Source: an optimization exercise on an open RTL-to-GDS flow (aim: small area and a short achievable clock period). Production flows keep margins and buffers that such runs may drop.
In this exercise RTL edits were held to simulation tests only and were not proved equivalent to the original.
Some runs may be left out. An edit can pass the tests and still lose a function that they never use.
Treat power and IR drop as tool artefacts here; the default activity estimate runs too high for this design.

### flow/design.v
module div_pre(
  input  [31:0] a, b,
  input         sgn,
  output [62:0] w,
  output [31:0] dp,
  output [4:0]  s,
  output        xneg, ds, dz, one
);
  assign xneg = sgn & a[31];
  assign ds = sgn & b[31];
  wire [31:0] du = ds ? -b : b;
  wire le1 = ~|du[31:1];
  assign dz = le1 & ~du[0];
  assign one = le1 & du[0];
  wire [32:0] xe = {xneg, a};
  wire [32:0] xi = (one & ds) ? -xe : xe;
  wire [31:0] d0 = du;
  wire s4 = ~|d0[31:16];
  wire [31:0] d1 = s4 ? {d0[15:0], 16'd0} : d0;
  wire s3 = ~|d1[31:24];
  wire [31:0] d2 = s3 ? {d1[23:0], 8'd0} : d1;
  wire s2 = ~|d2[31:28];
  wire [31:0] d3 = s2 ? {d2[27:0], 4'd0} : d2;
  wire s1 = ~|d3[31:30];
  wire [31:0] d4 = s1 ? {d3[29:0], 2'd0} : d3;
  wire s0 = ~d4[31];
  wire [31:0] d5 = s0 ? {d4[30:0], 1'd0} : d4;
  assign s = le1 ? 5'd0 : {s4, s3, s2, s1, s0};
  assign dp = le1 ? 32'd0 : d5;
  wire [62:0] x0 = {{30{xi[32]}}, xi};
  wire [62:0] x1 = (s4 & ~le1) ? {x0[46:0], 16'd0} : x0;
  wire [62:0] x2 = (s3 & ~le1) ? {x1[54:0], 8'd0} : x1;
  wire [62:0] x3 = (s2 & ~le1) ? {x2[58:0], 4'd0} : x2;
  wire [62:0] x4 = (s1 & ~le1) ? {x3[60:0], 2'd0} : x3;
  assign w = (s0 & ~le1) ? {x4[61:0], 1'd0} : x4;
endmodule
module srt_sel(
  input  [34:0] si, ci,
  input  [31:0] dp,
  output [2:0]  q
);
  wire [6:0] y = si[34:28] + ci[34:28];
  wire hi = dp[30];
  reg [6:0] m2;
  always @(*)
    case (dp[30:28])
      3'd0: m2 = 7'd12; 3'd1: m2 = 7'd14; 3'd2: m2 = 7'd15; 3'd3: m2 = 7'd16;
      3'd4: m2 = 7'd18; 3'd5: m2 = 7'd19; 3'd6: m2 = 7'd20; default: m2 = 7'd22;
    endcase
  wire ge2 = $signed(y) >= $signed(m2);
  wire ge1 = $signed(y) >= $signed(hi ? 7'd6 : 7'd4);
  wire ge0 = $signed(y) >= $signed(hi ? 7'h79 : 7'h7b);
  wire gem1 = $signed(~y) <= $signed(m2);
  wire two = ge2 | ~gem1;
  wire one = (ge1 & ~ge2) | (gem1 & ~ge0);
  assign q = {~ge0, two, one};
endmodule
module srt_csa(
  input  [34:0] si, ci,
  input  [31:0] dp,
  input  [2:0]  q,
  output [34:0] so, co
);
  wire pos = ~q[2] & (q[1] | q[0]);
  wire [34:0] m = ({35{q[0]}} & {3'b000, dp}) | ({35{q[1]}} & {2'b00, dp, 1'b0});
  wire [34:0] x = m ^ {35{pos}};
  assign so = si ^ ci ^ x;
  wire [34:0] mj = (si & ci) | (si & x) | (ci & x);
  assign co = {mj[33:0], pos};
endmodule
module srt_iters #(parameter J0 = 0, parameter J1 = 16, parameter QI = 0, parameter QO = 0) (
  input  [34:0] si, ci,
  input  [31:0] dp,
  input  [29:0] wl,
  input  [2:0]  qi,
  output [34:0] so, co,
  output [3*(J1-J0)-1:0] qd,
  output [2:0]  qo
);
  wire [34:0] ss [J0:J1];
  wire [34:0] cc [J0:J1];
  assign ss[J0] = si;
  assign cc[J0] = ci;
  genvar j;
  generate
    for (j = J0; j < J1; j = j + 1) begin : it
      wire [34:0] sm, cy;
      wire [2:0] q;
      if (QI && j == J0) begin : qin
        assign q = qi;
      end else begin : qsel
        srt_sel sl(.si(ss[j]), .ci(cc[j]), .dp(dp), .q(q));
      end
      srt_csa st(.si(ss[j]), .ci(cc[j]), .dp(dp), .q(q), .so(sm), .co(cy));
      assign qd[3*(J1-1-j) +: 3] = q;
      if (j == 15) begin : last
        assign ss[j+1] = sm;
        assign cc[j+1] = cy;
      end else begin : mid
        assign ss[j+1] = {sm[32:0], wl[29-2*j -: 2]};
        assign cc[j+1] = {cy[32:0], 2'b00};
      end
    end
    if (QO) begin : qout
      srt_sel sl(.si(ss[J1]), .ci(cc[J1]), .dp(dp), .q(qo));
    end else begin : noqout
      assign qo = 3'b000;
    end
  endgenerate
  assign so = ss[J1];
  assign co = cc[J1];
endmodule
module div_post(
  input  [34:0] rs, rc,
  input  [47:0] qd,
  input  [31:0] dp,
  input  [4:0]  s,
  input         xneg, ds, dz, one, selr,
  output [31:0] res
);
  wire [34:0] r1 = rs + rc;
  wire [34:0] r2 = rs + rc + (xneg ? ~{3'b000, dp} + 35'd1 : {3'b000, dp});
  wire zero = ~|r1;
  wire corr = xneg ? (~r1[34] & ~zero) : r1[34];
  wire [34:0] rf = corr ? r2 : r1;
  wire [34:0] rsh = $signed(rf) >>> s;
  reg [31:0] p, n;
  integer k;
  always @(*) begin
    for (k = 0; k < 16; k = k + 1) begin
      p[2*k +: 2] = qd[3*k+2] ? 2'b00 : qd[3*k +: 2];
      n[2*k +: 2] = qd[3*k+2] ? qd[3*k +: 2] : 2'b00;
    end
  end
  wire [31:0] qa = ds ? n : p;
  wire [31:0] qb = ds ? p : n;
  wire [31:0] q0 = qa - qb;
  wire [31:0] qc = (xneg ^ ds) ? qa - qb + 32'd1 : qa - qb - 32'd1;
  wire [31:0] qf = corr ? qc : q0;
  wire [31:0] qv = dz ? 32'hffffffff : one ? rf[31:0] : qf;
  wire [31:0] rv = one ? 32'd0 : rsh[31:0];
  assign res = selr ? rv : qv;
endmodule
module mul33(input [32:0] a, input [32:0] b, output [63:0] p);
  wire [33:0] bx = {b[32], b};
  wire [34:0] ax = {{2{a[32]}}, a};
  wire neg0 = bx[1];
  wire one0 = bx[0] ^ 1'b0;
  wire two0 = (bx[1] & ~bx[0] & ~1'b0) | (~bx[1] & bx[0] & 1'b0);
  wire [34:0] pp0;
  assign pp0[0] = (one0 & ax[0]) ^ neg0;
  assign pp0[34:1] = (({34{one0}} & ax[34:1]) | ({34{two0}} & ax[33:0])) ^ {34{neg0}};
  wire neg1 = bx[3];
  wire one1 = bx[2] ^ bx[1];
  wire two1 = (bx[3] & ~bx[2] & ~bx[1]) | (~bx[3] & bx[2] & bx[1]);
  wire [34:0] pp1;
  assign pp1[0] = (one1 & ax[0]) ^ neg1;
  assign pp1[34:1] = (({34{one1}} & ax[34:1]) | ({34{two1}} & ax[33:0])) ^ {34{neg1}};
  wire neg2 = bx[5];
  wire one2 = bx[4] ^ bx[3];
  wire two2 = (bx[5] & ~bx[4] & ~bx[3]) | (~bx[5] & bx[4] & bx[3]);
  wire [34:0] pp2;
  assign pp2[0] = (one2 & ax[0]) ^ neg2;
  assign pp2[34:1] = (({34{one2}} & ax[34:1]) | ({34{two2}} & ax[33:0])) ^ {34{neg2}};
  wire neg3 = bx[7];
  wire one3 = bx[6] ^ bx[5];
  wire two3 = (bx[7] & ~bx[6] & ~bx[5]) | (~bx[7] & bx[6] & bx[5]);
  wire [34:0] pp3;
  assign pp3[0] = (one3 & ax[0]) ^ neg3;
  assign pp3[34:1] = (({34{one3}} & ax[34:1]) | ({34{two3}} & ax[33:0])) ^ {34{neg3}};
  wire neg4 = bx[9];
  wire one4 = bx[8] ^ bx[7];
  wire two4 = (bx[9] & ~bx[8] & ~bx[7]) | (~bx[9] & bx[8] & bx[7]);
  wire [34:0] pp4;
  assign pp4[0] = (one4 & ax[0]) ^ neg4;
  assign pp4[34:1] = (({34{one4}} & ax[34:1]) | ({34{two4}} & ax[33:0])) ^ {34{neg4}};
  wire neg5 = bx[11];
  wire one5 = bx[10] ^ bx[9];
  wire two5 = (bx[11] & ~bx[10] & ~bx[9]) | (~bx[11] & bx[10] & bx[9]);
  wire [34:0] pp5;
  assign pp5[0] = (one5 & ax[0]) ^ neg5;
  assign pp5[34:1] = (({34{one5}} & ax[34:1]) | ({34{two5}} & ax[33:0])) ^ {34{neg5}};
  wire neg6 = bx[13];
  wire one6 = bx[12] ^ bx[11];
  wire two6 = (bx[13] & ~bx[12] & ~bx[11]) | (~bx[13] & bx[12] & bx[11]);
  wire [34:0] pp6;
  assign pp6[0] = (one6 & ax[0]) ^ neg6;
  assign pp6[34:1] = (({34{one6}} & ax[34:1]) | ({34{two6}} & ax[33:0])) ^ {34{neg6}};
  wire neg7 = bx[15];
  wire one7 = bx[14] ^ bx[13];
  wire two7 = (bx[15] & ~bx[14] & ~bx[13]) | (~bx[15] & bx[14] & bx[13]);
  wire [34:0] pp7;
  assign pp7[0] = (one7 & ax[0]) ^ neg7;
  assign pp7[34:1] = (({34{one7}} & ax[34:1]) | ({34{two7}} & ax[33:0])) ^ {34{neg7}};
  wire neg8 = bx[17];
  wire one8 = bx[16] ^ bx[15];
  wire two8 = (bx[17] & ~bx[16] & ~bx[15]) | (~bx[17] & bx[16] & bx[15]);
  wire [34:0] pp8;
  assign pp8[0] = (one8 & ax[0]) ^ neg8;
  assign pp8[34:1] = (({34{one8}} & ax[34:1]) | ({34{two8}} & ax[33:0])) ^ {34{neg8}};
  wire neg9 = bx[19];
  wire one9 = bx[18] ^ bx[17];
  wire two9 = (bx[19] & ~bx[18] & ~bx[17]) | (~bx[19] & bx[18] & bx[17]);
  wire [34:0] pp9;
  assign pp9[0] = (one9 & ax[0]) ^ neg9;
  assign pp9[34:1] = (({34{one9}} & ax[34:1]) | ({34{two9}} & ax[33:0])) ^ {34{neg9}};
  wire neg10 = bx[21];
  wire one10 = bx[20] ^ bx[19];
  wire two10 = (bx[21] & ~bx[20] & ~bx[19]) | (~bx[21] & bx[20] & bx[19]);
  wire [34:0] pp10;
  assign pp10[0] = (one10 & ax[0]) ^ neg10;
  assign pp10[34:1] = (({34{one10}} & ax[34:1]) | ({34{two10}} & ax[33:0])) ^ {34{neg10}};
  wire neg11 = bx[23];
  wire one11 = bx[22] ^ bx[21];
  wire two11 = (bx[23] & ~bx[22] & ~bx[21]) | (~bx[23] & bx[22] & bx[21]);
  wire [34:0] pp11;
  assign pp11[0] = (one11 & ax[0]) ^ neg11;
  assign pp11[34:1] = (({34{one11}} & ax[34:1]) | ({34{two11}} & ax[33:0])) ^ {34{neg11}};
  wire neg12 = bx[25];
  wire one12 = bx[24] ^ bx[23];
  wire two12 = (bx[25] & ~bx[24] & ~bx[23]) | (~bx[25] & bx[24] & bx[23]);
  wire [34:0] pp12;
  assign pp12[0] = (one12 & ax[0]) ^ neg12;
  assign pp12[34:1] = (({34{one12}} & ax[34:1]) | ({34{two12}} & ax[33:0])) ^ {34{neg12}};
  wire neg13 = bx[27];
  wire one13 = bx[26] ^ bx[25];
  wire two13 = (bx[27] & ~bx[26] & ~bx[25]) | (~bx[27] & bx[26] & bx[25]);
  wire [34:0] pp13;
  assign pp13[0] = (one13 & ax[0]) ^ neg13;
  assign pp13[34:1] = (({34{one13}} & ax[34:1]) | ({34{two13}} & ax[33:0])) ^ {34{neg13}};
  wire neg14 = bx[29];
  wire one14 = bx[28] ^ bx[27];
  wire two14 = (bx[29] & ~bx[28] & ~bx[27]) | (~bx[29] & bx[28] & bx[27]);
  wire [34:0] pp14;
  assign pp14[0] = (one14 & ax[0]) ^ neg14;
  assign pp14[34:1] = (({34{one14}} & ax[34:1]) | ({34{two14}} & ax[33:0])) ^ {34{neg14}};
  wire neg15 = bx[31];
  wire one15 = bx[30] ^ bx[29];
  wire two15 = (bx[31] & ~bx[30] & ~bx[29]) | (~bx[31] & bx[30] & bx[29]);
  wire [34:0] pp15;
  assign pp15[0] = (one15 & ax[0]) ^ neg15;
  assign pp15[34:1] = (({34{one15}} & ax[34:1]) | ({34{two15}} & ax[33:0])) ^ {34{neg15}};
  wire neg16 = bx[33];
  wire one16 = bx[32] ^ bx[31];
  wire two16 = (bx[33] & ~bx[32] & ~bx[31]) | (~bx[33] & bx[32] & bx[31]);
  wire [34:0] pp16;
  assign pp16[0] = (one16 & ax[0]) ^ neg16;
  assign pp16[34:1] = (({34{one16}} & ax[34:1]) | ({34{two16}} & ax[33:0])) ^ {34{neg16}};
  wire t1 = pp0[24] ^ pp1[22];
  wire t2 = pp0[24] & pp1[22];
  wire t3 = pp0[25] ^ pp1[23];
  wire t4 = pp0[25] & pp1[23];
  wire t5 = pp0[26] ^ pp1[24] ^ pp2[22];
  wire t6 = (pp0[26] & pp1[24]) | (pp0[26] & pp2[22]) | (pp1[24] & pp2[22]);
  wire t7 = pp3[20] ^ pp4[18];
  wire t8 = pp3[20] & pp4[18];
  wire t9 = pp0[27] ^ pp1[25] ^ pp2[23];
  wire t10 = (pp0[27] & pp1[25]) | (pp0[27] & pp2[23]) | (pp1[25] & pp2[23]);
  wire t11 = pp3[21] ^ pp4[19];
  wire t12 = pp3[21] & pp4[19];
  wire t13 = pp0[28] ^ pp1[26] ^ pp2[24];
  wire t14 = (pp0[28] & pp1[26]) | (pp0[28] & pp2[24]) | (pp1[26] & pp2[24]);
  wire t15 = pp3[22] ^ pp4[20] ^ pp5[18];
  wire t16 = (pp3[22] & pp4[20]) | (pp3[22] & pp5[18]) | (pp4[20] & pp5[18]);
  wire t17 = pp6[16] ^ pp7[14];
  wire t18 = pp6[16] & pp7[14];
  wire t19 = pp0[29] ^ pp1[27] ^ pp2[25];
  wire t20 = (pp0[29] & pp1[27]) | (pp0[29] & pp2[25]) | (pp1[27] & pp2[25]);
  wire t21 = pp3[23] ^ pp4[21] ^ pp5[19];
  wire t22 = (pp3[23] & pp4[21]) | (pp3[23] & pp5[19]) | (pp4[21] & pp5[19]);
  wire t23 = pp6[17] ^ pp7[15];
  wire t24 = pp6[17] & pp7[15];
  wire t25 = pp0[30] ^ pp1[28] ^ pp2[26];
  wire t26 = (pp0[30] & pp1[28]) | (pp0[30] & pp2[26]) | (pp1[28] & pp2[26]);
  wire t27 = pp3[24] ^ pp4[22] ^ pp5[20];
  wire t28 = (pp3[24] & pp4[22]) | (pp3[24] & pp5[20]) | (pp4[22] & pp5[20]);
  wire t29 = pp6[18] ^ pp7[16] ^ pp8[14];
  wire t30 = (pp6[18] & pp7[16]) | (pp6[18] & pp8[14]) | (pp7[16] & pp8[14]);
  wire t31 = pp9[12] ^ pp10[10];
  wire t32 = pp9[12] & pp10[10];
  wire t33 = pp0[31] ^ pp1[29] ^ pp2[27];
  wire t34 = (pp0[31] & pp1[29]) | (pp0[31] & pp2[27]) | (pp1[29] & pp2[27]);
  wire t35 = pp3[25] ^ pp4[23] ^ pp5[21];
  wire t36 = (pp3[25] & pp4[23]) | (pp3[25] & pp5[21]) | (pp4[23] & pp5[21]);
  wire t37 = pp6[19] ^ pp7[17] ^ pp8[15];
  wire t38 = (pp6[19] & pp7[17]) | (pp6[19] & pp8[15]) | (pp7[17] & pp8[15]);
  wire t39 = pp9[13] ^ pp10[11];
  wire t40 = pp9[13] & pp10[11];
  wire t41 = pp0[32] ^ pp1[30] ^ pp2[28];
  wire t42 = (pp0[32] & pp1[30]) | (pp0[32] & pp2[28]) | (pp1[30] & pp2[28]);
  wire t43 = pp3[26] ^ pp4[24] ^ pp5[22];
  wire t44 = (pp3[26] & pp4[24]) | (pp3[26] & pp5[22]) | (pp4[24] & pp5[22]);
  wire t45 = pp6[20] ^ pp7[18] ^ pp8[16];
  wire t46 = (pp6[20] & pp7[18]) | (pp6[20] & pp8[16]) | (pp7[18] & pp8[16]);
  wire t47 = pp9[14] ^ pp10[12] ^ pp11[10];
  wire t48 = (pp9[14] & pp10[12]) | (pp9[14] & pp11[10]) | (pp10[12] & pp11[10]);
  wire t49 = pp12[8] ^ pp13[6];
  wire t50 = pp12[8] & pp13[6];
  wire t51 = pp0[33] ^ pp1[31] ^ pp2[29];
  wire t52 = (pp0[33] & pp1[31]) | (pp0[33] & pp2[29]) | (pp1[31] & pp2[29]);
  wire t53 = pp3[27] ^ pp4[25] ^ pp5[23];
  wire t54 = (pp3[27] & pp4[25]) | (pp3[27] & pp5[23]) | (pp4[25] & pp5[23]);
  wire t55 = pp6[21] ^ pp7[19] ^ pp8[17];
  wire t56 = (pp6[21] & pp7[19]) | (pp6[21] & pp8[17]) | (pp7[19] & pp8[17]);
  wire t57 = pp9[15] ^ pp10[13] ^ pp11[11];
  wire t58 = (pp9[15] & pp10[13]) | (pp9[15] & pp11[11]) | (pp10[13] & pp11[11]);
  wire t59 = pp12[9] ^ pp13[7];
  wire t60 = pp12[9] & pp13[7];
  wire t61 = ~pp0[34] ^ pp1[32] ^ pp2[30];
  wire t62 = (~pp0[34] & pp1[32]) | (~pp0[34] & pp2[30]) | (pp1[32] & pp2[30]);
  wire t63 = pp3[28] ^ pp4[26] ^ pp5[24];
  wire t64 = (pp3[28] & pp4[26]) | (pp3[28] & pp5[24]) | (pp4[26] & pp5[24]);
  wire t65 = pp6[22] ^ pp7[20] ^ pp8[18];
  wire t66 = (pp6[22] & pp7[20]) | (pp6[22] & pp8[18]) | (pp7[20] & pp8[18]);
  wire t67 = pp9[16] ^ pp10[14] ^ pp11[12];
  wire t68 = (pp9[16] & pp10[14]) | (pp9[16] & pp11[12]) | (pp10[14] & pp11[12]);
  wire t69 = pp12[10] ^ pp13[8] ^ pp14[6];
  wire t70 = (pp12[10] & pp13[8]) | (pp12[10] & pp14[6]) | (pp13[8] & pp14[6]);
  wire t71 = pp1[33] ^ pp2[31] ^ pp3[29];
  wire t72 = (pp1[33] & pp2[31]) | (pp1[33] & pp3[29]) | (pp2[31] & pp3[29]);
  wire t73 = pp4[27] ^ pp5[25] ^ pp6[23];
  wire t74 = (pp4[27] & pp5[25]) | (pp4[27] & pp6[23]) | (pp5[25] & pp6[23]);
  wire t75 = pp7[21] ^ pp8[19] ^ pp9[17];
  wire t76 = (pp7[21] & pp8[19]) | (pp7[21] & pp9[17]) | (pp8[19] & pp9[17]);
  wire t77 = pp10[15] ^ pp11[13] ^ pp12[11];
  wire t78 = (pp10[15] & pp11[13]) | (pp10[15] & pp12[11]) | (pp11[13] & pp12[11]);
  wire t79 = pp13[9] ^ pp14[7];
  wire t80 = pp13[9] & pp14[7];
  wire t81 = ~pp1[34] ^ pp2[32] ^ pp3[30];
  wire t82 = (~pp1[34] & pp2[32]) | (~pp1[34] & pp3[30]) | (pp2[32] & pp3[30]);
  wire t83 = pp4[28] ^ pp5[26] ^ pp6[24];
  wire t84 = (pp4[28] & pp5[26]) | (pp4[28] & pp6[24]) | (pp5[26] & pp6[24]);
  wire t85 = pp7[22] ^ pp8[20] ^ pp9[18];
  wire t86 = (pp7[22] & pp8[20]) | (pp7[22] & pp9[18]) | (pp8[20] & pp9[18]);
  wire t87 = pp10[16] ^ pp11[14] ^ pp12[12];
  wire t88 = (pp10[16] & pp11[14]) | (pp10[16] & pp12[12]) | (pp11[14] & pp12[12]);
  wire t89 = pp2[33] ^ pp3[31] ^ pp4[29];
  wire t90 = (pp2[33] & pp3[31]) | (pp2[33] & pp4[29]) | (pp3[31] & pp4[29]);
  wire t91 = pp5[27] ^ pp6[25] ^ pp7[23];
  wire t92 = (pp5[27] & pp6[25]) | (pp5[27] & pp7[23]) | (pp6[25] & pp7[23]);
  wire t93 = pp8[21] ^ pp9[19] ^ pp10[17];
  wire t94 = (pp8[21] & pp9[19]) | (pp8[21] & pp10[17]) | (pp9[19] & pp10[17]);
  wire t95 = pp11[15] ^ pp12[13];
  wire t96 = pp11[15] & pp12[13];
  wire t97 = ~pp2[34] ^ pp3[32] ^ pp4[30];
  wire t98 = (~pp2[34] & pp3[32]) | (~pp2[34] & pp4[30]) | (pp3[32] & pp4[30]);
  wire t99 = pp5[28] ^ pp6[26] ^ pp7[24];
  wire t100 = (pp5[28] & pp6[26]) | (pp5[28] & pp7[24]) | (pp6[26] & pp7[24]);
  wire t101 = pp8[22] ^ pp9[20] ^ pp10[18];
  wire t102 = (pp8[22] & pp9[20]) | (pp8[22] & pp10[18]) | (pp9[20] & pp10[18]);
  wire t103 = pp3[33] ^ pp4[31] ^ pp5[29];
  wire t104 = (pp3[33] & pp4[31]) | (pp3[33] & pp5[29]) | (pp4[31] & pp5[29]);
  wire t105 = pp6[27] ^ pp7[25] ^ pp8[23];
  wire t106 = (pp6[27] & pp7[25]) | (pp6[27] & pp8[23]) | (pp7[25] & pp8[23]);
  wire t107 = pp9[21] ^ pp10[19];
  wire t108 = pp9[21] & pp10[19];
  wire t109 = ~pp3[34] ^ pp4[32] ^ pp5[30];
  wire t110 = (~pp3[34] & pp4[32]) | (~pp3[34] & pp5[30]) | (pp4[32] & pp5[30]);
  wire t111 = pp6[28] ^ pp7[26] ^ pp8[24];
  wire t112 = (pp6[28] & pp7[26]) | (pp6[28] & pp8[24]) | (pp7[26] & pp8[24]);
  wire t113 = pp4[33] ^ pp5[31] ^ pp6[29];
  wire t114 = (pp4[33] & pp5[31]) | (pp4[33] & pp6[29]) | (pp5[31] & pp6[29]);
  wire t115 = pp7[27] ^ pp8[25];
  wire t116 = pp7[27] & pp8[25];
  wire t117 = ~pp4[34] ^ pp5[32] ^ pp6[30];
  wire t118 = (~pp4[34] & pp5[32]) | (~pp4[34] & pp6[30]) | (pp5[32] & pp6[30]);
  wire t119 = pp5[33] ^ pp6[31];
  wire t120 = pp5[33] & pp6[31];
  wire t121 = pp0[16] ^ pp1[14];
  wire t122 = pp0[16] & pp1[14];
  wire t123 = pp0[17] ^ pp1[15];
  wire t124 = pp0[17] & pp1[15];
  wire t125 = pp0[18] ^ pp1[16] ^ pp2[14];
  wire t126 = (pp0[18] & pp1[16]) | (pp0[18] & pp2[14]) | (pp1[16] & pp2[14]);
  wire t127 = pp3[12] ^ pp4[10];
  wire t128 = pp3[12] & pp4[10];
  wire t129 = pp0[19] ^ pp1[17] ^ pp2[15];
  wire t130 = (pp0[19] & pp1[17]) | (pp0[19] & pp2[15]) | (pp1[17] & pp2[15]);
  wire t131 = pp3[13] ^ pp4[11];
  wire t132 = pp3[13] & pp4[11];
  wire t133 = pp0[20] ^ pp1[18] ^ pp2[16];
  wire t134 = (pp0[20] & pp1[18]) | (pp0[20] & pp2[16]) | (pp1[18] & pp2[16]);
  wire t135 = pp3[14] ^ pp4[12] ^ pp5[10];
  wire t136 = (pp3[14] & pp4[12]) | (pp3[14] & pp5[10]) | (pp4[12] & pp5[10]);
  wire t137 = pp6[8] ^ pp7[6];
  wire t138 = pp6[8] & pp7[6];
  wire t139 = pp0[21] ^ pp1[19] ^ pp2[17];
  wire t140 = (pp0[21] & pp1[19]) | (pp0[21] & pp2[17]) | (pp1[19] & pp2[17]);
  wire t141 = pp3[15] ^ pp4[13] ^ pp5[11];
  wire t142 = (pp3[15] & pp4[13]) | (pp3[15] & pp5[11]) | (pp4[13] & pp5[11]);
  wire t143 = pp6[9] ^ pp7[7];
  wire t144 = pp6[9] & pp7[7];
  wire t145 = pp0[22] ^ pp1[20] ^ pp2[18];
  wire t146 = (pp0[22] & pp1[20]) | (pp0[22] & pp2[18]) | (pp1[20] & pp2[18]);
  wire t147 = pp3[16] ^ pp4[14] ^ pp5[12];
  wire t148 = (pp3[16] & pp4[14]) | (pp3[16] & pp5[12]) | (pp4[14] & pp5[12]);
  wire t149 = pp6[10] ^ pp7[8] ^ pp8[6];
  wire t150 = (pp6[10] & pp7[8]) | (pp6[10] & pp8[6]) | (pp7[8] & pp8[6]);
  wire t151 = pp9[4] ^ pp10[2];
  wire t152 = pp9[4] & pp10[2];
  wire t153 = pp0[23] ^ pp1[21] ^ pp2[19];
  wire t154 = (pp0[23] & pp1[21]) | (pp0[23] & pp2[19]) | (pp1[21] & pp2[19]);
  wire t155 = pp3[17] ^ pp4[15] ^ pp5[13];
  wire t156 = (pp3[17] & pp4[15]) | (pp3[17] & pp5[13]) | (pp4[15] & pp5[13]);
  wire t157 = pp6[11] ^ pp7[9] ^ pp8[7];
  wire t158 = (pp6[11] & pp7[9]) | (pp6[11] & pp8[7]) | (pp7[9] & pp8[7]);
  wire t159 = pp9[5] ^ pp10[3];
  wire t160 = pp9[5] & pp10[3];
  wire t161 = t1 ^ pp2[20] ^ pp3[18];
  wire t162 = (t1 & pp2[20]) | (t1 & pp3[18]) | (pp2[20] & pp3[18]);
  wire t163 = pp4[16] ^ pp5[14] ^ pp6[12];
  wire t164 = (pp4[16] & pp5[14]) | (pp4[16] & pp6[12]) | (pp5[14] & pp6[12]);
  wire t165 = pp7[10] ^ pp8[8] ^ pp9[6];
  wire t166 = (pp7[10] & pp8[8]) | (pp7[10] & pp9[6]) | (pp8[8] & pp9[6]);
  wire t167 = pp10[4] ^ pp11[2] ^ pp12[0];
  wire t168 = (pp10[4] & pp11[2]) | (pp10[4] & pp12[0]) | (pp11[2] & pp12[0]);
  wire t169 = t3 ^ pp2[21] ^ pp3[19];
  wire t170 = (t3 & pp2[21]) | (t3 & pp3[19]) | (pp2[21] & pp3[19]);
  wire t171 = pp4[17] ^ pp5[15] ^ pp6[13];
  wire t172 = (pp4[17] & pp5[15]) | (pp4[17] & pp6[13]) | (pp5[15] & pp6[13]);
  wire t173 = pp7[11] ^ pp8[9] ^ pp9[7];
  wire t174 = (pp7[11] & pp8[9]) | (pp7[11] & pp9[7]) | (pp8[9] & pp9[7]);
  wire t175 = pp10[5] ^ pp11[3] ^ pp12[1];
  wire t176 = (pp10[5] & pp11[3]) | (pp10[5] & pp12[1]) | (pp11[3] & pp12[1]);
  wire t177 = t5 ^ t7 ^ pp5[16];
  wire t178 = (t5 & t7) | (t5 & pp5[16]) | (t7 & pp5[16]);
  wire t179 = pp6[14] ^ pp7[12] ^ pp8[10];
  wire t180 = (pp6[14] & pp7[12]) | (pp6[14] & pp8[10]) | (pp7[12] & pp8[10]);
  wire t181 = pp9[8] ^ pp10[6] ^ pp11[4];
  wire t182 = (pp9[8] & pp10[6]) | (pp9[8] & pp11[4]) | (pp10[6] & pp11[4]);
  wire t183 = pp12[2] ^ pp13[0] ^ neg13;
  wire t184 = (pp12[2] & pp13[0]) | (pp12[2] & neg13) | (pp13[0] & neg13);
  wire t185 = t9 ^ t11 ^ pp5[17];
  wire t186 = (t9 & t11) | (t9 & pp5[17]) | (t11 & pp5[17]);
  wire t187 = pp6[15] ^ pp7[13] ^ pp8[11];
  wire t188 = (pp6[15] & pp7[13]) | (pp6[15] & pp8[11]) | (pp7[13] & pp8[11]);
  wire t189 = pp9[9] ^ pp10[7] ^ pp11[5];
  wire t190 = (pp9[9] & pp10[7]) | (pp9[9] & pp11[5]) | (pp10[7] & pp11[5]);
  wire t191 = pp12[3] ^ pp13[1] ^ t6;
  wire t192 = (pp12[3] & pp13[1]) | (pp12[3] & t6) | (pp13[1] & t6);
  wire t193 = t13 ^ t15 ^ t17;
  wire t194 = (t13 & t15) | (t13 & t17) | (t15 & t17);
  wire t195 = pp8[12] ^ pp9[10] ^ pp10[8];
  wire t196 = (pp8[12] & pp9[10]) | (pp8[12] & pp10[8]) | (pp9[10] & pp10[8]);
  wire t197 = pp11[6] ^ pp12[4] ^ pp13[2];
  wire t198 = (pp11[6] & pp12[4]) | (pp11[6] & pp13[2]) | (pp12[4] & pp13[2]);
  wire t199 = pp14[0] ^ neg14 ^ t10;
  wire t200 = (pp14[0] & neg14) | (pp14[0] & t10) | (neg14 & t10);
  wire t201 = t19 ^ t21 ^ t23;
  wire t202 = (t19 & t21) | (t19 & t23) | (t21 & t23);
  wire t203 = pp8[13] ^ pp9[11] ^ pp10[9];
  wire t204 = (pp8[13] & pp9[11]) | (pp8[13] & pp10[9]) | (pp9[11] & pp10[9]);
  wire t205 = pp11[7] ^ pp12[5] ^ pp13[3];
  wire t206 = (pp11[7] & pp12[5]) | (pp11[7] & pp13[3]) | (pp12[5] & pp13[3]);
  wire t207 = pp14[1] ^ t14 ^ t16;
  wire t208 = (pp14[1] & t14) | (pp14[1] & t16) | (t14 & t16);
  wire t209 = t25 ^ t27 ^ t29;
  wire t210 = (t25 & t27) | (t25 & t29) | (t27 & t29);
  wire t211 = t31 ^ pp11[8] ^ pp12[6];
  wire t212 = (t31 & pp11[8]) | (t31 & pp12[6]) | (pp11[8] & pp12[6]);
  wire t213 = pp13[4] ^ pp14[2] ^ pp15[0];
  wire t214 = (pp13[4] & pp14[2]) | (pp13[4] & pp15[0]) | (pp14[2] & pp15[0]);
  wire t215 = neg15 ^ t20 ^ t22;
  wire t216 = (neg15 & t20) | (neg15 & t22) | (t20 & t22);
  wire t217 = t33 ^ t35 ^ t37;
  wire t218 = (t33 & t35) | (t33 & t37) | (t35 & t37);
  wire t219 = t39 ^ pp11[9] ^ pp12[7];
  wire t220 = (t39 & pp11[9]) | (t39 & pp12[7]) | (pp11[9] & pp12[7]);
  wire t221 = pp13[5] ^ pp14[3] ^ pp15[1];
  wire t222 = (pp13[5] & pp14[3]) | (pp13[5] & pp15[1]) | (pp14[3] & pp15[1]);
  wire t223 = t26 ^ t28 ^ t30;
  wire t224 = (t26 & t28) | (t26 & t30) | (t28 & t30);
  wire t225 = t41 ^ t43 ^ t45;
  wire t226 = (t41 & t43) | (t41 & t45) | (t43 & t45);
  wire t227 = t47 ^ t49 ^ pp14[4];
  wire t228 = (t47 & t49) | (t47 & pp14[4]) | (t49 & pp14[4]);
  wire t229 = pp15[2] ^ pp16[0] ^ neg16;
  wire t230 = (pp15[2] & pp16[0]) | (pp15[2] & neg16) | (pp16[0] & neg16);
  wire t231 = t34 ^ t36 ^ t38;
  wire t232 = (t34 & t36) | (t34 & t38) | (t36 & t38);
  wire t233 = t51 ^ t53 ^ t55;
  wire t234 = (t51 & t53) | (t51 & t55) | (t53 & t55);
  wire t235 = t57 ^ t59 ^ pp14[5];
  wire t236 = (t57 & t59) | (t57 & pp14[5]) | (t59 & pp14[5]);
  wire t237 = pp15[3] ^ pp16[1] ^ t42;
  wire t238 = (pp15[3] & pp16[1]) | (pp15[3] & t42) | (pp16[1] & t42);
  wire t239 = t44 ^ t46 ^ t48;
  wire t240 = (t44 & t46) | (t44 & t48) | (t46 & t48);
  wire t241 = t61 ^ t63 ^ t65;
  wire t242 = (t61 & t63) | (t61 & t65) | (t63 & t65);
  wire t243 = t67 ^ t69 ^ pp15[4];
  wire t244 = (t67 & t69) | (t67 & pp15[4]) | (t69 & pp15[4]);
  wire t245 = pp16[2] ^ 1'b1 ^ t52;
  wire t246 = (pp16[2] & 1'b1) | (pp16[2] & t52) | (1'b1 & t52);
  wire t247 = t54 ^ t56 ^ t58;
  wire t248 = (t54 & t56) | (t54 & t58) | (t56 & t58);
  wire t249 = t71 ^ t73 ^ t75;
  wire t250 = (t71 & t73) | (t71 & t75) | (t73 & t75);
  wire t251 = t77 ^ t79 ^ pp15[5];
  wire t252 = (t77 & t79) | (t77 & pp15[5]) | (t79 & pp15[5]);
  wire t253 = pp16[3] ^ 1'b1 ^ t62;
  wire t254 = (pp16[3] & 1'b1) | (pp16[3] & t62) | (1'b1 & t62);
  wire t255 = t64 ^ t66 ^ t68;
  wire t256 = (t64 & t66) | (t64 & t68) | (t66 & t68);
  wire t257 = t81 ^ t83 ^ t85;
  wire t258 = (t81 & t83) | (t81 & t85) | (t83 & t85);
  wire t259 = t87 ^ pp13[10] ^ pp14[8];
  wire t260 = (t87 & pp13[10]) | (t87 & pp14[8]) | (pp13[10] & pp14[8]);
  wire t261 = pp15[6] ^ pp16[4] ^ t72;
  wire t262 = (pp15[6] & pp16[4]) | (pp15[6] & t72) | (pp16[4] & t72);
  wire t263 = t74 ^ t76 ^ t78;
  wire t264 = (t74 & t76) | (t74 & t78) | (t76 & t78);
  wire t265 = t89 ^ t91 ^ t93;
  wire t266 = (t89 & t91) | (t89 & t93) | (t91 & t93);
  wire t267 = t95 ^ pp13[11] ^ pp14[9];
  wire t268 = (t95 & pp13[11]) | (t95 & pp14[9]) | (pp13[11] & pp14[9]);
  wire t269 = pp15[7] ^ pp16[5] ^ 1'b1;
  wire t270 = (pp15[7] & pp16[5]) | (pp15[7] & 1'b1) | (pp16[5] & 1'b1);
  wire t271 = t82 ^ t84 ^ t86;
  wire t272 = (t82 & t84) | (t82 & t86) | (t84 & t86);
  wire t273 = t97 ^ t99 ^ t101;
  wire t274 = (t97 & t99) | (t97 & t101) | (t99 & t101);
  wire t275 = pp11[16] ^ pp12[14] ^ pp13[12];
  wire t276 = (pp11[16] & pp12[14]) | (pp11[16] & pp13[12]) | (pp12[14] & pp13[12]);
  wire t277 = pp14[10] ^ pp15[8] ^ pp16[6];
  wire t278 = (pp14[10] & pp15[8]) | (pp14[10] & pp16[6]) | (pp15[8] & pp16[6]);
  wire t279 = t90 ^ t92 ^ t94;
  wire t280 = (t90 & t92) | (t90 & t94) | (t92 & t94);
  wire t281 = t103 ^ t105 ^ t107;
  wire t282 = (t103 & t105) | (t103 & t107) | (t105 & t107);
  wire t283 = pp11[17] ^ pp12[15] ^ pp13[13];
  wire t284 = (pp11[17] & pp12[15]) | (pp11[17] & pp13[13]) | (pp12[15] & pp13[13]);
  wire t285 = pp14[11] ^ pp15[9] ^ pp16[7];
  wire t286 = (pp14[11] & pp15[9]) | (pp14[11] & pp16[7]) | (pp15[9] & pp16[7]);
  wire t287 = 1'b1 ^ t98 ^ t100;
  wire t288 = (1'b1 & t98) | (1'b1 & t100) | (t98 & t100);
  wire t289 = t109 ^ t111 ^ pp9[22];
  wire t290 = (t109 & t111) | (t109 & pp9[22]) | (t111 & pp9[22]);
  wire t291 = pp10[20] ^ pp11[18] ^ pp12[16];
  wire t292 = (pp10[20] & pp11[18]) | (pp10[20] & pp12[16]) | (pp11[18] & pp12[16]);
  wire t293 = pp13[14] ^ pp14[12] ^ pp15[10];
  wire t294 = (pp13[14] & pp14[12]) | (pp13[14] & pp15[10]) | (pp14[12] & pp15[10]);
  wire t295 = pp16[8] ^ t104 ^ t106;
  wire t296 = (pp16[8] & t104) | (pp16[8] & t106) | (t104 & t106);
  wire t297 = t113 ^ t115 ^ pp9[23];
  wire t298 = (t113 & t115) | (t113 & pp9[23]) | (t115 & pp9[23]);
  wire t299 = pp10[21] ^ pp11[19] ^ pp12[17];
  wire t300 = (pp10[21] & pp11[19]) | (pp10[21] & pp12[17]) | (pp11[19] & pp12[17]);
  wire t301 = pp13[15] ^ pp14[13] ^ pp15[11];
  wire t302 = (pp13[15] & pp14[13]) | (pp13[15] & pp15[11]) | (pp14[13] & pp15[11]);
  wire t303 = pp16[9] ^ 1'b1 ^ t110;
  wire t304 = (pp16[9] & 1'b1) | (pp16[9] & t110) | (1'b1 & t110);
  wire t305 = t117 ^ pp7[28] ^ pp8[26];
  wire t306 = (t117 & pp7[28]) | (t117 & pp8[26]) | (pp7[28] & pp8[26]);
  wire t307 = pp9[24] ^ pp10[22] ^ pp11[20];
  wire t308 = (pp9[24] & pp10[22]) | (pp9[24] & pp11[20]) | (pp10[22] & pp11[20]);
  wire t309 = pp12[18] ^ pp13[16] ^ pp14[14];
  wire t310 = (pp12[18] & pp13[16]) | (pp12[18] & pp14[14]) | (pp13[16] & pp14[14]);
  wire t311 = pp15[12] ^ pp16[10] ^ t114;
  wire t312 = (pp15[12] & pp16[10]) | (pp15[12] & t114) | (pp16[10] & t114);
  wire t313 = t119 ^ pp7[29] ^ pp8[27];
  wire t314 = (t119 & pp7[29]) | (t119 & pp8[27]) | (pp7[29] & pp8[27]);
  wire t315 = pp9[25] ^ pp10[23] ^ pp11[21];
  wire t316 = (pp9[25] & pp10[23]) | (pp9[25] & pp11[21]) | (pp10[23] & pp11[21]);
  wire t317 = pp12[19] ^ pp13[17] ^ pp14[15];
  wire t318 = (pp12[19] & pp13[17]) | (pp12[19] & pp14[15]) | (pp13[17] & pp14[15]);
  wire t319 = pp15[13] ^ pp16[11] ^ 1'b1;
  wire t320 = (pp15[13] & pp16[11]) | (pp15[13] & 1'b1) | (pp16[11] & 1'b1);
  wire t321 = ~pp5[34] ^ pp6[32] ^ pp7[30];
  wire t322 = (~pp5[34] & pp6[32]) | (~pp5[34] & pp7[30]) | (pp6[32] & pp7[30]);
  wire t323 = pp8[28] ^ pp9[26] ^ pp10[24];
  wire t324 = (pp8[28] & pp9[26]) | (pp8[28] & pp10[24]) | (pp9[26] & pp10[24]);
  wire t325 = pp11[22] ^ pp12[20] ^ pp13[18];
  wire t326 = (pp11[22] & pp12[20]) | (pp11[22] & pp13[18]) | (pp12[20] & pp13[18]);
  wire t327 = pp14[16] ^ pp15[14] ^ pp16[12];
  wire t328 = (pp14[16] & pp15[14]) | (pp14[16] & pp16[12]) | (pp15[14] & pp16[12]);
  wire t329 = pp6[33] ^ pp7[31] ^ pp8[29];
  wire t330 = (pp6[33] & pp7[31]) | (pp6[33] & pp8[29]) | (pp7[31] & pp8[29]);
  wire t331 = pp9[27] ^ pp10[25] ^ pp11[23];
  wire t332 = (pp9[27] & pp10[25]) | (pp9[27] & pp11[23]) | (pp10[25] & pp11[23]);
  wire t333 = pp12[21] ^ pp13[19] ^ pp14[17];
  wire t334 = (pp12[21] & pp13[19]) | (pp12[21] & pp14[17]) | (pp13[19] & pp14[17]);
  wire t335 = pp15[15] ^ pp16[13];
  wire t336 = pp15[15] & pp16[13];
  wire t337 = ~pp6[34] ^ pp7[32] ^ pp8[30];
  wire t338 = (~pp6[34] & pp7[32]) | (~pp6[34] & pp8[30]) | (pp7[32] & pp8[30]);
  wire t339 = pp9[28] ^ pp10[26] ^ pp11[24];
  wire t340 = (pp9[28] & pp10[26]) | (pp9[28] & pp11[24]) | (pp10[26] & pp11[24]);
  wire t341 = pp12[22] ^ pp13[20] ^ pp14[18];
  wire t342 = (pp12[22] & pp13[20]) | (pp12[22] & pp14[18]) | (pp13[20] & pp14[18]);
  wire t343 = pp7[33] ^ pp8[31] ^ pp9[29];
  wire t344 = (pp7[33] & pp8[31]) | (pp7[33] & pp9[29]) | (pp8[31] & pp9[29]);
  wire t345 = pp10[27] ^ pp11[25] ^ pp12[23];
  wire t346 = (pp10[27] & pp11[25]) | (pp10[27] & pp12[23]) | (pp11[25] & pp12[23]);
  wire t347 = pp13[21] ^ pp14[19];
  wire t348 = pp13[21] & pp14[19];
  wire t349 = ~pp7[34] ^ pp8[32] ^ pp9[30];
  wire t350 = (~pp7[34] & pp8[32]) | (~pp7[34] & pp9[30]) | (pp8[32] & pp9[30]);
  wire t351 = pp10[28] ^ pp11[26] ^ pp12[24];
  wire t352 = (pp10[28] & pp11[26]) | (pp10[28] & pp12[24]) | (pp11[26] & pp12[24]);
  wire t353 = pp8[33] ^ pp9[31] ^ pp10[29];
  wire t354 = (pp8[33] & pp9[31]) | (pp8[33] & pp10[29]) | (pp9[31] & pp10[29]);
  wire t355 = pp11[27] ^ pp12[25];
  wire t356 = pp11[27] & pp12[25];
  wire t357 = ~pp8[34] ^ pp9[32] ^ pp10[30];
  wire t358 = (~pp8[34] & pp9[32]) | (~pp8[34] & pp10[30]) | (pp9[32] & pp10[30]);
  wire t359 = pp9[33] ^ pp10[31];
  wire t360 = pp9[33] & pp10[31];
  wire t361 = pp0[10] ^ pp1[8];
  wire t362 = pp0[10] & pp1[8];
  wire t363 = pp0[11] ^ pp1[9];
  wire t364 = pp0[11] & pp1[9];
  wire t365 = pp0[12] ^ pp1[10] ^ pp2[8];
  wire t366 = (pp0[12] & pp1[10]) | (pp0[12] & pp2[8]) | (pp1[10] & pp2[8]);
  wire t367 = pp3[6] ^ pp4[4];
  wire t368 = pp3[6] & pp4[4];
  wire t369 = pp0[13] ^ pp1[11] ^ pp2[9];
  wire t370 = (pp0[13] & pp1[11]) | (pp0[13] & pp2[9]) | (pp1[11] & pp2[9]);
  wire t371 = pp3[7] ^ pp4[5];
  wire t372 = pp3[7] & pp4[5];
  wire t373 = pp0[14] ^ pp1[12] ^ pp2[10];
  wire t374 = (pp0[14] & pp1[12]) | (pp0[14] & pp2[10]) | (pp1[12] & pp2[10]);
  wire t375 = pp3[8] ^ pp4[6] ^ pp5[4];
  wire t376 = (pp3[8] & pp4[6]) | (pp3[8] & pp5[4]) | (pp4[6] & pp5[4]);
  wire t377 = pp6[2] ^ pp7[0];
  wire t378 = pp6[2] & pp7[0];
  wire t379 = pp0[15] ^ pp1[13] ^ pp2[11];
  wire t380 = (pp0[15] & pp1[13]) | (pp0[15] & pp2[11]) | (pp1[13] & pp2[11]);
  wire t381 = pp3[9] ^ pp4[7] ^ pp5[5];
  wire t382 = (pp3[9] & pp4[7]) | (pp3[9] & pp5[5]) | (pp4[7] & pp5[5]);
  wire t383 = pp6[3] ^ pp7[1];
  wire t384 = pp6[3] & pp7[1];
  wire t385 = t121 ^ pp2[12] ^ pp3[10];
  wire t386 = (t121 & pp2[12]) | (t121 & pp3[10]) | (pp2[12] & pp3[10]);
  wire t387 = pp4[8] ^ pp5[6] ^ pp6[4];
  wire t388 = (pp4[8] & pp5[6]) | (pp4[8] & pp6[4]) | (pp5[6] & pp6[4]);
  wire t389 = pp7[2] ^ pp8[0] ^ neg8;
  wire t390 = (pp7[2] & pp8[0]) | (pp7[2] & neg8) | (pp8[0] & neg8);
  wire t391 = t123 ^ pp2[13] ^ pp3[11];
  wire t392 = (t123 & pp2[13]) | (t123 & pp3[11]) | (pp2[13] & pp3[11]);
  wire t393 = pp4[9] ^ pp5[7] ^ pp6[5];
  wire t394 = (pp4[9] & pp5[7]) | (pp4[9] & pp6[5]) | (pp5[7] & pp6[5]);
  wire t395 = pp7[3] ^ pp8[1] ^ t122;
  wire t396 = (pp7[3] & pp8[1]) | (pp7[3] & t122) | (pp8[1] & t122);
  wire t397 = t125 ^ t127 ^ pp5[8];
  wire t398 = (t125 & t127) | (t125 & pp5[8]) | (t127 & pp5[8]);
  wire t399 = pp6[6] ^ pp7[4] ^ pp8[2];
  wire t400 = (pp6[6] & pp7[4]) | (pp6[6] & pp8[2]) | (pp7[4] & pp8[2]);
  wire t401 = pp9[0] ^ neg9 ^ t124;
  wire t402 = (pp9[0] & neg9) | (pp9[0] & t124) | (neg9 & t124);
  wire t403 = t129 ^ t131 ^ pp5[9];
  wire t404 = (t129 & t131) | (t129 & pp5[9]) | (t131 & pp5[9]);
  wire t405 = pp6[7] ^ pp7[5] ^ pp8[3];
  wire t406 = (pp6[7] & pp7[5]) | (pp6[7] & pp8[3]) | (pp7[5] & pp8[3]);
  wire t407 = pp9[1] ^ t126 ^ t128;
  wire t408 = (pp9[1] & t126) | (pp9[1] & t128) | (t126 & t128);
  wire t409 = t133 ^ t135 ^ t137;
  wire t410 = (t133 & t135) | (t133 & t137) | (t135 & t137);
  wire t411 = pp8[4] ^ pp9[2] ^ pp10[0];
  wire t412 = (pp8[4] & pp9[2]) | (pp8[4] & pp10[0]) | (pp9[2] & pp10[0]);
  wire t413 = neg10 ^ t130 ^ t132;
  wire t414 = (neg10 & t130) | (neg10 & t132) | (t130 & t132);
  wire t415 = t139 ^ t141 ^ t143;
  wire t416 = (t139 & t141) | (t139 & t143) | (t141 & t143);
  wire t417 = pp8[5] ^ pp9[3] ^ pp10[1];
  wire t418 = (pp8[5] & pp9[3]) | (pp8[5] & pp10[1]) | (pp9[3] & pp10[1]);
  wire t419 = t134 ^ t136 ^ t138;
  wire t420 = (t134 & t136) | (t134 & t138) | (t136 & t138);
  wire t421 = t145 ^ t147 ^ t149;
  wire t422 = (t145 & t147) | (t145 & t149) | (t147 & t149);
  wire t423 = t151 ^ pp11[0] ^ neg11;
  wire t424 = (t151 & pp11[0]) | (t151 & neg11) | (pp11[0] & neg11);
  wire t425 = t140 ^ t142 ^ t144;
  wire t426 = (t140 & t142) | (t140 & t144) | (t142 & t144);
  wire t427 = t153 ^ t155 ^ t157;
  wire t428 = (t153 & t155) | (t153 & t157) | (t155 & t157);
  wire t429 = t159 ^ pp11[1] ^ t146;
  wire t430 = (t159 & pp11[1]) | (t159 & t146) | (pp11[1] & t146);
  wire t431 = t148 ^ t150 ^ t152;
  wire t432 = (t148 & t150) | (t148 & t152) | (t150 & t152);
  wire t433 = t161 ^ t163 ^ t165;
  wire t434 = (t161 & t163) | (t161 & t165) | (t163 & t165);
  wire t435 = t167 ^ neg12 ^ t154;
  wire t436 = (t167 & neg12) | (t167 & t154) | (neg12 & t154);
  wire t437 = t156 ^ t158 ^ t160;
  wire t438 = (t156 & t158) | (t156 & t160) | (t158 & t160);
  wire t439 = t169 ^ t171 ^ t173;
  wire t440 = (t169 & t171) | (t169 & t173) | (t171 & t173);
  wire t441 = t175 ^ t2 ^ t162;
  wire t442 = (t175 & t2) | (t175 & t162) | (t2 & t162);
  wire t443 = t164 ^ t166 ^ t168;
  wire t444 = (t164 & t166) | (t164 & t168) | (t166 & t168);
  wire t445 = t177 ^ t179 ^ t181;
  wire t446 = (t177 & t179) | (t177 & t181) | (t179 & t181);
  wire t447 = t183 ^ t4 ^ t170;
  wire t448 = (t183 & t4) | (t183 & t170) | (t4 & t170);
  wire t449 = t172 ^ t174 ^ t176;
  wire t450 = (t172 & t174) | (t172 & t176) | (t174 & t176);
  wire t451 = t185 ^ t187 ^ t189;
  wire t452 = (t185 & t187) | (t185 & t189) | (t187 & t189);
  wire t453 = t191 ^ t8 ^ t178;
  wire t454 = (t191 & t8) | (t191 & t178) | (t8 & t178);
  wire t455 = t180 ^ t182 ^ t184;
  wire t456 = (t180 & t182) | (t180 & t184) | (t182 & t184);
  wire t457 = t193 ^ t195 ^ t197;
  wire t458 = (t193 & t195) | (t193 & t197) | (t195 & t197);
  wire t459 = t199 ^ t12 ^ t186;
  wire t460 = (t199 & t12) | (t199 & t186) | (t12 & t186);
  wire t461 = t188 ^ t190 ^ t192;
  wire t462 = (t188 & t190) | (t188 & t192) | (t190 & t192);
  wire t463 = t201 ^ t203 ^ t205;
  wire t464 = (t201 & t203) | (t201 & t205) | (t203 & t205);
  wire t465 = t207 ^ t18 ^ t194;
  wire t466 = (t207 & t18) | (t207 & t194) | (t18 & t194);
  wire t467 = t196 ^ t198 ^ t200;
  wire t468 = (t196 & t198) | (t196 & t200) | (t198 & t200);
  wire t469 = t209 ^ t211 ^ t213;
  wire t470 = (t209 & t211) | (t209 & t213) | (t211 & t213);
  wire t471 = t215 ^ t24 ^ t202;
  wire t472 = (t215 & t24) | (t215 & t202) | (t24 & t202);
  wire t473 = t204 ^ t206 ^ t208;
  wire t474 = (t204 & t206) | (t204 & t208) | (t206 & t208);
  wire t475 = t217 ^ t219 ^ t221;
  wire t476 = (t217 & t219) | (t217 & t221) | (t219 & t221);
  wire t477 = t223 ^ t32 ^ t210;
  wire t478 = (t223 & t32) | (t223 & t210) | (t32 & t210);
  wire t479 = t212 ^ t214 ^ t216;
  wire t480 = (t212 & t214) | (t212 & t216) | (t214 & t216);
  wire t481 = t225 ^ t227 ^ t229;
  wire t482 = (t225 & t227) | (t225 & t229) | (t227 & t229);
  wire t483 = t231 ^ t40 ^ t218;
  wire t484 = (t231 & t40) | (t231 & t218) | (t40 & t218);
  wire t485 = t220 ^ t222 ^ t224;
  wire t486 = (t220 & t222) | (t220 & t224) | (t222 & t224);
  wire t487 = t233 ^ t235 ^ t237;
  wire t488 = (t233 & t235) | (t233 & t237) | (t235 & t237);
  wire t489 = t239 ^ t50 ^ t226;
  wire t490 = (t239 & t50) | (t239 & t226) | (t50 & t226);
  wire t491 = t228 ^ t230 ^ t232;
  wire t492 = (t228 & t230) | (t228 & t232) | (t230 & t232);
  wire t493 = t241 ^ t243 ^ t245;
  wire t494 = (t241 & t243) | (t241 & t245) | (t243 & t245);
  wire t495 = t247 ^ t60 ^ t234;
  wire t496 = (t247 & t60) | (t247 & t234) | (t60 & t234);
  wire t497 = t236 ^ t238 ^ t240;
  wire t498 = (t236 & t238) | (t236 & t240) | (t238 & t240);
  wire t499 = t249 ^ t251 ^ t253;
  wire t500 = (t249 & t251) | (t249 & t253) | (t251 & t253);
  wire t501 = t255 ^ t70 ^ t242;
  wire t502 = (t255 & t70) | (t255 & t242) | (t70 & t242);
  wire t503 = t244 ^ t246 ^ t248;
  wire t504 = (t244 & t246) | (t244 & t248) | (t246 & t248);
  wire t505 = t257 ^ t259 ^ t261;
  wire t506 = (t257 & t259) | (t257 & t261) | (t259 & t261);
  wire t507 = t263 ^ t80 ^ t250;
  wire t508 = (t263 & t80) | (t263 & t250) | (t80 & t250);
  wire t509 = t252 ^ t254 ^ t256;
  wire t510 = (t252 & t254) | (t252 & t256) | (t254 & t256);
  wire t511 = t265 ^ t267 ^ t269;
  wire t512 = (t265 & t267) | (t265 & t269) | (t267 & t269);
  wire t513 = t271 ^ t88 ^ t258;
  wire t514 = (t271 & t88) | (t271 & t258) | (t88 & t258);
  wire t515 = t260 ^ t262 ^ t264;
  wire t516 = (t260 & t262) | (t260 & t264) | (t262 & t264);
  wire t517 = t273 ^ t275 ^ t277;
  wire t518 = (t273 & t275) | (t273 & t277) | (t275 & t277);
  wire t519 = t279 ^ t96 ^ t266;
  wire t520 = (t279 & t96) | (t279 & t266) | (t96 & t266);
  wire t521 = t268 ^ t270 ^ t272;
  wire t522 = (t268 & t270) | (t268 & t272) | (t270 & t272);
  wire t523 = t281 ^ t283 ^ t285;
  wire t524 = (t281 & t283) | (t281 & t285) | (t283 & t285);
  wire t525 = t287 ^ t102 ^ t274;
  wire t526 = (t287 & t102) | (t287 & t274) | (t102 & t274);
  wire t527 = t276 ^ t278 ^ t280;
  wire t528 = (t276 & t278) | (t276 & t280) | (t278 & t280);
  wire t529 = t289 ^ t291 ^ t293;
  wire t530 = (t289 & t291) | (t289 & t293) | (t291 & t293);
  wire t531 = t295 ^ t108 ^ t282;
  wire t532 = (t295 & t108) | (t295 & t282) | (t108 & t282);
  wire t533 = t284 ^ t286 ^ t288;
  wire t534 = (t284 & t286) | (t284 & t288) | (t286 & t288);
  wire t535 = t297 ^ t299 ^ t301;
  wire t536 = (t297 & t299) | (t297 & t301) | (t299 & t301);
  wire t537 = t303 ^ t112 ^ t290;
  wire t538 = (t303 & t112) | (t303 & t290) | (t112 & t290);
  wire t539 = t292 ^ t294 ^ t296;
  wire t540 = (t292 & t294) | (t292 & t296) | (t294 & t296);
  wire t541 = t305 ^ t307 ^ t309;
  wire t542 = (t305 & t307) | (t305 & t309) | (t307 & t309);
  wire t543 = t311 ^ t116 ^ t298;
  wire t544 = (t311 & t116) | (t311 & t298) | (t116 & t298);
  wire t545 = t300 ^ t302 ^ t304;
  wire t546 = (t300 & t302) | (t300 & t304) | (t302 & t304);
  wire t547 = t313 ^ t315 ^ t317;
  wire t548 = (t313 & t315) | (t313 & t317) | (t315 & t317);
  wire t549 = t319 ^ t118 ^ t306;
  wire t550 = (t319 & t118) | (t319 & t306) | (t118 & t306);
  wire t551 = t308 ^ t310 ^ t312;
  wire t552 = (t308 & t310) | (t308 & t312) | (t310 & t312);
  wire t553 = t321 ^ t323 ^ t325;
  wire t554 = (t321 & t323) | (t321 & t325) | (t323 & t325);
  wire t555 = t327 ^ t120 ^ t314;
  wire t556 = (t327 & t120) | (t327 & t314) | (t120 & t314);
  wire t557 = t316 ^ t318 ^ t320;
  wire t558 = (t316 & t318) | (t316 & t320) | (t318 & t320);
  wire t559 = t329 ^ t331 ^ t333;
  wire t560 = (t329 & t331) | (t329 & t333) | (t331 & t333);
  wire t561 = t335 ^ 1'b1 ^ t322;
  wire t562 = (t335 & 1'b1) | (t335 & t322) | (1'b1 & t322);
  wire t563 = t324 ^ t326 ^ t328;
  wire t564 = (t324 & t326) | (t324 & t328) | (t326 & t328);
  wire t565 = t337 ^ t339 ^ t341;
  wire t566 = (t337 & t339) | (t337 & t341) | (t339 & t341);
  wire t567 = pp15[16] ^ pp16[14] ^ t330;
  wire t568 = (pp15[16] & pp16[14]) | (pp15[16] & t330) | (pp16[14] & t330);
  wire t569 = t332 ^ t334 ^ t336;
  wire t570 = (t332 & t334) | (t332 & t336) | (t334 & t336);
  wire t571 = t343 ^ t345 ^ t347;
  wire t572 = (t343 & t345) | (t343 & t347) | (t345 & t347);
  wire t573 = pp15[17] ^ pp16[15] ^ 1'b1;
  wire t574 = (pp15[17] & pp16[15]) | (pp15[17] & 1'b1) | (pp16[15] & 1'b1);
  wire t575 = t338 ^ t340 ^ t342;
  wire t576 = (t338 & t340) | (t338 & t342) | (t340 & t342);
  wire t577 = t349 ^ t351 ^ pp13[22];
  wire t578 = (t349 & t351) | (t349 & pp13[22]) | (t351 & pp13[22]);
  wire t579 = pp14[20] ^ pp15[18] ^ pp16[16];
  wire t580 = (pp14[20] & pp15[18]) | (pp14[20] & pp16[16]) | (pp15[18] & pp16[16]);
  wire t581 = t344 ^ t346 ^ t348;
  wire t582 = (t344 & t346) | (t344 & t348) | (t346 & t348);
  wire t583 = t353 ^ t355 ^ pp13[23];
  wire t584 = (t353 & t355) | (t353 & pp13[23]) | (t355 & pp13[23]);
  wire t585 = pp14[21] ^ pp15[19] ^ pp16[17];
  wire t586 = (pp14[21] & pp15[19]) | (pp14[21] & pp16[17]) | (pp15[19] & pp16[17]);
  wire t587 = 1'b1 ^ t350 ^ t352;
  wire t588 = (1'b1 & t350) | (1'b1 & t352) | (t350 & t352);
  wire t589 = t357 ^ pp11[28] ^ pp12[26];
  wire t590 = (t357 & pp11[28]) | (t357 & pp12[26]) | (pp11[28] & pp12[26]);
  wire t591 = pp13[24] ^ pp14[22] ^ pp15[20];
  wire t592 = (pp13[24] & pp14[22]) | (pp13[24] & pp15[20]) | (pp14[22] & pp15[20]);
  wire t593 = pp16[18] ^ t354 ^ t356;
  wire t594 = (pp16[18] & t354) | (pp16[18] & t356) | (t354 & t356);
  wire t595 = t359 ^ pp11[29] ^ pp12[27];
  wire t596 = (t359 & pp11[29]) | (t359 & pp12[27]) | (pp11[29] & pp12[27]);
  wire t597 = pp13[25] ^ pp14[23] ^ pp15[21];
  wire t598 = (pp13[25] & pp14[23]) | (pp13[25] & pp15[21]) | (pp14[23] & pp15[21]);
  wire t599 = pp16[19] ^ 1'b1 ^ t358;
  wire t600 = (pp16[19] & 1'b1) | (pp16[19] & t358) | (1'b1 & t358);
  wire t601 = ~pp9[34] ^ pp10[32] ^ pp11[30];
  wire t602 = (~pp9[34] & pp10[32]) | (~pp9[34] & pp11[30]) | (pp10[32] & pp11[30]);
  wire t603 = pp12[28] ^ pp13[26] ^ pp14[24];
  wire t604 = (pp12[28] & pp13[26]) | (pp12[28] & pp14[24]) | (pp13[26] & pp14[24]);
  wire t605 = pp15[22] ^ pp16[20] ^ t360;
  wire t606 = (pp15[22] & pp16[20]) | (pp15[22] & t360) | (pp16[20] & t360);
  wire t607 = pp10[33] ^ pp11[31] ^ pp12[29];
  wire t608 = (pp10[33] & pp11[31]) | (pp10[33] & pp12[29]) | (pp11[31] & pp12[29]);
  wire t609 = pp13[27] ^ pp14[25] ^ pp15[23];
  wire t610 = (pp13[27] & pp14[25]) | (pp13[27] & pp15[23]) | (pp14[25] & pp15[23]);
  wire t611 = pp16[21] ^ 1'b1;
  wire t612 = pp16[21] & 1'b1;
  wire t613 = ~pp10[34] ^ pp11[32] ^ pp12[30];
  wire t614 = (~pp10[34] & pp11[32]) | (~pp10[34] & pp12[30]) | (pp11[32] & pp12[30]);
  wire t615 = pp13[28] ^ pp14[26] ^ pp15[24];
  wire t616 = (pp13[28] & pp14[26]) | (pp13[28] & pp15[24]) | (pp14[26] & pp15[24]);
  wire t617 = pp11[33] ^ pp12[31] ^ pp13[29];
  wire t618 = (pp11[33] & pp12[31]) | (pp11[33] & pp13[29]) | (pp12[31] & pp13[29]);
  wire t619 = pp14[27] ^ pp15[25];
  wire t620 = pp14[27] & pp15[25];
  wire t621 = ~pp11[34] ^ pp12[32] ^ pp13[30];
  wire t622 = (~pp11[34] & pp12[32]) | (~pp11[34] & pp13[30]) | (pp12[32] & pp13[30]);
  wire t623 = pp12[33] ^ pp13[31];
  wire t624 = pp12[33] & pp13[31];
  wire t625 = pp0[6] ^ pp1[4];
  wire t626 = pp0[6] & pp1[4];
  wire t627 = pp0[7] ^ pp1[5];
  wire t628 = pp0[7] & pp1[5];
  wire t629 = pp0[8] ^ pp1[6] ^ pp2[4];
  wire t630 = (pp0[8] & pp1[6]) | (pp0[8] & pp2[4]) | (pp1[6] & pp2[4]);
  wire t631 = pp3[2] ^ pp4[0];
  wire t632 = pp3[2] & pp4[0];
  wire t633 = pp0[9] ^ pp1[7] ^ pp2[5];
  wire t634 = (pp0[9] & pp1[7]) | (pp0[9] & pp2[5]) | (pp1[7] & pp2[5]);
  wire t635 = pp3[3] ^ pp4[1];
  wire t636 = pp3[3] & pp4[1];
  wire t637 = t361 ^ pp2[6] ^ pp3[4];
  wire t638 = (t361 & pp2[6]) | (t361 & pp3[4]) | (pp2[6] & pp3[4]);
  wire t639 = pp4[2] ^ pp5[0] ^ neg5;
  wire t640 = (pp4[2] & pp5[0]) | (pp4[2] & neg5) | (pp5[0] & neg5);
  wire t641 = t363 ^ pp2[7] ^ pp3[5];
  wire t642 = (t363 & pp2[7]) | (t363 & pp3[5]) | (pp2[7] & pp3[5]);
  wire t643 = pp4[3] ^ pp5[1] ^ t362;
  wire t644 = (pp4[3] & pp5[1]) | (pp4[3] & t362) | (pp5[1] & t362);
  wire t645 = t365 ^ t367 ^ pp5[2];
  wire t646 = (t365 & t367) | (t365 & pp5[2]) | (t367 & pp5[2]);
  wire t647 = pp6[0] ^ neg6 ^ t364;
  wire t648 = (pp6[0] & neg6) | (pp6[0] & t364) | (neg6 & t364);
  wire t649 = t369 ^ t371 ^ pp5[3];
  wire t650 = (t369 & t371) | (t369 & pp5[3]) | (t371 & pp5[3]);
  wire t651 = pp6[1] ^ t366 ^ t368;
  wire t652 = (pp6[1] & t366) | (pp6[1] & t368) | (t366 & t368);
  wire t653 = t373 ^ t375 ^ t377;
  wire t654 = (t373 & t375) | (t373 & t377) | (t375 & t377);
  wire t655 = neg7 ^ t370 ^ t372;
  wire t656 = (neg7 & t370) | (neg7 & t372) | (t370 & t372);
  wire t657 = t379 ^ t381 ^ t383;
  wire t658 = (t379 & t381) | (t379 & t383) | (t381 & t383);
  wire t659 = t374 ^ t376 ^ t378;
  wire t660 = (t374 & t376) | (t374 & t378) | (t376 & t378);
  wire t661 = t385 ^ t387 ^ t389;
  wire t662 = (t385 & t387) | (t385 & t389) | (t387 & t389);
  wire t663 = t380 ^ t382 ^ t384;
  wire t664 = (t380 & t382) | (t380 & t384) | (t382 & t384);
  wire t665 = t391 ^ t393 ^ t395;
  wire t666 = (t391 & t393) | (t391 & t395) | (t393 & t395);
  wire t667 = t386 ^ t388 ^ t390;
  wire t668 = (t386 & t388) | (t386 & t390) | (t388 & t390);
  wire t669 = t397 ^ t399 ^ t401;
  wire t670 = (t397 & t399) | (t397 & t401) | (t399 & t401);
  wire t671 = t392 ^ t394 ^ t396;
  wire t672 = (t392 & t394) | (t392 & t396) | (t394 & t396);
  wire t673 = t403 ^ t405 ^ t407;
  wire t674 = (t403 & t405) | (t403 & t407) | (t405 & t407);
  wire t675 = t398 ^ t400 ^ t402;
  wire t676 = (t398 & t400) | (t398 & t402) | (t400 & t402);
  wire t677 = t409 ^ t411 ^ t413;
  wire t678 = (t409 & t411) | (t409 & t413) | (t411 & t413);
  wire t679 = t404 ^ t406 ^ t408;
  wire t680 = (t404 & t406) | (t404 & t408) | (t406 & t408);
  wire t681 = t415 ^ t417 ^ t419;
  wire t682 = (t415 & t417) | (t415 & t419) | (t417 & t419);
  wire t683 = t410 ^ t412 ^ t414;
  wire t684 = (t410 & t412) | (t410 & t414) | (t412 & t414);
  wire t685 = t421 ^ t423 ^ t425;
  wire t686 = (t421 & t423) | (t421 & t425) | (t423 & t425);
  wire t687 = t416 ^ t418 ^ t420;
  wire t688 = (t416 & t418) | (t416 & t420) | (t418 & t420);
  wire t689 = t427 ^ t429 ^ t431;
  wire t690 = (t427 & t429) | (t427 & t431) | (t429 & t431);
  wire t691 = t422 ^ t424 ^ t426;
  wire t692 = (t422 & t424) | (t422 & t426) | (t424 & t426);
  wire t693 = t433 ^ t435 ^ t437;
  wire t694 = (t433 & t435) | (t433 & t437) | (t435 & t437);
  wire t695 = t428 ^ t430 ^ t432;
  wire t696 = (t428 & t430) | (t428 & t432) | (t430 & t432);
  wire t697 = t439 ^ t441 ^ t443;
  wire t698 = (t439 & t441) | (t439 & t443) | (t441 & t443);
  wire t699 = t434 ^ t436 ^ t438;
  wire t700 = (t434 & t436) | (t434 & t438) | (t436 & t438);
  wire t701 = t445 ^ t447 ^ t449;
  wire t702 = (t445 & t447) | (t445 & t449) | (t447 & t449);
  wire t703 = t440 ^ t442 ^ t444;
  wire t704 = (t440 & t442) | (t440 & t444) | (t442 & t444);
  wire t705 = t451 ^ t453 ^ t455;
  wire t706 = (t451 & t453) | (t451 & t455) | (t453 & t455);
  wire t707 = t446 ^ t448 ^ t450;
  wire t708 = (t446 & t448) | (t446 & t450) | (t448 & t450);
  wire t709 = t457 ^ t459 ^ t461;
  wire t710 = (t457 & t459) | (t457 & t461) | (t459 & t461);
  wire t711 = t452 ^ t454 ^ t456;
  wire t712 = (t452 & t454) | (t452 & t456) | (t454 & t456);
  wire t713 = t463 ^ t465 ^ t467;
  wire t714 = (t463 & t465) | (t463 & t467) | (t465 & t467);
  wire t715 = t458 ^ t460 ^ t462;
  wire t716 = (t458 & t460) | (t458 & t462) | (t460 & t462);
  wire t717 = t469 ^ t471 ^ t473;
  wire t718 = (t469 & t471) | (t469 & t473) | (t471 & t473);
  wire t719 = t464 ^ t466 ^ t468;
  wire t720 = (t464 & t466) | (t464 & t468) | (t466 & t468);
  wire t721 = t475 ^ t477 ^ t479;
  wire t722 = (t475 & t477) | (t475 & t479) | (t477 & t479);
  wire t723 = t470 ^ t472 ^ t474;
  wire t724 = (t470 & t472) | (t470 & t474) | (t472 & t474);
  wire t725 = t481 ^ t483 ^ t485;
  wire t726 = (t481 & t483) | (t481 & t485) | (t483 & t485);
  wire t727 = t476 ^ t478 ^ t480;
  wire t728 = (t476 & t478) | (t476 & t480) | (t478 & t480);
  wire t729 = t487 ^ t489 ^ t491;
  wire t730 = (t487 & t489) | (t487 & t491) | (t489 & t491);
  wire t731 = t482 ^ t484 ^ t486;
  wire t732 = (t482 & t484) | (t482 & t486) | (t484 & t486);
  wire t733 = t493 ^ t495 ^ t497;
  wire t734 = (t493 & t495) | (t493 & t497) | (t495 & t497);
  wire t735 = t488 ^ t490 ^ t492;
  wire t736 = (t488 & t490) | (t488 & t492) | (t490 & t492);
  wire t737 = t499 ^ t501 ^ t503;
  wire t738 = (t499 & t501) | (t499 & t503) | (t501 & t503);
  wire t739 = t494 ^ t496 ^ t498;
  wire t740 = (t494 & t496) | (t494 & t498) | (t496 & t498);
  wire t741 = t505 ^ t507 ^ t509;
  wire t742 = (t505 & t507) | (t505 & t509) | (t507 & t509);
  wire t743 = t500 ^ t502 ^ t504;
  wire t744 = (t500 & t502) | (t500 & t504) | (t502 & t504);
  wire t745 = t511 ^ t513 ^ t515;
  wire t746 = (t511 & t513) | (t511 & t515) | (t513 & t515);
  wire t747 = t506 ^ t508 ^ t510;
  wire t748 = (t506 & t508) | (t506 & t510) | (t508 & t510);
  wire t749 = t517 ^ t519 ^ t521;
  wire t750 = (t517 & t519) | (t517 & t521) | (t519 & t521);
  wire t751 = t512 ^ t514 ^ t516;
  wire t752 = (t512 & t514) | (t512 & t516) | (t514 & t516);
  wire t753 = t523 ^ t525 ^ t527;
  wire t754 = (t523 & t525) | (t523 & t527) | (t525 & t527);
  wire t755 = t518 ^ t520 ^ t522;
  wire t756 = (t518 & t520) | (t518 & t522) | (t520 & t522);
  wire t757 = t529 ^ t531 ^ t533;
  wire t758 = (t529 & t531) | (t529 & t533) | (t531 & t533);
  wire t759 = t524 ^ t526 ^ t528;
  wire t760 = (t524 & t526) | (t524 & t528) | (t526 & t528);
  wire t761 = t535 ^ t537 ^ t539;
  wire t762 = (t535 & t537) | (t535 & t539) | (t537 & t539);
  wire t763 = t530 ^ t532 ^ t534;
  wire t764 = (t530 & t532) | (t530 & t534) | (t532 & t534);
  wire t765 = t541 ^ t543 ^ t545;
  wire t766 = (t541 & t543) | (t541 & t545) | (t543 & t545);
  wire t767 = t536 ^ t538 ^ t540;
  wire t768 = (t536 & t538) | (t536 & t540) | (t538 & t540);
  wire t769 = t547 ^ t549 ^ t551;
  wire t770 = (t547 & t549) | (t547 & t551) | (t549 & t551);
  wire t771 = t542 ^ t544 ^ t546;
  wire t772 = (t542 & t544) | (t542 & t546) | (t544 & t546);
  wire t773 = t553 ^ t555 ^ t557;
  wire t774 = (t553 & t555) | (t553 & t557) | (t555 & t557);
  wire t775 = t548 ^ t550 ^ t552;
  wire t776 = (t548 & t550) | (t548 & t552) | (t550 & t552);
  wire t777 = t559 ^ t561 ^ t563;
  wire t778 = (t559 & t561) | (t559 & t563) | (t561 & t563);
  wire t779 = t554 ^ t556 ^ t558;
  wire t780 = (t554 & t556) | (t554 & t558) | (t556 & t558);
  wire t781 = t565 ^ t567 ^ t569;
  wire t782 = (t565 & t567) | (t565 & t569) | (t567 & t569);
  wire t783 = t560 ^ t562 ^ t564;
  wire t784 = (t560 & t562) | (t560 & t564) | (t562 & t564);
  wire t785 = t571 ^ t573 ^ t575;
  wire t786 = (t571 & t573) | (t571 & t575) | (t573 & t575);
  wire t787 = t566 ^ t568 ^ t570;
  wire t788 = (t566 & t568) | (t566 & t570) | (t568 & t570);
  wire t789 = t577 ^ t579 ^ t581;
  wire t790 = (t577 & t579) | (t577 & t581) | (t579 & t581);
  wire t791 = t572 ^ t574 ^ t576;
  wire t792 = (t572 & t574) | (t572 & t576) | (t574 & t576);
  wire t793 = t583 ^ t585 ^ t587;
  wire t794 = (t583 & t585) | (t583 & t587) | (t585 & t587);
  wire t795 = t578 ^ t580 ^ t582;
  wire t796 = (t578 & t580) | (t578 & t582) | (t580 & t582);
  wire t797 = t589 ^ t591 ^ t593;
  wire t798 = (t589 & t591) | (t589 & t593) | (t591 & t593);
  wire t799 = t584 ^ t586 ^ t588;
  wire t800 = (t584 & t586) | (t584 & t588) | (t586 & t588);
  wire t801 = t595 ^ t597 ^ t599;
  wire t802 = (t595 & t597) | (t595 & t599) | (t597 & t599);
  wire t803 = t590 ^ t592 ^ t594;
  wire t804 = (t590 & t592) | (t590 & t594) | (t592 & t594);
  wire t805 = t601 ^ t603 ^ t605;
  wire t806 = (t601 & t603) | (t601 & t605) | (t603 & t605);
  wire t807 = t596 ^ t598 ^ t600;
  wire t808 = (t596 & t598) | (t596 & t600) | (t598 & t600);
  wire t809 = t607 ^ t609 ^ t611;
  wire t810 = (t607 & t609) | (t607 & t611) | (t609 & t611);
  wire t811 = t602 ^ t604 ^ t606;
  wire t812 = (t602 & t604) | (t602 & t606) | (t604 & t606);
  wire t813 = t613 ^ t615 ^ pp16[22];
  wire t814 = (t613 & t615) | (t613 & pp16[22]) | (t615 & pp16[22]);
  wire t815 = t608 ^ t610 ^ t612;
  wire t816 = (t608 & t610) | (t608 & t612) | (t610 & t612);
  wire t817 = t617 ^ t619 ^ pp16[23];
  wire t818 = (t617 & t619) | (t617 & pp16[23]) | (t619 & pp16[23]);
  wire t819 = 1'b1 ^ t614 ^ t616;
  wire t820 = (1'b1 & t614) | (1'b1 & t616) | (t614 & t616);
  wire t821 = t621 ^ pp14[28] ^ pp15[26];
  wire t822 = (t621 & pp14[28]) | (t621 & pp15[26]) | (pp14[28] & pp15[26]);
  wire t823 = pp16[24] ^ t618 ^ t620;
  wire t824 = (pp16[24] & t618) | (pp16[24] & t620) | (t618 & t620);
  wire t825 = t623 ^ pp14[29] ^ pp15[27];
  wire t826 = (t623 & pp14[29]) | (t623 & pp15[27]) | (pp14[29] & pp15[27]);
  wire t827 = pp16[25] ^ 1'b1 ^ t622;
  wire t828 = (pp16[25] & 1'b1) | (pp16[25] & t622) | (1'b1 & t622);
  wire t829 = ~pp12[34] ^ pp13[32] ^ pp14[30];
  wire t830 = (~pp12[34] & pp13[32]) | (~pp12[34] & pp14[30]) | (pp13[32] & pp14[30]);
  wire t831 = pp15[28] ^ pp16[26] ^ t624;
  wire t832 = (pp15[28] & pp16[26]) | (pp15[28] & t624) | (pp16[26] & t624);
  wire t833 = pp13[33] ^ pp14[31] ^ pp15[29];
  wire t834 = (pp13[33] & pp14[31]) | (pp13[33] & pp15[29]) | (pp14[31] & pp15[29]);
  wire t835 = pp16[27] ^ 1'b1;
  wire t836 = pp16[27] & 1'b1;
  wire t837 = ~pp13[34] ^ pp14[32] ^ pp15[30];
  wire t838 = (~pp13[34] & pp14[32]) | (~pp13[34] & pp15[30]) | (pp14[32] & pp15[30]);
  wire t839 = pp14[33] ^ pp15[31];
  wire t840 = pp14[33] & pp15[31];
  wire t841 = pp0[4] ^ pp1[2];
  wire t842 = pp0[4] & pp1[2];
  wire t843 = pp0[5] ^ pp1[3];
  wire t844 = pp0[5] & pp1[3];
  wire t845 = t625 ^ pp2[2] ^ pp3[0];
  wire t846 = (t625 & pp2[2]) | (t625 & pp3[0]) | (pp2[2] & pp3[0]);
  wire t847 = t627 ^ pp2[3] ^ pp3[1];
  wire t848 = (t627 & pp2[3]) | (t627 & pp3[1]) | (pp2[3] & pp3[1]);
  wire t849 = t629 ^ t631 ^ neg4;
  wire t850 = (t629 & t631) | (t629 & neg4) | (t631 & neg4);
  wire t851 = t633 ^ t635 ^ t630;
  wire t852 = (t633 & t635) | (t633 & t630) | (t635 & t630);
  wire t853 = t637 ^ t639 ^ t634;
  wire t854 = (t637 & t639) | (t637 & t634) | (t639 & t634);
  wire t855 = t641 ^ t643 ^ t638;
  wire t856 = (t641 & t643) | (t641 & t638) | (t643 & t638);
  wire t857 = t645 ^ t647 ^ t642;
  wire t858 = (t645 & t647) | (t645 & t642) | (t647 & t642);
  wire t859 = t649 ^ t651 ^ t646;
  wire t860 = (t649 & t651) | (t649 & t646) | (t651 & t646);
  wire t861 = t653 ^ t655 ^ t650;
  wire t862 = (t653 & t655) | (t653 & t650) | (t655 & t650);
  wire t863 = t657 ^ t659 ^ t654;
  wire t864 = (t657 & t659) | (t657 & t654) | (t659 & t654);
  wire t865 = t661 ^ t663 ^ t658;
  wire t866 = (t661 & t663) | (t661 & t658) | (t663 & t658);
  wire t867 = t665 ^ t667 ^ t662;
  wire t868 = (t665 & t667) | (t665 & t662) | (t667 & t662);
  wire t869 = t669 ^ t671 ^ t666;
  wire t870 = (t669 & t671) | (t669 & t666) | (t671 & t666);
  wire t871 = t673 ^ t675 ^ t670;
  wire t872 = (t673 & t675) | (t673 & t670) | (t675 & t670);
  wire t873 = t677 ^ t679 ^ t674;
  wire t874 = (t677 & t679) | (t677 & t674) | (t679 & t674);
  wire t875 = t681 ^ t683 ^ t678;
  wire t876 = (t681 & t683) | (t681 & t678) | (t683 & t678);
  wire t877 = t685 ^ t687 ^ t682;
  wire t878 = (t685 & t687) | (t685 & t682) | (t687 & t682);
  wire t879 = t689 ^ t691 ^ t686;
  wire t880 = (t689 & t691) | (t689 & t686) | (t691 & t686);
  wire t881 = t693 ^ t695 ^ t690;
  wire t882 = (t693 & t695) | (t693 & t690) | (t695 & t690);
  wire t883 = t697 ^ t699 ^ t694;
  wire t884 = (t697 & t699) | (t697 & t694) | (t699 & t694);
  wire t885 = t701 ^ t703 ^ t698;
  wire t886 = (t701 & t703) | (t701 & t698) | (t703 & t698);
  wire t887 = t705 ^ t707 ^ t702;
  wire t888 = (t705 & t707) | (t705 & t702) | (t707 & t702);
  wire t889 = t709 ^ t711 ^ t706;
  wire t890 = (t709 & t711) | (t709 & t706) | (t711 & t706);
  wire t891 = t713 ^ t715 ^ t710;
  wire t892 = (t713 & t715) | (t713 & t710) | (t715 & t710);
  wire t893 = t717 ^ t719 ^ t714;
  wire t894 = (t717 & t719) | (t717 & t714) | (t719 & t714);
  wire t895 = t721 ^ t723 ^ t718;
  wire t896 = (t721 & t723) | (t721 & t718) | (t723 & t718);
  wire t897 = t725 ^ t727 ^ t722;
  wire t898 = (t725 & t727) | (t725 & t722) | (t727 & t722);
  wire t899 = t729 ^ t731 ^ t726;
  wire t900 = (t729 & t731) | (t729 & t726) | (t731 & t726);
  wire t901 = t733 ^ t735 ^ t730;
  wire t902 = (t733 & t735) | (t733 & t730) | (t735 & t730);
  wire t903 = t737 ^ t739 ^ t734;
  wire t904 = (t737 & t739) | (t737 & t734) | (t739 & t734);
  wire t905 = t741 ^ t743 ^ t738;
  wire t906 = (t741 & t743) | (t741 & t738) | (t743 & t738);
  wire t907 = t745 ^ t747 ^ t742;
  wire t908 = (t745 & t747) | (t745 & t742) | (t747 & t742);
  wire t909 = t749 ^ t751 ^ t746;
  wire t910 = (t749 & t751) | (t749 & t746) | (t751 & t746);
  wire t911 = t753 ^ t755 ^ t750;
  wire t912 = (t753 & t755) | (t753 & t750) | (t755 & t750);
  wire t913 = t757 ^ t759 ^ t754;
  wire t914 = (t757 & t759) | (t757 & t754) | (t759 & t754);
  wire t915 = t761 ^ t763 ^ t758;
  wire t916 = (t761 & t763) | (t761 & t758) | (t763 & t758);
  wire t917 = t765 ^ t767 ^ t762;
  wire t918 = (t765 & t767) | (t765 & t762) | (t767 & t762);
  wire t919 = t769 ^ t771 ^ t766;
  wire t920 = (t769 & t771) | (t769 & t766) | (t771 & t766);
  wire t921 = t773 ^ t775 ^ t770;
  wire t922 = (t773 & t775) | (t773 & t770) | (t775 & t770);
  wire t923 = t777 ^ t779 ^ t774;
  wire t924 = (t777 & t779) | (t777 & t774) | (t779 & t774);
  wire t925 = t781 ^ t783 ^ t778;
  wire t926 = (t781 & t783) | (t781 & t778) | (t783 & t778);
  wire t927 = t785 ^ t787 ^ t782;
  wire t928 = (t785 & t787) | (t785 & t782) | (t787 & t782);
  wire t929 = t789 ^ t791 ^ t786;
  wire t930 = (t789 & t791) | (t789 & t786) | (t791 & t786);
  wire t931 = t793 ^ t795 ^ t790;
  wire t932 = (t793 & t795) | (t793 & t790) | (t795 & t790);
  wire t933 = t797 ^ t799 ^ t794;
  wire t934 = (t797 & t799) | (t797 & t794) | (t799 & t794);
  wire t935 = t801 ^ t803 ^ t798;
  wire t936 = (t801 & t803) | (t801 & t798) | (t803 & t798);
  wire t937 = t805 ^ t807 ^ t802;
  wire t938 = (t805 & t807) | (t805 & t802) | (t807 & t802);
  wire t939 = t809 ^ t811 ^ t806;
  wire t940 = (t809 & t811) | (t809 & t806) | (t811 & t806);
  wire t941 = t813 ^ t815 ^ t810;
  wire t942 = (t813 & t815) | (t813 & t810) | (t815 & t810);
  wire t943 = t817 ^ t819 ^ t814;
  wire t944 = (t817 & t819) | (t817 & t814) | (t819 & t814);
  wire t945 = t821 ^ t823 ^ t818;
  wire t946 = (t821 & t823) | (t821 & t818) | (t823 & t818);
  wire t947 = t825 ^ t827 ^ t822;
  wire t948 = (t825 & t827) | (t825 & t822) | (t827 & t822);
  wire t949 = t829 ^ t831 ^ t826;
  wire t950 = (t829 & t831) | (t829 & t826) | (t831 & t826);
  wire t951 = t833 ^ t835 ^ t830;
  wire t952 = (t833 & t835) | (t833 & t830) | (t835 & t830);
  wire t953 = t837 ^ pp16[28] ^ t834;
  wire t954 = (t837 & pp16[28]) | (t837 & t834) | (pp16[28] & t834);
  wire t955 = t839 ^ pp16[29] ^ 1'b1;
  wire t956 = (t839 & pp16[29]) | (t839 & 1'b1) | (pp16[29] & 1'b1);
  wire t957 = ~pp14[34] ^ pp15[32] ^ pp16[30];
  wire t958 = (~pp14[34] & pp15[32]) | (~pp14[34] & pp16[30]) | (pp15[32] & pp16[30]);
  wire t959 = pp15[33] ^ pp16[31];
  wire t960 = pp15[33] & pp16[31];
  wire t961 = pp0[2] ^ pp1[0];
  wire t962 = pp0[2] & pp1[0];
  wire t963 = pp0[3] ^ pp1[1];
  wire t964 = pp0[3] & pp1[1];
  wire t965 = t841 ^ pp2[0] ^ neg2;
  wire t966 = (t841 & pp2[0]) | (t841 & neg2) | (pp2[0] & neg2);
  wire t967 = t843 ^ pp2[1] ^ t842;
  wire t968 = (t843 & pp2[1]) | (t843 & t842) | (pp2[1] & t842);
  wire t969 = t845 ^ neg3 ^ t844;
  wire t970 = (t845 & neg3) | (t845 & t844) | (neg3 & t844);
  wire t971 = t847 ^ t626 ^ t846;
  wire t972 = (t847 & t626) | (t847 & t846) | (t626 & t846);
  wire t973 = t849 ^ t628 ^ t848;
  wire t974 = (t849 & t628) | (t849 & t848) | (t628 & t848);
  wire t975 = t851 ^ t632 ^ t850;
  wire t976 = (t851 & t632) | (t851 & t850) | (t632 & t850);
  wire t977 = t853 ^ t636 ^ t852;
  wire t978 = (t853 & t636) | (t853 & t852) | (t636 & t852);
  wire t979 = t855 ^ t640 ^ t854;
  wire t980 = (t855 & t640) | (t855 & t854) | (t640 & t854);
  wire t981 = t857 ^ t644 ^ t856;
  wire t982 = (t857 & t644) | (t857 & t856) | (t644 & t856);
  wire t983 = t859 ^ t648 ^ t858;
  wire t984 = (t859 & t648) | (t859 & t858) | (t648 & t858);
  wire t985 = t861 ^ t652 ^ t860;
  wire t986 = (t861 & t652) | (t861 & t860) | (t652 & t860);
  wire t987 = t863 ^ t656 ^ t862;
  wire t988 = (t863 & t656) | (t863 & t862) | (t656 & t862);
  wire t989 = t865 ^ t660 ^ t864;
  wire t990 = (t865 & t660) | (t865 & t864) | (t660 & t864);
  wire t991 = t867 ^ t664 ^ t866;
  wire t992 = (t867 & t664) | (t867 & t866) | (t664 & t866);
  wire t993 = t869 ^ t668 ^ t868;
  wire t994 = (t869 & t668) | (t869 & t868) | (t668 & t868);
  wire t995 = t871 ^ t672 ^ t870;
  wire t996 = (t871 & t672) | (t871 & t870) | (t672 & t870);
  wire t997 = t873 ^ t676 ^ t872;
  wire t998 = (t873 & t676) | (t873 & t872) | (t676 & t872);
  wire t999 = t875 ^ t680 ^ t874;
  wire t1000 = (t875 & t680) | (t875 & t874) | (t680 & t874);
  wire t1001 = t877 ^ t684 ^ t876;
  wire t1002 = (t877 & t684) | (t877 & t876) | (t684 & t876);
  wire t1003 = t879 ^ t688 ^ t878;
  wire t1004 = (t879 & t688) | (t879 & t878) | (t688 & t878);
  wire t1005 = t881 ^ t692 ^ t880;
  wire t1006 = (t881 & t692) | (t881 & t880) | (t692 & t880);
  wire t1007 = t883 ^ t696 ^ t882;
  wire t1008 = (t883 & t696) | (t883 & t882) | (t696 & t882);
  wire t1009 = t885 ^ t700 ^ t884;
  wire t1010 = (t885 & t700) | (t885 & t884) | (t700 & t884);
  wire t1011 = t887 ^ t704 ^ t886;
  wire t1012 = (t887 & t704) | (t887 & t886) | (t704 & t886);
  wire t1013 = t889 ^ t708 ^ t888;
  wire t1014 = (t889 & t708) | (t889 & t888) | (t708 & t888);
  wire t1015 = t891 ^ t712 ^ t890;
  wire t1016 = (t891 & t712) | (t891 & t890) | (t712 & t890);
  wire t1017 = t893 ^ t716 ^ t892;
  wire t1018 = (t893 & t716) | (t893 & t892) | (t716 & t892);
  wire t1019 = t895 ^ t720 ^ t894;
  wire t1020 = (t895 & t720) | (t895 & t894) | (t720 & t894);
  wire t1021 = t897 ^ t724 ^ t896;
  wire t1022 = (t897 & t724) | (t897 & t896) | (t724 & t896);
  wire t1023 = t899 ^ t728 ^ t898;
  wire t1024 = (t899 & t728) | (t899 & t898) | (t728 & t898);
  wire t1025 = t901 ^ t732 ^ t900;
  wire t1026 = (t901 & t732) | (t901 & t900) | (t732 & t900);
  wire t1027 = t903 ^ t736 ^ t902;
  wire t1028 = (t903 & t736) | (t903 & t902) | (t736 & t902);
  wire t1029 = t905 ^ t740 ^ t904;
  wire t1030 = (t905 & t740) | (t905 & t904) | (t740 & t904);
  wire t1031 = t907 ^ t744 ^ t906;
  wire t1032 = (t907 & t744) | (t907 & t906) | (t744 & t906);
  wire t1033 = t909 ^ t748 ^ t908;
  wire t1034 = (t909 & t748) | (t909 & t908) | (t748 & t908);
  wire t1035 = t911 ^ t752 ^ t910;
  wire t1036 = (t911 & t752) | (t911 & t910) | (t752 & t910);
  wire t1037 = t913 ^ t756 ^ t912;
  wire t1038 = (t913 & t756) | (t913 & t912) | (t756 & t912);
  wire t1039 = t915 ^ t760 ^ t914;
  wire t1040 = (t915 & t760) | (t915 & t914) | (t760 & t914);
  wire t1041 = t917 ^ t764 ^ t916;
  wire t1042 = (t917 & t764) | (t917 & t916) | (t764 & t916);
  wire t1043 = t919 ^ t768 ^ t918;
  wire t1044 = (t919 & t768) | (t919 & t918) | (t768 & t918);
  wire t1045 = t921 ^ t772 ^ t920;
  wire t1046 = (t921 & t772) | (t921 & t920) | (t772 & t920);
  wire t1047 = t923 ^ t776 ^ t922;
  wire t1048 = (t923 & t776) | (t923 & t922) | (t776 & t922);
  wire t1049 = t925 ^ t780 ^ t924;
  wire t1050 = (t925 & t780) | (t925 & t924) | (t780 & t924);
  wire t1051 = t927 ^ t784 ^ t926;
  wire t1052 = (t927 & t784) | (t927 & t926) | (t784 & t926);
  wire t1053 = t929 ^ t788 ^ t928;
  wire t1054 = (t929 & t788) | (t929 & t928) | (t788 & t928);
  wire t1055 = t931 ^ t792 ^ t930;
  wire t1056 = (t931 & t792) | (t931 & t930) | (t792 & t930);
  wire t1057 = t933 ^ t796 ^ t932;
  wire t1058 = (t933 & t796) | (t933 & t932) | (t796 & t932);
  wire t1059 = t935 ^ t800 ^ t934;
  wire t1060 = (t935 & t800) | (t935 & t934) | (t800 & t934);
  wire t1061 = t937 ^ t804 ^ t936;
  wire t1062 = (t937 & t804) | (t937 & t936) | (t804 & t936);
  wire t1063 = t939 ^ t808 ^ t938;
  wire t1064 = (t939 & t808) | (t939 & t938) | (t808 & t938);
  wire t1065 = t941 ^ t812 ^ t940;
  wire t1066 = (t941 & t812) | (t941 & t940) | (t812 & t940);
  wire t1067 = t943 ^ t816 ^ t942;
  wire t1068 = (t943 & t816) | (t943 & t942) | (t816 & t942);
  wire t1069 = t945 ^ t820 ^ t944;
  wire t1070 = (t945 & t820) | (t945 & t944) | (t820 & t944);
  wire t1071 = t947 ^ t824 ^ t946;
  wire t1072 = (t947 & t824) | (t947 & t946) | (t824 & t946);
  wire t1073 = t949 ^ t828 ^ t948;
  wire t1074 = (t949 & t828) | (t949 & t948) | (t828 & t948);
  wire t1075 = t951 ^ t832 ^ t950;
  wire t1076 = (t951 & t832) | (t951 & t950) | (t832 & t950);
  wire t1077 = t953 ^ t836 ^ t952;
  wire t1078 = (t953 & t836) | (t953 & t952) | (t836 & t952);
  wire t1079 = t955 ^ t838 ^ t954;
  wire t1080 = (t955 & t838) | (t955 & t954) | (t838 & t954);
  wire t1081 = t957 ^ t840 ^ t956;
  wire t1082 = (t957 & t840) | (t957 & t956) | (t840 & t956);
  wire t1083 = t959 ^ 1'b1 ^ t958;
  wire t1084 = (t959 & 1'b1) | (t959 & t958) | (1'b1 & t958);
  wire [63:0] r0 = {t1083, t1081, t1079, t1077, t1075, t1073, t1071, t1069, t1067, t1065, t1063, t1061, t1059, t1057, t1055, t1053, t1051, t1049, t1047, t1045, t1043, t1041, t1039, t1037, t1035, t1033, t1031, t1029, t1027, t1025, t1023, t1021, t1019, t1017, t1015, t1013, t1011, t1009, t1007, t1005, t1003, t1001, t999, t997, t995, t993, t991, t989, t987, t985, t983, t981, t979, t977, t975, t973, t971, t969, t967, t965, t963, t961, pp0[1], pp0[0]};
  wire [63:0] r1 = {t1082, t1080, t1078, t1076, t1074, t1072, t1070, t1068, t1066, t1064, t1062, t1060, t1058, t1056, t1054, t1052, t1050, t1048, t1046, t1044, t1042, t1040, t1038, t1036, t1034, t1032, t1030, t1028, t1026, t1024, t1022, t1020, t1018, t1016, t1014, t1012, t1010, t1008, t1006, t1004, t1002, t1000, t998, t996, t994, t992, t990, t988, t986, t984, t982, t980, t978, t976, t974, t972, t970, t968, t966, t964, t962, neg1, 1'b0, neg0};
  assign p = r0 + r1;
endmodule
module reg_file(
  input clk, input reset,
  input [31:0] ra1, ra2,
  output [31:0] rd1, rd2,
  input we, input [4:0] wa, input [31:0] wd,
  output [31:0] r0, r1, r2, r3, r4, r5, r6
);
  wire [31:0] q [0:31];
  reg [31:7] v;
  genvar i;
  generate
    for (i = 0; i < 7; i = i + 1) begin : lo
      reg [31:0] r;
      always @(posedge clk or posedge reset)
        if (reset) r <= 32'd0;
        else if (we && wa == i) r <= wd;
      assign q[i] = r;
    end
    for (i = 7; i < 32; i = i + 1) begin : hi
      reg [31:0] r;
      always @(posedge clk)
        if (we && wa == i) r <= wd;
      assign q[i] = r;
    end
  endgenerate
  always @(posedge clk or posedge reset)
    if (reset) v <= 25'd0;
    else if (we && wa >= 5'd7) v[wa] <= 1'b1;
  wire [31:0] vall = {v, 7'b1111111};
  wire [31:0] s1 = ra1 & vall;
  wire [31:0] s2 = ra2 & vall;
  reg [31:0] o1, o2;
  integer k;
  always @(*) begin
    o1 = 32'd0;
    o2 = 32'd0;
    for (k = 0; k < 32; k = k + 1) begin
      o1 = o1 | (q[k] & {32{s1[k]}});
      o2 = o2 | (q[k] & {32{s2[k]}});
    end
  end
  assign rd1 = o1;
  assign rd2 = o2;
  assign r0 = q[0];
  assign r1 = q[1];
  assign r2 = q[2];
  assign r3 = q[3];
  assign r4 = q[4];
  assign r5 = q[5];
  assign r6 = q[6];
endmodule
module cpu(
    input clk,
    input reset,
    input [31:0] instruction_from_icache,
    input busywait_from_icache,
    input [31:0] data_from_dcache,
    input busywait_from_dcache,
    output [31:0] address_to_icache,
    output [31:0] reg0_output,reg1_output,reg2_output,reg3_output,reg4_output,reg5_output,reg6_output,
    output dcache_read,
    output dcache_write,
    output [31:0] dcache_address,
    output [31:0] dcache_writedata
  );
  localparam K1 = 5;
  localparam K2 = 6;
  localparam Q1 = 0;
  localparam Q2 = 1;
  wire stall = busywait_from_icache | busywait_from_dcache;
  wire bj;
  wire [31:0] bj_addr;
  reg [31:0] pc;
  always @(posedge clk or posedge reset)
    if (reset) pc <= 32'hFFFFFFFC;
    else if (!stall) pc <= bj ? bj_addr : pc + 32'd4;
  assign address_to_icache = pc;
  reg [31:0] ir;
  reg ir_v;
  always @(posedge clk or posedge reset)
    if (reset) ir_v <= 1'b0;
    else if (bj) ir_v <= 1'b0;
    else if (!stall) ir_v <= 1'b1;
  reg [31:0] ra1_oh, ra2_oh;
  always @(posedge clk)
    if (!stall) begin
      ir <= instruction_from_icache;
      ra1_oh <= 32'd1 << instruction_from_icache[19:15];
      ra2_oh <= 32'd1 << instruction_from_icache[24:20];
    end
  wire [6:0] opc = ir[6:0];
  wire [2:0] f3 = ir[14:12];
  wire [6:0] f7 = ir[31:25];
  wire is_lui   = opc == 7'b0110111;
  wire is_auipc = opc == 7'b0010111;
  wire is_jal   = opc == 7'b1101111;
  wire is_jalr  = opc == 7'b1100111;
  wire is_br    = opc == 7'b1100011;
  wire is_ld    = opc == 7'b0000011;
  wire is_st    = opc == 7'b0100011;
  wire is_opi   = opc == 7'b0010011;
  wire is_op    = opc == 7'b0110011;
  wire is_m     = is_op & (f7 == 7'b0000001);
  wire is_div   = is_m & f3[2];
  wire d_we = ir_v & (is_lui | is_auipc | is_jal | is_jalr | is_ld | is_opi | is_op);
  wire d_mr = ir_v & is_ld;
  wire d_mw = ir_v & is_st;
  wire d_br = ir_v & is_br;
  wire d_jp = ir_v & (is_jal | is_jalr);
  wire [1:0] d_rsel = is_lui ? 2'd1 : (is_jal | is_jalr) ? 2'd3 : (is_op & is_m) ? 2'd0 : 2'd2;
  wire d_in1 = is_auipc | is_jal;
  wire d_in2 = is_auipc | is_jal | is_jalr | is_ld | is_st | is_opi;
  wire d_cpl = is_br | (is_op & f7[5]);
  wire [2:0] d_aluop = (is_opi | is_op) ? f3 : 3'd0;
  wire [31:0] imm_i = {{21{ir[31]}}, ir[30:20]};
  wire [31:0] imm_s = {{21{ir[31]}}, ir[30:25], ir[11:7]};
  wire [31:0] imm_b = {{20{ir[31]}}, ir[7], ir[30:25], ir[11:8], 1'b0};
  wire [31:0] imm_u = {ir[31:12], 12'd0};
  wire [31:0] imm_j = {{12{ir[31]}}, ir[19:12], ir[20], ir[30:21], 1'b0};
  wire [31:0] d_imm = (is_lui | is_auipc) ? imm_u : is_jal ? imm_j : is_st ? imm_s : is_br ? imm_b : imm_i;
  wire [31:0] rs1v, rs2v, wdata;
  reg we_m;
  reg [4:0] rd_m;
  reg_file rf(
    .clk(clk), .reset(reset),
    .ra1(ra1_oh), .ra2(ra2_oh), .rd1(rs1v), .rd2(rs2v),
    .we(we_m), .wa(rd_m), .wd(wdata),
    .r0(reg0_output), .r1(reg1_output), .r2(reg2_output), .r3(reg3_output),
    .r4(reg4_output), .r5(reg5_output), .r6(reg6_output)
  );
  wire [62:0] dv_w;
  wire [31:0] dv_dp;
  wire [4:0]  dv_s;
  wire dv_xneg, dv_ds, dv_dz, dv_one;
  div_pre dpre(.a(rs1v), .b(rs2v), .sgn(~f3[0]), .w(dv_w), .dp(dv_dp), .s(dv_s),
               .xneg(dv_xneg), .ds(dv_ds), .dz(dv_dz), .one(dv_one));
  wire [34:0] d_ds, d_dc;
  wire [3*K1-1:0] d_dq;
  wire [2:0] d_qo;
  srt_iters #(.J0(0), .J1(K1), .QI(0), .QO(Q1)) dit1(.si({{2{dv_w[62]}}, dv_w[62:30]}), .ci(35'd0),
               .dp(dv_dp), .wl(dv_w[29:0]), .qi(3'b000), .so(d_ds), .co(d_dc), .qd(d_dq), .qo(d_qo));
  reg we_x, mr_x, mw_x, br_x, jp_x;
  always @(posedge clk or posedge reset)
    if (reset) {we_x, mr_x, mw_x, br_x, jp_x} <= 5'd0;
    else if (bj) {we_x, mr_x, mw_x, br_x, jp_x} <= 5'd0;
    else if (!stall) {we_x, mr_x, mw_x, br_x, jp_x} <= {d_we, d_mr, d_mw, d_br, d_jp};
  reg [4:0] rd_x;
  reg [2:0] f3_x, aluop_x;
  reg [1:0] rsel_x;
  reg in1_x, in2_x, cpl_x, ld_x;
  reg [31:0] d1_x, d2_x, imm_x;
  reg [2:0] dsh_x, dch_x;
  reg [3*K1-1:0] dq_x;
  reg [2:0] qo_x;
  reg [29:0] dw_x;
  reg [4:0] dvs_x;
  reg xneg_x, ds_x, dz_x, one_x;
  always @(posedge clk)
    if (!stall) begin
      rd_x <= ir[11:7];
      f3_x <= f3;
      aluop_x <= d_aluop;
      rsel_x <= d_rsel;
      in1_x <= d_in1;
      in2_x <= d_in2;
      cpl_x <= d_cpl;
      ld_x <= is_ld;
      d1_x <= is_div ? d_ds[31:0] : rs1v;
      d2_x <= is_div ? dv_dp : rs2v;
      imm_x <= is_div ? d_dc[31:0] : d_imm;
      dsh_x <= d_ds[34:32];
      dch_x <= d_dc[34:32];
      dq_x <= d_dq;
      qo_x <= d_qo;
      dw_x <= dv_w[29:0];
      dvs_x <= dv_s;
      {xneg_x, ds_x, dz_x, one_x} <= {dv_xneg, dv_ds, dv_dz, dv_one};
    end
  wire [31:0] pc_x = pc - 32'd8;       
  wire [31:0] op1 = in1_x ? pc_x : d1_x;
  wire [31:0] op2 = in2_x ? imm_x : d2_x;
  wire [31:0] op2c = cpl_x ? -op2 : op2;
  wire [31:0] sum = op1 + op2c;
  wire ltu = op1 < op2c;
  wire lts = (op1[31] ^ op2c[31]) ? op1[31] : ltu;
  wire big = |op2c[31:5];
  wire shl = ~aluop_x[2];
  reg [31:0] shin, shout, shres;
  integer b;
  always @(*) begin
    for (b = 0; b < 32; b = b + 1) shin[b] = shl ? op1[31-b] : op1[b];
    shout = shin >> op2c[4:0];
    for (b = 0; b < 32; b = b + 1) shres[b] = shl ? shout[31-b] : shout[b];
  end
  wire [31:0] sh = big ? 32'd0 : shres;
  reg [31:0] alu;
  always @(*)
    case (aluop_x)
      3'd0: alu = sum;
      3'd1: alu = sh;
      3'd2: alu = {31'd0, lts};
      3'd3: alu = {31'd0, ltu};
      3'd4: alu = op1 ^ op2c;
      3'd5: alu = sh;
      3'd6: alu = op1 | op2c;
      default: alu = op1 & op2c;
    endcase
  wire zero = ~|sum;
  wire sign = sum[31];
  reg cond;
  always @(*)
    case (f3_x)
      3'b000: cond = zero;
      3'b001: cond = ~zero;
      3'b100: cond = ~zero & sign;
      3'b101: cond = ~sign;
      3'b110: cond = ~zero & ltu;
      3'b111: cond = ~ltu;
      default: cond = 1'b0;
    endcase
  assign bj = (br_x & cond) | jp_x;
  assign bj_addr = jp_x ? sum : pc_x + imm_x;
  wire msg = f3_x[1:0] == 2'b01;
  wire [63:0] prod;
  mul33 mu(.a({msg & d1_x[31], d1_x}), .b({msg & d2_x[31], d2_x}), .p(prod));
  wire [31:0] mres = (f3_x[1:0] == 2'b00) ? prod[31:0] : prod[63:32];
  reg [31:0] res;
  always @(*)
    case (rsel_x)
      2'd0: res = mres;
      2'd1: res = imm_x;
      2'd2: res = alu;
      default: res = pc - 32'd4;
    endcase
  wire [34:0] x_ds, x_dc;
  wire [3*K2-1:0] x_dq;
  wire [31:0] dp_x = d2_x;
  wire [2:0] x_qo;
  srt_iters #(.J0(K1), .J1(K1+K2), .QI(Q1), .QO(Q2)) dit2(.si({dsh_x, d1_x}), .ci({dch_x, imm_x}),
               .dp(dp_x), .wl(dw_x), .qi(qo_x), .so(x_ds), .co(x_dc), .qd(x_dq), .qo(x_qo));
  wire div_x = (rsel_x == 2'd0) & f3_x[2];
  reg mr_m, mw_m;
  always @(posedge clk or posedge reset)
    if (reset) {we_m, mr_m, mw_m} <= 3'd0;
    else if (!stall) {we_m, mr_m, mw_m} <= {we_x, mr_x, mw_x};
  reg [2:0] f3_m;
  reg ld_m, dv_m;
  reg [31:0] res_m, sd_m;
  reg [2:0] dsh_m;
  reg [34:0] dc_m;
  reg [3*(K1+K2)-1:0] dq_m;
  reg [2:0] qo_m;
  reg [29:0] dw_m;
  reg [4:0] dvs_m;
  reg xneg_m, ds_m, dz_m, one_m;
  always @(posedge clk)
    if (!stall) begin
      rd_m <= rd_x;
      f3_m <= f3_x;
      ld_m <= ld_x;
      dv_m <= div_x;
      res_m <= div_x ? x_ds[31:0] : res;
      sd_m <= (f3_x == 3'b000) ? {24'd0, d2_x[7:0]} :
              (f3_x == 3'b001) ? {16'd0, d2_x[15:0]} : d2_x;
      dsh_m <= x_ds[34:32];
      dc_m <= x_dc;
      dq_m <= {dq_x, x_dq};
      qo_m <= x_qo;
      dw_m <= dw_x;
      dvs_m <= dvs_x;
      {xneg_m, ds_m, dz_m, one_m} <= {xneg_x, ds_x, dz_x, one_x};
    end
  assign dcache_read = mr_m;
  assign dcache_write = mw_m;
  assign dcache_address = res_m;
  assign dcache_writedata = sd_m;
  reg [31:0] ldv;
  always @(*)
    case (f3_m)
      3'b000: ldv = {{24{data_from_dcache[7]}}, data_from_dcache[7:0]};
      3'b001: ldv = {{16{data_from_dcache[15]}}, data_from_dcache[15:0]};
      3'b010: ldv = data_from_dcache;
      3'b100: ldv = {24'd0, data_from_dcache[7:0]};
      3'b101: ldv = {16'd0, data_from_dcache[15:0]};
      default: ldv = 32'd0;
    endcase
  wire [34:0] m_ds, m_dc;
  wire [3*(16-K1-K2)-1:0] m_dq;
  wire [31:0] dp_m = sd_m;
  wire [2:0] m_qo;
  srt_iters #(.J0(K1+K2), .J1(16), .QI(Q2), .QO(0)) dit3(.si({dsh_m, res_m}), .ci(dc_m),
               .dp(dp_m), .wl(dw_m), .qi(qo_m), .so(m_ds), .co(m_dc), .qd(m_dq), .qo(m_qo));
  wire [31:0] dres;
  div_post dpost(.rs(m_ds), .rc(m_dc), .qd({dq_m, m_dq}), .dp(dp_m), .s(dvs_m),
                 .xneg(xneg_m), .ds(ds_m), .dz(dz_m), .one(one_m), .selr(f3_m[1]), .res(dres));
  assign wdata = ld_m ? ldv : dv_m ? dres : res_m;
endmodule
### flow/run.sh
#!/bin/bash
# synth_recipe.tcl (not shown) runs the flow's synth.tcl, then flattens the netlist and writes it again
# the make line also repeats each setting of config.mk as NAME=value (left out here)
make -C /OpenROAD-flow-scripts/flow DESIGN_CONFIG=/design/flow/config.mk WORK_HOME=/design/flow/orfs CLKGATE_MAP_FILE= SYNTH_SCRIPT=/design/flow/synth_recipe.tcl finish
### flow/config.mk
export PLATFORM = sky130hd
export DESIGN_NAME = cpu
export DESIGN_NICKNAME = cpu
export VERILOG_FILES = /design/flow/design.v
export SDC_FILE = /design/flow/constraint.sdc
export NUM_CORES = 8
export LEC_CHECK = 0
export ABC_AREA = 1
export CAP_MARGIN = 35
export CORE_MARGIN = 2
export CORE_UTILIZATION = 30
export PLACE_DENSITY = 0.5
export SLEW_MARGIN = 35
### flow/constraint.sdc
create_clock -name core_clock -period 120.0 [get_ports {clk}]
set_input_delay 24.0000 -clock core_clock [delete_from_list [all_inputs] [get_ports {clk}]]
set_output_delay 24.0000 -clock core_clock [all_outputs]
set_load 0.01 [all_outputs]
### Pin placement, run 1

The bar under the picture is 200 um long. Pins as bars across the die edge, other pins in gray.
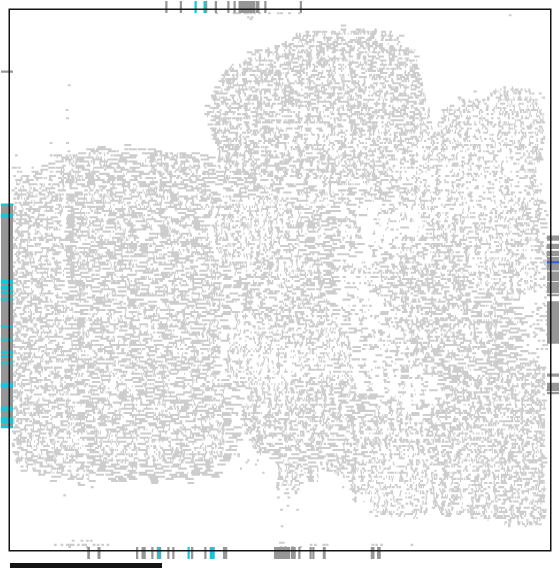
- busywait_from_dcache: blue (pins 1; direction input; edge right)
- reg5_output: cyan (pins 32; direction output; edge 25 left, 5 bottom, 2 top)
- all pins by edge: 218 left, 89 right, 56 bottom, 27 top

### Signal wires by layer, run 1

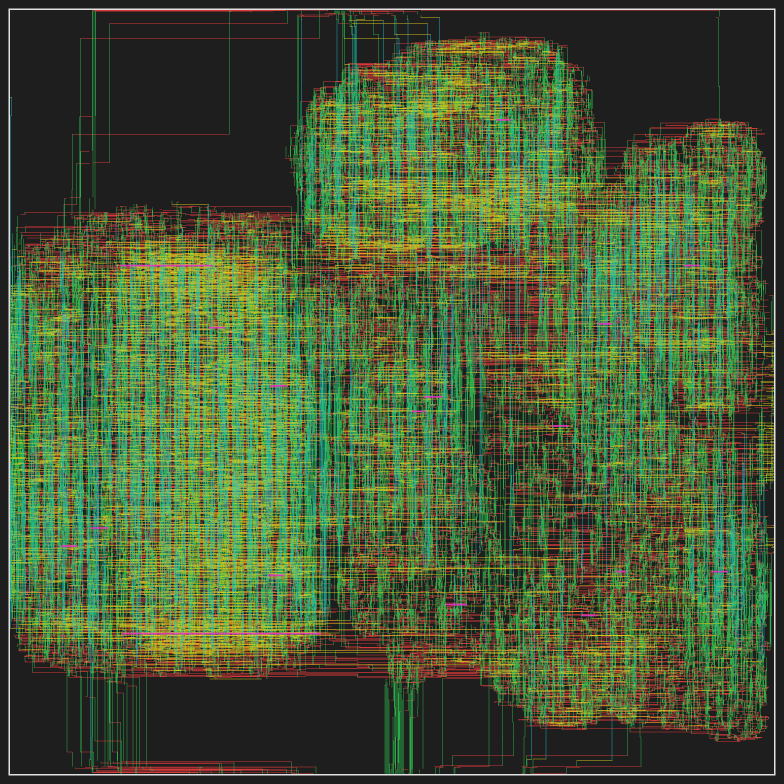
- met4: cyan (wire length 69.1 mm)
- met5: magenta (wire length 471 um)
- met2: green (wire length 355 mm)
- met3: yellow (wire length 98.7 mm)
- met1: red (wire length 325 mm)

==> summary.txt, run 1 <==
post-DP HPWL between 600 and 700 mm; crit-path max cell delay roughly 0.64 ns; initial antenna violation count 70; Area Growth Syn to Fin 11.92%; area of the multi-input gates 0.09383 sq mm; total global routing overflow 0; postcts setup bufs 0; clk buf depth 4; TritonCTS clock tree done; clock network area share 0.03150; input/output buffers 389; Clock Latency Late Sink between 0.9 and 1 ns; WP data required 120.56 ns; synthesized instance count 19.11k; Post-synth EDFFs around 1.2k; DR iter-0 viols 21.57k; Critical Path Start Type flop; measured slew at the worst slew-check pin 1.101 ns; via/cell ratio 5.731; ys async rst share 0.1923; tap cells 6681; status finished clean; gpl congestion 1.014; hold_ws 0.3705 ns; total global-route track usage 0.3214; FFs & Latches between 1.5k and 2k; setup slack after layout 91.95 ns; Root Driver clkbuf_16; Worst Path Max Fanout 34; commonest non-fill, non-tap cells in the layout nand2_1 (4642), inv_1 (2204), nand3_1 (1291), xor2_1 (1251), edfxtp_1 (1218); Hold Path Class flop to flop; clock buffers 220; #MultiIn Comb 14.15k; reg-to-reg setup timing slack 91.95 ns; IO Pins just under 400; WL per Instance 32.62 um; max-cap violation count 0; Final Hold Viols 0; endpoints failing setup 0; Slew Viols, Final 0; ANT nets after route 0; fillers about 53k; multi-input gate share of total cell area 0.5563; Placed Area 0.1630 sq mm; Crit-path slowest cell inv_2; vias in the first global route ~140k; buffering overhead 0.04896; CP Class flop to flop; Net Count, Synth 20.86k; crit-path leading delay family adder cells; row cnt between 200 and 300; register area share after synthesis 0.2911; Die ar. 0.5080 sq mm; Largest cell class multi-input gates; primary flip-flop cell chosen by synthesis mapping edfxtp_1; vias 149.0k; first-pass GRT wire length roughly 1200 mm; placed insts around 26k; ant diodes 51; reg2reg path depth 127; synth warn 7; final worst-path cycle share 0.2337; Place WS 91.61 ns; Setup Skew 0.1223 ns; Seq/total area 0.2601; hold-fix buffers at CTS 0; Peak Freq 0.03566 GHz; final non-filler cell total around 26k; layout cells sized above 1 0.06794; Distinct cells, synth 95; synthesis-stage register bit count 1508; register area 0.04387 sq mm; post-layout util 0.3366; crit path capture type flop; core box area 0.5010 sq mm; TNS Setup 0 ns; post-route cell area 0.1687 sq mm; Die Span X 712.7 um; Non-clock buffers 944; Cell Area, Synth roughly 0.15 sq mm; Initial DRT Pass Iterations 7
### Static IR drop, run 1

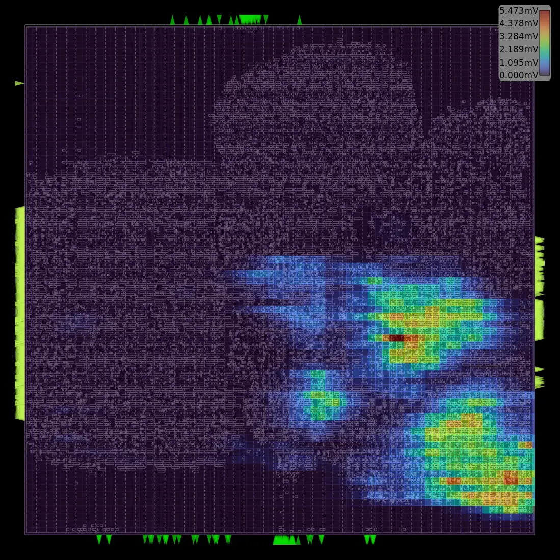

-- run 1: state kept, by name (all words and copies together) (netlist names), 10 cells and up --
name / flops
dc_m: 31
res_m: 32
dit2.it.qsel.sl.si: 10
dq_x: 15
rf.v: 25
d1_x: 32
sd_m: 32
ra2_oh: 32
dq_m: 33
rf.hi.r: 800
d2_x: 32
ra1_oh: 32
imm_x: 32
ir: 32
pc: 32
rf.lo.r: 224
-- run 1: path summary, 6_finish.rpt --
path                            start       endpoint
max                          d2_x[30]        qo_m[0]
min                        dit2.wl[5]        dw_m[5]
max reg2reg                  d2_x[30]        qo_m[0]
min reg2reg                dit2.wl[5]        dw_m[5]
max in group asynchronous       reset       rf.v[14]
min in group asynchronous       reset  rf.lo[6].r[3]
-- run 1: cell families (layout without fill, tap and decap cells) --
group | after synthesis | in the layout | synth area share
XOR/XNOR | 1395 | 1395 | 0.08118
flip-flops | 1508 | 1508 | 0.2911
adder cells (fa/ha/maj) | 1680 | 1680 | 0.1867
AO/OA/AOI/OAI | 3250 | 3250 | 0.1296
buffers and inverters | 3450 | 3605 | 0.09051
other | 0 | 51 | 0
AND/OR/NAND/NOR | 7801 | 7801 | 0.2191
multiplexers | 27 | 27 | 0.001793
-- run 1: synth_stat cells (all sizes together) (14+ instances only) --
cell,instances,area [sq um]
a211oi,46,345.3
fa,947,18960
o31ai,14,105.1
ha,733,9171
a21oi,608,3062
clkbuf,760,2914
o21bai,42,315.3
nand2,4752,18250
a21o,22,165.2
nand3b,42,319.1
dlygate4sd1,16,140.1
nor3,130,671.9
buf,308,1698
inv,2323,8725
o22ai,968,6087
or2,79,494.2
edfxtp,1218,36580
a221o,18,180.2
a31oi,85,544.3
o2111ai,65,581.8
xor2,1256,11020
nand3,1314,6701
o221ai,25,219.0
clkinv,43,162.7
a22o,72,630.6
nand4,224,1433
o21ai,1041,5270
nor2,1165,4537
o211ai,98,740.7
dfstp,30,788.3
xnor2,139,1217
a2111oi,21,183.9
dfrtp,260,6506
o41ai,18,165.2
a221oi,36,315.3
mux2i,27,270.3
nor4,61,394.1
-- run 1: layer usage --
metal | global-route usage | part of all wire
met1 | 0.4060 | 0.38
met2 | 0.4761 | 0.42
met3 | 0.09428 | 0.12
met4 | 0.2111 | 0.082
met5 | 0.001225 | 0.00056
### Sequential cells colored by netlist name, run 1

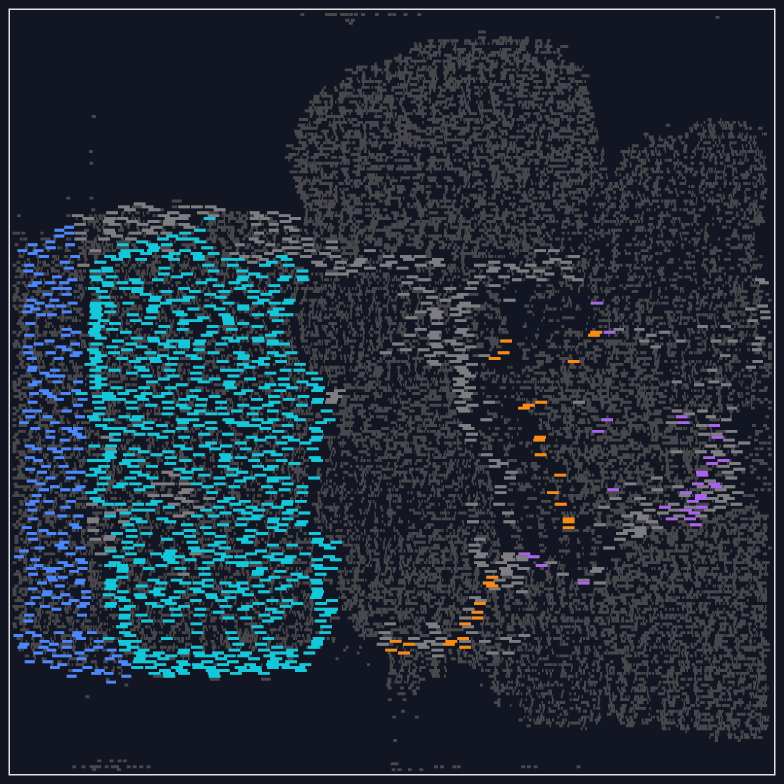

==> run 1 -> run 2 <==
--- a/flow/config.mk
+++ b/flow/config.mk
@@ -10,4 +10,7 @@
 export CORE_MARGIN = 2
 export CORE_UTILIZATION = 30
+export CTS_BUF_LIST = sky130_fd_sc_hd__clkbuf_8
+export CTS_CLUSTER_DIAMETER = 70
+export CTS_CLUSTER_SIZE = 14
 export PLACE_DENSITY = 0.5
 export SLEW_MARGIN = 35
### Sequential cells colored by netlist name, run 2

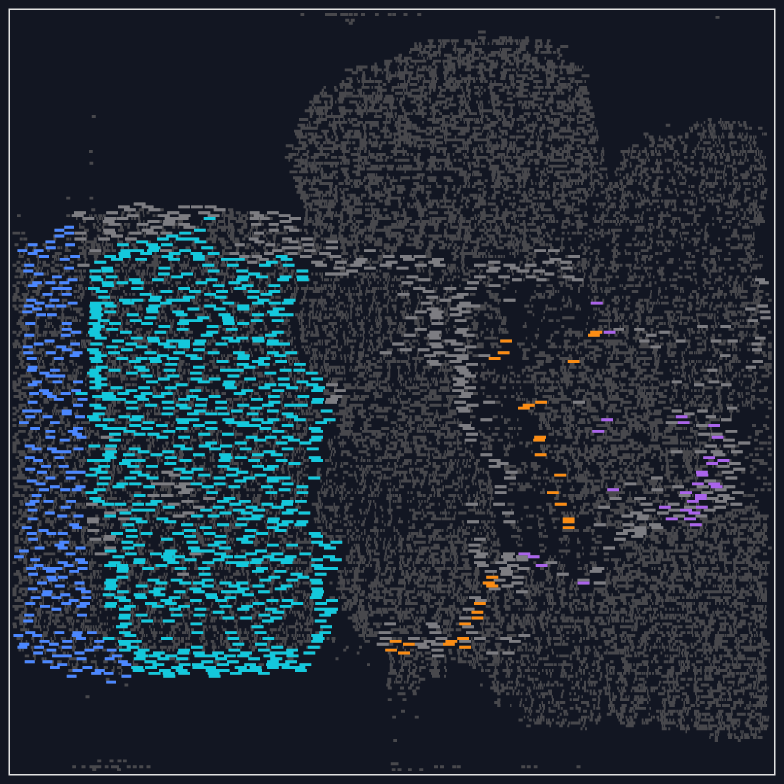
- rf.lo.r: blue (placed flops 224)
- dq_m: orange (placed flops 33)
- rf.hi.r: cyan (placed flops 800)
- sd_m: purple (placed flops 32)
- not colored: 419

### Pin placement, run 2

The bar under the picture is 200 um long. Pins as bars across the die edge, other pins in gray.
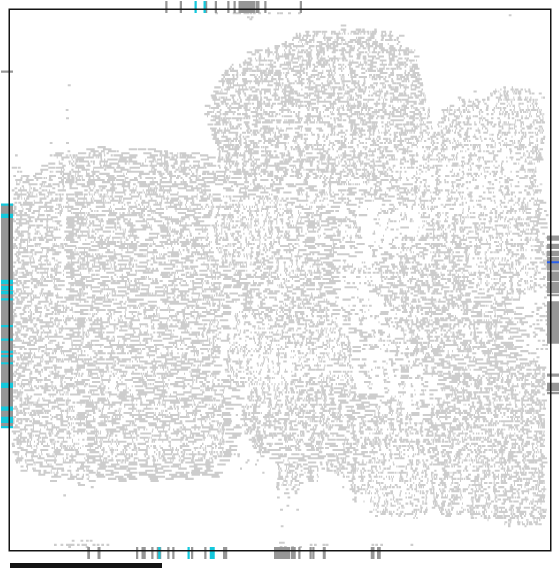
- busywait_from_dcache: blue (pins 1; direction input; edge right)
- reg5_output: cyan (pins 32; direction output; edge 25 left, 5 bottom, 2 top)
- all pins by edge: 218 left, 89 right, 56 bottom, 27 top

==> run 2 against run 1 <==
Effect of this change:
- clock-buffer cell count fell by 70
- critical path type unchanged
- die area unchanged
- sequential cell count unchanged
- global-route usage hardly changed
- maximum frequency up 0.11%
- sequential share of layout area is 0.43 points higher
- final area is 1.6% lower
- clock skew grew 0.048 ns
==> summary.txt, run 2 <==
status finished clean (unchanged); post_cts resized 0 (unchanged); synthesis-stage register bit count 1508 (unchanged); Top Usage Layer GRT met2 (unchanged); WP data required 120.66 ns (was 120.56 ns); hold_ws 0.4159 ns (was 0.3705 ns); clk buf depth 4 (unchanged); vias 149.0k (about the same); Peak Freq 0.03569 GHz (was 0.03566 GHz); hold-fix buffers at CTS 0 (unchanged); CTS H-tree lvls 4 (unchanged); max reg flops 800 (unchanged); Setup crit end qo_m[0] (unchanged); post-DP HPWL 620.0 mm (unchanged); Worst Path Max Fanout 34 (unchanged); Initial Util 0.3008 (unchanged); Slew Viols, Final 0 (unchanged); total global-route track usage 0.3213 (was 0.3214); post-layout min period 28.02 ns (was 28.05 ns); reg-to-reg setup timing slack 91.98 ns (was 91.95 ns); TNS Setup 0 ns (unchanged); Crit-path slowest cell inv_2 (unchanged); IO Pins 390 (unchanged); post-layout util 0.3312 (was 0.3366); Clk pin slew, worst setup/hold paths 0.09 ns (was 0.07 ns); gpl congestion 1.014 (unchanged); post-synth top area cell edfxtp_1 (unchanged); total wire length 848.1 mm (was 847.9 mm); synth warn 7 (unchanged); Die Span X 712.7 um (unchanged); reg2reg path depth 127 (unchanged); worst reg2reg startpoint d2_x[30] (unchanged); row cnt 260 (unchanged); register area 0.04387 sq mm (unchanged); ys async rst share 0.1923 (unchanged); CP Class flop to flop (unchanged); final worst-path cycle share 0.2335 (was 0.2337); CP startpoint d2_x[30] (unchanged); Post-synth EDFFs 1218 (unchanged); GR Util met2 0.4777 (was 0.4761); Synth top area share 0.2427 (unchanged); placed insts 25.65k (unchanged); DRC Markers 0 (unchanged); clock sinks 1508 (unchanged); postcts setup bufs 0 (unchanged); synth cell count leaders nand2_1 (4652), inv_1 (2230), nand3_1 (1292) (unchanged); Initial DRT Pass Iterations 9 (was 7); Cell Area, Synth 0.1507 sq mm (unchanged); area of the multi-input gates 0.09383 sq mm (about the same); crit-path max cell delay 0.64 ns (about the same); Die ar. 0.5080 sq mm (unchanged); Area Growth Syn to Fin 10.10% (was 11.92%); biggest regs rf.hi.r x800, rf.lo.r x224, dq_m x33 (unchanged); Setup Skew 0.1700 ns (was 0.1223 ns); RSZ-0062 raised after global routing false (unchanged); measured slew at the worst slew-check pin 1.088 ns (was 1.101 ns); Hold Path Class flop to flop (unchanged); M1 GR Usage 0.4065 (was 0.4060); crit path capture type flop (unchanged); Layout Nets 20.87k (was 20.89k); commonest non-fill, non-tap cells in the layout nand2_1 (4642), inv_1 (2245), nand3_1 (1291), xor2_1 (1251), edfxtp_1 (1218) (was nand2_1 (4642), inv_1 (2204), nand3_1 (1291), xor2_1 (1251), edfxtp_1 (1218)); Distinct cells, synth 95 (unchanged); final non-filler cell total 25.92k (was 26.00k); top area cells in the synthesized netlist edfxtp_1 (24%), fa_1 (13%), nand2_1 (12%) (unchanged); input/output buffers 389 (unchanged); Final Hold Viols 0 (unchanged); total global routing overflow 0 (unchanged); CTS buffer count 145 (was 168); via/cell ratio 5.748 (was 5.731); Most flops, register rf.hi.r (unchanged); die height 712.7 um (unchanged); DR iter-0 viols 21.41k (was 21.57k); core box area 0.5010 sq mm (unchanged); Clock Latency Late Sink 1.06 ns (was 0.92 ns); Max-slew headroom 0.2721 (was 0.2613); vias in the first global route 140.5k (was 140.6k); first-pass GRT wire length 1152 mm (about the same); register area share after synthesis 0.2911 (unchanged); max-cap violation count 0 (unchanged); Root Driver clkbuf_8 (was clkbuf_16); primary flip-flop cell chosen by synthesis mapping edfxtp_1 (unchanged); fillers 53.72k (was 53.43k); largest net degree at the start of global routing 144 (unchanged); hold path start dq_x[6] (was dit2.wl[5]); commonest non-fill, non-tap cell in the layout nand2_1 (unchanged); ANT nets after route 0 (unchanged); Avg Inst Size Synth 7.885 sq um (unchanged); TritonCTS clock tree done (unchanged); initial antenna violation count 69 (was 70); Worst Path Arrival 28.68 ns (was 28.60 ns); WL per Instance 32.72 um (was 32.62 um); GR Util met3 0.09170 (was 0.09428); terminus of the critical flop-to-flop path qo_m[0] (unchanged); synthesized instance count 19.11k (unchanged); layout cells sized above 1 0.06503 (was 0.06794); count leader, synth nand2_1 (unchanged); endpoints failing setup 0 (unchanged); Net Count, Synth 20.86k (unchanged); Critical Path Start Type flop (unchanged); cell mode on critical path inv_1 (unchanged)
-- run 2: cell counts after synthesis --
Identical to the previous run, type by type.
-- run 2: final cells by class --
class                      instances  area share
antenna                           45   0.0006787
clock buffer                     150     0.01244
clock inverter                    71    0.003062
inverter                        2366     0.05363
multi-input combinational      14150      0.5656
sequential                      1508      0.2644
tap                             6681     0.05039
timing repair buffer             944     0.04979
-- run 2: metrics by stage --
stage	instance area, sq um	setup WS (ns)
2_1_floorplan	150700	83.16
3_3_place_gp	162700	91.50
3_5_place_dp	163000	91.61
4_1_cts	165600	91.49
5_1_grt	165800	89.57
6_report	165900	91.98
-- run 2: worst max-delay path, delay by kind of cell, from the launching register on --
kind	cells	cell delay, ns
and+or+nand+nor	31	4.24
DFF	1	0.40
AOI/OAI and AO/OA	28	4.81
buffers and inverters	31	6.06
adders and majority gates	25	9.06
xor gates and xnor gates	12	3.03
-- run 2: how the worst min path moves through the flow --
stage	slack, ns	depth (start not counted)	to
6_report	0.42	0	dq_m[24]
5_1_grt	0.43	0	rd_m[4]
2_1_floorplan	0.40	0	dq_m[18]
3_3_place_gp	0.40	0	rd_m[3]
4_1_cts	0.42	0	rd_m[0]
3_5_place_dp	0.41	0	dq_m[23]
-- run 2: cells by family (layout without fill, tap and decap cells) --
| family | Yosys count | in the layout | synth area share |
|---|---|---|---|
| buffers and inverters | 3450 | 3531 | 0.09051 |
| AOI/OAI and AO/OA | 3250 | 3250 | 0.1296 |
| DFF | 1508 | 1508 | 0.2911 |
| muxes | 27 | 27 | 0.001793 |
| and+or+nand+nor | 7801 | 7801 | 0.2191 |
| adders and majority gates | 1680 | 1680 | 0.1867 |
| xor gates and xnor gates | 1395 | 1395 | 0.08118 |
| other | 0 | 45 | 0 |
-- run 2: per-layer routing --
layer | up-vias | share of wire
met3 | 2480 | 0.12
met5 | - | 0.00090
met2 | 9949 | 0.42
li1 | 63350 | -
met1 | 73170 | 0.38
met4 | 40 | 0.081
### The routed nets, run 2

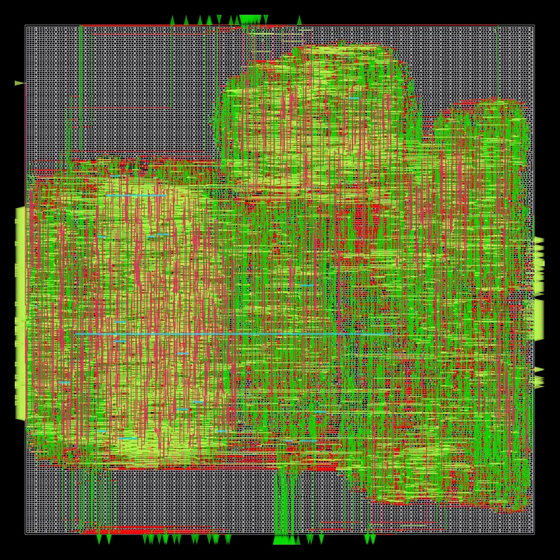

==> run 2 -> run 3 <==
--- a/flow/config.mk
+++ b/flow/config.mk
@@ -14,3 +14,3 @@
 export CTS_CLUSTER_SIZE = 14
 export PLACE_DENSITY = 0.5
-export SLEW_MARGIN = 35
+export SLEW_MARGIN = 60
### The routed nets, run 3

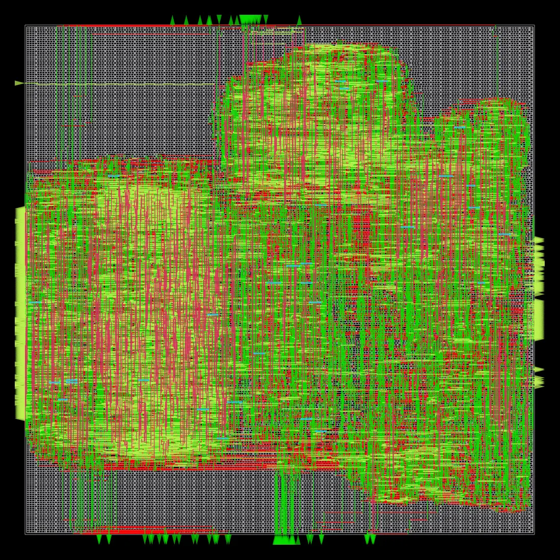
DR top layer: met5
WL per Instance: 32.60 um

### Sequential cells colored by netlist name, run 3

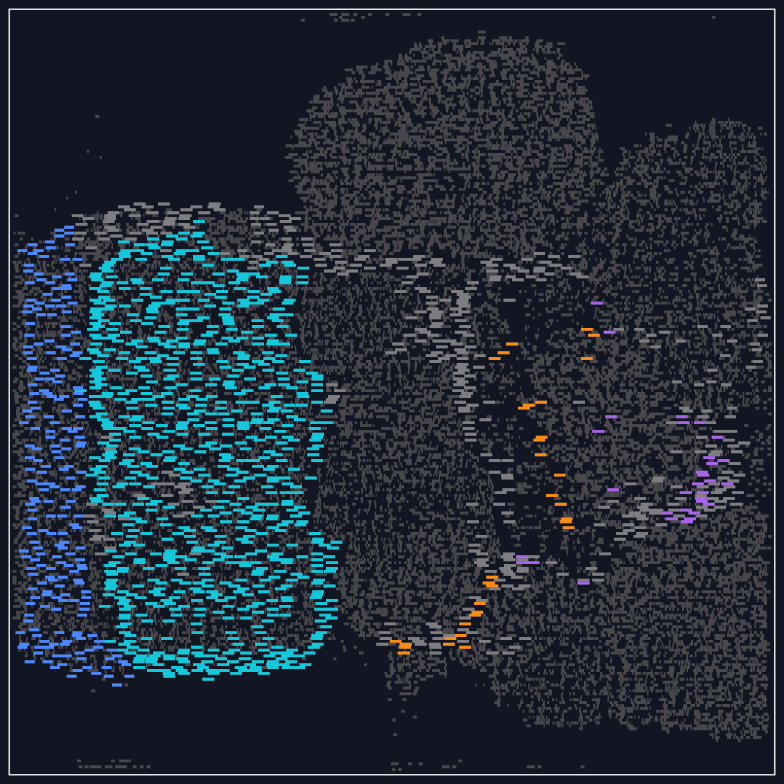
- dq_m: orange (placed flops 33)
- rf.hi.r: cyan (placed flops 800)
- rf.lo.r: blue (placed flops 224)
- sd_m: purple (placed flops 32)

==> run 3 against run 2 <==
Effect of this change:
- sequential cell count unchanged
- first-iteration DRC count about the same
- global-route usage up 0.071 points
- non-clock buffer count up 144
==> summary.txt, run 3 <==
commonest non-fill, non-tap cell in the layout nand2_1 (unchanged); register area share after synthesis 0.2911 (unchanged); Most flops, register rf.hi.r (unchanged); Slew Viols, Final 0 (unchanged); fillers 53.58k (was 53.72k); DR iter-0 viols 21.41k (about the same); CP Class flop to flop (unchanged); Simple-Gate Fraction of Synth Area 0.2191 (unchanged); IO Pins 390 (unchanged); Compound-Gate Fraction of Synth Area 0.1296 (unchanged); vias in the first global route 141.7k (was 140.5k); synthesized instance count 19.11k (unchanged); Clk pin slew, worst setup/hold paths 0.10 ns (was 0.09 ns); Die Span X 712.7 um (unchanged); Placed Area 0.1656 sq mm (was 0.1630 sq mm); top area cells in the synthesized netlist edfxtp_1 (24%), fa_1 (13%), nand2_1 (12%) (unchanged); Final Hold Viols 0 (unchanged); Net Count, Synth 20.86k (unchanged); Layout Nets 21.01k (was 20.87k); crit-path max cell delay 0.68 ns (was 0.64 ns); mux contribution to synthesized area 0.001793 (unchanged); endpoints failing setup 0 (unchanged); Initial DRT Pass Iterations 10 (was 9); ANT nets after route 0 (unchanged); Distinct cells, synth 95 (unchanged); largest net degree at the start of global routing 82 (was 144); placed insts 25.77k (was 25.65k); Critical Path Start Type flop (unchanged); initial antenna violation count 69 (unchanged); post-layout util 0.3373 (was 0.3312); clk buf depth 4 (unchanged); measured slew at the worst slew-check pin 0.7447 ns (was 1.088 ns); TritonCTS clock tree done (unchanged); total wire length 849.8 mm (was 848.1 mm); biggest regs rf.hi.r x800, rf.lo.r x224, dq_m x33 (unchanged); gpl congestion 1.014 (unchanged); main combinational cell family by area after synthesis simple AND/OR/NAND/NOR gates (unchanged); die height 712.7 um (unchanged); first-pass GRT wire length 1155 mm (was 1152 mm); post-route cell area 0.1690 sq mm (was 0.1659 sq mm); Post-synth EDFFs 1218 (unchanged); crit path capture type flop (unchanged); Synth Area in Adders 0.1867 (unchanged); RSZ-0062 raised after global routing false (unchanged); synthesis-stage register bit count 1508 (unchanged); WP data required 120.68 ns (was 120.66 ns); post-synth top area cell edfxtp_1 (unchanged); post_cts resized 0 (unchanged); Peak Freq 0.03592 GHz (was 0.03569 GHz); total global-route track usage 0.3220 (was 0.3213); Area Growth Syn to Fin 12.15% (was 10.10%); CTS H-tree lvls 4 (unchanged); synth warn 7 (unchanged); total global routing overflow 0 (unchanged); Avg Inst Size Synth 7.885 sq um (unchanged); status finished clean (unchanged); synth cell count leaders nand2_1 (4652), inv_1 (2230), nand3_1 (1292) (unchanged); final worst-path cycle share 0.2320 (was 0.2335); Max-slew headroom 0.5036 (was 0.2721); Clock Latency Late Sink 1.10 ns (was 1.06 ns); final non-filler cell total 26.07k (was 25.92k); Synth top area share 0.2427 (unchanged); Die ar. 0.5080 sq mm (unchanged); ys async rst share 0.1923 (unchanged); post-synthesis xor/xnor area fraction 0.08118 (unchanged); row cnt 260 (unchanged); Worst Path Max Fanout 32 (was 34); primary flip-flop cell chosen by synthesis mapping edfxtp_1 (unchanged); Crit-path slowest cell edfxtp_1 (was inv_2); layout cells sized above 1 0.08019 (was 0.06503); core box area 0.5010 sq mm (unchanged); hold-fix buffers at CTS 0 (unchanged); TNS Setup 0 ns (unchanged); Cell Area, Synth 0.1507 sq mm (unchanged); input/output buffers 389 (unchanged); DRC Markers 0 (unchanged); via/cell ratio 5.743 (was 5.748); cell mode on critical path inv_1 (unchanged); postcts setup bufs 0 (unchanged)
run 3: cell types whose count changed in the layout (fill, tap and decap cells not counted), moves of 24 or more:
cell,change
buf_6,+80
o21ai_0,-47
buf_2,+30
buf_4,-28
buf_8,+28
nand2_1,-24
o21ai_2,+24
run 3: worst max-delay path: cells and delay by family (launching register included):
family          cells  cell delay [ns]
compound gates     28             4.83
xor+xnor           13             3.31
fa+ha+maj          27             9.91
buf+inv            30             4.76
flops               1             0.68
simple gates       31             3.88
run 3: worst paths after layout:
kind / slack (ns) / to / cells past startpoint / start
worst max-delay path: 92.16 / qo_m[0] / 129 / imm_x[28]
worst min-delay path: 0.40 / dq_m[23] / 0 / dq_x[5]
worst max register to register: 92.16 / qo_m[0] / 129 / imm_x[28]
worst min register to register: 0.40 / dq_m[23] / 0 / dq_x[5]
max in group asynchronous: 94.81 / rf.v[19] / 6 / reset
min in group asynchronous: 23.45 / rf.lo[6].r[11] / 2 / reset
run 3: kinds of logic (layout without fill, tap and decap cells):
family | Yosys count | after routing
xor+xnor | 1395 | 1395
fa+ha+maj | 1680 | 1680
mux | 27 | 27
flops | 1508 | 1508
simple gates | 7801 | 7801
compound gates | 3250 | 3250
other cells | 0 | 42
buf+inv | 3450 | 3681
run 3: through the flow:
step	setup WS (ns)	hold WS, ns
3_3_place_gp	91.50	0.4002
4_1_cts	92.47	0.4069
2_1_floorplan	83.16	0.4003
3_5_place_dp	92.63	0.4045
5_1_grt	89.77	0.4196
6_report	92.16	0.4042
run 3: final cells by class:
type	count	area (sq um)	area share
Clock buffer	148	2037	0.01205
Tap cell	6681	8359	0.04946
Multi-Input combinational cell	14150	94630	0.5600
Clock inverter	79	649.4	0.003842
Antenna cell	42	105.1	0.0006219
Inverter	2366	8960	0.05302
Sequential cell	1508	43870	0.2596
Timing Repair Buffer	1088	10380	0.06143
run 3: routing by layer:
| layer | track usage | wire length (um) | up-vias |
|---|---|---|---|
| met4 | 0.2097 | 69080 | 60 |
| met1 | 0.4088 | 327600 | 73330 |
| met3 | 0.09005 | 96110 | 2636 |
| li1 | - | - | 63670 |
| met5 | 0 | 420 | - |
| met2 | 0.4788 | 356600 | 10010 |
### Signal wires by layer, run 3

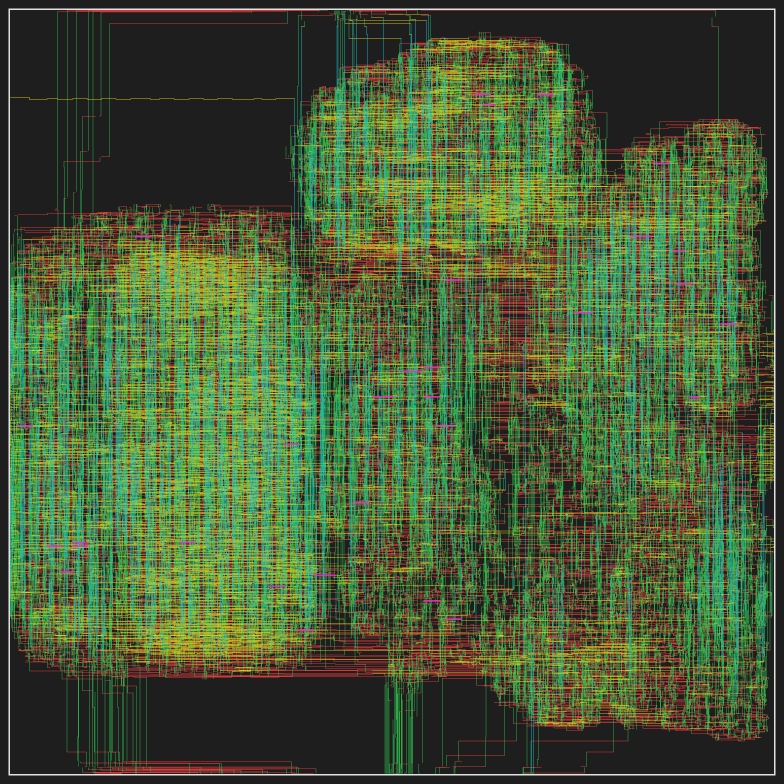

==> run 3 -> run 4 <==
--- a/flow/config.mk
+++ b/flow/config.mk
@@ -14,3 +14,3 @@
 export CTS_CLUSTER_SIZE = 14
 export PLACE_DENSITY = 0.5
-export SLEW_MARGIN = 60
+export SLEW_MARGIN = 50
### Signal wires by layer, run 4

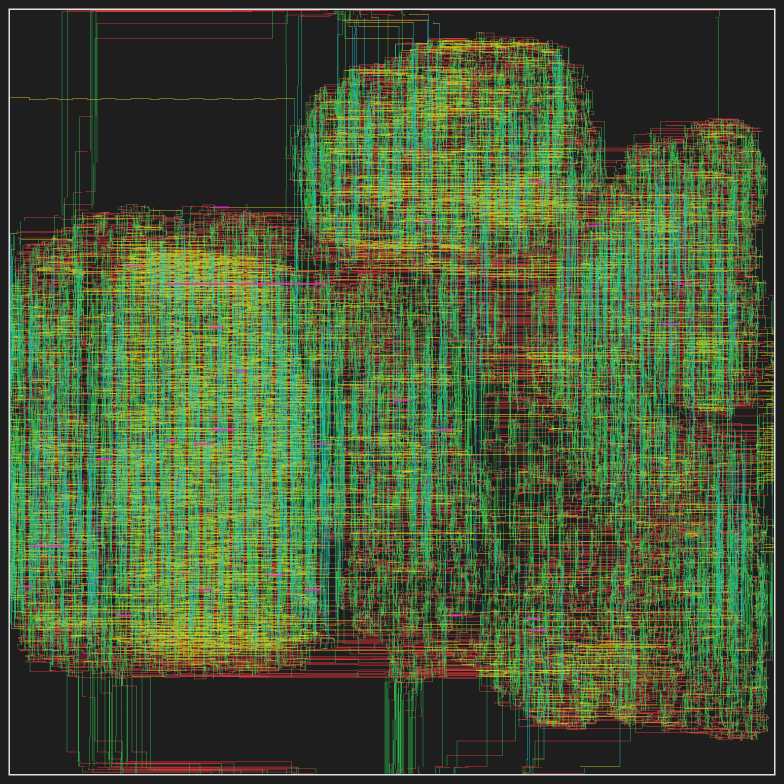
- met2: green (wire length 355 mm)
- met3: yellow (wire length 95.9 mm)
- met1: red (wire length 328 mm)
- met5: magenta (wire length 492 um)
- met4: cyan (wire length 69.3 mm)

### Pin placement, run 4

The bar under the picture is 200 um long. Pins as bars across the die edge, other pins in gray.
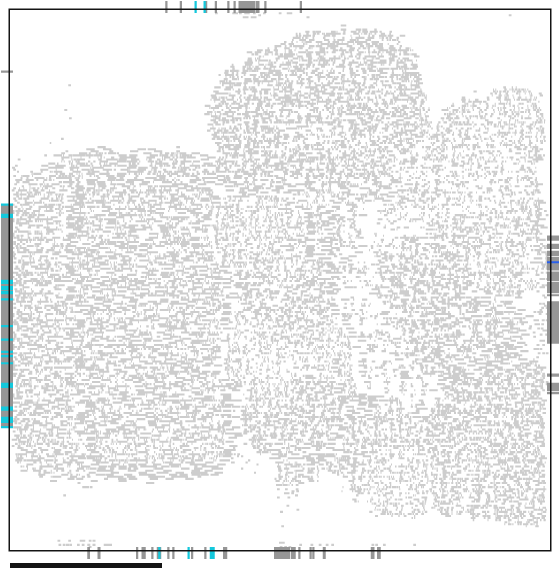
- busywait_from_dcache: blue (pins 1; direction input; edge right)
- reg5_output: cyan (pins 32; direction output; edge 25 left, 5 bottom, 2 top)
- all pins by edge: 218 left, 89 right, 56 bottom, 27 top

==> run 4 against run 3 <==
Effect of this change:
- die area is the same
- utilization decreased by 0.50 points
- wire length down 0.20%
- maximum frequency decreased by 0.52%
- final area shrank 1.5%
- worst hold slack improved by 0.011 ns
- largest cell class unchanged
==> summary.txt, run 4 <==
status finished clean (unchanged); Worst Path Max Fanout 34 (was 32); Initial DRT Pass Iterations 8 (was 10); Avg Inst Size Synth 7.885 sq um (unchanged); Die Span X 712.7 um (unchanged); WP buf/inv 33 (was 30); clk buf depth 4 (unchanged); Area Growth Syn to Fin 10.50% (was 12.15%); max reg flops 800 (unchanged); hold-fix buffers at CTS 0 (unchanged); Worst path depth 130 (was 129); Worst Path Arrival 28.66 ns (was 28.52 ns); vias 149.1k (was 149.7k); die height 712.7 um (unchanged); register area share after synthesis 0.2911 (unchanged); commonest non-fill, non-tap cell in the layout nand2_1 (unchanged); Initial Util 0.3008 (unchanged); top area cells in the synthesized netlist edfxtp_1 (24%), fa_1 (13%), nand2_1 (12%) (unchanged); via/cell ratio 5.745 (was 5.743); row cnt 260 (unchanged); Slew Viols, Final 0 (unchanged); DR iter-0 viols 21.43k (was 21.41k); CTS H-tree lvls 4 (unchanged); worst reg2reg startpoint d2_x[30] (was imm_x[28]); Root Driver clkbuf_8 (unchanged); total global routing overflow 0 (unchanged); WP data required 120.68 ns (about the same); Setup crit end qo_m[0] (unchanged); biggest regs rf.hi.r x800, rf.lo.r x224, dq_m x33 (unchanged); TNS Setup 0 ns (unchanged); DRC Markers 0 (unchanged); Clock Latency Late Sink 1.07 ns (was 1.10 ns); RSZ-0062 raised after global routing false (unchanged); WL per Instance 32.68 um (was 32.60 um); measured slew at the worst slew-check pin 0.9467 ns (was 0.7447 ns); total wire length 848.1 mm (was 849.8 mm); Layout Nets 20.90k (was 21.01k); Synth top area share 0.2427 (unchanged); layout cells sized above 1 0.06969 (was 0.08019); final worst-path cycle share 0.2332 (was 0.2320); synthesized instance count 19.11k (unchanged); CTS buffer count 148 (was 146); Distinct cells, synth 95 (unchanged); CP Class flop to flop (unchanged); clock sinks 1508 (unchanged); post-DP HPWL 621.5 mm (was 626.9 mm); largest net degree at the start of global routing 82 (unchanged); Clk pin slew, worst setup/hold paths 0.09 ns (was 0.10 ns); first-pass GRT wire length 1152 mm (was 1155 mm); Setup Skew 0.2019 ns (was 0.1873 ns); crit-path leading delay family adder cells (unchanged); commonest non-fill, non-tap cells in the layout nand2_1 (4627), inv_1 (2233), nand3_1 (1291), xor2_1 (1250), edfxtp_1 (1218) (was nand2_1 (4618), inv_1 (2225), nand3_1 (1287), xor2_1 (1237), edfxtp_1 (1218)); TritonCTS clock tree done (unchanged); total global-route track usage 0.3215 (was 0.3220); IO Pins 390 (unchanged); synth warn 7 (unchanged); synthesis-stage register bit count 1508 (unchanged); cell mode on critical path inv_1 (unchanged); postcts setup bufs 0 (unchanged); Post-synth EDFFs 1218 (unchanged); CP startpoint d2_x[30] (was imm_x[28]); synth cell count leaders nand2_1 (4652), inv_1 (2230), nand3_1 (1292) (unchanged); vias in the first global route 140.7k (was 141.7k); post-synth top area cell edfxtp_1 (unchanged); crit path capture type flop (unchanged); Critical Path Start Type flop (unchanged); ys async rst share 0.1923 (unchanged); Crit-path slowest cell fa_1 (was edfxtp_1); count leader, synth nand2_1 (unchanged); terminus of the critical flop-to-flop path qo_m[0] (unchanged); post-layout util 0.3324 (was 0.3373); gpl congestion 1.014 (unchanged); Final Hold Viols 0 (unchanged); initial antenna violation count 69 (unchanged); ANT nets after route 0 (unchanged); max-cap violation count 0 (unchanged); endpoints failing setup 0 (unchanged); crit-path max cell delay 0.55 ns (was 0.68 ns); primary flip-flop cell chosen by synthesis mapping edfxtp_1 (unchanged); post-layout min period 27.98 ns (was 27.84 ns); Peak Freq 0.03573 GHz (was 0.03592 GHz); Net Count, Synth 20.86k (unchanged); core box area 0.5010 sq mm (unchanged); Die ar. 0.5080 sq mm (unchanged); reg2reg path depth 130 (was 129); reg-to-reg setup timing slack 92.02 ns (was 92.16 ns); input/output buffers 389 (unchanged); Most flops, register rf.hi.r (unchanged); Hold Path Class flop to flop (unchanged); post_cts resized 0 (unchanged); Max-slew headroom 0.3622 (was 0.5036); Cell Area, Synth 0.1507 sq mm (unchanged)
-- run 4: cell count changes in the layout (fill, tap and decap cells not counted), sizes merged --
cell / previous run / this run
buf: 707 / 584
clkbuf: 149 / 157
bufinv: 8 / 1
clkdlybuf4s50: 376 / 383
clkinv: 55 / 62
clkinvlp: 10 / 4
diode: 42 / 47
dlymetal6s2s: 3 / 0
inv: 2372 / 2374
clkdlybuf4s18: 1 / 2
-- run 4: final cells by class --
class,instances,area (sq um)
Clock buffer,153,2106
Fill cell,53700,334500
Timing Repair Buffer,973,8594
Antenna cell,47,117.6
Multi-Input combinational cell,14150,94050
Inverter,2366,8925
Sequential cell,1508,43870
Tap cell,6681,8359
Clock inverter,75,484.2
-- run 4: layer usage --
| metal | global-route usage | up-vias | wire length (um) |
|---|---|---|---|
| li1 | - | 63430 | - |
| met1 | 0.4079 | 73190 | 327900 |
| met2 | 0.4775 | 9912 | 354500 |
| met3 | 0.09108 | 2536 | 95910 |
| met4 | 0.2093 | 54 | 69340 |
| met5 | 0 | - | 492 |
-- run 4: cells by family (layout without fill, tap and decap cells) --
family,after synthesis,count (layout),synth area share
compound gates,3250,3250,0.1296
xor+xnor,1395,1395,0.08118
fa+ha+maj,1680,1680,0.1867
buf+inv,3450,3567,0.09051
flops,1508,1508,0.2911
mux,27,27,0.001793
other cells,0,47,0
simple gates,7801,7801,0.2191
-- run 4: worst min path at each step --
stage,slack [ns],startpoint,endpoint,cells past startpoint
2_1_floorplan,0.40,dq_x[0],dq_m[18],0
3_3_place_gp,0.40,rd_x[3],rd_m[3],0
3_5_place_dp,0.41,rd_x[0],rd_m[0],0
4_1_cts,0.41,dq_x[5],dq_m[23],0
5_1_grt,0.43,dq_x[5],dq_m[23],0
6_report,0.42,dq_x[5],dq_m[23],0
-- run 4: per-stage QoR --
stage	setup slack, ns	area, sq um	hold WS (ns)	std cells
floorplan	83.16	150700	0.4003	19110
global placement	91.50	162700	0.4002	25630
finish	92.02	166500	0.4153	25960
CTS	92.25	166200	0.4143	25900
detailed placement	92.38	163600	0.4056	25680
global route	89.79	166400	0.4271	25920
### Sequential cells colored by netlist name, run 4

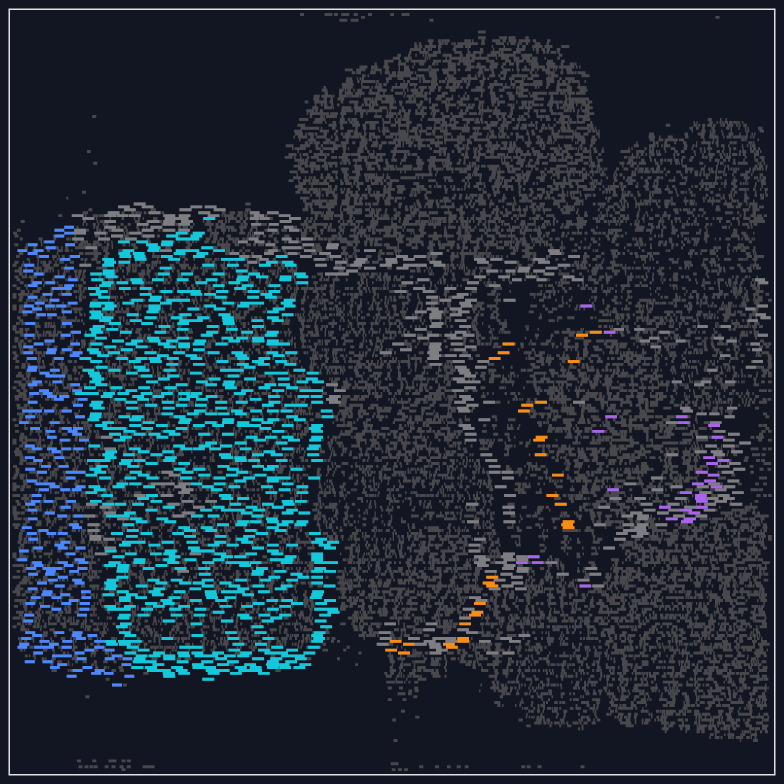

==> run 4 -> run 5 <==
--- a/flow/config.mk
+++ b/flow/config.mk
@@ -13,4 +13,5 @@
 export CTS_CLUSTER_DIAMETER = 70
 export CTS_CLUSTER_SIZE = 14
+export GPL_TIMING_DRIVEN = 0
 export PLACE_DENSITY = 0.5
-export SLEW_MARGIN = 50
+export SLEW_MARGIN = 35
### Sequential cells colored by netlist name, run 5

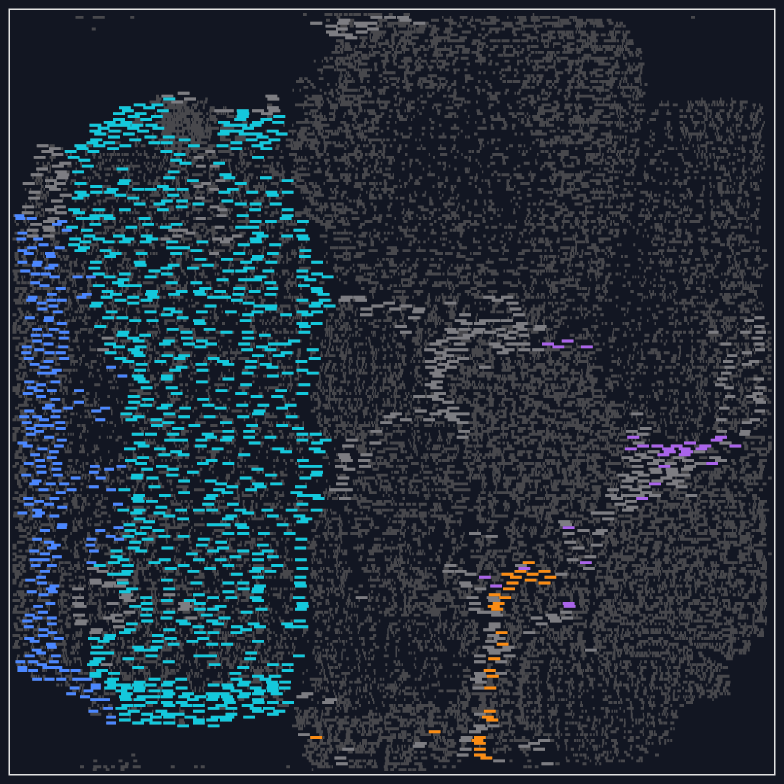
register area: 0.04387 sq mm
post-layout util: 0.3478

### The routed nets, run 5

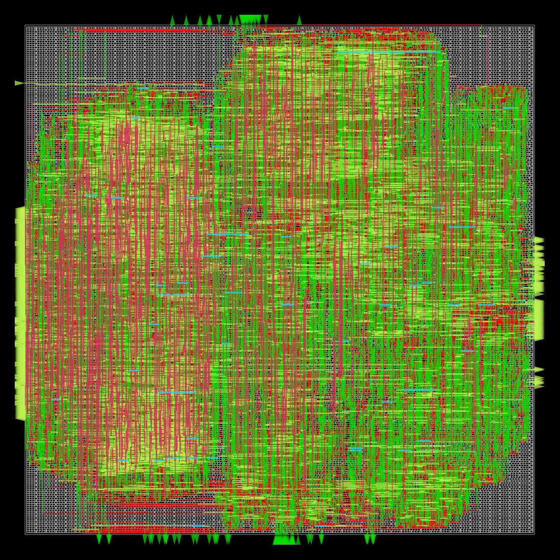
vias: 156.7k
WL per Instance: 39.33 um
total wire length: 1055 mm

==> run 5 against run 4 <==
Effect of this change:
- synthesized cell count did not move
- critical path depth fell by 2
- die area did not move
- sequential share of layout area fell by 1.2 points
- non-clock buffer count rose by 774
- first-iteration DRC count rose by 0.66%
- wire length rose by 24%
- register-to-register slack got worse by 4.2 ns
- clock skew rose by 0.027 ns
==> summary.txt, run 5 <==
cell mode on critical path nand2_1 (was inv_1); ANT nets after route 0 (unchanged); Top Usage Layer GRT met2 (unchanged); Peak Freq 0.03109 GHz (was 0.03573 GHz); crit-path leading delay family simple AND/OR/NAND/NOR gates (was adder cells); CTS buffer count 170 (was 148); Most flops, register rf.hi.r (unchanged); input/output buffers 389 (unchanged); IO Pins 390 (unchanged); Max-slew headroom 0.2242 (was 0.3622); Synth Area in Adders 0.1867 (unchanged); first-pass GRT wire length 1371 mm (was 1152 mm); synthesis-stage register bit count 1508 (unchanged); crit path capture type flop (unchanged); post-DP HPWL 862.5 mm (was 621.5 mm); total global routing overflow 0 (unchanged); Layout Nets 21.69k (was 20.90k); total global-route track usage 0.4007 (was 0.3215); primary flip-flop cell chosen by synthesis mapping edfxtp_1 (unchanged); CTS H-tree lvls 4 (unchanged); hold path cells 0 (unchanged); Initial DRT Pass Iterations 8 (unchanged); post_cts resized 0 (unchanged); fillers 53.60k (was 53.70k); clk buf depth 4 (unchanged); max reg flops 800 (unchanged); layout cells sized above 1 0.07697 (was 0.06969); Cell Area, Synth 0.1507 sq mm (unchanged); max-cap violation count 0 (unchanged); Synth top area share 0.2427 (unchanged); Root Driver clkbuf_8 (unchanged); TritonCTS clock tree done (unchanged); largest net degree at the start of global routing 78 (was 82); TNS Setup 0 ns (unchanged); DRC Markers 0 (unchanged); Worst path depth 128 (was 130); post-synthesis xor/xnor area fraction 0.08118 (unchanged); Post-synth EDFFs 1218 (unchanged); Initial Util 0.3008 (unchanged); Net Count, Synth 20.86k (unchanged); Worst Path Max Fanout 17 (was 34); count leader, synth nand2_1 (unchanged); ys async rst share 0.1923 (unchanged); Simple-Gate Fraction of Synth Area 0.2191 (unchanged); Worst Path Arrival 33.00 ns (was 28.66 ns); DR iter-0 viols 21.57k (was 21.43k); via/cell ratio 5.839 (was 5.745); hold_ws 0.4203 ns (was 0.4153 ns); Compound-Gate Fraction of Synth Area 0.1296 (unchanged); synthesized instance count 19.11k (unchanged); M1 GR Usage 0.4698 (was 0.4079); synth warn 7 (unchanged); reg2reg path depth 128 (was 130); Slew Viols, Final 0 (unchanged); endpoints failing setup 0 (unchanged); hold-fix buffers at CTS 0 (unchanged); die height 712.7 um (unchanged); biggest regs rf.hi.r x800, rf.lo.r x224, dq_m x33 (unchanged); Area Growth Syn to Fin 15.64% (was 10.50%); main combinational cell family by area after synthesis simple AND/OR/NAND/NOR gates (unchanged); status finished clean (unchanged); Final Hold Viols 0 (unchanged); clock sinks 1508 (unchanged); GR Util met2 0.6164 (was 0.4775); Hold Path Class flop to flop (unchanged); commonest non-fill, non-tap cells in the layout nand2_1 (4625), inv_1 (2257), nand3_1 (1291), xor2_1 (1243), edfxtp_1 (1218) (was nand2_1 (4627), inv_1 (2233), nand3_1 (1291), xor2_1 (1250), edfxtp_1 (1218)); postcts setup bufs 0 (unchanged); Die ar. 0.5080 sq mm (unchanged); gpl congestion 1.071 (was 1.014); row cnt 260 (unchanged); commonest non-fill, non-tap cell in the layout nand2_1 (unchanged); synth cell count leaders nand2_1 (4652), inv_1 (2230), nand3_1 (1292) (unchanged)
==> run 5: cell types whose count changed in the layout (fill, tap and decap cells not counted), sizes merged <==
cell / change
buf: -2
bufinv: +13
clkbuf: +779
clkdlybuf4s18: -2
clkdlybuf4s50: +5
clkinv: +13
clkinvlp: +5
diode: +38
dlygate4sd1: +16
inv: +18
==> run 5: per-stage QoR <==
| stage | util | setup slack, ns | area, sq um | std cells |
|---|---|---|---|---|
| after floorplan | - | 83.16 | 150700 | 19110 |
| after global placement | 0.3252 | 69.21 | 162900 | 26180 |
| after detailed placement | 0.3398 | 88.42 | 170200 | 26450 |
| after CTS | 0.3472 | 88.30 | 173900 | 26750 |
| after global routing | 0.3475 | 86.12 | 174100 | 26760 |
| final | 0.3478 | 87.83 | 174300 | 26840 |
==> run 5: worst paths after layout <==
check                              start             end  slack [ns]
worst min register to register   dq_x[2]        dq_m[20]        0.42
worst max register to register  rf.v[14]       imm_x[22]       87.83
max in group asynchronous          reset            we_m       94.86
worst min-delay path             dq_x[2]        dq_m[20]        0.42
min in group asynchronous          reset  rf.lo[6].r[13]       23.25
worst max-delay path            rf.v[14]       imm_x[22]       87.83
==> run 5: cell families after synthesis <==
logic type               after synthesis
flip-flops                          1508
multiplexers                          27
XOR/XNOR                            1395
buffers and inverters               3450
AND/OR/NAND/NOR                     7801
AO/OA/AOI/OAI                       3250
adder cells (fa/ha/maj)             1680
==> run 5: area by class of cell <==
class                   instances  share of cell area
diodes                         85            0.001221
plain buffers                1084             0.02923
clock buffers                 175             0.01382
clock inverters               124            0.007345
inverters                    2366             0.05107
multi-input cells           14150              0.5402
flip-flops and latches       1508              0.2518
well taps                    6681             0.04797
repair buffers                663             0.05736
==> run 5: metal layers <==
layer | vias to the layer above | wire [um] | part of all wire
li1 | 65220 | - | -
met1 | 77510 | 385200 | 0.36
met2 | 10660 | 457400 | 0.43
met3 | 3255 | 103300 | 0.098
met4 | 92 | 108600 | 0.10
met5 | - | 920 | 0.00087
### Signal wires by layer, run 5

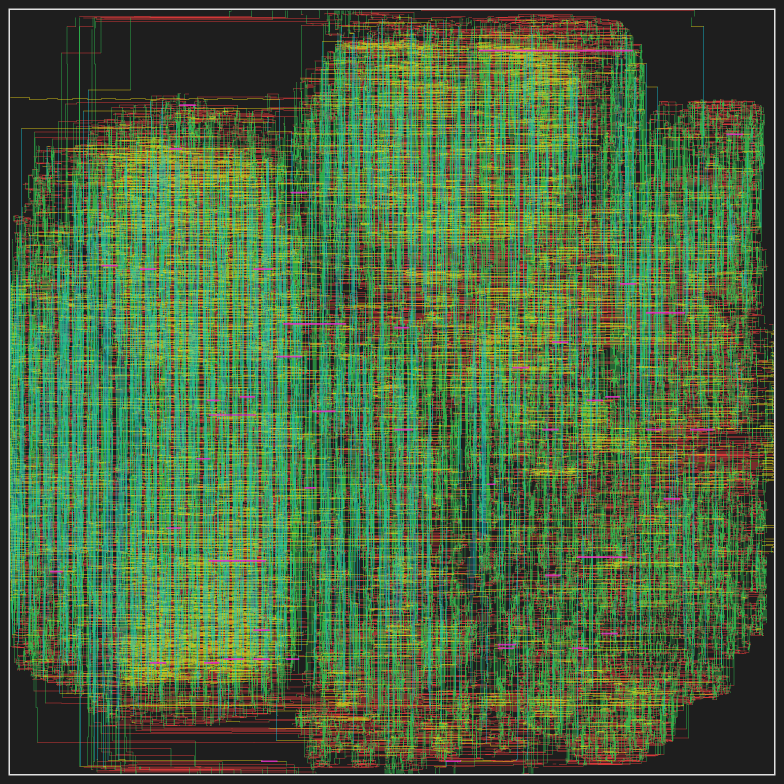

==> run 5 -> run 6 <==
--- a/flow/config.mk
+++ b/flow/config.mk
@@ -9,9 +9,8 @@
 export CAP_MARGIN = 35
 export CORE_MARGIN = 2
-export CORE_UTILIZATION = 30
+export CORE_UTILIZATION = 35
 export CTS_BUF_LIST = sky130_fd_sc_hd__clkbuf_8
 export CTS_CLUSTER_DIAMETER = 70
 export CTS_CLUSTER_SIZE = 14
-export GPL_TIMING_DRIVEN = 0
-export PLACE_DENSITY = 0.5
+export PLACE_DENSITY = 0.6
 export SLEW_MARGIN = 35
### Signal wires by layer, run 6

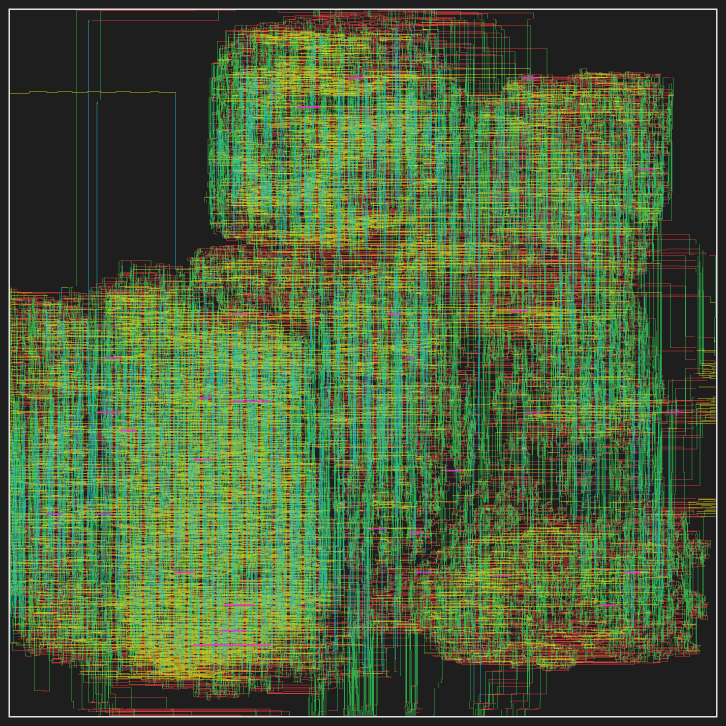
- met4: cyan (wire length 73.0 mm)
- met1: red (wire length 296 mm)
- met2: green (wire length 337 mm)
- met5: magenta (wire length 507 um)
- met3: yellow (wire length 113 mm)

==> run 6 against run 5 <==
Effect of this change:
- still clean
- worst hold slack lost 0.013 ns
- wire length fell by 22%
- clock skew up 0.0079 ns
==> summary.txt, run 6 <==
status finished clean (unchanged); Avg Inst Size Synth 7.885 sq um (unchanged); endpoints failing setup 0 (unchanged); Die Span X 660.2 um (was 712.7 um); via/cell ratio 6.059 (was 5.839); Clock Latency Late Sink 1.17 ns (was 1.24 ns); total global routing overflow 0 (unchanged); Max-slew headroom 0.2517 (was 0.2242); clock sinks 1508 (unchanged); hold-fix buffers at CTS 0 (unchanged); vias 150.9k (was 156.7k); Post-synth EDFFs 1218 (unchanged); count leader, synth nand2_1 (unchanged); Die ar. 0.4358 sq mm (was 0.5080 sq mm); WP data required 120.69 ns (was 120.83 ns); vias in the first global route 140.0k (was 147.6k); Slew Viols, Final 0 (unchanged); post-layout min period 28.31 ns (was 32.17 ns); TNS Setup 0 ns (unchanged); Synth top area share 0.2427 (unchanged); Distinct cells, synth 95 (unchanged); IO Pins 390 (unchanged); clk buf depth 4 (unchanged); Layout Nets 20.84k (was 21.69k); ANT nets after route 0 (unchanged); Net Count, Synth 20.86k (unchanged); crit-path leading delay family simple AND/OR/NAND/NOR gates (unchanged); cell mode on critical path nand2_1 (unchanged); Most flops, register rf.hi.r (unchanged); first-pass GRT wire length 1118 mm (was 1371 mm); Initial Util 0.3522 (was 0.3008); WP buf/inv 31 (was 27); final non-filler cell total 24.91k (was 26.84k); post-DP HPWL 592.1 mm (was 862.5 mm); synthesis-stage register bit count 1508 (unchanged); Critical Path Start Type flop (unchanged); Final Hold Viols 0 (unchanged); Area Growth Syn to Fin 9.381% (was 15.64%); synthesized instance count 19.11k (unchanged); gpl congestion 1.066 (was 1.071); layout cells sized above 1 0.06555 (was 0.07697); Hold Path Class flop to flop (unchanged); placed insts 24.62k (was 26.45k); Crit-path slowest cell nand2_1 (was nor2_2); RSZ-0062 raised after global routing false (unchanged); Worst Path Arrival 29.00 ns (was 33.00 ns); row cnt 240 (was 260); Setup Skew 0.2365 ns (was 0.2285 ns); Peak Freq 0.03532 GHz (was 0.03109 GHz); commonest non-fill, non-tap cell in the layout nand2_1 (unchanged); post-synth top area cell edfxtp_1 (unchanged); WL per Instance 32.92 um (was 39.33 um); CTS buffer count 151 (was 170); Simple-Gate Fraction of Synth Area 0.2191 (unchanged); biggest regs rf.hi.r x800, rf.lo.r x224, dq_m x33 (unchanged); synth warn 7 (unchanged); max reg flops 800 (unchanged); CP Class flop to flop (unchanged); ys async rst share 0.1923 (unchanged); post-synthesis xor/xnor area fraction 0.08118 (unchanged); commonest non-fill, non-tap cells in the layout nand2_1 (4645), inv_1 (2228), nand3_1 (1291), xor2_1 (1249), edfxtp_1 (1218) (was nand2_1 (4625), inv_1 (2257), nand3_1 (1291), xor2_1 (1243), edfxtp_1 (1218)); hold_ws 0.4070 ns (was 0.4203 ns); postcts setup bufs 0 (unchanged); total wire length 820.0 mm (was 1055 mm); post_cts resized 0 (unchanged); DR iter-0 viols 23.70k (was 21.57k); fillers 44.02k (was 53.60k); measured slew at the worst slew-check pin 1.122 ns (was 1.152 ns); register area share after synthesis 0.2911 (unchanged); total global-route track usage 0.3635 (was 0.4007); Root Driver clkbuf_8 (unchanged); crit path capture type flop (unchanged); Compound-Gate Fraction of Synth Area 0.1296 (unchanged); core box area 0.4279 sq mm (was 0.5010 sq mm); final worst-path cycle share 0.2359 (was 0.2681); main combinational cell family by area after synthesis simple AND/OR/NAND/NOR gates (unchanged); top area cells in the synthesized netlist edfxtp_1 (24%), fa_1 (13%), nand2_1 (12%) (unchanged); Worst Path Max Fanout 35 (was 17); largest net degree at the start of global routing 79 (was 78); input/output buffers 389 (unchanged); DRC Markers 0 (unchanged); crit-path max cell delay 0.72 ns (was 0.89 ns); Initial DRT Pass Iterations 10 (was 8); synth cell count leaders nand2_1 (4652), inv_1 (2230), nand3_1 (1292) (unchanged); CTS H-tree lvls 4 (unchanged); Synth Area in Adders 0.1867 (unchanged); Clk pin slew, worst setup/hold paths 0.11 ns (was 0.12 ns); Cell Area, Synth 0.1507 sq mm (unchanged); TritonCTS clock tree done (unchanged); initial antenna violation count 78 (was 133); die height 660.2 um (was 712.7 um); mux contribution to synthesized area 0.001793 (unchanged); primary flip-flop cell chosen by synthesis mapping edfxtp_1 (unchanged); max-cap violation count 0 (unchanged)
### Static IR drop, run 6

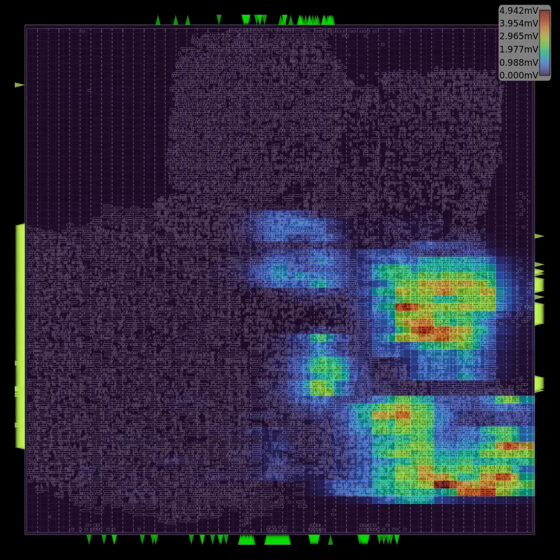

[run 6: cell counts after synthesis]
No cell type changed its count.
[run 6: layout make-up]
| class | count | area, sq um | area share |
|---|---|---|---|
| Antenna cell | 41 | 102.6 | 0.0006225 |
| Clock buffer | 160 | 2202 | 0.01336 |
| Clock inverter | 79 | 585.6 | 0.003553 |
| Inverter | 2366 | 8904 | 0.05402 |
| Multi-Input combinational cell | 14150 | 93870 | 0.5695 |
| Sequential cell | 1508 | 43870 | 0.2662 |
| Tap cell | 5687 | 7116 | 0.04317 |
| Timing Repair Buffer | 911 | 8173 | 0.04958 |
[run 6: through the flow]
| stage | instance area [sq um] | setup WS (ns) | util |
|---|---|---|---|
| 2_1_floorplan | 150700 | 83.16 | - |
| 3_3_place_gp | 161100 | 91.04 | 0.3765 |
| 3_5_place_dp | 161700 | 91.80 | 0.3780 |
| 4_1_cts | 164500 | 91.97 | 0.3845 |
| 5_1_grt | 164700 | 89.70 | 0.3850 |
| 6_report | 164800 | 91.69 | 0.3852 |
[run 6: path summary, 6_finish.rpt]
check                           depth (start not counted)             to  slack, ns        from
worst max-delay path                                  132       d1_x[31]      91.69  ra2_oh[21]
min in group asynchronous                               2       rf.v[22]      23.37       reset
worst max register to register                        132       d1_x[31]      91.69  ra2_oh[21]
worst min register to register                          0       dvs_m[1]       0.41    dvs_x[1]
max in group asynchronous                               3  rf.lo[6].r[5]      94.99       reset
worst min-delay path                                    0       dvs_m[1]       0.41    dvs_x[1]
[run 6: routing by layer]
layer / GRT usage / vias up / wire length, um
met5: 0 / - / 506
met4: 0.2546 / 58 / 73020
met3: 0.1328 / 3120 / 113400
met2: 0.5305 / 12020 / 337000
met1: 0.4434 / 72390 / 296000
li1: - / 63330 / -
[run 6: cell families (layout without fill, tap and decap cells)]
group | count (synthesis) | count (layout)
other cells | 0 | 41
buf+inv | 3450 | 3516
simple gates | 7801 | 7801
xor+xnor | 1395 | 1395
flops | 1508 | 1508
mux | 27 | 27
fa+ha+maj | 1680 | 1680
compound gates | 3250 | 3250
[run 6: worst reg2reg max path, delay by kind of cell, from the launching register on]
family	cells	cell delay [ns]
adder cells (fa/ha/maj)	19	7.07
flip-flops	1	0.37
AND/OR/NAND/NOR	47	7.48
XOR/XNOR	7	1.58
AO/OA/AOI/OAI	28	4.36
buffers and inverters	31	6.90
### Sequential cells colored by netlist name, run 6

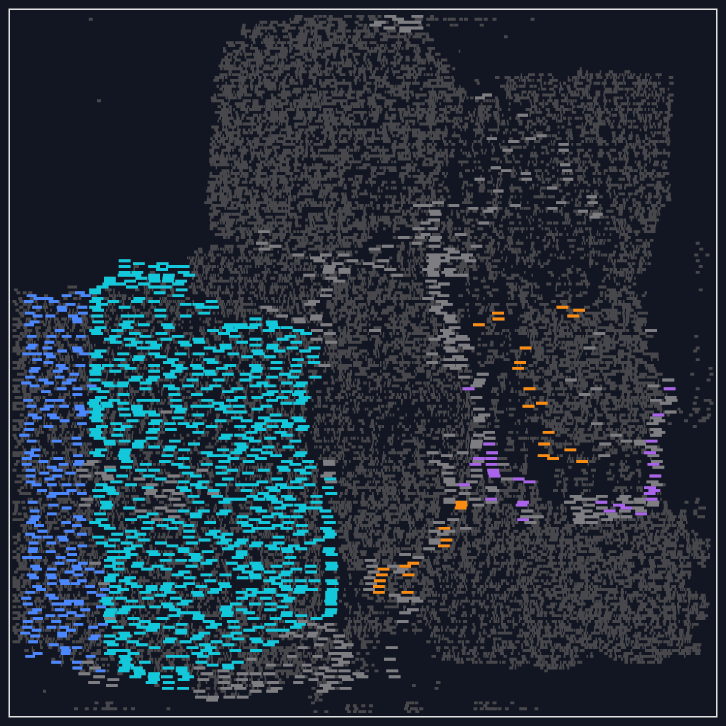

==> run 6 -> run 7 <==
--- a/flow/config.mk
+++ b/flow/config.mk
@@ -9,8 +9,8 @@
 export CAP_MARGIN = 35
 export CORE_MARGIN = 2
-export CORE_UTILIZATION = 35
+export CORE_UTILIZATION = 30
 export CTS_BUF_LIST = sky130_fd_sc_hd__clkbuf_8
-export CTS_CLUSTER_DIAMETER = 70
+export CTS_CLUSTER_DIAMETER = 60
 export CTS_CLUSTER_SIZE = 14
-export PLACE_DENSITY = 0.6
+export PLACE_DENSITY = 0.55
 export SLEW_MARGIN = 35
### Sequential cells colored by netlist name, run 7

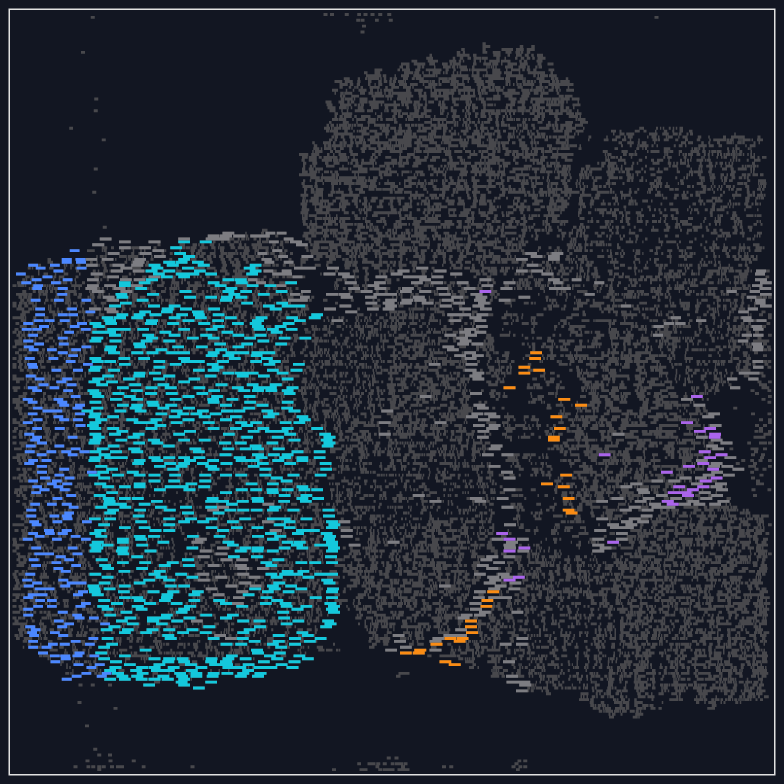
Seq/total area: 0.2641

==> run 7 against run 6 <==
Effect of this change:
- sequential cell count did not move
- clock-buffer cell count shrank 9
- synthesized area did not move
- die area grew 17%
==> summary.txt, run 7 <==
TritonCTS clock tree done (unchanged); hold path cells 0 (unchanged); Max-slew headroom 0.2641 (was 0.2517); die height 712.7 um (was 660.2 um); Die Span X 712.7 um (was 660.2 um); commonest non-fill, non-tap cells in the layout nand2_1 (4645), inv_1 (2246), nand3_1 (1290), xor2_1 (1251), edfxtp_1 (1218) (was nand2_1 (4645), inv_1 (2228), nand3_1 (1291), xor2_1 (1249), edfxtp_1 (1218)); Hold Path Class flop to flop (unchanged); mux contribution to synthesized area 0.001793 (unchanged); CTS H-tree lvls 4 (unchanged); hold path start dvs_x[1] (unchanged); setup slack after layout 91.28 ns (was 91.69 ns); post-DP HPWL 609.1 mm (was 592.1 mm); Post-synth EDFFs 1218 (unchanged); Clk pin slew, worst setup/hold paths 0.10 ns (was 0.11 ns); max-cap violation count 0 (unchanged); core box area 0.5010 sq mm (was 0.4279 sq mm); Synth Area in Adders 0.1867 (unchanged); DR iter-0 viols 23.27k (was 23.70k); Area Growth Syn to Fin 10.23% (was 9.381%); post-synthesis xor/xnor area fraction 0.08118 (unchanged); input/output buffers 389 (unchanged); clk buf depth 4 (unchanged); Worst Path Max Fanout 34 (was 35); Most flops, register rf.hi.r (unchanged); total global routing overflow 0 (unchanged); largest net degree at the start of global routing 153 (was 79); Die ar. 0.5080 sq mm (was 0.4358 sq mm); Root Driver clkbuf_8 (unchanged); terminus of the critical flop-to-flop path qo_m[0] (was d1_x[31]); WP data required 120.69 ns (about the same); Place WS 91.15 ns (was 91.80 ns); TNS Setup 0 ns (unchanged); count leader, synth nand2_1 (unchanged); layout cells sized above 1 0.06414 (was 0.06555); synth cell count leaders nand2_1 (4652), inv_1 (2230), nand3_1 (1292) (unchanged); biggest regs rf.hi.r x800, rf.lo.r x224, dq_m x33 (unchanged); Layout Nets 20.84k (about the same); Clock Latency Late Sink 1.08 ns (was 1.17 ns); Initial Util 0.3008 (was 0.3522); ys async rst share 0.1923 (unchanged); hold_ws 0.4140 ns (was 0.4070 ns); Placed Area 0.1629 sq mm (was 0.1617 sq mm); Net Count, Synth 20.86k (unchanged); status finished clean (unchanged); Critical Path Start Type flop (unchanged); clock sinks 1508 (unchanged); vias in the first global route 140.3k (was 140.0k); postcts setup bufs 0 (unchanged); hold-fix buffers at CTS 0 (unchanged); measured slew at the worst slew-check pin 1.104 ns (was 1.122 ns); final worst-path cycle share 0.2393 (was 0.2359); row cnt 260 (was 240); Initial DRT Pass Iterations 10 (unchanged); synth warn 7 (unchanged); CP Class flop to flop (unchanged); crit path capture type flop (unchanged); ANT nets after route 0 (unchanged); top area cells in the synthesized netlist edfxtp_1 (24%), fa_1 (13%), nand2_1 (12%) (unchanged); Slew Viols, Final 0 (unchanged); register area share after synthesis 0.2911 (unchanged); first-pass GRT wire length 1136 mm (was 1118 mm); endpoints failing setup 0 (unchanged); max reg flops 800 (unchanged); post-synth top area cell edfxtp_1 (unchanged); via/cell ratio 5.802 (was 6.059); synthesis-stage register bit count 1508 (unchanged); IO Pins 390 (unchanged); gpl congestion 1.046 (was 1.066); post-route cell area 0.1661 sq mm (was 0.1648 sq mm); reg-to-reg setup timing slack 91.28 ns (was 91.69 ns); Synth top area share 0.2427 (unchanged); reg2reg path depth 125 (was 132); initial antenna violation count 76 (was 78); post-layout min period 28.72 ns (was 28.31 ns); cell mode on critical path inv_1 (was nand2_1); crit-path max cell delay 1.04 ns (was 0.72 ns); Setup Skew 0.1784 ns (was 0.2365 ns); Min-Delay Endpoint dvs_m[1] (unchanged); Worst Path Arrival 29.40 ns (was 29.00 ns); Final Hold Viols 0 (unchanged); Distinct cells, synth 95 (unchanged); Peak Freq 0.03482 GHz (was 0.03532 GHz); Simple-Gate Fraction of Synth Area 0.2191 (unchanged); DRC Markers 0 (unchanged); post_cts resized 0 (unchanged); Avg Inst Size Synth 7.885 sq um (unchanged); primary flip-flop cell chosen by synthesis mapping edfxtp_1 (unchanged); main combinational cell family by area after synthesis simple AND/OR/NAND/NOR gates (unchanged); Compound-Gate Fraction of Synth Area 0.1296 (unchanged); Cell Area, Synth 0.1507 sq mm (unchanged); synthesized instance count 19.11k (unchanged); worst reg2reg startpoint d2_x[29] (was ra2_oh[21]); Crit-path slowest cell edfxtp_1 (was nand2_1); RSZ-0062 raised after global routing false (unchanged); commonest non-fill, non-tap cell in the layout nand2_1 (unchanged); CTS buffer count 150 (was 151)
### Signal wires by layer, run 7

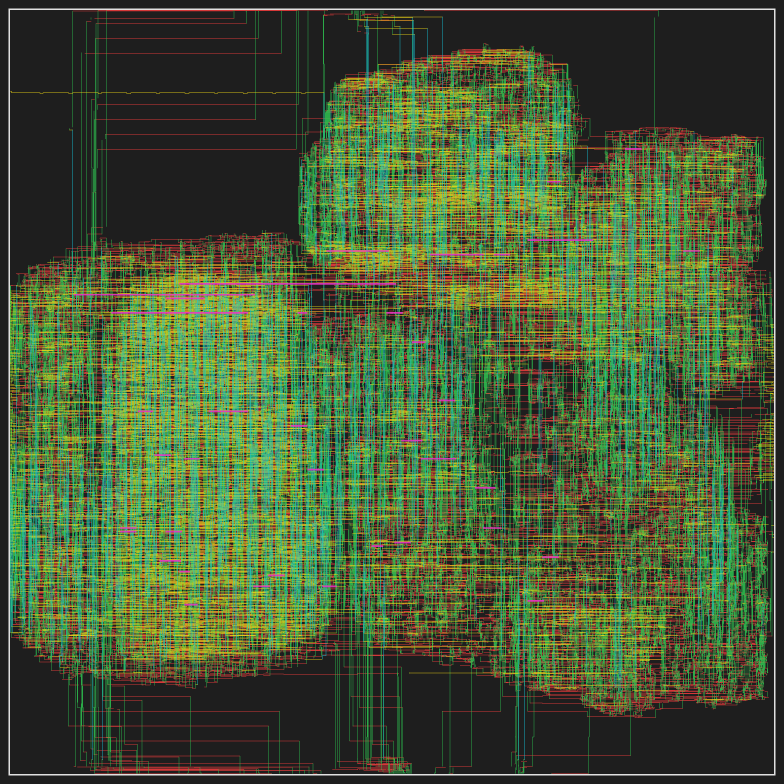
vias: 150.4k
WL per Instance: 32.26 um
total wire length: 836.4 mm
total global-route track usage: 0.3163

-- run 7: critical path: cells and delay by family (launching register included) --
| kind | cells | cell delay [ns] |
|---|---|---|
| adders and majority gates | 25 | 9.25 |
| xor gates and xnor gates | 12 | 3.19 |
| AOI/OAI and AO/OA | 29 | 5.05 |
| buffers and inverters | 30 | 5.80 |
| DFF | 1 | 1.04 |
| and+or+nand+nor | 29 | 3.98 |
-- run 7: through the flow --
| step | utilization | std cells |
|---|---|---|
| 6_report | 0.3316 | 25930 |
| 5_1_grt | 0.3313 | 25860 |
| 4_1_cts | 0.3306 | 25840 |
| 3_5_place_dp | 0.3252 | 25610 |
| 3_3_place_gp | 0.3243 | 25590 |
| 2_1_floorplan | - | 19110 |
-- run 7: cell families (layout without fill, tap and decap cells) --
group,Yosys count,count (layout)
AND/OR/NAND/NOR,7801,7801
buffers and inverters,3450,3515
AO/OA/AOI/OAI,3250,3250
adder cells (fa/ha/maj),1680,1680
flip-flops,1508,1508
XOR/XNOR,1395,1395
multiplexers,27,27
other,0,68
-- run 7: final cells by class --
| class | instances | area, sq um |
|---|---|---|
| flip-flops and latches | 1508 | 43870 |
| repair buffers | 911 | 8228 |
| diodes | 68 | 170.2 |
| fillers | 53480 | 334900 |
| clock buffers | 151 | 2078 |
| well taps | 6681 | 8359 |
| inverters | 2366 | 8899 |
| multi-input cells | 14150 | 93860 |
| clock inverters | 87 | 650.6 |
-- run 7: how the worst max path moves through the flow --
stage / depth (start not counted) / end / from / slack, ns
detailed placement: 125 / qo_m[0] / d2_x[30] / 91.15
floorplan: 3 / we_m / busywait_from_dcache / 83.16
finish: 125 / qo_m[0] / d2_x[29] / 91.28
global route: 129 / qo_m[0] / d2_x[29] / 89.14
global placement: 128 / qo_m[0] / d2_x[29] / 90.54
CTS: 124 / qo_m[0] / d2_x[30] / 91.09
-- run 7: layer usage --
layer / up-vias / part of all wire / GRT usage / wire length [um]
met3: 2873 / 0.13 / 0.1107 / 110100
li1: 63360 / - / - / -
met5: - / 0.0014 / 0.01065 / 1147
met4: 76 / 0.081 / 0.2028 / 67670
met1: 72950 / 0.37 / 0.3912 / 310300
met2: 11170 / 0.42 / 0.4665 / 347100
### The routed nets, run 7

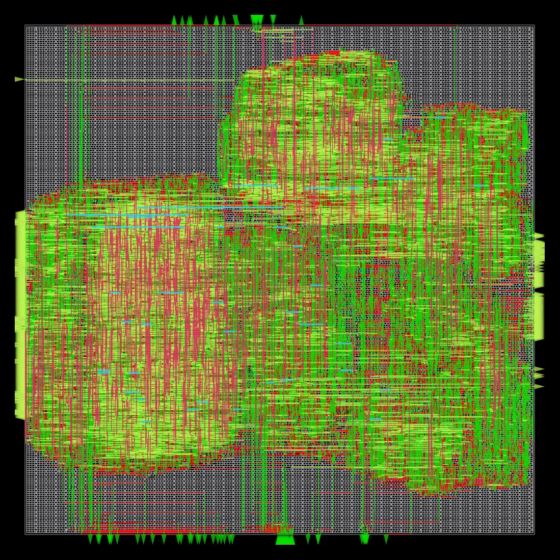

==> run 7 -> run 8 <==
--- a/flow/design.v
+++ b/flow/design.v
@@ -1418,10 +1418,20 @@
     else if (bj) ir_v <= 1'b0;
     else if (!stall) ir_v <= 1'b1;
-  reg [31:0] ra1_oh, ra2_oh;
+  reg [3:0] ra1_h, ra2_h;
+  reg [7:0] ra1_l, ra2_l;
   always @(posedge clk)
     if (!stall) begin
       ir <= instruction_from_icache;
-      ra1_oh <= 32'd1 << instruction_from_icache[19:15];
-      ra2_oh <= 32'd1 << instruction_from_icache[24:20];
+      ra1_h <= 4'd1 << instruction_from_icache[19:18];
+      ra1_l <= 8'd1 << instruction_from_icache[17:15];
+      ra2_h <= 4'd1 << instruction_from_icache[24:23];
+      ra2_l <= 8'd1 << instruction_from_icache[22:20];
+    end
+  reg [31:0] ra1_oh, ra2_oh;
+  integer r;
+  always @(*)
+    for (r = 0; r < 32; r = r + 1) begin
+      ra1_oh[r] = ra1_h[r >> 3] & ra1_l[r & 7];
+      ra2_oh[r] = ra2_h[r >> 3] & ra2_l[r & 7];
     end
   wire [6:0] opc = ir[6:0];
--- a/flow/config.mk
+++ b/flow/config.mk
@@ -11,6 +11,6 @@
 export CORE_UTILIZATION = 30
 export CTS_BUF_LIST = sky130_fd_sc_hd__clkbuf_8
-export CTS_CLUSTER_DIAMETER = 60
+export CTS_CLUSTER_DIAMETER = 70
 export CTS_CLUSTER_SIZE = 14
-export PLACE_DENSITY = 0.55
+export PLACE_DENSITY = 0.5
 export SLEW_MARGIN = 35
### The routed nets, run 8

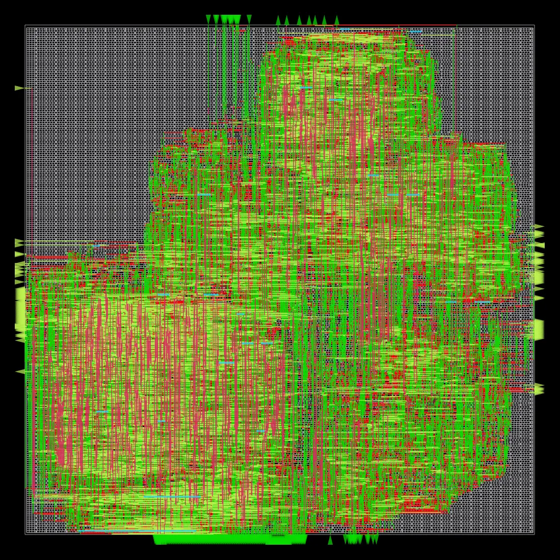
total global-route track usage: 0.3272
met1 WL: 332.1 mm
vias: 150.9k
routed wl met3: 105.0 mm
met2 routed WL: 359.4 mm

==> run 8 against run 7 <==
Effect of this change:
- still clean on timing, DRC and antenna
- worst hold slack better by 0.013 ns
- register-to-register slack improved by 0.04 ns
- global-route usage rose by 1.1 points
- critical path depth rose by 5
- synthesized cell count grew 0.25%
- sequential cell count decreased by 40
- maximum frequency increased by 0.14%
- critical path type unchanged
- highest routed layer unchanged
==> summary.txt, run 8 <==
crit-path max cell delay 0.85 ns (was 1.04 ns); Root Driver clkbuf_8 (unchanged); Distinct cells, synth 82 (was 95); gpl congestion 1.055 (was 1.046); core box area 0.4981 sq mm (was 0.5010 sq mm); commonest non-fill, non-tap cells in the layout nand2_1 (4013), inv_1 (2572), nor2_1 (1386), xor2_1 (1242), edfxtp_1 (1178) (was nand2_1 (4645), inv_1 (2246), nand3_1 (1290), xor2_1 (1251), edfxtp_1 (1218)); Most flops, register rf.hi.r (unchanged); worst reg2reg startpoint ra2_l[3] (was d2_x[29]); layout cells sized above 1 0.06168 (was 0.06414); post-layout util 0.3330 (was 0.3316); status finished clean (unchanged); Peak Freq 0.03487 GHz (was 0.03482 GHz); reg2reg path depth 130 (was 125); WP buf/inv 32 (was 30); cell mode on critical path nand2_1 (was inv_1); initial antenna violation count 89 (was 76); biggest regs rf.hi.r x800, rf.lo.r x224, dq_m x33 (unchanged); fillers 53.20k (was 53.48k); IO Pins 390 (unchanged); post-synth top area cell edfxtp_1 (unchanged); max-cap violation count 0 (unchanged); measured slew at the worst slew-check pin 1.088 ns (was 1.104 ns); Final Hold Viols 0 (unchanged); Clock Latency Late Sink 1.16 ns (was 1.08 ns); first-pass GRT wire length 1169 mm (was 1136 mm); crit path capture type flop (unchanged); crit-path leading delay family buffers and inverters (was adder cells); commonest non-fill, non-tap cell in the layout nand2_1 (unchanged); primary flip-flop cell chosen by synthesis mapping edfxtp_1 (unchanged); M1 GR Usage 0.4150 (was 0.3912); clk buf depth 4 (unchanged); reg-to-reg setup timing slack 91.33 ns (was 91.28 ns); Layout Nets 20.89k (was 20.84k); hold path cells 0 (unchanged); DR iter-0 viols 23.77k (was 23.27k); Worst Path Arrival 29.45 ns (was 29.40 ns); Cell Area, Synth 0.1501 sq mm (was 0.1507 sq mm); Initial Util 0.3014 (was 0.3008); placed insts 25.64k (was 25.61k); register area share after synthesis 0.2843 (was 0.2911); GR Util met3 0.1025 (was 0.1107); post-DP HPWL 623.9 mm (was 609.1 mm); Top Usage Layer GRT met2 (unchanged); synthesis-stage register bit count 1468 (was 1508); TritonCTS clock tree done (unchanged); input/output buffers 389 (unchanged); Post-synth EDFFs 1178 (was 1218); Critical Path Start Type flop (unchanged); Worst Path Max Fanout 38 (was 34); postcts setup bufs 0 (unchanged); clock sinks 1468 (was 1508); Crit-path slowest cell nand3_2 (was edfxtp_1); DRC Markers 0 (unchanged); total wire length 864.0 mm (was 836.4 mm); final non-filler cell total 25.96k (was 25.93k); Synth top area share 0.2357 (was 0.2427); CTS buffer count 151 (was 150); Slew Viols, Final 0 (unchanged); post_cts resized 0 (unchanged); WP data required 120.77 ns (was 120.69 ns); Clk pin slew, worst setup/hold paths 0.10 ns (about the same); top area cells in the synthesized netlist edfxtp_1 (24%), fa_1 (13%), nand2_1 (10%) (was edfxtp_1 (24%), fa_1 (13%), nand2_1 (12%)); via/cell ratio 5.815 (was 5.802); final worst-path cycle share 0.2390 (was 0.2393); vias in the first global route 141.1k (was 140.3k); die height 711.3 um (was 712.7 um); Die ar. 0.5060 sq mm (was 0.5080 sq mm); synth cell count leaders nand2_1 (4029), inv_1 (2552), nor2_1 (1429) (was nand2_1 (4652), inv_1 (2230), nand3_1 (1292)); ys async rst share 0.1975 (was 0.1923); row cnt 259 (was 260); Initial DRT Pass Iterations 10 (unchanged); largest net degree at the start of global routing 80 (was 153); Area Growth Syn to Fin 10.51% (was 10.23%); Min-Delay Endpoint rd_m[1] (was dvs_m[1]); WL per Instance 33.29 um (was 32.26 um); synth warn 7 (unchanged); Setup Skew 0.1706 ns (was 0.1784 ns); post-layout min period 28.67 ns (was 28.72 ns); total global routing overflow 0 (unchanged); ANT nets after route 0 (unchanged); Max-slew headroom 0.2744 (was 0.2641); CP Class flop to flop (unchanged); synthesized instance count 19.16k (was 19.11k); TNS Setup 0 ns (unchanged); Die Span X 711.3 um (was 712.7 um); Net Count, Synth 20.91k (was 20.86k); Hold Path Class flop to flop (unchanged); RSZ-0062 raised after global routing false (unchanged); hold-fix buffers at CTS 0 (unchanged); hold path start rd_x[1] (was dvs_x[1]); CTS H-tree lvls 4 (unchanged); endpoints failing setup 0 (unchanged); max reg flops 800 (unchanged); GR Util met2 0.4811 (was 0.4665); Avg Inst Size Synth 7.835 sq um (was 7.885 sq um); count leader, synth nand2_1 (unchanged); terminus of the critical flop-to-flop path imm_x[15] (was qo_m[0])
### Pin placement, run 8

The bar under the picture is 200 um long. Pins as bars across the die edge, other pins in gray.
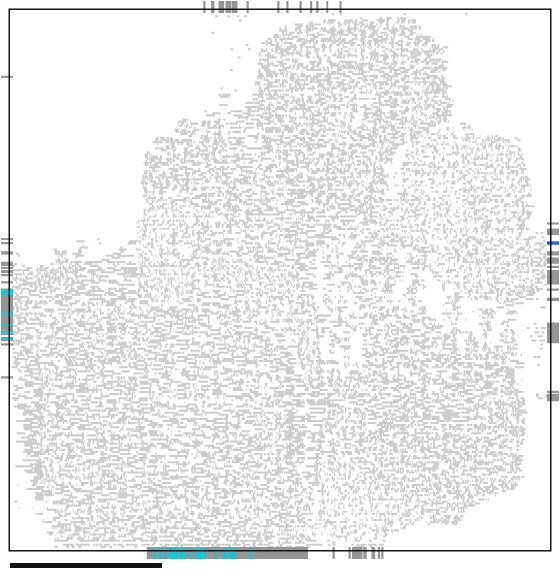
- busywait_from_dcache: blue (pins 1; direction input; edge right)
- reg5_output: cyan (pins 32; direction output; edge 25 bottom, 7 left)

[run 8: cell types whose count changed after synthesis, sizes merged, moves of 62 or more]
cell	previous run	this run
a221oi	36	119
o21ai	1041	1169
nand2	4752	4065
inv	2323	2605
a22oi	6	68
nor2	1165	1447
nand4	224	562
nand3	1314	892
o22ai	968	1033
[run 8: final cells by class]
class	instances	area (sq um)	area share
flip-flops and latches	1468	42670	0.2572
clock buffers	160	2202	0.01328
repair buffers	949	8461	0.05101
diodes	57	142.6	0.0008599
clock inverters	94	681.9	0.004111
multi-input cells	13920	93380	0.5630
well taps	6655	8327	0.05020
inverters	2658	10000	0.06031
[run 8: logic make-up (layout without fill, tap and decap cells)]
family          after synthesis  count (layout)  synth area share
mux                          37              37          0.002476
xor+xnor                   1373            1373           0.08012
other cells                   0              57                 0
buf+inv                    3775            3861           0.09861
compound gates             3551            3551            0.1413
flops                      1468            1468            0.2843
fa+ha+maj                  1683            1683            0.1877
simple gates               7271            7271            0.2055
[run 8: worst max path at each step]
stage,start,endpoint,cells past startpoint
2_1_floorplan,busywait_from_dcache,we_m,4
3_5_place_dp,ra2_h[0],imm_x[15],134
5_1_grt,ra2_l[3],d1_x[22],136
4_1_cts,ra2_h[0],d1_x[22],134
6_report,ra2_l[3],imm_x[15],130
3_3_place_gp,busywait_from_dcache,ir[0],6
[run 8: through the flow]
stage	setup slack (ns)	hold slack (ns)	cell area (sq um)
6_report	91.33	0.4268	165900
5_1_grt	89.11	0.4341	165800
4_1_cts	92.05	0.4275	165500
3_5_place_dp	92.15	0.4045	162600
2_1_floorplan	84.10	0.4003	150100
3_3_place_gp	91.92	0.4024	162200
[run 8: layer usage]
layer,share of wire,vias to the layer above
met2,0.42,10610
met3,0.12,2594
li1,-,63840
met1,0.38,73850
met5,0.00059,-
met4,0.077,44
### Static IR drop, run 8

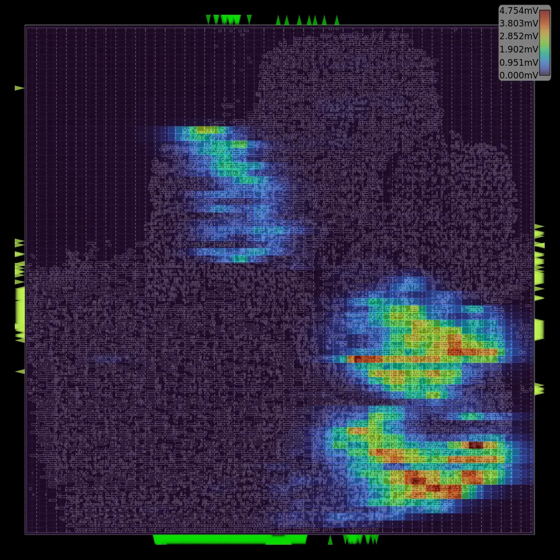

==> run 8 -> run 9 <==
--- a/flow/design.v
+++ b/flow/design.v
@@ -3,5 +3,6 @@
   input         sgn,
   output [62:0] w,
-  output [31:0] dp,
+  output [32:0] dp,
+  output [2:0]  idx,
   output [4:0]  s,
   output        xneg, ds, dz, one
@@ -9,40 +10,46 @@
   assign xneg = sgn & a[31];
   assign ds = sgn & b[31];
-  wire [31:0] du = ds ? -b : b;
-  wire le1 = ~|du[31:1];
-  assign dz = le1 & ~du[0];
-  assign one = le1 & du[0];
-  wire [32:0] xe = {xneg, a};
-  wire [32:0] xi = (one & ds) ? -xe : xe;
-  wire [31:0] d0 = du;
-  wire s4 = ~|d0[31:16];
-  wire [31:0] d1 = s4 ? {d0[15:0], 16'd0} : d0;
-  wire s3 = ~|d1[31:24];
-  wire [31:0] d2 = s3 ? {d1[23:0], 8'd0} : d1;
-  wire s2 = ~|d2[31:28];
-  wire [31:0] d3 = s2 ? {d2[27:0], 4'd0} : d2;
-  wire s1 = ~|d3[31:30];
-  wire [31:0] d4 = s1 ? {d3[29:0], 2'd0} : d3;
-  wire s0 = ~d4[31];
-  wire [31:0] d5 = s0 ? {d4[30:0], 1'd0} : d4;
-  assign s = le1 ? 5'd0 : {s4, s3, s2, s1, s0};
-  assign dp = le1 ? 32'd0 : d5;
-  wire [62:0] x0 = {{30{xi[32]}}, xi};
-  wire [62:0] x1 = (s4 & ~le1) ? {x0[46:0], 16'd0} : x0;
-  wire [62:0] x2 = (s3 & ~le1) ? {x1[54:0], 8'd0} : x1;
-  wire [62:0] x3 = (s2 & ~le1) ? {x2[58:0], 4'd0} : x2;
-  wire [62:0] x4 = (s1 & ~le1) ? {x3[60:0], 2'd0} : x3;
-  assign w = (s0 & ~le1) ? {x4[61:0], 1'd0} : x4;
+  assign dz = b == 32'd0;
+  assign one = b == 32'd1;
+  wire le1 = dz | one;
+  wire m1 = sgn & (b == 32'hffffffff);
+  wire [31:0] t0 = ds ? ~b : b;
+  wire [32:0] b0 = {ds, b};
+  wire s4 = ~|t0[31:16];
+  wire [31:0] t1 = s4 ? {t0[15:0], 16'd0} : t0;
+  wire s3 = ~|t1[31:24];
+  wire [31:0] t2 = s3 ? {t1[23:0], 8'd0} : t1;
+  wire s2 = ~|t2[31:28];
+  wire [31:0] t3 = s2 ? {t2[27:0], 4'd0} : t2;
+  wire s1 = ~|t3[31:30];
+  wire [31:0] t4 = s1 ? {t3[29:0], 2'd0} : t3;
+  wire s0 = ~t4[31];
+  wire [4:0] sh = le1 ? 5'd0 : {s4, s3, s2, s1, s0};
+  assign s = sh;
+  wire [32:0] b1 = sh[4] ? {b0[16:0], 16'd0} : b0;
+  wire [32:0] b2 = sh[3] ? {b1[24:0], 8'd0} : b1;
+  wire [32:0] b3 = sh[2] ? {b2[28:0], 4'd0} : b2;
+  wire [32:0] b4 = sh[1] ? {b3[30:0], 2'd0} : b3;
+  wire [32:0] b5 = sh[0] ? {b4[31:0], 1'd0} : b4;
+  assign dp = le1 ? 33'd0 : b5;
+  assign idx = m1 ? 3'd0 : ds ? ~dp[30:28] : dp[30:28];
+  wire [62:0] x0 = {{30{xneg}}, xneg, a};
+  wire [62:0] x1 = sh[4] ? {x0[46:0], 16'd0} : x0;
+  wire [62:0] x2 = sh[3] ? {x1[54:0], 8'd0} : x1;
+  wire [62:0] x3 = sh[2] ? {x2[58:0], 4'd0} : x2;
+  wire [62:0] x4 = sh[1] ? {x3[60:0], 2'd0} : x3;
+  assign w = sh[0] ? {x4[61:0], 1'd0} : x4;
 endmodule
 module srt_sel(
   input  [34:0] si, ci,
-  input  [31:0] dp,
+  input  [2:0]  idx,
+  input         ds,
   output [2:0]  q
 );
   wire [6:0] y = si[34:28] + ci[34:28];
-  wire hi = dp[30];
+  wire hi = idx[2];
   reg [6:0] m2;
   always @(*)
-    case (dp[30:28])
+    case (idx)
       3'd0: m2 = 7'd12; 3'd1: m2 = 7'd14; 3'd2: m2 = 7'd15; 3'd3: m2 = 7'd16;
       3'd4: m2 = 7'd18; 3'd5: m2 = 7'd19; 3'd6: m2 = 7'd20; default: m2 = 7'd22;
@@ -54,14 +61,14 @@
   wire two = ge2 | ~gem1;
   wire one = (ge1 & ~ge2) | (gem1 & ~ge0);
-  assign q = {~ge0, two, one};
+  assign q = {(two | one) & (~ge0 ^ ds), two, one};
 endmodule
 module srt_csa(
   input  [34:0] si, ci,
-  input  [31:0] dp,
+  input  [32:0] dp,
   input  [2:0]  q,
   output [34:0] so, co
 );
   wire pos = ~q[2] & (q[1] | q[0]);
-  wire [34:0] m = ({35{q[0]}} & {3'b000, dp}) | ({35{q[1]}} & {2'b00, dp, 1'b0});
+  wire [34:0] m = ({35{q[0]}} & {{2{dp[32]}}, dp}) | ({35{q[1]}} & {dp[32], dp, 1'b0});
   wire [34:0] x = m ^ {35{pos}};
   assign so = si ^ ci ^ x;
@@ -71,5 +78,7 @@
 module srt_iters #(parameter J0 = 0, parameter J1 = 16, parameter QI = 0, parameter QO = 0) (
   input  [34:0] si, ci,
-  input  [31:0] dp,
+  input  [32:0] dp,
+  input  [2:0]  idx,
+  input         ds,
   input  [29:0] wl,
   input  [2:0]  qi,
@@ -90,5 +99,5 @@
         assign q = qi;
       end else begin : qsel
-        srt_sel sl(.si(ss[j]), .ci(cc[j]), .dp(dp), .q(q));
+        srt_sel sl(.si(ss[j]), .ci(cc[j]), .idx(idx), .ds(ds), .q(q));
       end
       srt_csa st(.si(ss[j]), .ci(cc[j]), .dp(dp), .q(q), .so(sm), .co(cy));
@@ -103,5 +112,5 @@
     end
     if (QO) begin : qout
-      srt_sel sl(.si(ss[J1]), .ci(cc[J1]), .dp(dp), .q(qo));
+      srt_sel sl(.si(ss[J1]), .ci(cc[J1]), .idx(idx), .ds(ds), .q(qo));
     end else begin : noqout
       assign qo = 3'b000;
@@ -114,11 +123,13 @@
   input  [34:0] rs, rc,
   input  [47:0] qd,
-  input  [31:0] dp,
+  input  [32:0] dp,
   input  [4:0]  s,
   input         xneg, ds, dz, one, selr,
   output [31:0] res
 );
+  wire sub = xneg ^ ds;
+  wire [34:0] dpe = {{2{dp[32]}}, dp};
   wire [34:0] r1 = rs + rc;
-  wire [34:0] r2 = rs + rc + (xneg ? ~{3'b000, dp} + 35'd1 : {3'b000, dp});
+  wire [34:0] r2 = rs + rc + (dpe ^ {35{sub}}) + {34'd0, sub};
   wire zero = ~|r1;
   wire corr = xneg ? (~r1[34] & ~zero) : r1[34];
@@ -133,8 +144,6 @@
     end
   end
-  wire [31:0] qa = ds ? n : p;
-  wire [31:0] qb = ds ? p : n;
-  wire [31:0] q0 = qa - qb;
-  wire [31:0] qc = (xneg ^ ds) ? qa - qb + 32'd1 : qa - qb - 32'd1;
+  wire [31:0] q0 = p - n;
+  wire [31:0] qc = sub ? q0 + 32'd1 : q0 - 32'd1;
   wire [31:0] qf = corr ? qc : q0;
   wire [31:0] qv = dz ? 32'hffffffff : one ? rf[31:0] : qf;
@@ -1402,5 +1411,5 @@
   localparam K1 = 5;
   localparam K2 = 6;
-  localparam Q1 = 0;
+  localparam Q1 = 1;
   localparam Q2 = 1;
   wire stall = busywait_from_icache | busywait_from_dcache;
@@ -1418,20 +1427,10 @@
     else if (bj) ir_v <= 1'b0;
     else if (!stall) ir_v <= 1'b1;
-  reg [3:0] ra1_h, ra2_h;
-  reg [7:0] ra1_l, ra2_l;
+  reg [31:0] ra1_oh, ra2_oh;
   always @(posedge clk)
     if (!stall) begin
       ir <= instruction_from_icache;
-      ra1_h <= 4'd1 << instruction_from_icache[19:18];
-      ra1_l <= 8'd1 << instruction_from_icache[17:15];
-      ra2_h <= 4'd1 << instruction_from_icache[24:23];
-      ra2_l <= 8'd1 << instruction_from_icache[22:20];
-    end
-  reg [31:0] ra1_oh, ra2_oh;
-  integer r;
-  always @(*)
-    for (r = 0; r < 32; r = r + 1) begin
-      ra1_oh[r] = ra1_h[r >> 3] & ra1_l[r & 7];
-      ra2_oh[r] = ra2_h[r >> 3] & ra2_l[r & 7];
+      ra1_oh <= 32'd1 << instruction_from_icache[19:15];
+      ra2_oh <= 32'd1 << instruction_from_icache[24:20];
     end
   wire [6:0] opc = ir[6:0];
@@ -1476,8 +1475,9 @@
   );
   wire [62:0] dv_w;
-  wire [31:0] dv_dp;
+  wire [32:0] dv_dp;
+  wire [2:0]  dv_idx;
   wire [4:0]  dv_s;
   wire dv_xneg, dv_ds, dv_dz, dv_one;
-  div_pre dpre(.a(rs1v), .b(rs2v), .sgn(~f3[0]), .w(dv_w), .dp(dv_dp), .s(dv_s),
+  div_pre dpre(.a(rs1v), .b(rs2v), .sgn(~f3[0]), .w(dv_w), .dp(dv_dp), .idx(dv_idx), .s(dv_s),
                .xneg(dv_xneg), .ds(dv_ds), .dz(dv_dz), .one(dv_one));
   wire [34:0] d_ds, d_dc;
@@ -1485,5 +1485,5 @@
   wire [2:0] d_qo;
   srt_iters #(.J0(0), .J1(K1), .QI(0), .QO(Q1)) dit1(.si({{2{dv_w[62]}}, dv_w[62:30]}), .ci(35'd0),
-               .dp(dv_dp), .wl(dv_w[29:0]), .qi(3'b000), .so(d_ds), .co(d_dc), .qd(d_dq), .qo(d_qo));
+               .dp(dv_dp), .idx(dv_idx), .ds(dv_ds), .wl(dv_w[29:0]), .qi(3'b000), .so(d_ds), .co(d_dc), .qd(d_dq), .qo(d_qo));
   reg we_x, mr_x, mw_x, br_x, jp_x;
   always @(posedge clk or posedge reset)
@@ -1496,5 +1496,6 @@
   reg in1_x, in2_x, cpl_x, ld_x;
   reg [31:0] d1_x, d2_x, imm_x;
-  reg [2:0] dsh_x, dch_x;
+  reg [2:0] dsh_x, dch_x, idx_x;
+  reg dps_x;
   reg [3*K1-1:0] dq_x;
   reg [2:0] qo_x;
@@ -1513,5 +1514,7 @@
       ld_x <= is_ld;
       d1_x <= is_div ? d_ds[31:0] : rs1v;
-      d2_x <= is_div ? dv_dp : rs2v;
+      d2_x <= is_div ? dv_dp[31:0] : rs2v;
+      dps_x <= dv_dp[32];
+      idx_x <= dv_idx;
       imm_x <= is_div ? d_dc[31:0] : d_imm;
       dsh_x <= d_ds[34:32];
@@ -1581,8 +1584,8 @@
   wire [34:0] x_ds, x_dc;
   wire [3*K2-1:0] x_dq;
-  wire [31:0] dp_x = d2_x;
+  wire [32:0] dp_x = {dps_x, d2_x};
   wire [2:0] x_qo;
   srt_iters #(.J0(K1), .J1(K1+K2), .QI(Q1), .QO(Q2)) dit2(.si({dsh_x, d1_x}), .ci({dch_x, imm_x}),
-               .dp(dp_x), .wl(dw_x), .qi(qo_x), .so(x_ds), .co(x_dc), .qd(x_dq), .qo(x_qo));
+               .dp(dp_x), .idx(idx_x), .ds(ds_x), .wl(dw_x), .qi(qo_x), .so(x_ds), .co(x_dc), .qd(x_dq), .qo(x_qo));
   wire div_x = (rsel_x == 2'd0) & f3_x[2];
   reg mr_m, mw_m;
@@ -1593,5 +1596,6 @@
   reg ld_m, dv_m;
   reg [31:0] res_m, sd_m;
-  reg [2:0] dsh_m;
+  reg [2:0] dsh_m, idx_m;
+  reg dps_m;
   reg [34:0] dc_m;
   reg [3*(K1+K2)-1:0] dq_m;
@@ -1610,4 +1614,6 @@
               (f3_x == 3'b001) ? {16'd0, d2_x[15:0]} : d2_x;
       dsh_m <= x_ds[34:32];
+      dps_m <= dps_x;
+      idx_m <= idx_x;
       dc_m <= x_dc;
       dq_m <= {dq_x, x_dq};
@@ -1633,8 +1639,8 @@
   wire [34:0] m_ds, m_dc;
   wire [3*(16-K1-K2)-1:0] m_dq;
-  wire [31:0] dp_m = sd_m;
+  wire [32:0] dp_m = {dps_m, sd_m};
   wire [2:0] m_qo;
   srt_iters #(.J0(K1+K2), .J1(16), .QI(Q2), .QO(0)) dit3(.si({dsh_m, res_m}), .ci(dc_m),
-               .dp(dp_m), .wl(dw_m), .qi(qo_m), .so(m_ds), .co(m_dc), .qd(m_dq), .qo(m_qo));
+               .dp(dp_m), .idx(idx_m), .ds(ds_m), .wl(dw_m), .qi(qo_m), .so(m_ds), .co(m_dc), .qd(m_dq), .qo(m_qo));
   wire [31:0] dres;
   div_post dpost(.rs(m_ds), .rc(m_dc), .qd({dq_m, m_dq}), .dp(dp_m), .s(dvs_m),
### Static IR drop, run 9

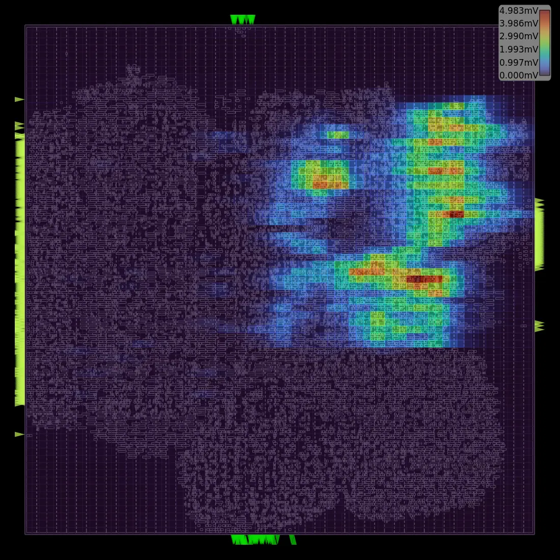

### Signal wires by layer, run 9

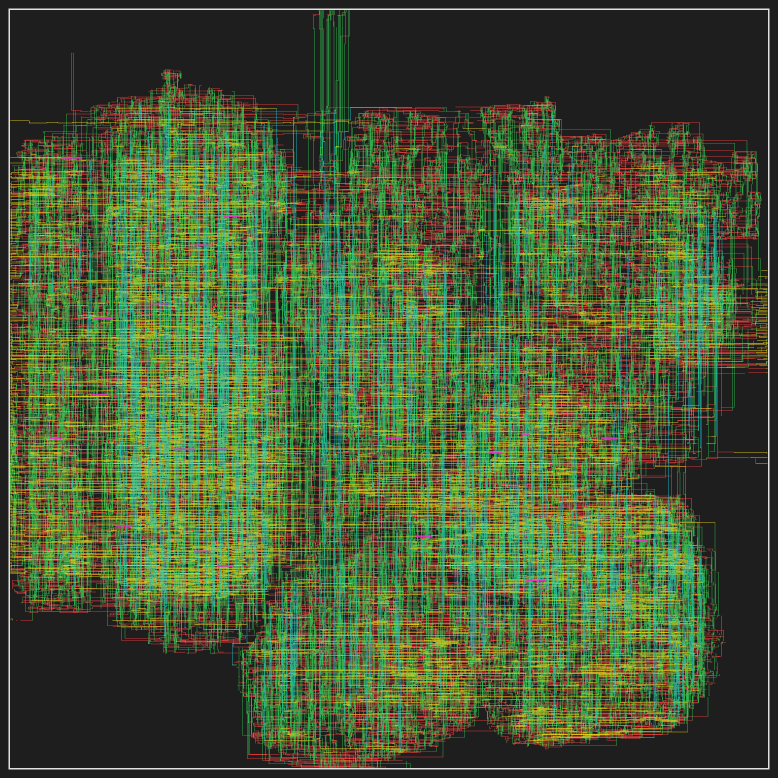
- met3: yellow (wire length 99.0 mm)
- met5: magenta (wire length 273 um)
- met4: cyan (wire length 62.0 mm)
- met1: red (wire length 325 mm)
- met2: green (wire length 348 mm)

==> run 9 against run 8 <==
Effect of this change:
- still clean
- utilization up 0.071 points
- global-route usage down 0.51 points
- die area down 1.1%
- synthesized cell count down 3.0%
- synthesized area down 1.1%
- clock skew up 0.0048 ns
- wire length down 3.5%
- sequential cell count up 47
- first-iteration DRC count down 8.1%
==> summary.txt, run 9 <==
row cnt 258 (was 259); endpoints failing setup 0 (unchanged); CP startpoint ra2_oh[21] (was ra2_l[3]); Root Driver clkbuf_8 (unchanged); Post-synth EDFFs 1225 (was 1178); TritonCTS clock tree done (unchanged); via/cell ratio 5.760 (was 5.815); postcts setup bufs 0 (unchanged); Cell Area, Synth 0.1485 sq mm (was 0.1501 sq mm); core box area 0.4933 sq mm (was 0.4981 sq mm); commonest non-fill, non-tap cells in the layout nand2_1 (4311), inv_1 (2321), xor2_1 (1258), edfxtp_1 (1225), o21ai_0 (1029) (was nand2_1 (4013), inv_1 (2572), nor2_1 (1386), xor2_1 (1242), edfxtp_1 (1178)); TNS Setup 0 ns (unchanged); total global-route track usage 0.3221 (was 0.3272); post-route cell area 0.1646 sq mm (was 0.1659 sq mm); vias in the first global route 137.5k (was 141.1k); IO Pins 390 (unchanged); reg2reg path depth 150 (was 130); Critical Path Start Type flop (unchanged); hold_ws 0.4207 ns (was 0.4268 ns); clk buf depth 4 (unchanged); RSZ-0062 raised after global routing false (unchanged); synth warn 7 (unchanged); CTS H-tree lvls 4 (unchanged); terminus of the critical flop-to-flop path qo_x[2] (was imm_x[15]); Clock Latency Late Sink 1.20 ns (was 1.16 ns); register area share after synthesis 0.2968 (was 0.2843); DRC Markers 0 (unchanged); clock sinks 1515 (was 1468); Synth top area share 0.2477 (was 0.2357); Max-slew headroom 0.2291 (was 0.2744); layout cells sized above 1 0.06656 (was 0.06168); Hold Path Class flop to flop (unchanged); Initial Util 0.3011 (was 0.3014); cell mode on critical path nor2_1 (was nand2_1); post-DP HPWL 628.8 mm (was 623.9 mm); first-pass GRT wire length 1139 mm (was 1169 mm); commonest non-fill, non-tap cell in the layout nand2_1 (unchanged); synthesized instance count 18.59k (was 19.16k); worst reg2reg startpoint ra2_oh[21] (was ra2_l[3]); hold-fix buffers at CTS 0 (unchanged); final non-filler cell total 25.35k (was 25.96k); Avg Inst Size Synth 7.990 sq um (was 7.835 sq um); ANT nets after route 0 (unchanged); CP Class flop to flop (unchanged); Worst Path Max Fanout 67 (was 38); setup slack after layout 90.07 ns (was 91.33 ns); top area cells in the synthesized netlist edfxtp_1 (25%), fa_1 (13%), nand2_1 (11%) (was edfxtp_1 (24%), fa_1 (13%), nand2_1 (10%)); total wire length 834.1 mm (was 864.0 mm); largest net degree at the start of global routing 144 (was 80); ys async rst share 0.1914 (was 0.1975); biggest regs rf.hi.r x800, rf.lo.r x224, dq_m x33 (unchanged); count leader, synth nand2_1 (unchanged); die height 707.6 um (was 711.3 um); Final Hold Viols 0 (unchanged); status finished clean (unchanged); total global routing overflow 0 (unchanged); Worst Path Arrival 30.72 ns (was 29.45 ns); Peak Freq 0.03341 GHz (was 0.03487 GHz); Initial DRT Pass Iterations 9 (was 10); Most flops, register rf.hi.r (unchanged); Setup Skew 0.1754 ns (was 0.1706 ns); Setup crit end qo_x[2] (was imm_x[15]); Clk pin slew, worst setup/hold paths 0.11 ns (was 0.10 ns); Crit-path slowest cell edfxtp_1 (was nand3_2); measured slew at the worst slew-check pin 1.144 ns (was 1.088 ns); Area Growth Syn to Fin 10.84% (was 10.51%); Die ar. 0.5007 sq mm (was 0.5060 sq mm); Placed Area 0.1613 sq mm (was 0.1626 sq mm); synth cell count leaders nand2_1 (4325), inv_1 (2289), xor2_1 (1261) (was nand2_1 (4029), inv_1 (2552), nor2_1 (1429)); reg-to-reg setup timing slack 90.07 ns (was 91.33 ns); input/output buffers 389 (unchanged); post-synth top area cell edfxtp_1 (unchanged); placed insts 25.01k (was 25.64k); crit path capture type flop (unchanged); post-layout min period 29.93 ns (was 28.67 ns); WP data required 120.79 ns (was 120.77 ns); max-cap violation count 0 (unchanged); CTS buffer count 156 (was 151); Place WS 90.28 ns (was 92.15 ns); crit-path max cell delay 0.78 ns (was 0.85 ns); primary flip-flop cell chosen by synthesis mapping edfxtp_1 (unchanged); WL per Instance 32.91 um (was 33.29 um); initial antenna violation count 83 (was 89); vias 146.0k (was 150.9k); Layout Nets 20.39k (was 20.89k); synthesis-stage register bit count 1515 (was 1468); Die Span X 707.6 um (was 711.3 um); max reg flops 800 (unchanged); DR iter-0 viols 21.85k (was 23.77k); Distinct cells, synth 86 (was 82); post_cts resized 0 (unchanged); Net Count, Synth 20.30k (was 20.91k); gpl congestion 1.046 (was 1.055); final worst-path cycle share 0.2494 (was 0.2390); Slew Viols, Final 0 (unchanged)
## run 9: metal layers
layer / vias up / GRT usage / share of wire
li1: 62100 / - / -
met1: 71350 / 0.4172 / 0.39
met2: 10270 / 0.4760 / 0.42
met3: 2258 / 0.09122 / 0.12
met4: 40 / 0.1920 / 0.074
met5: - / 0.00009613 / 0.00033
## run 9: cell type report
type / count / area [sq um]
diodes: 52 / 130.1
clock buffers: 166 / 2285
clock inverters: 112 / 815.8
fillers: 52330 / 328600
inverters: 2411 / 9074
multi-input cells: 13640 / 91870
flip-flops and latches: 1515 / 44080
well taps: 6500 / 8133
repair buffers: 951 / 8227
## run 9: worst min path at each step
stage,startpoint,to,slack (ns),depth (start not counted)
finish,dvs_x[1],dvs_m[1],0.42,0
global route,dvs_x[1],dvs_m[1],0.43,0
floorplan,dq_x[0],dq_m[18],0.40,0
detailed placement,dvs_x[0],dvs_m[0],0.40,0
CTS,dit2.wl[4],dw_m[4],0.42,0
global placement,dit2.wl[1],dw_m[1],0.40,0
## run 9: logic make-up (layout without fill, tap and decap cells)
group	Yosys count	after routing	share of synthesized area
and+or+nand+nor	7092	7092	0.2004
AOI/OAI and AO/OA	3438	3438	0.1394
buffers and inverters	3432	3640	0.09021
adders and majority gates	1647	1647	0.1866
DFF	1515	1515	0.2968
xor gates and xnor gates	1424	1424	0.08398
muxes	39	39	0.002629
other	0	52	0
## run 9: through the flow
stage               utilization
detailed placement       0.3270
global route             0.3335
floorplan                     -
global placement         0.3264
finish                   0.3337
CTS                      0.3332
## run 9: critical path, delay by kind of cell, from the launching register on
family | cells | cell delay (ns)
AO/OA/AOI/OAI | 24 | 3.30
buffers and inverters | 32 | 6.68
XOR/XNOR | 7 | 1.88
adder cells (fa/ha/maj) | 20 | 7.79
AND/OR/NAND/NOR | 67 | 8.87
flip-flops | 1 | 0.78
### Sequential cells colored by netlist name, run 9

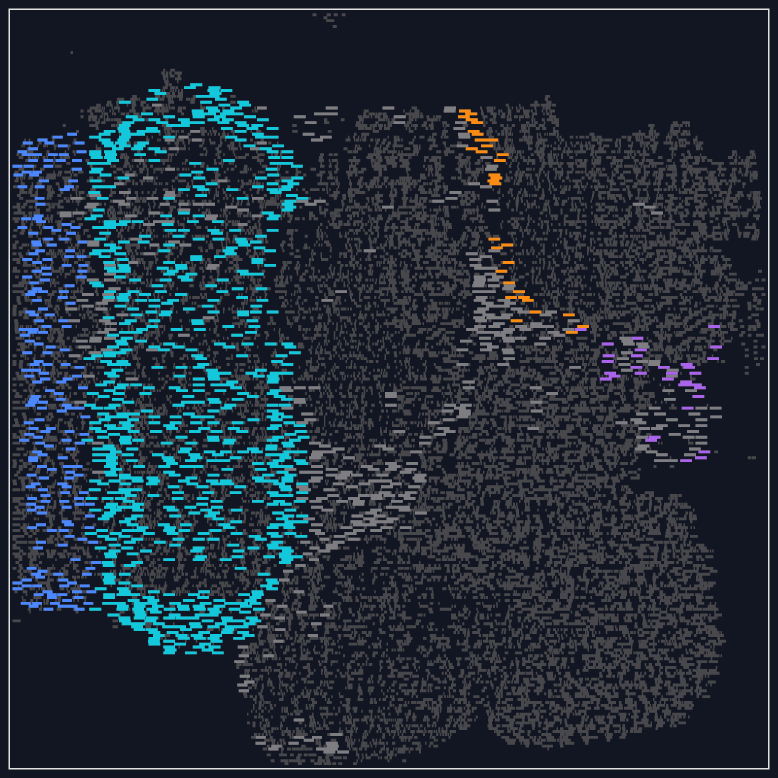

==> run 9 -> run 10 <==
--- a/flow/design.v
+++ b/flow/design.v
@@ -131,5 +131,6 @@
   wire [34:0] dpe = {{2{dp[32]}}, dp};
   wire [34:0] r1 = rs + rc;
-  wire [34:0] r2 = rs + rc + (dpe ^ {35{sub}}) + {34'd0, sub};
+  wire [34:0] dpa = sub ? -dpe : dpe;
+  wire [34:0] r2 = rs + rc + dpa;
   wire zero = ~|r1;
   wire corr = xneg ? (~r1[34] & ~zero) : r1[34];
@@ -1411,5 +1412,5 @@
   localparam K1 = 5;
   localparam K2 = 6;
-  localparam Q1 = 1;
+  localparam Q1 = 0;
   localparam Q2 = 1;
   wire stall = busywait_from_icache | busywait_from_dcache;
### Sequential cells colored by netlist name, run 10

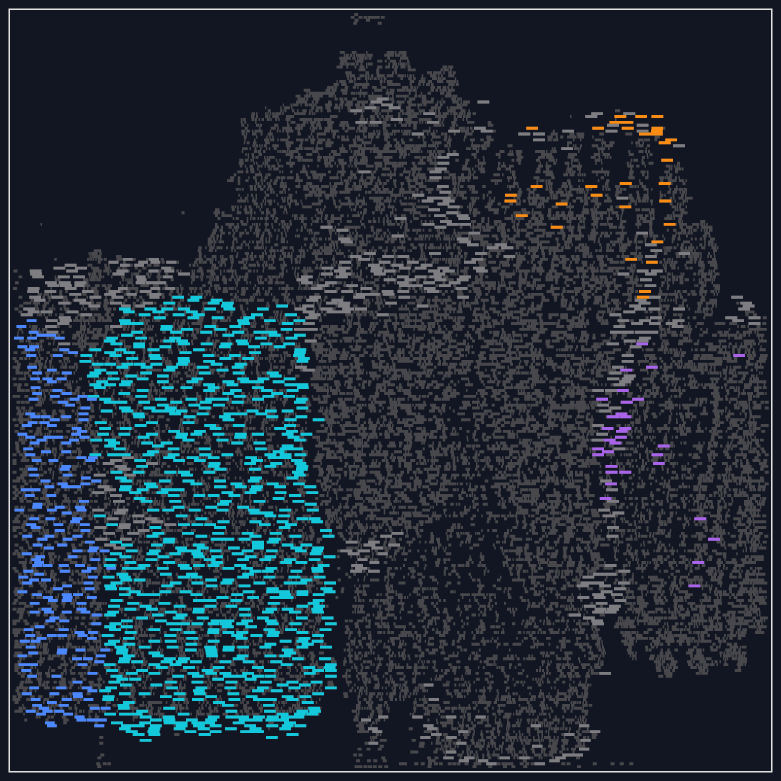
- sd_m: purple (placed flops 32; where right middle)
- dq_m: orange (placed flops 33; where top right)
- rf.lo.r: blue (placed flops 224)
- rf.hi.r: cyan (placed flops 800)
- not colored: 427

==> run 10 against run 9 <==
Effect of this change:
- still clean
- non-clock buffer count grew 56
- wire length increased by 3.7%
- via count up 2.2%
- sequential cell count up 1
- clock skew is 0.015 ns lower
- global-route usage grew 0.94 points
- clock-buffer cell count down 4
- cell count is 2.1% higher
- maximum frequency increased by 3.4%
- critical path type unchanged
- largest cell class unchanged
==> summary.txt, run 10 <==
Slew Viols, Final 0 (unchanged); Max-slew headroom 0.2473 (was 0.2291); Initial Util 0.3008 (was 0.3011); count leader, synth nand2_1 (unchanged); max reg flops 800 (unchanged); crit path capture type flop (unchanged); Initial DRT Pass Iterations 27 (was 9); met1 WL 316.0 mm (was 324.8 mm); first-pass GRT wire length 1169 mm (was 1139 mm); Distinct cells, synth 84 (was 86); DR iter-0 viols 23.01k (was 21.85k); status finished clean (unchanged); ANT nets after route 0 (unchanged); TNS Setup 0 ns (unchanged); synthesized instance count 18.94k (was 18.59k); Place WS 91.40 ns (was 90.28 ns); terminus of the critical flop-to-flop path d1_x[31] (was qo_x[2]); routed wl met3 107.6 mm (was 98.98 mm); Die ar. 0.5041 sq mm (was 0.5007 sq mm); endpoints failing setup 0 (unchanged); final worst-path cycle share 0.2411 (was 0.2494); worst reg2reg startpoint ra2_oh[19] (was ra2_oh[21]); total global-route track usage 0.3315 (was 0.3221); Crit-path slowest cell nand2_1 (was edfxtp_1); reg2reg path depth 125 (was 150); Post-synth EDFFs 1226 (was 1225); Area Growth Syn to Fin 11.27% (was 10.84%); commonest non-fill, non-tap cells in the layout nand2_1 (4515), inv_1 (2331), xor2_1 (1277), edfxtp_1 (1226), nand3_1 (1128) (was nand2_1 (4311), inv_1 (2321), xor2_1 (1258), edfxtp_1 (1225), o21ai_0 (1029)); Peak Freq 0.03456 GHz (was 0.03341 GHz); synth cell count leaders nand2_1 (4531), inv_1 (2310), xor2_1 (1281) (was nand2_1 (4325), inv_1 (2289), xor2_1 (1261)); Root Driver clkbuf_8 (unchanged); DR top layer met5 (unchanged); max-cap violation count 0 (unchanged); post-DP HPWL 634.3 mm (was 628.8 mm); Setup Skew 0.1608 ns (was 0.1754 ns); post_cts resized 0 (unchanged); Layout Nets 20.78k (was 20.39k); cell mode on critical path nand2_1 (was nor2_1); met2 routed WL 353.1 mm (was 348.1 mm); DRC Markers 0 (unchanged); Min-Delay Endpoint dz_m (was dvs_m[1]); core box area 0.4971 sq mm (was 0.4933 sq mm); Clock Latency Late Sink 1.16 ns (was 1.20 ns); hold-fix buffers at CTS 0 (unchanged); postcts setup bufs 0 (unchanged); Hold Path Class flop to flop (unchanged); largest net degree at the start of global routing 142 (was 144); Avg Inst Size Synth 7.895 sq um (was 7.990 sq um); reg-to-reg setup timing slack 91.06 ns (was 90.07 ns); primary flip-flop cell chosen by synthesis mapping edfxtp_1 (unchanged); input/output buffers 389 (unchanged); WL per Instance 33.43 um (was 32.91 um); die height 710.0 um (was 707.6 um); WP data required 120.83 ns (was 120.79 ns); biggest regs rf.hi.r x800, rf.lo.r x224, dq_m x33 (unchanged); IO Pins 390 (unchanged); post-synth top area cell edfxtp_1 (unchanged); register area share after synthesis 0.2950 (was 0.2968); initial antenna violation count 92 (was 83); gpl congestion 1.077 (was 1.046); Net Count, Synth 20.66k (was 20.30k); Worst Path Arrival 29.77 ns (was 30.72 ns); setup slack after layout 91.06 ns (was 90.07 ns); post-layout min period 28.94 ns (was 29.93 ns); Clk pin slew, worst setup/hold paths 0.10 ns (was 0.11 ns); vias in the first global route 140.8k (was 137.5k); clk buf depth 4 (unchanged); Worst Path Max Fanout 90 (was 67); hold path cells 0 (unchanged); via/cell ratio 5.766 (was 5.760); crit-path max cell delay 0.68 ns (was 0.78 ns); fillers 52.98k (was 52.33k); total global routing overflow 0 (unchanged); synthesis-stage register bit count 1516 (was 1515); commonest non-fill, non-tap cell in the layout nand2_1 (unchanged); TritonCTS clock tree done (unchanged); ys async rst share 0.1913 (was 0.1914); Synth top area share 0.2462 (was 0.2477); layout cells sized above 1 0.06583 (was 0.06656); top area cells in the synthesized netlist edfxtp_1 (25%), fa_1 (13%), nand2_1 (11%) (unchanged); synth warn 7 (unchanged); clock sinks 1516 (was 1515); CP Class flop to flop (unchanged); row cnt 259 (was 258); CTS buffer count 157 (was 156); RSZ-0062 raised after global routing false (unchanged); total wire length 864.9 mm (was 834.1 mm); Die Span X 710.0 um (was 707.6 um); measured slew at the worst slew-check pin 1.126 ns (was 1.144 ns); Most flops, register rf.hi.r (unchanged); vias 149.2k (was 146.0k); Final Hold Viols 0 (unchanged); Critical Path Start Type flop (unchanged); CTS H-tree lvls 4 (unchanged); Cell Area, Synth 0.1495 sq mm (was 0.1485 sq mm); hold path start dz_x (was dvs_x[1])
### M1 wires, run 10

Supply wires on this layer in gray.
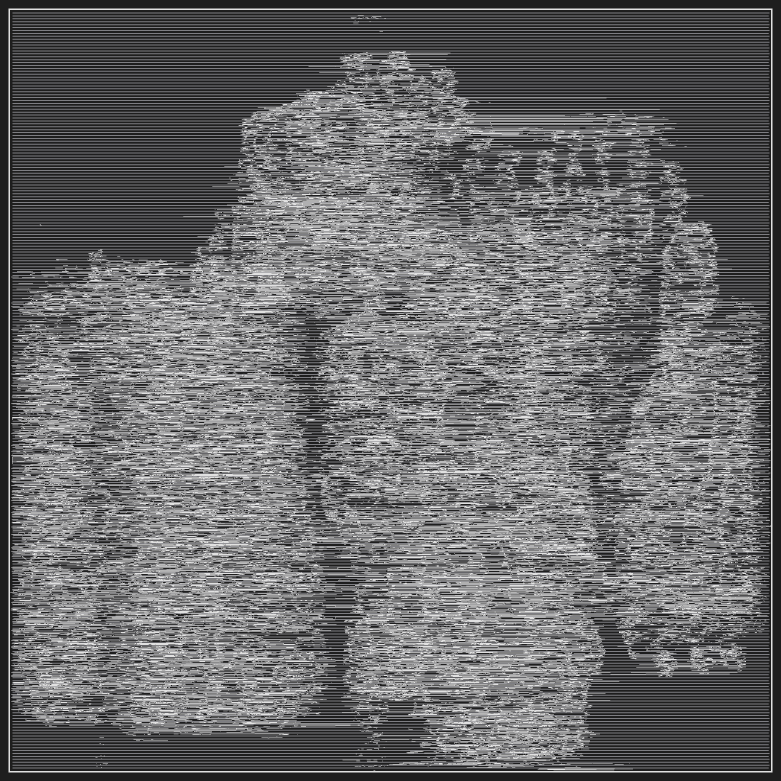
- longest straight run: 191 um
- share of all routed wire: 37%
- main direction: horizontal
- wire length on this layer: 316 mm
- nets with wire on the layer: 19338

==> run 10: metrics by stage <==
stage | utilization | hold slack [ns] | instance area (sq um) | std cells
final | 0.3347 | 0.4010 | 166400 | 25880
after global routing | 0.3345 | 0.4261 | 166300 | 25830
after global placement | 0.3273 | 0.4013 | 162700 | 25530
after CTS | 0.3340 | 0.4050 | 166100 | 25820
after floorplan | - | 0.4003 | 149500 | 18940
after detailed placement | 0.3280 | 0.4066 | 163100 | 25550
==> run 10: area by class of cell <==
cell class	count	area, sq um	share of cell area
sequential	1516	44110	0.2651
tap	6655	8327	0.05004
clock inverter	105	773.2	0.004647
clock buffer	162	2230	0.01340
antenna	50	125.1	0.0007519
timing repair buffer	1007	8801	0.05289
multi-input combinational	13960	92910	0.5584
inverter	2421	9121	0.05482
==> run 10: critical path, delay by kind of cell, from the launching register on <==
kind	cells	cell delay (ns)
adder cells (fa/ha/maj)	16	6.26
XOR/XNOR	8	2.04
buffers and inverters	25	5.92
flip-flops	1	0.34
AO/OA/AOI/OAI	23	4.82
AND/OR/NAND/NOR	53	9.01
==> run 10: routing by layer <==
| layer | GRT usage | vias up |
|---|---|---|
| met5 | 0 | - |
| met4 | 0.2665 | 62 |
| met3 | 0.1048 | 2860 |
| met2 | 0.4798 | 10550 |
| met1 | 0.4045 | 72450 |
| li1 | - | 63280 |
==> run 10: kinds of logic after synthesis <==
| group | Yosys count | synth area share |
|---|---|---|
| mux | 15 | 0.001004 |
| compound gates | 3402 | 0.1370 |
| fa+ha+maj | 1649 | 0.1855 |
| buf+inv | 3466 | 0.08977 |
| flops | 1516 | 0.2950 |
| xor+xnor | 1419 | 0.08316 |
| simple gates | 7474 | 0.2086 |
==> run 10: how the worst max path moves through the flow <==
stage,slack (ns),end,startpoint
3_3_place_gp,90.17,d1_x[31],rf.v[31]
4_1_cts,91.39,d1_x[31],ra2_oh[30]
3_5_place_dp,91.40,d1_x[31],ra2_oh[30]
6_report,91.06,d1_x[31],ra2_oh[19]
2_1_floorplan,83.07,we_m,busywait_from_dcache
5_1_grt,89.33,d1_x[31],ra2_oh[16]
### Static IR drop, run 10

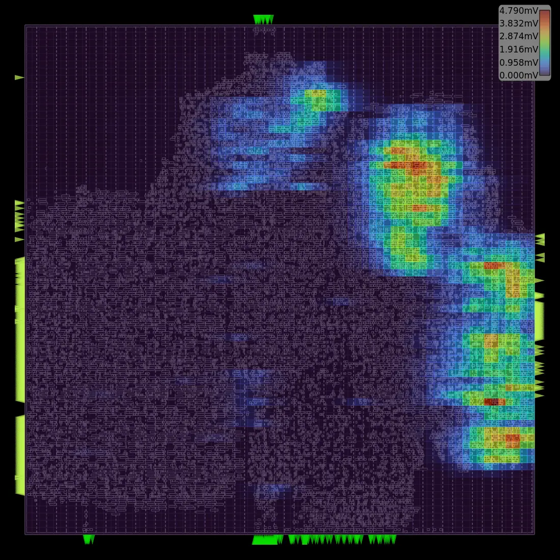

==> run 10 -> run 11 <==
--- a/flow/config.mk
+++ b/flow/config.mk
@@ -9,8 +9,8 @@
 export CAP_MARGIN = 35
 export CORE_MARGIN = 2
-export CORE_UTILIZATION = 30
+export CORE_UTILIZATION = 35
 export CTS_BUF_LIST = sky130_fd_sc_hd__clkbuf_8
 export CTS_CLUSTER_DIAMETER = 70
 export CTS_CLUSTER_SIZE = 14
-export PLACE_DENSITY = 0.5
+export PLACE_DENSITY = 0.6
 export SLEW_MARGIN = 35
### Static IR drop, run 11

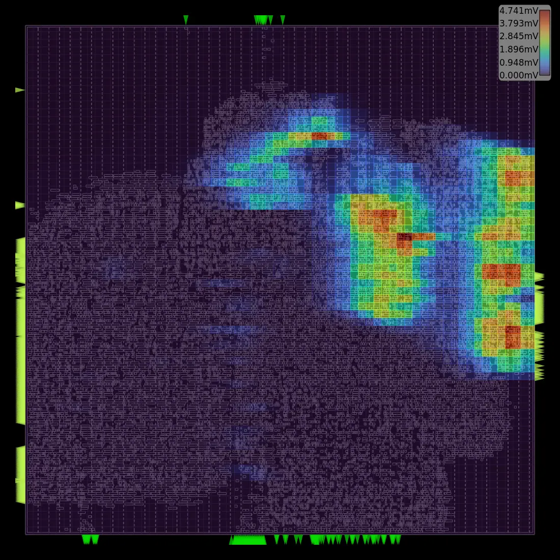

==> run 11 against run 10 <==
Effect of this change:
- setup slack worse by 1.3 ns
- synthesized cell count unchanged
- non-clock buffer count down 53
- clock-buffer cell count down 11
- wire length down 6.5%
- worst hold slack better by 0.027 ns
- synthesized area unchanged
- first-iteration DRC count up 14%
- global-route usage up 2.9 points
- sequential share of layout area up 0.30 points
==> summary.txt, run 11 <==
reg2reg path depth 124 (was 125); post-DP HPWL 584.7 mm (was 634.3 mm); total global-route track usage 0.3608 (was 0.3315); CP Class flop to flop (unchanged); cell mode on critical path nand2_1 (unchanged); Final Hold Viols 0 (unchanged); Die Span X 657.7 um (was 710.0 um); max reg flops 800 (unchanged); synthesis-stage register bit count 1516 (unchanged); largest net degree at the start of global routing 163 (was 142); WP data required 120.77 ns (was 120.83 ns); Root Driver clkbuf_8 (unchanged); initial antenna violation count 91 (was 92); Critical Path Start Type flop (unchanged); endpoints failing setup 0 (unchanged); post_cts resized 0 (unchanged); synth warn 7 (unchanged); final worst-path cycle share 0.2517 (was 0.2411); top area cells in the synthesized netlist edfxtp_1 (25%), fa_1 (13%), nand2_1 (11%) (unchanged); crit path capture type flop (unchanged); count leader, synth nand2_1 (unchanged); primary flip-flop cell chosen by synthesis mapping edfxtp_1 (unchanged); Min-Delay Endpoint dq_m[24] (was dz_m); first-pass GRT wire length 1109 mm (was 1169 mm); post-layout min period 30.20 ns (was 28.94 ns); TritonCTS clock tree done (unchanged); biggest regs rf.hi.r x800, rf.lo.r x224, dq_m x33 (unchanged); clock sinks 1516 (unchanged); Most flops, register rf.hi.r (unchanged); Area Growth Syn to Fin 10.04% (was 11.27%); Max-slew headroom 0.2586 (was 0.2473); IO Pins 390 (unchanged); commonest non-fill, non-tap cell in the layout nand2_1 (unchanged); hold path start dq_x[6] (was dz_x); synthesized instance count 18.94k (unchanged); status finished clean (unchanged); DRC Markers 0 (unchanged); terminus of the critical flop-to-flop path d1_x[29] (was d1_x[31]); reg-to-reg setup timing slack 89.80 ns (was 91.06 ns); vias 151.7k (was 149.2k); Cell Area, Synth 0.1495 sq mm (unchanged); layout cells sized above 1 0.06168 (was 0.06583); total global routing overflow 0 (unchanged); Synth top area share 0.2462 (unchanged); measured slew at the worst slew-check pin 1.110 ns (was 1.126 ns); input/output buffers 389 (unchanged); Initial DRT Pass Iterations 14 (was 27); DR iter-0 viols 26.17k (was 23.01k); core box area 0.4264 sq mm (was 0.4971 sq mm); gpl congestion 1.089 (was 1.077); vias in the first global route 141.3k (was 140.8k); synth cell count leaders nand2_1 (4531), inv_1 (2310), xor2_1 (1281) (unchanged); crit-path leading delay family simple AND/OR/NAND/NOR gates (unchanged); Post-synth EDFFs 1226 (unchanged); WP buf/inv 24 (was 25); Placed Area 0.1614 sq mm (was 0.1631 sq mm); TNS Setup 0 ns (unchanged); Net Count, Synth 20.66k (unchanged); commonest non-fill, non-tap cells in the layout nand2_1 (4512), inv_1 (2332), xor2_1 (1277), edfxtp_1 (1226), nand3_1 (1128) (was nand2_1 (4515), inv_1 (2331), xor2_1 (1277), edfxtp_1 (1226), nand3_1 (1128)); clk buf depth 4 (unchanged); post-synth top area cell edfxtp_1 (unchanged); Slew Viols, Final 0 (unchanged); Initial Util 0.3507 (was 0.3008); ys async rst share 0.1913 (unchanged); Setup Skew 0.2126 ns (was 0.1608 ns); Avg Inst Size Synth 7.895 sq um (unchanged); Worst Path Arrival 30.97 ns (was 29.77 ns); hold path cells 0 (unchanged); Peak Freq 0.03311 GHz (was 0.03456 GHz); total wire length 808.3 mm (was 864.9 mm); ANT nets after route 0 (unchanged); Distinct cells, synth 84 (unchanged); Clk pin slew, worst setup/hold paths 0.10 ns (about the same); register area share after synthesis 0.2950 (unchanged); Die ar. 0.4325 sq mm (was 0.5041 sq mm); postcts setup bufs 0 (unchanged); Hold Path Class flop to flop (unchanged); die height 657.7 um (was 710.0 um); max-cap violation count 0 (unchanged); CTS buffer count 146 (was 157); Clock Latency Late Sink 1.17 ns (was 1.16 ns); CTS H-tree lvls 4 (unchanged); via/cell ratio 6.109 (was 5.766); WL per Instance 32.55 um (was 33.43 um); RSZ-0062 raised after global routing false (unchanged); Layout Nets 20.72k (was 20.78k); Worst Path Max Fanout 53 (was 90); row cnt 240 (was 259); post-route cell area 0.1646 sq mm (was 0.1664 sq mm); crit-path max cell delay 0.91 ns (was 0.68 ns); Crit-path slowest cell dfrtp_1 (was nand2_1); hold-fix buffers at CTS 0 (unchanged); worst reg2reg startpoint rf.v[29] (was ra2_oh[19])
### Signal wires by layer, run 11

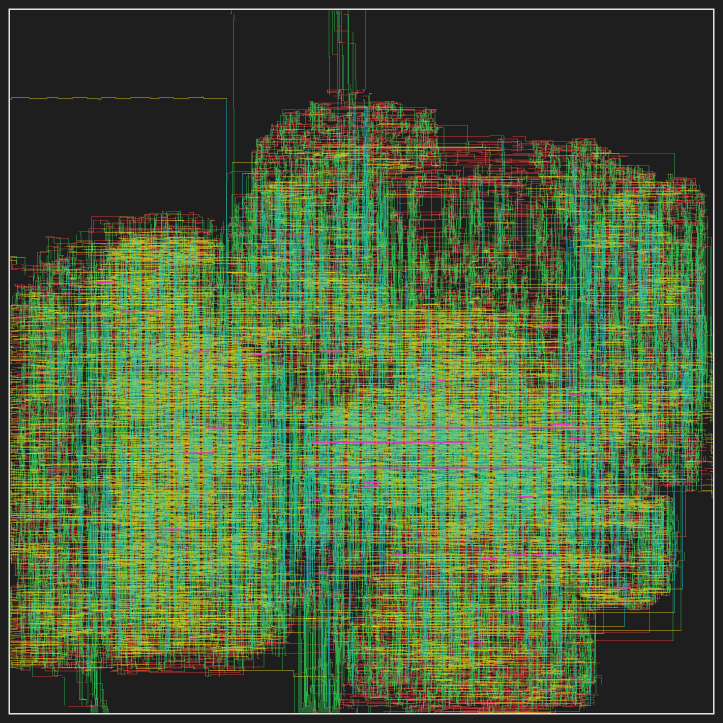
- met3: yellow (wire length 125 mm)
- met2: green (wire length 320 mm)
- met5: magenta (wire length 1040 um)
- met1: red (wire length 280 mm)
- met4: cyan (wire length 82.8 mm)

-- run 11: cell counts after synthesis --
No cell type changed its count.
-- run 11: area by class of cell --
class                   instances  area (sq um)
clock inverters                82         564.3
clock buffers                 151          2078
multi-input cells           13960         92930
flip-flops and latches       1516         44110
fillers                     44150        261900
repair buffers                954          8489
diodes                         61         152.6
well taps                    5687          7116
inverters                    2421          9111
-- run 11: cells by family after synthesis --
kind of cell | synth area share
xor+xnor | 0.08316
compound gates | 0.1370
buf+inv | 0.08977
fa+ha+maj | 0.1855
simple gates | 0.2086
mux | 0.001004
flops | 0.2950
-- run 11: worst max-delay path by stage --
stage	cells after the start	end	start
final	124	d1_x[29]	rf.v[29]
after global routing	124	d1_x[29]	rf.v[29]
after CTS	124	d1_x[29]	rf.v[29]
after detailed placement	124	d1_x[29]	rf.v[29]
after global placement	128	d1_x[29]	rf.v[29]
after floorplan	3	we_m	busywait_from_dcache
-- run 11: routing by layer --
metal / part of all wire / GRT usage
met1: 0.35 / 0.4246
met2: 0.40 / 0.5056
met3: 0.15 / 0.1623
met4: 0.10 / 0.2857
met5: 0.0013 / 0.01596
-- run 11: through the flow --
stage | setup slack, ns | instances | hold WS [ns] | util
2_1_floorplan | 83.07 | 18940 | 0.4003 | -
3_3_place_gp | 91.30 | 24500 | 0.4031 | 0.3773
3_5_place_dp | 91.28 | 24520 | 0.4051 | 0.3784
4_1_cts | 91.11 | 24750 | 0.4289 | 0.3846
5_1_grt | 88.61 | 24780 | 0.4318 | 0.3856
6_report | 89.80 | 24830 | 0.4280 | 0.3859
### M1 wires, run 11

Supply wires on this layer in gray.
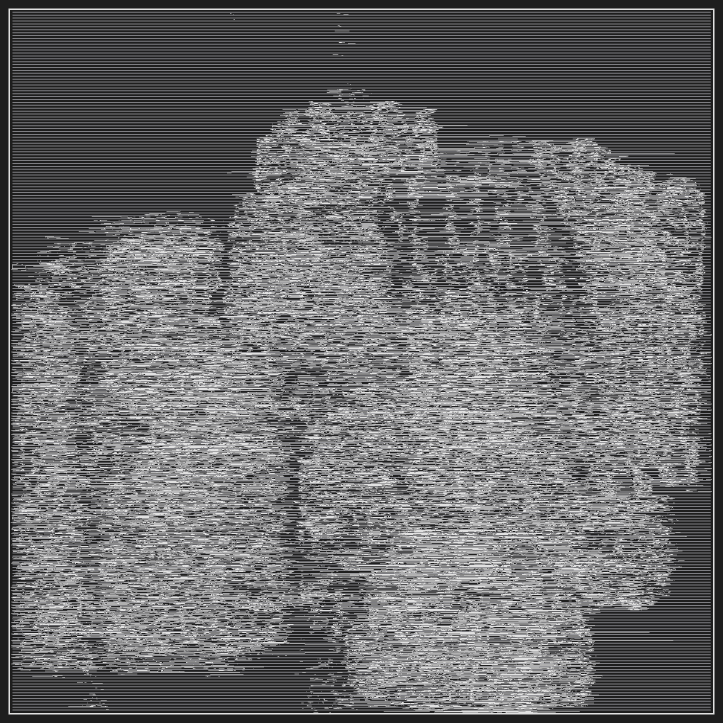

==> run 11 -> run 12 <==
--- a/flow/design.v
+++ b/flow/design.v
@@ -1428,11 +1428,8 @@
     else if (bj) ir_v <= 1'b0;
     else if (!stall) ir_v <= 1'b1;
-  reg [31:0] ra1_oh, ra2_oh;
   always @(posedge clk)
-    if (!stall) begin
-      ir <= instruction_from_icache;
-      ra1_oh <= 32'd1 << instruction_from_icache[19:15];
-      ra2_oh <= 32'd1 << instruction_from_icache[24:20];
-    end
+    if (!stall) ir <= instruction_from_icache;
+  wire [31:0] ra1_oh = 32'd1 << ir[19:15];
+  wire [31:0] ra2_oh = 32'd1 << ir[24:20];
   wire [6:0] opc = ir[6:0];
   wire [2:0] f3 = ir[14:12];
--- a/flow/config.mk
+++ b/flow/config.mk
@@ -9,8 +9,8 @@
 export CAP_MARGIN = 35
 export CORE_MARGIN = 2
-export CORE_UTILIZATION = 35
+export CORE_UTILIZATION = 30
 export CTS_BUF_LIST = sky130_fd_sc_hd__clkbuf_8
 export CTS_CLUSTER_DIAMETER = 70
 export CTS_CLUSTER_SIZE = 14
-export PLACE_DENSITY = 0.6
+export PLACE_DENSITY = 0.5
 export SLEW_MARGIN = 35
### M1 wires, run 12

Supply wires on this layer in gray.
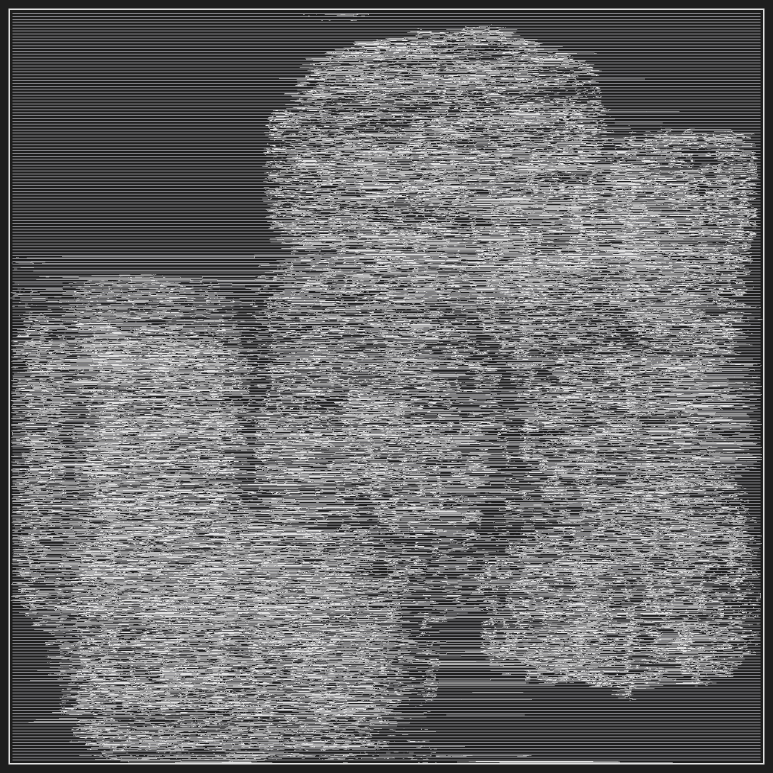
- main direction: horizontal
- nets with wire on the layer: 18894
- wire length on this layer: 331 mm
- share of all routed wire: 39%

==> run 12 against run 11 <==
Effect of this change:
- still clean on timing, DRC and antenna
- synthesized cell count decreased by 2.4%
- sequential cell count decreased by 64
- clock-buffer cell count increased by 3
- die area increased by 14%
- sequential share of layout area decreased by 0.91 points
- cell count increased by 1.5%
- non-clock buffer count increased by 15
- maximum frequency decreased by 1.8%
- wire length increased by 5.0%
- critical path type unchanged
- critical endpoint is now d1_x[31]
==> summary.txt, run 12 <==
routed wl met3 104.1 mm (was 124.6 mm); Cell Area, Synth 0.1463 sq mm (was 0.1495 sq mm); Net Count, Synth 20.21k (was 20.66k); Place WS 90.02 ns (was 91.28 ns); GR Util met2 0.4821 (was 0.5056); Root Driver clkbuf_8 (unchanged); Final Hold Viols 0 (unchanged); DRC Markers 0 (unchanged); total wire length 848.3 mm (was 808.3 mm); clock sinks 1452 (was 1516); GR Util met3 0.1018 (was 0.1623); final non-filler cell total 25.20k (was 24.83k); DR iter-0 viols 22.03k (was 26.17k); Avg Inst Size Synth 7.913 sq um (was 7.895 sq um); post-layout min period 30.76 ns (was 30.20 ns); count leader, synth nand2_1 (unchanged); initial antenna violation count 102 (was 91); Initial Util 0.3011 (was 0.3507); Worst Path Arrival 31.42 ns (was 30.97 ns); measured slew at the worst slew-check pin 1.092 ns (was 1.110 ns); setup slack after layout 89.24 ns (was 89.80 ns); mux contribution to synthesized area 0.003147 (was 0.001004); synthesis-stage register bit count 1452 (was 1516); row cnt 256 (was 240); Layout Nets 20.32k (was 20.72k); Area Growth Syn to Fin 11.36% (was 10.04%); status finished clean (unchanged); Distinct cells, synth 81 (was 84); RSZ-0062 raised after global routing false (unchanged); cell mode on critical path nand2_1 (unchanged); clk buf depth 4 (unchanged); Initial DRT Pass Iterations 7 (was 14); postcts setup bufs 0 (unchanged); Slew Viols, Final 0 (unchanged); endpoints failing setup 0 (unchanged); top area cells in the synthesized netlist edfxtp_1 (24%), fa_1 (13%), nand2_1 (11%) (was edfxtp_1 (25%), fa_1 (13%), nand2_1 (11%)); WL per Instance 33.66 um (was 32.55 um); Max-slew headroom 0.2717 (was 0.2586); Synth top area share 0.2385 (was 0.2462); post-synthesis xor/xnor area fraction 0.08386 (was 0.08316); largest net degree at the start of global routing 92 (was 163); register area share after synthesis 0.2883 (was 0.2950); layout cells sized above 1 0.06586 (was 0.06168); synthesized instance count 18.49k (was 18.94k); core box area 0.4859 sq mm (was 0.4264 sq mm); Clk pin slew, worst setup/hold paths 0.10 ns (about the same); post-DP HPWL 620.0 mm (was 584.7 mm); DR top layer met5 (unchanged); TNS Setup 0 ns (unchanged); placed insts 24.89k (was 24.52k); Peak Freq 0.03251 GHz (was 0.03311 GHz); primary flip-flop cell chosen by synthesis mapping edfxtp_1 (unchanged); synth warn 7 (unchanged); input/output buffers 389 (unchanged); Critical Path Start Type flop (unchanged); hold-fix buffers at CTS 0 (unchanged); vias in the first global route 138.3k (was 141.3k); met1 WL 331.2 mm (was 279.6 mm); Compound-Gate Fraction of Synth Area 0.1455 (was 0.1370); vias 147.1k (was 151.7k); Top Usage Layer GRT met2 (unchanged); commonest non-fill, non-tap cell in the layout nand2_1 (unchanged); post_cts resized 0 (unchanged); via/cell ratio 5.837 (was 6.109); total global-route track usage 0.3320 (was 0.3608); Simple-Gate Fraction of Synth Area 0.1994 (was 0.2086); Die Span X 702.4 um (was 657.7 um)
### Static IR drop, run 12

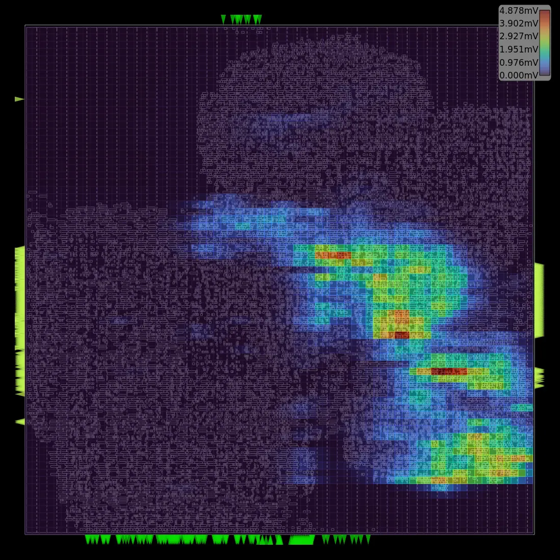

[run 12: logic make-up (layout without fill, tap and decap cells)]
| kind of cell | count (synthesis) | count (layout) |
|---|---|---|
| fa+ha+maj | 1649 | 1649 |
| mux | 46 | 46 |
| other cells | 0 | 43 |
| buf+inv | 3447 | 3663 |
| xor+xnor | 1400 | 1400 |
| compound gates | 3479 | 3479 |
| flops | 1452 | 1452 |
| simple gates | 7017 | 7017 |
[run 12: worst paths after layout]
kind                                 start             end  slack [ns]  cells past startpoint
worst max-delay path                ir[23]        d1_x[31]       89.24                    131
worst min-delay path            dit2.wl[2]         dw_m[2]        0.43                      0
worst max register to register      ir[23]        d1_x[31]       89.24                    131
worst min register to register  dit2.wl[2]         dw_m[2]        0.43                      0
max in group asynchronous            reset   rf.lo[4].r[6]       93.91                      5
min in group asynchronous            reset  rf.lo[3].r[16]       23.47                      2
[run 12: through the flow]
step / hold slack [ns] / instance area, sq um / util
6_report: 0.4265 / 162900 / 0.3353
5_1_grt: 0.4393 / 162900 / 0.3351
4_1_cts: 0.4290 / 162700 / 0.3348
3_5_place_dp: 0.4056 / 159700 / 0.3288
3_3_place_gp: 0.4017 / 159400 / 0.3280
2_1_floorplan: 0.4003 / 146300 / -
[run 12: cell type report]
class                           instances  area (sq um)  share of cell area
Tap cell                             6450          8070             0.04953
Antenna cell                           43         107.6           0.0006604
Timing Repair Buffer                  969          8471             0.05199
Clock inverter                        103         817.0            0.005015
Sequential cell                      1452         42190              0.2589
Clock buffer                          154          2120             0.01301
Multi-Input combinational cell      13590         91990              0.5646
Inverter                             2437          9165             0.05625
[run 12: worst max-delay path, delay by kind of cell, from the launching register on]
kind / cells / cell delay, ns
adder cells (fa/ha/maj): 15 / 5.81
XOR/XNOR: 5 / 1.10
AND/OR/NAND/NOR: 55 / 9.64
flip-flops: 1 / 0.36
AO/OA/AOI/OAI: 26 / 4.36
buffers and inverters: 30 / 8.85
### Pin placement, run 12

The bar under the picture is 200 um long. Pins as bars across the die edge, other pins in gray.
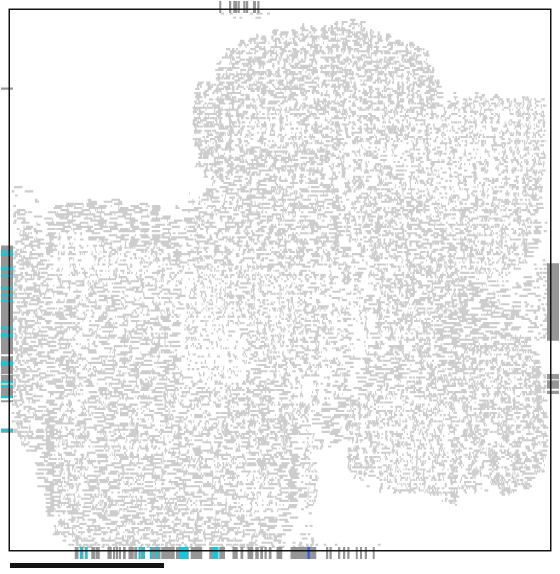

--- run 13: outline of the changes from run 12 ---
flow/design.v: 1647 -> 2579 lines; modules unchanged: 1
  srt_qsel: new, 1031 lines
  div_pre: edited, 42 -> 37 lines
  srt_step: new, 15 lines
  srt_iters: edited, 44 -> 28 lines
  div_post: edited, 32 -> 28 lines
  reg_file: edited, 51 -> 23 lines
  cpu: edited, 250 -> 224 lines
  removed: srt_sel, srt_csa
==> module div_pre as of run 13 <==
module div_pre(
  input  [31:0] a, b,
  input         sgn,
  output [61:0] w,
  output [31:0] dp,
  output [4:0]  s,
  output        qneg, rneg, dz, one
);
  wire xs = sgn & a[31];
  wire ds = sgn & b[31];
  wire [31:0] xu = xs ? -a : a;
  wire [31:0] du = ds ? -b : b;
  wire le1 = ~|du[31:1];
  assign dz = le1 & ~du[0];
  assign one = le1 & du[0];
  assign qneg = xs ^ ds;
  assign rneg = xs;
  wire [31:0] d0 = du;
  wire s4 = ~|d0[31:16];
  wire [31:0] d1 = s4 ? {d0[15:0], 16'd0} : d0;
  wire s3 = ~|d1[31:24];
  wire [31:0] d2 = s3 ? {d1[23:0], 8'd0} : d1;
  wire s2 = ~|d2[31:28];
  wire [31:0] d3 = s2 ? {d2[27:0], 4'd0} : d2;
  wire s1 = ~|d3[31:30];
  wire [31:0] d4 = s1 ? {d3[29:0], 2'd0} : d3;
  wire s0 = ~d4[31];
  wire [31:0] d5 = s0 ? {d4[30:0], 1'd0} : d4;
  assign s = le1 ? 5'd0 : {s4, s3, s2, s1, s0};
  assign dp = le1 ? 32'd0 : d5;
  wire [61:0] x0 = {30'd0, xu};
  wire [61:0] x1 = (s4 & ~le1) ? {x0[45:0], 16'd0} : x0;
  wire [61:0] x2 = (s3 & ~le1) ? {x1[53:0], 8'd0} : x1;
  wire [61:0] x3 = (s2 & ~le1) ? {x2[57:0], 4'd0} : x2;
  wire [61:0] x4 = (s1 & ~le1) ? {x3[59:0], 2'd0} : x3;
  assign w = (s0 & ~le1) ? {x4[60:0], 1'd0} : x4;
endmodule
==> module srt_iters as of run 13 <==
module srt_iters #(parameter J0 = 0, parameter J1 = 16) (
  input  [34:0] si, ci,
  input  [31:0] dp,
  input  [29:0] wl,
  output [34:0] so, co,
  output [3*(J1-J0)-1:0] qd
);
  wire [34:0] ss [J0:J1];
  wire [34:0] cc [J0:J1];
  assign ss[J0] = si;
  assign cc[J0] = ci;
  genvar j;
  generate
    for (j = J0; j < J1; j = j + 1) begin : it
      wire [34:0] sm, cy;
      srt_step st(.si(ss[j]), .ci(cc[j]), .dp(dp), .so(sm), .co(cy), .q(qd[3*(J1-1-j) +: 3]));
      if (j == 15) begin : last
        assign ss[j+1] = sm;
        assign cc[j+1] = cy;
      end else begin : mid
        assign ss[j+1] = {sm[32:0], wl[29-2*j -: 2]};
        assign cc[j+1] = {cy[32:0], 2'b00};
      end
    end
  endgenerate
  assign so = ss[J1];
  assign co = cc[J1];
endmodule
==> module div_post as of run 13 <==
module div_post(
  input  [34:0] rs, rc,
  input  [47:0] qd,
  input  [31:0] dp,
  input  [4:0]  s,
  input         qneg, rneg, dz, one, selr,
  output [31:0] res
);
  wire [34:0] r = rs + rc;
  wire [34:0] r2 = rs + rc + {3'b000, dp};
  wire neg = r[34];
  wire [31:0] rf = neg ? r2[31:0] : r[31:0];
  reg [31:0] p, n;
  integer k;
  always @(*) begin
    for (k = 0; k < 16; k = k + 1) begin
      p[2*k +: 2] = qd[3*k+2] ? 2'b00 : qd[3*k +: 2] & 2'b11;
      n[2*k +: 2] = qd[3*k+2] ? qd[3*k +: 2] : 2'b00;
    end
  end
  wire [31:0] qv = p + ~n + {31'd0, ~neg};
  wire [31:0] ru = rf >> s;
  wire [31:0] qu = one ? ru : qv;
  wire [31:0] rr = one ? 32'd0 : ru;
  wire [31:0] qs = qneg ? -qu : qu;
  wire [31:0] rsg = rneg ? -rr : rr;
  assign res = selr ? rsg : (dz ? 32'hffffffff : qs);
endmodule
==> module srt_step as of run 13 <==
module srt_step(
  input  [34:0] si, ci,
  input  [31:0] dp,
  output [34:0] so, co,
  output [2:0]  q
);
  wire [6:0] y = si[34:28] + ci[34:28];
  srt_qsel sel(.idx(dp[30:28]), .y(y), .q(q));
  wire pos = ~q[2] & (q[1] | q[0]);
  wire [34:0] m = ({35{q[0]}} & {3'b000, dp}) | ({35{q[1]}} & {2'b00, dp, 1'b0});
  wire [34:0] x = m ^ {35{pos}};
  assign so = si ^ ci ^ x;
  wire [34:0] mj = (si & ci) | (si & x) | (ci & x);
  assign co = {mj[33:0], pos};
endmodule
==> flow/config.mk (replaced) <==
export PLATFORM = sky130hd
export DESIGN_NAME = cpu
export DESIGN_NICKNAME = cpu
export VERILOG_FILES = /design/flow/design.v
export SDC_FILE = /design/flow/constraint.sdc
export NUM_CORES = 8
export LEC_CHECK = 0
export CAP_MARGIN = 35
export CORE_MARGIN = 2
export CORE_UTILIZATION = 40
export SLEW_MARGIN = 35
### Pin placement, run 13

The bar under the picture is 200 um long. Pins as bars across the die edge, other pins in gray.
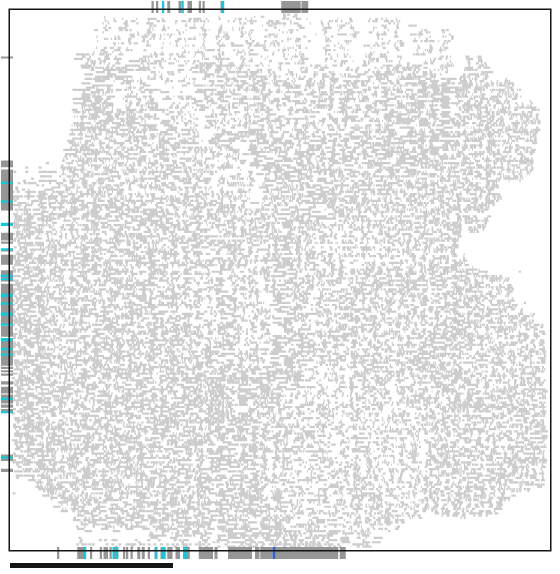
- reg5_output: cyan (pins 32; direction output; edge 20 left, 9 bottom, 3 top)
- busywait_from_dcache: blue (pins 1; direction input; edge bottom)

==> run 13 against run 12 <==
Effect of this change:
- the layout now fails its checks (antenna violations)
- wire length is 9.2% higher
- first-iteration DRC count up 50%
- register-to-register slack worse by 8.9 ns
- final area is 16% higher
- maximum frequency down 22%
- highest routed layer unchanged
- setup slack lost 8.9 ns
- synthesized area increased by 19%
- die area is 11% lower
==> summary.txt, run 13 <==
status complete, but fails checks (was finished clean); Failing Checks antenna violations; Hold Path Class flop to flop (unchanged); fillers 43.56k (was 51.73k); post_cts resized 0 (unchanged); Clk pin slew, worst setup/hold paths 0.06 ns (was 0.10 ns); Initial DRT Pass Iterations 10 (was 7); post-route cell area 0.1896 sq mm (was 0.1629 sq mm); Final Hold Viols 0 (unchanged); core box area 0.4312 sq mm (was 0.4859 sq mm); synthesis-stage register bit count 1577 (was 1452); Synth top area share 0.1493 (was 0.2385); via/cell ratio 6.836 (was 5.837); Die Span X 662.5 um (was 702.4 um); Area Growth Syn to Fin 9.347% (was 11.36%); WP data required 120.58 ns (was 120.65 ns); vias in the first global route 171.6k (was 138.3k); count leader, synth nand2_1 (unchanged); Setup Skew 0.1440 ns (was 0.2281 ns); Peak Freq 0.02523 GHz (was 0.03251 GHz); Slew Viols, Final 0 (unchanged); endpoints failing setup 0 (unchanged); CTS buffer count 182 (was 151); hold_ws 0.4103 ns (was 0.4265 ns); input/output buffers 389 (unchanged); clk buf depth 4 (unchanged); synth warn 8 (was 7); Setup crit end ds_m[31] (was d1_x[31]); die height 662.5 um (was 702.4 um); top area cells in the synthesized netlist dfrtp_1 (15%), fa_1 (11%), edfxtp_1 (8.9%) (was edfxtp_1 (24%), fa_1 (13%), nand2_1 (11%)); TritonCTS clock tree done (unchanged); ANT nets after route 1 (was 0); WP buf/inv 22 (was 30); WL per Instance 33.54 um (was 33.66 um); post-layout min period 39.63 ns (was 30.76 ns); reg2reg path depth 141 (was 131); clock sinks 1577 (was 1452); commonest non-fill, non-tap cells in the layout nand2_1 (2819), o21ai_0 (2095), nor2_1 (1868), a21oi_1 (1514), inv_1 (1373) (was nand2_1 (4354), inv_1 (2362), xor2_1 (1201), edfxtp_1 (1162), nor2_1 (1023)); ys async rst share 0.6753 (was 0.1997); first-pass GRT wire length 1304 mm (was 1147 mm); synth cell count leaders nand2_1 (2858), o21ai_0 (2107), nor2_1 (1938) (was nand2_1 (4372), inv_1 (2319), xor2_1 (1203)); total wire length 926.0 mm (was 848.3 mm); Critical Path Start Type flop (unchanged); postcts setup bufs 0 (unchanged); final worst-path cycle share 0.3303 (was 0.2564); hold-fix buffers at CTS 0 (unchanged); CTS H-tree lvls 4 (unchanged); row cnt 241 (was 256); Distinct cells, synth 142 (was 81); crit-path leading delay family compound AO/OA/AOI/OAI gates (was simple AND/OR/NAND/NOR gates); Post-synth EDFFs 512 (was 1162); crit path capture type flop (unchanged); Layout Nets 23.19k (was 20.32k); TNS Setup 0 ns (unchanged); Worst Path Arrival 40.21 ns (was 31.42 ns); Clock Latency Late Sink 0.98 ns (was 1.10 ns); Die ar. 0.4389 sq mm (was 0.4933 sq mm); Root Driver clkbuf_16 (was clkbuf_8); placed insts 27.20k (was 24.89k); Net Count, Synth 24.13k (was 20.21k); initial antenna violation count 86 (was 102); commonest non-fill, non-tap cell in the layout nand2_1 (unchanged); Initial Util 0.4022 (was 0.3011); Cell Area, Synth 0.1734 sq mm (was 0.1463 sq mm); total global-route track usage 0.4040 (was 0.3320); CP Class flop to flop (unchanged); DR iter-0 viols 32.96k (was 22.03k); max-cap violation count 0 (unchanged); Most flops, register rf.r (was rf.hi.r); register area 0.04206 sq mm (was 0.04219 sq mm); Crit-path slowest cell nor4_1 (was nor2_1); register area share after synthesis 0.2425 (was 0.2883); Avg Inst Size Synth 7.668 sq um (was 7.913 sq um); IO Pins 390 (unchanged); largest net degree at the start of global routing 157 (was 92); Worst Path Max Fanout 61 (was 79); RSZ-0062 raised after global routing false (unchanged); primary flip-flop cell chosen by synthesis mapping dfrtp_1 (was edfxtp_1); CP startpoint dc_x[28] (was ir[23]); vias 188.7k (was 147.1k); worst reg2reg startpoint dc_x[28] (was ir[23]); total global routing overflow 0 (unchanged); synthesized instance count 22.62k (was 18.49k); layout cells sized above 1 0.08356 (was 0.06586); post-DP HPWL 650.2 mm (was 620.0 mm); reg-to-reg setup timing slack 80.37 ns (was 89.24 ns); post-synth top area cell dfrtp_1 (was edfxtp_1); terminus of the critical flop-to-flop path ds_m[31] (was d1_x[31]); Max-slew headroom 0.2521 (was 0.2717); measured slew at the worst slew-check pin 1.121 ns (was 1.092 ns); max reg flops 1024 (was 800); Placed Area 0.1830 sq mm (was 0.1597 sq mm); Worst path depth 141 (was 131); final non-filler cell total 27.61k (was 25.20k); cell mode on critical path a21oi_1 (was nand2_1); crit-path max cell delay 0.74 ns (was 0.81 ns); gpl congestion 1.056 (was 1.007); area of the multi-input gates 0.1188 sq mm (was 0.09199 sq mm); DRC Markers 0 (unchanged)
### Signal wires by layer, run 13

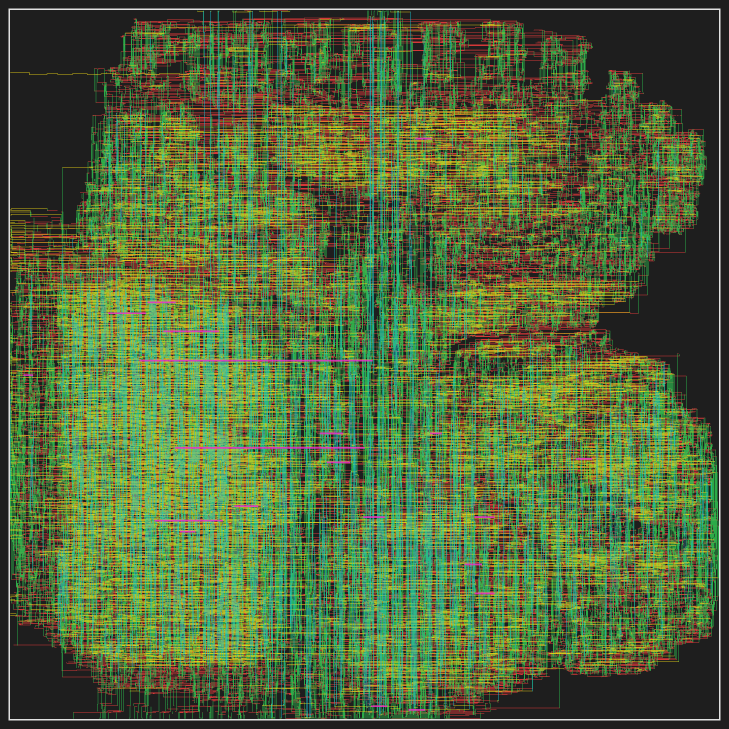
- met1: red (wire length 350 mm)
- met3: yellow (wire length 133 mm)
- met2: green (wire length 367 mm)
- met5: magenta (wire length 778 um)
- met4: cyan (wire length 75.2 mm)

[run 13: changes by cell type after synthesis, moves of 775 or more]
| cell | change |
|---|---|
| a21oi_1 | +941 |
| clkbuf_1 | +1134 |
| nand2_1 | -1514 |
| dfrtp_1 | +775 |
| inv_1 | -940 |
| xor2_1 | -988 |
| nor2_1 | +854 |
| o21ai_0 | +1084 |
[run 13: per-stage QoR]
stage	util	setup slack, ns
detailed placement	0.4243	80.84
finish	0.4398	80.37
floorplan	-	66.07
CTS	0.4386	80.68
global route	0.4394	77.74
global placement	0.4229	80.04
[run 13: how the worst min path moves through the flow]
| stage | from | endpoint | slack (ns) | cells after the start |
|---|---|---|---|---|
| after floorplan | dq_x[0] | dq_m[21] | 0.40 | 0 |
| after global placement | rneg_x | rneg_m | 0.40 | 0 |
| after detailed placement | dvs_x[1] | dvs_m[1] | 0.40 | 0 |
| after CTS | ld_x | ld_m | 0.40 | 0 |
| after global routing | dq_x[0] | dq_m[21] | 0.41 | 0 |
| final | dq_x[0] | dq_m[21] | 0.41 | 0 |
[run 13: cells by family (layout without fill, tap and decap cells)]
group,Yosys count,after routing,share of synthesized area
flip-flops,1577,1577,0.2425
XOR/XNOR,588,588,0.02997
AO/OA/AOI/OAI,7444,7444,0.2756
buffers and inverters,3665,2878,0.08107
multiplexers,513,513,0.03264
adder cells (fa/ha/maj),1503,1503,0.1484
AND/OR/NAND/NOR,7326,7326,0.1898
other,0,70,0
[run 13: cell type report]
cell class / instances / share of cell area
well taps: 5710 / 0.03767
inverters: 1433 / 0.02851
repair buffers: 1111 / 0.05228
flip-flops and latches: 1577 / 0.2218
clock inverters: 96 / 0.005951
multi-input cells: 17370 / 0.6263
diodes: 70 / 0.0009237
clock buffers: 238 / 0.02653
[run 13: routing by layer]
metal / global-route usage / vias to the layer above / wire length, um
met1: 0.5270 / 91100 / 349700
li1: - / 79230 / -
met3: 0.1449 / 3488 / 133100
met2: 0.5592 / 14880 / 367200
met4: 0.2627 / 40 / 75220
met5: 0.01020 / - / 778

[separate check: timing with driven ports]
The flow's constraints put no driver on any port. The routed layouts listed below were extracted and timed again, unchanged, in two steps.
Step 1 sets driving cells, clkbuf_16 on the clock port and buf_2 on the other inputs (assumed; they add their load-dependent delay and slew).
Step 2 moves the port delays by t, midway between the first and last clock arrival at a register: inputs arrive t later, outputs are due t later. That takes back most of the time a late clock gives input paths.
Slacks: ideal ports / drivers / drivers and shift; pairs: ideal ports / drivers.
run | shift t [ns] | slack for setup (ns) | latest minus earliest clock arrival (ns) | worst slew at a driven data input, ns | cell pins on the clock port's net
run 1 | 0.994 | 91.954 / 91.954 / 91.954 | 0.126 / 0.125 | 0.45 | 1
run 2 | 1.109 | 91.985 / 91.985 / 91.985 | 0.170 / 0.170 | 0.46 | 1
run 3 | 1.131 | 92.161 / 92.161 / 92.161 | 0.188 / 0.188 | 0.41 | 1
run 4 | 1.097 | 92.016 / 92.016 / 92.016 | 0.202 / 0.202 | 0.43 | 1
run 5 | 1.238 | 87.831 / 87.831 / 87.831 | 0.229 / 0.229 | 0.30 | 1
run 6 | 1.160 | 91.688 / 91.688 / 91.688 | 0.236 / 0.236 | 0.10 | 1
run 7 | 1.127 | 91.285 / 91.285 / 91.285 | 0.179 / 0.178 | 0.33 | 1
run 8 | 1.199 | 91.326 / 91.326 / 91.326 | 0.172 / 0.173 | 0.35 | 1
run 9 | 1.228 | 90.073 / 90.073 / 90.073 | 0.178 / 0.177 | 0.12 | 1
run 10 | 1.203 | 91.063 / 91.063 / 91.063 | 0.161 / 0.160 | 0.10 | 1
run 11 | 1.171 | 89.799 / 89.799 / 89.799 | 0.213 / 0.213 | 0.09 | 1
run 12 | 1.113 | 89.238 / 89.238 / 89.238 | 0.229 / 0.229 | 0.22 | 1
run 13 | 1.034 | 80.369 / 80.370 / 80.370 | 0.144 / 0.144 | 0.34 | 1
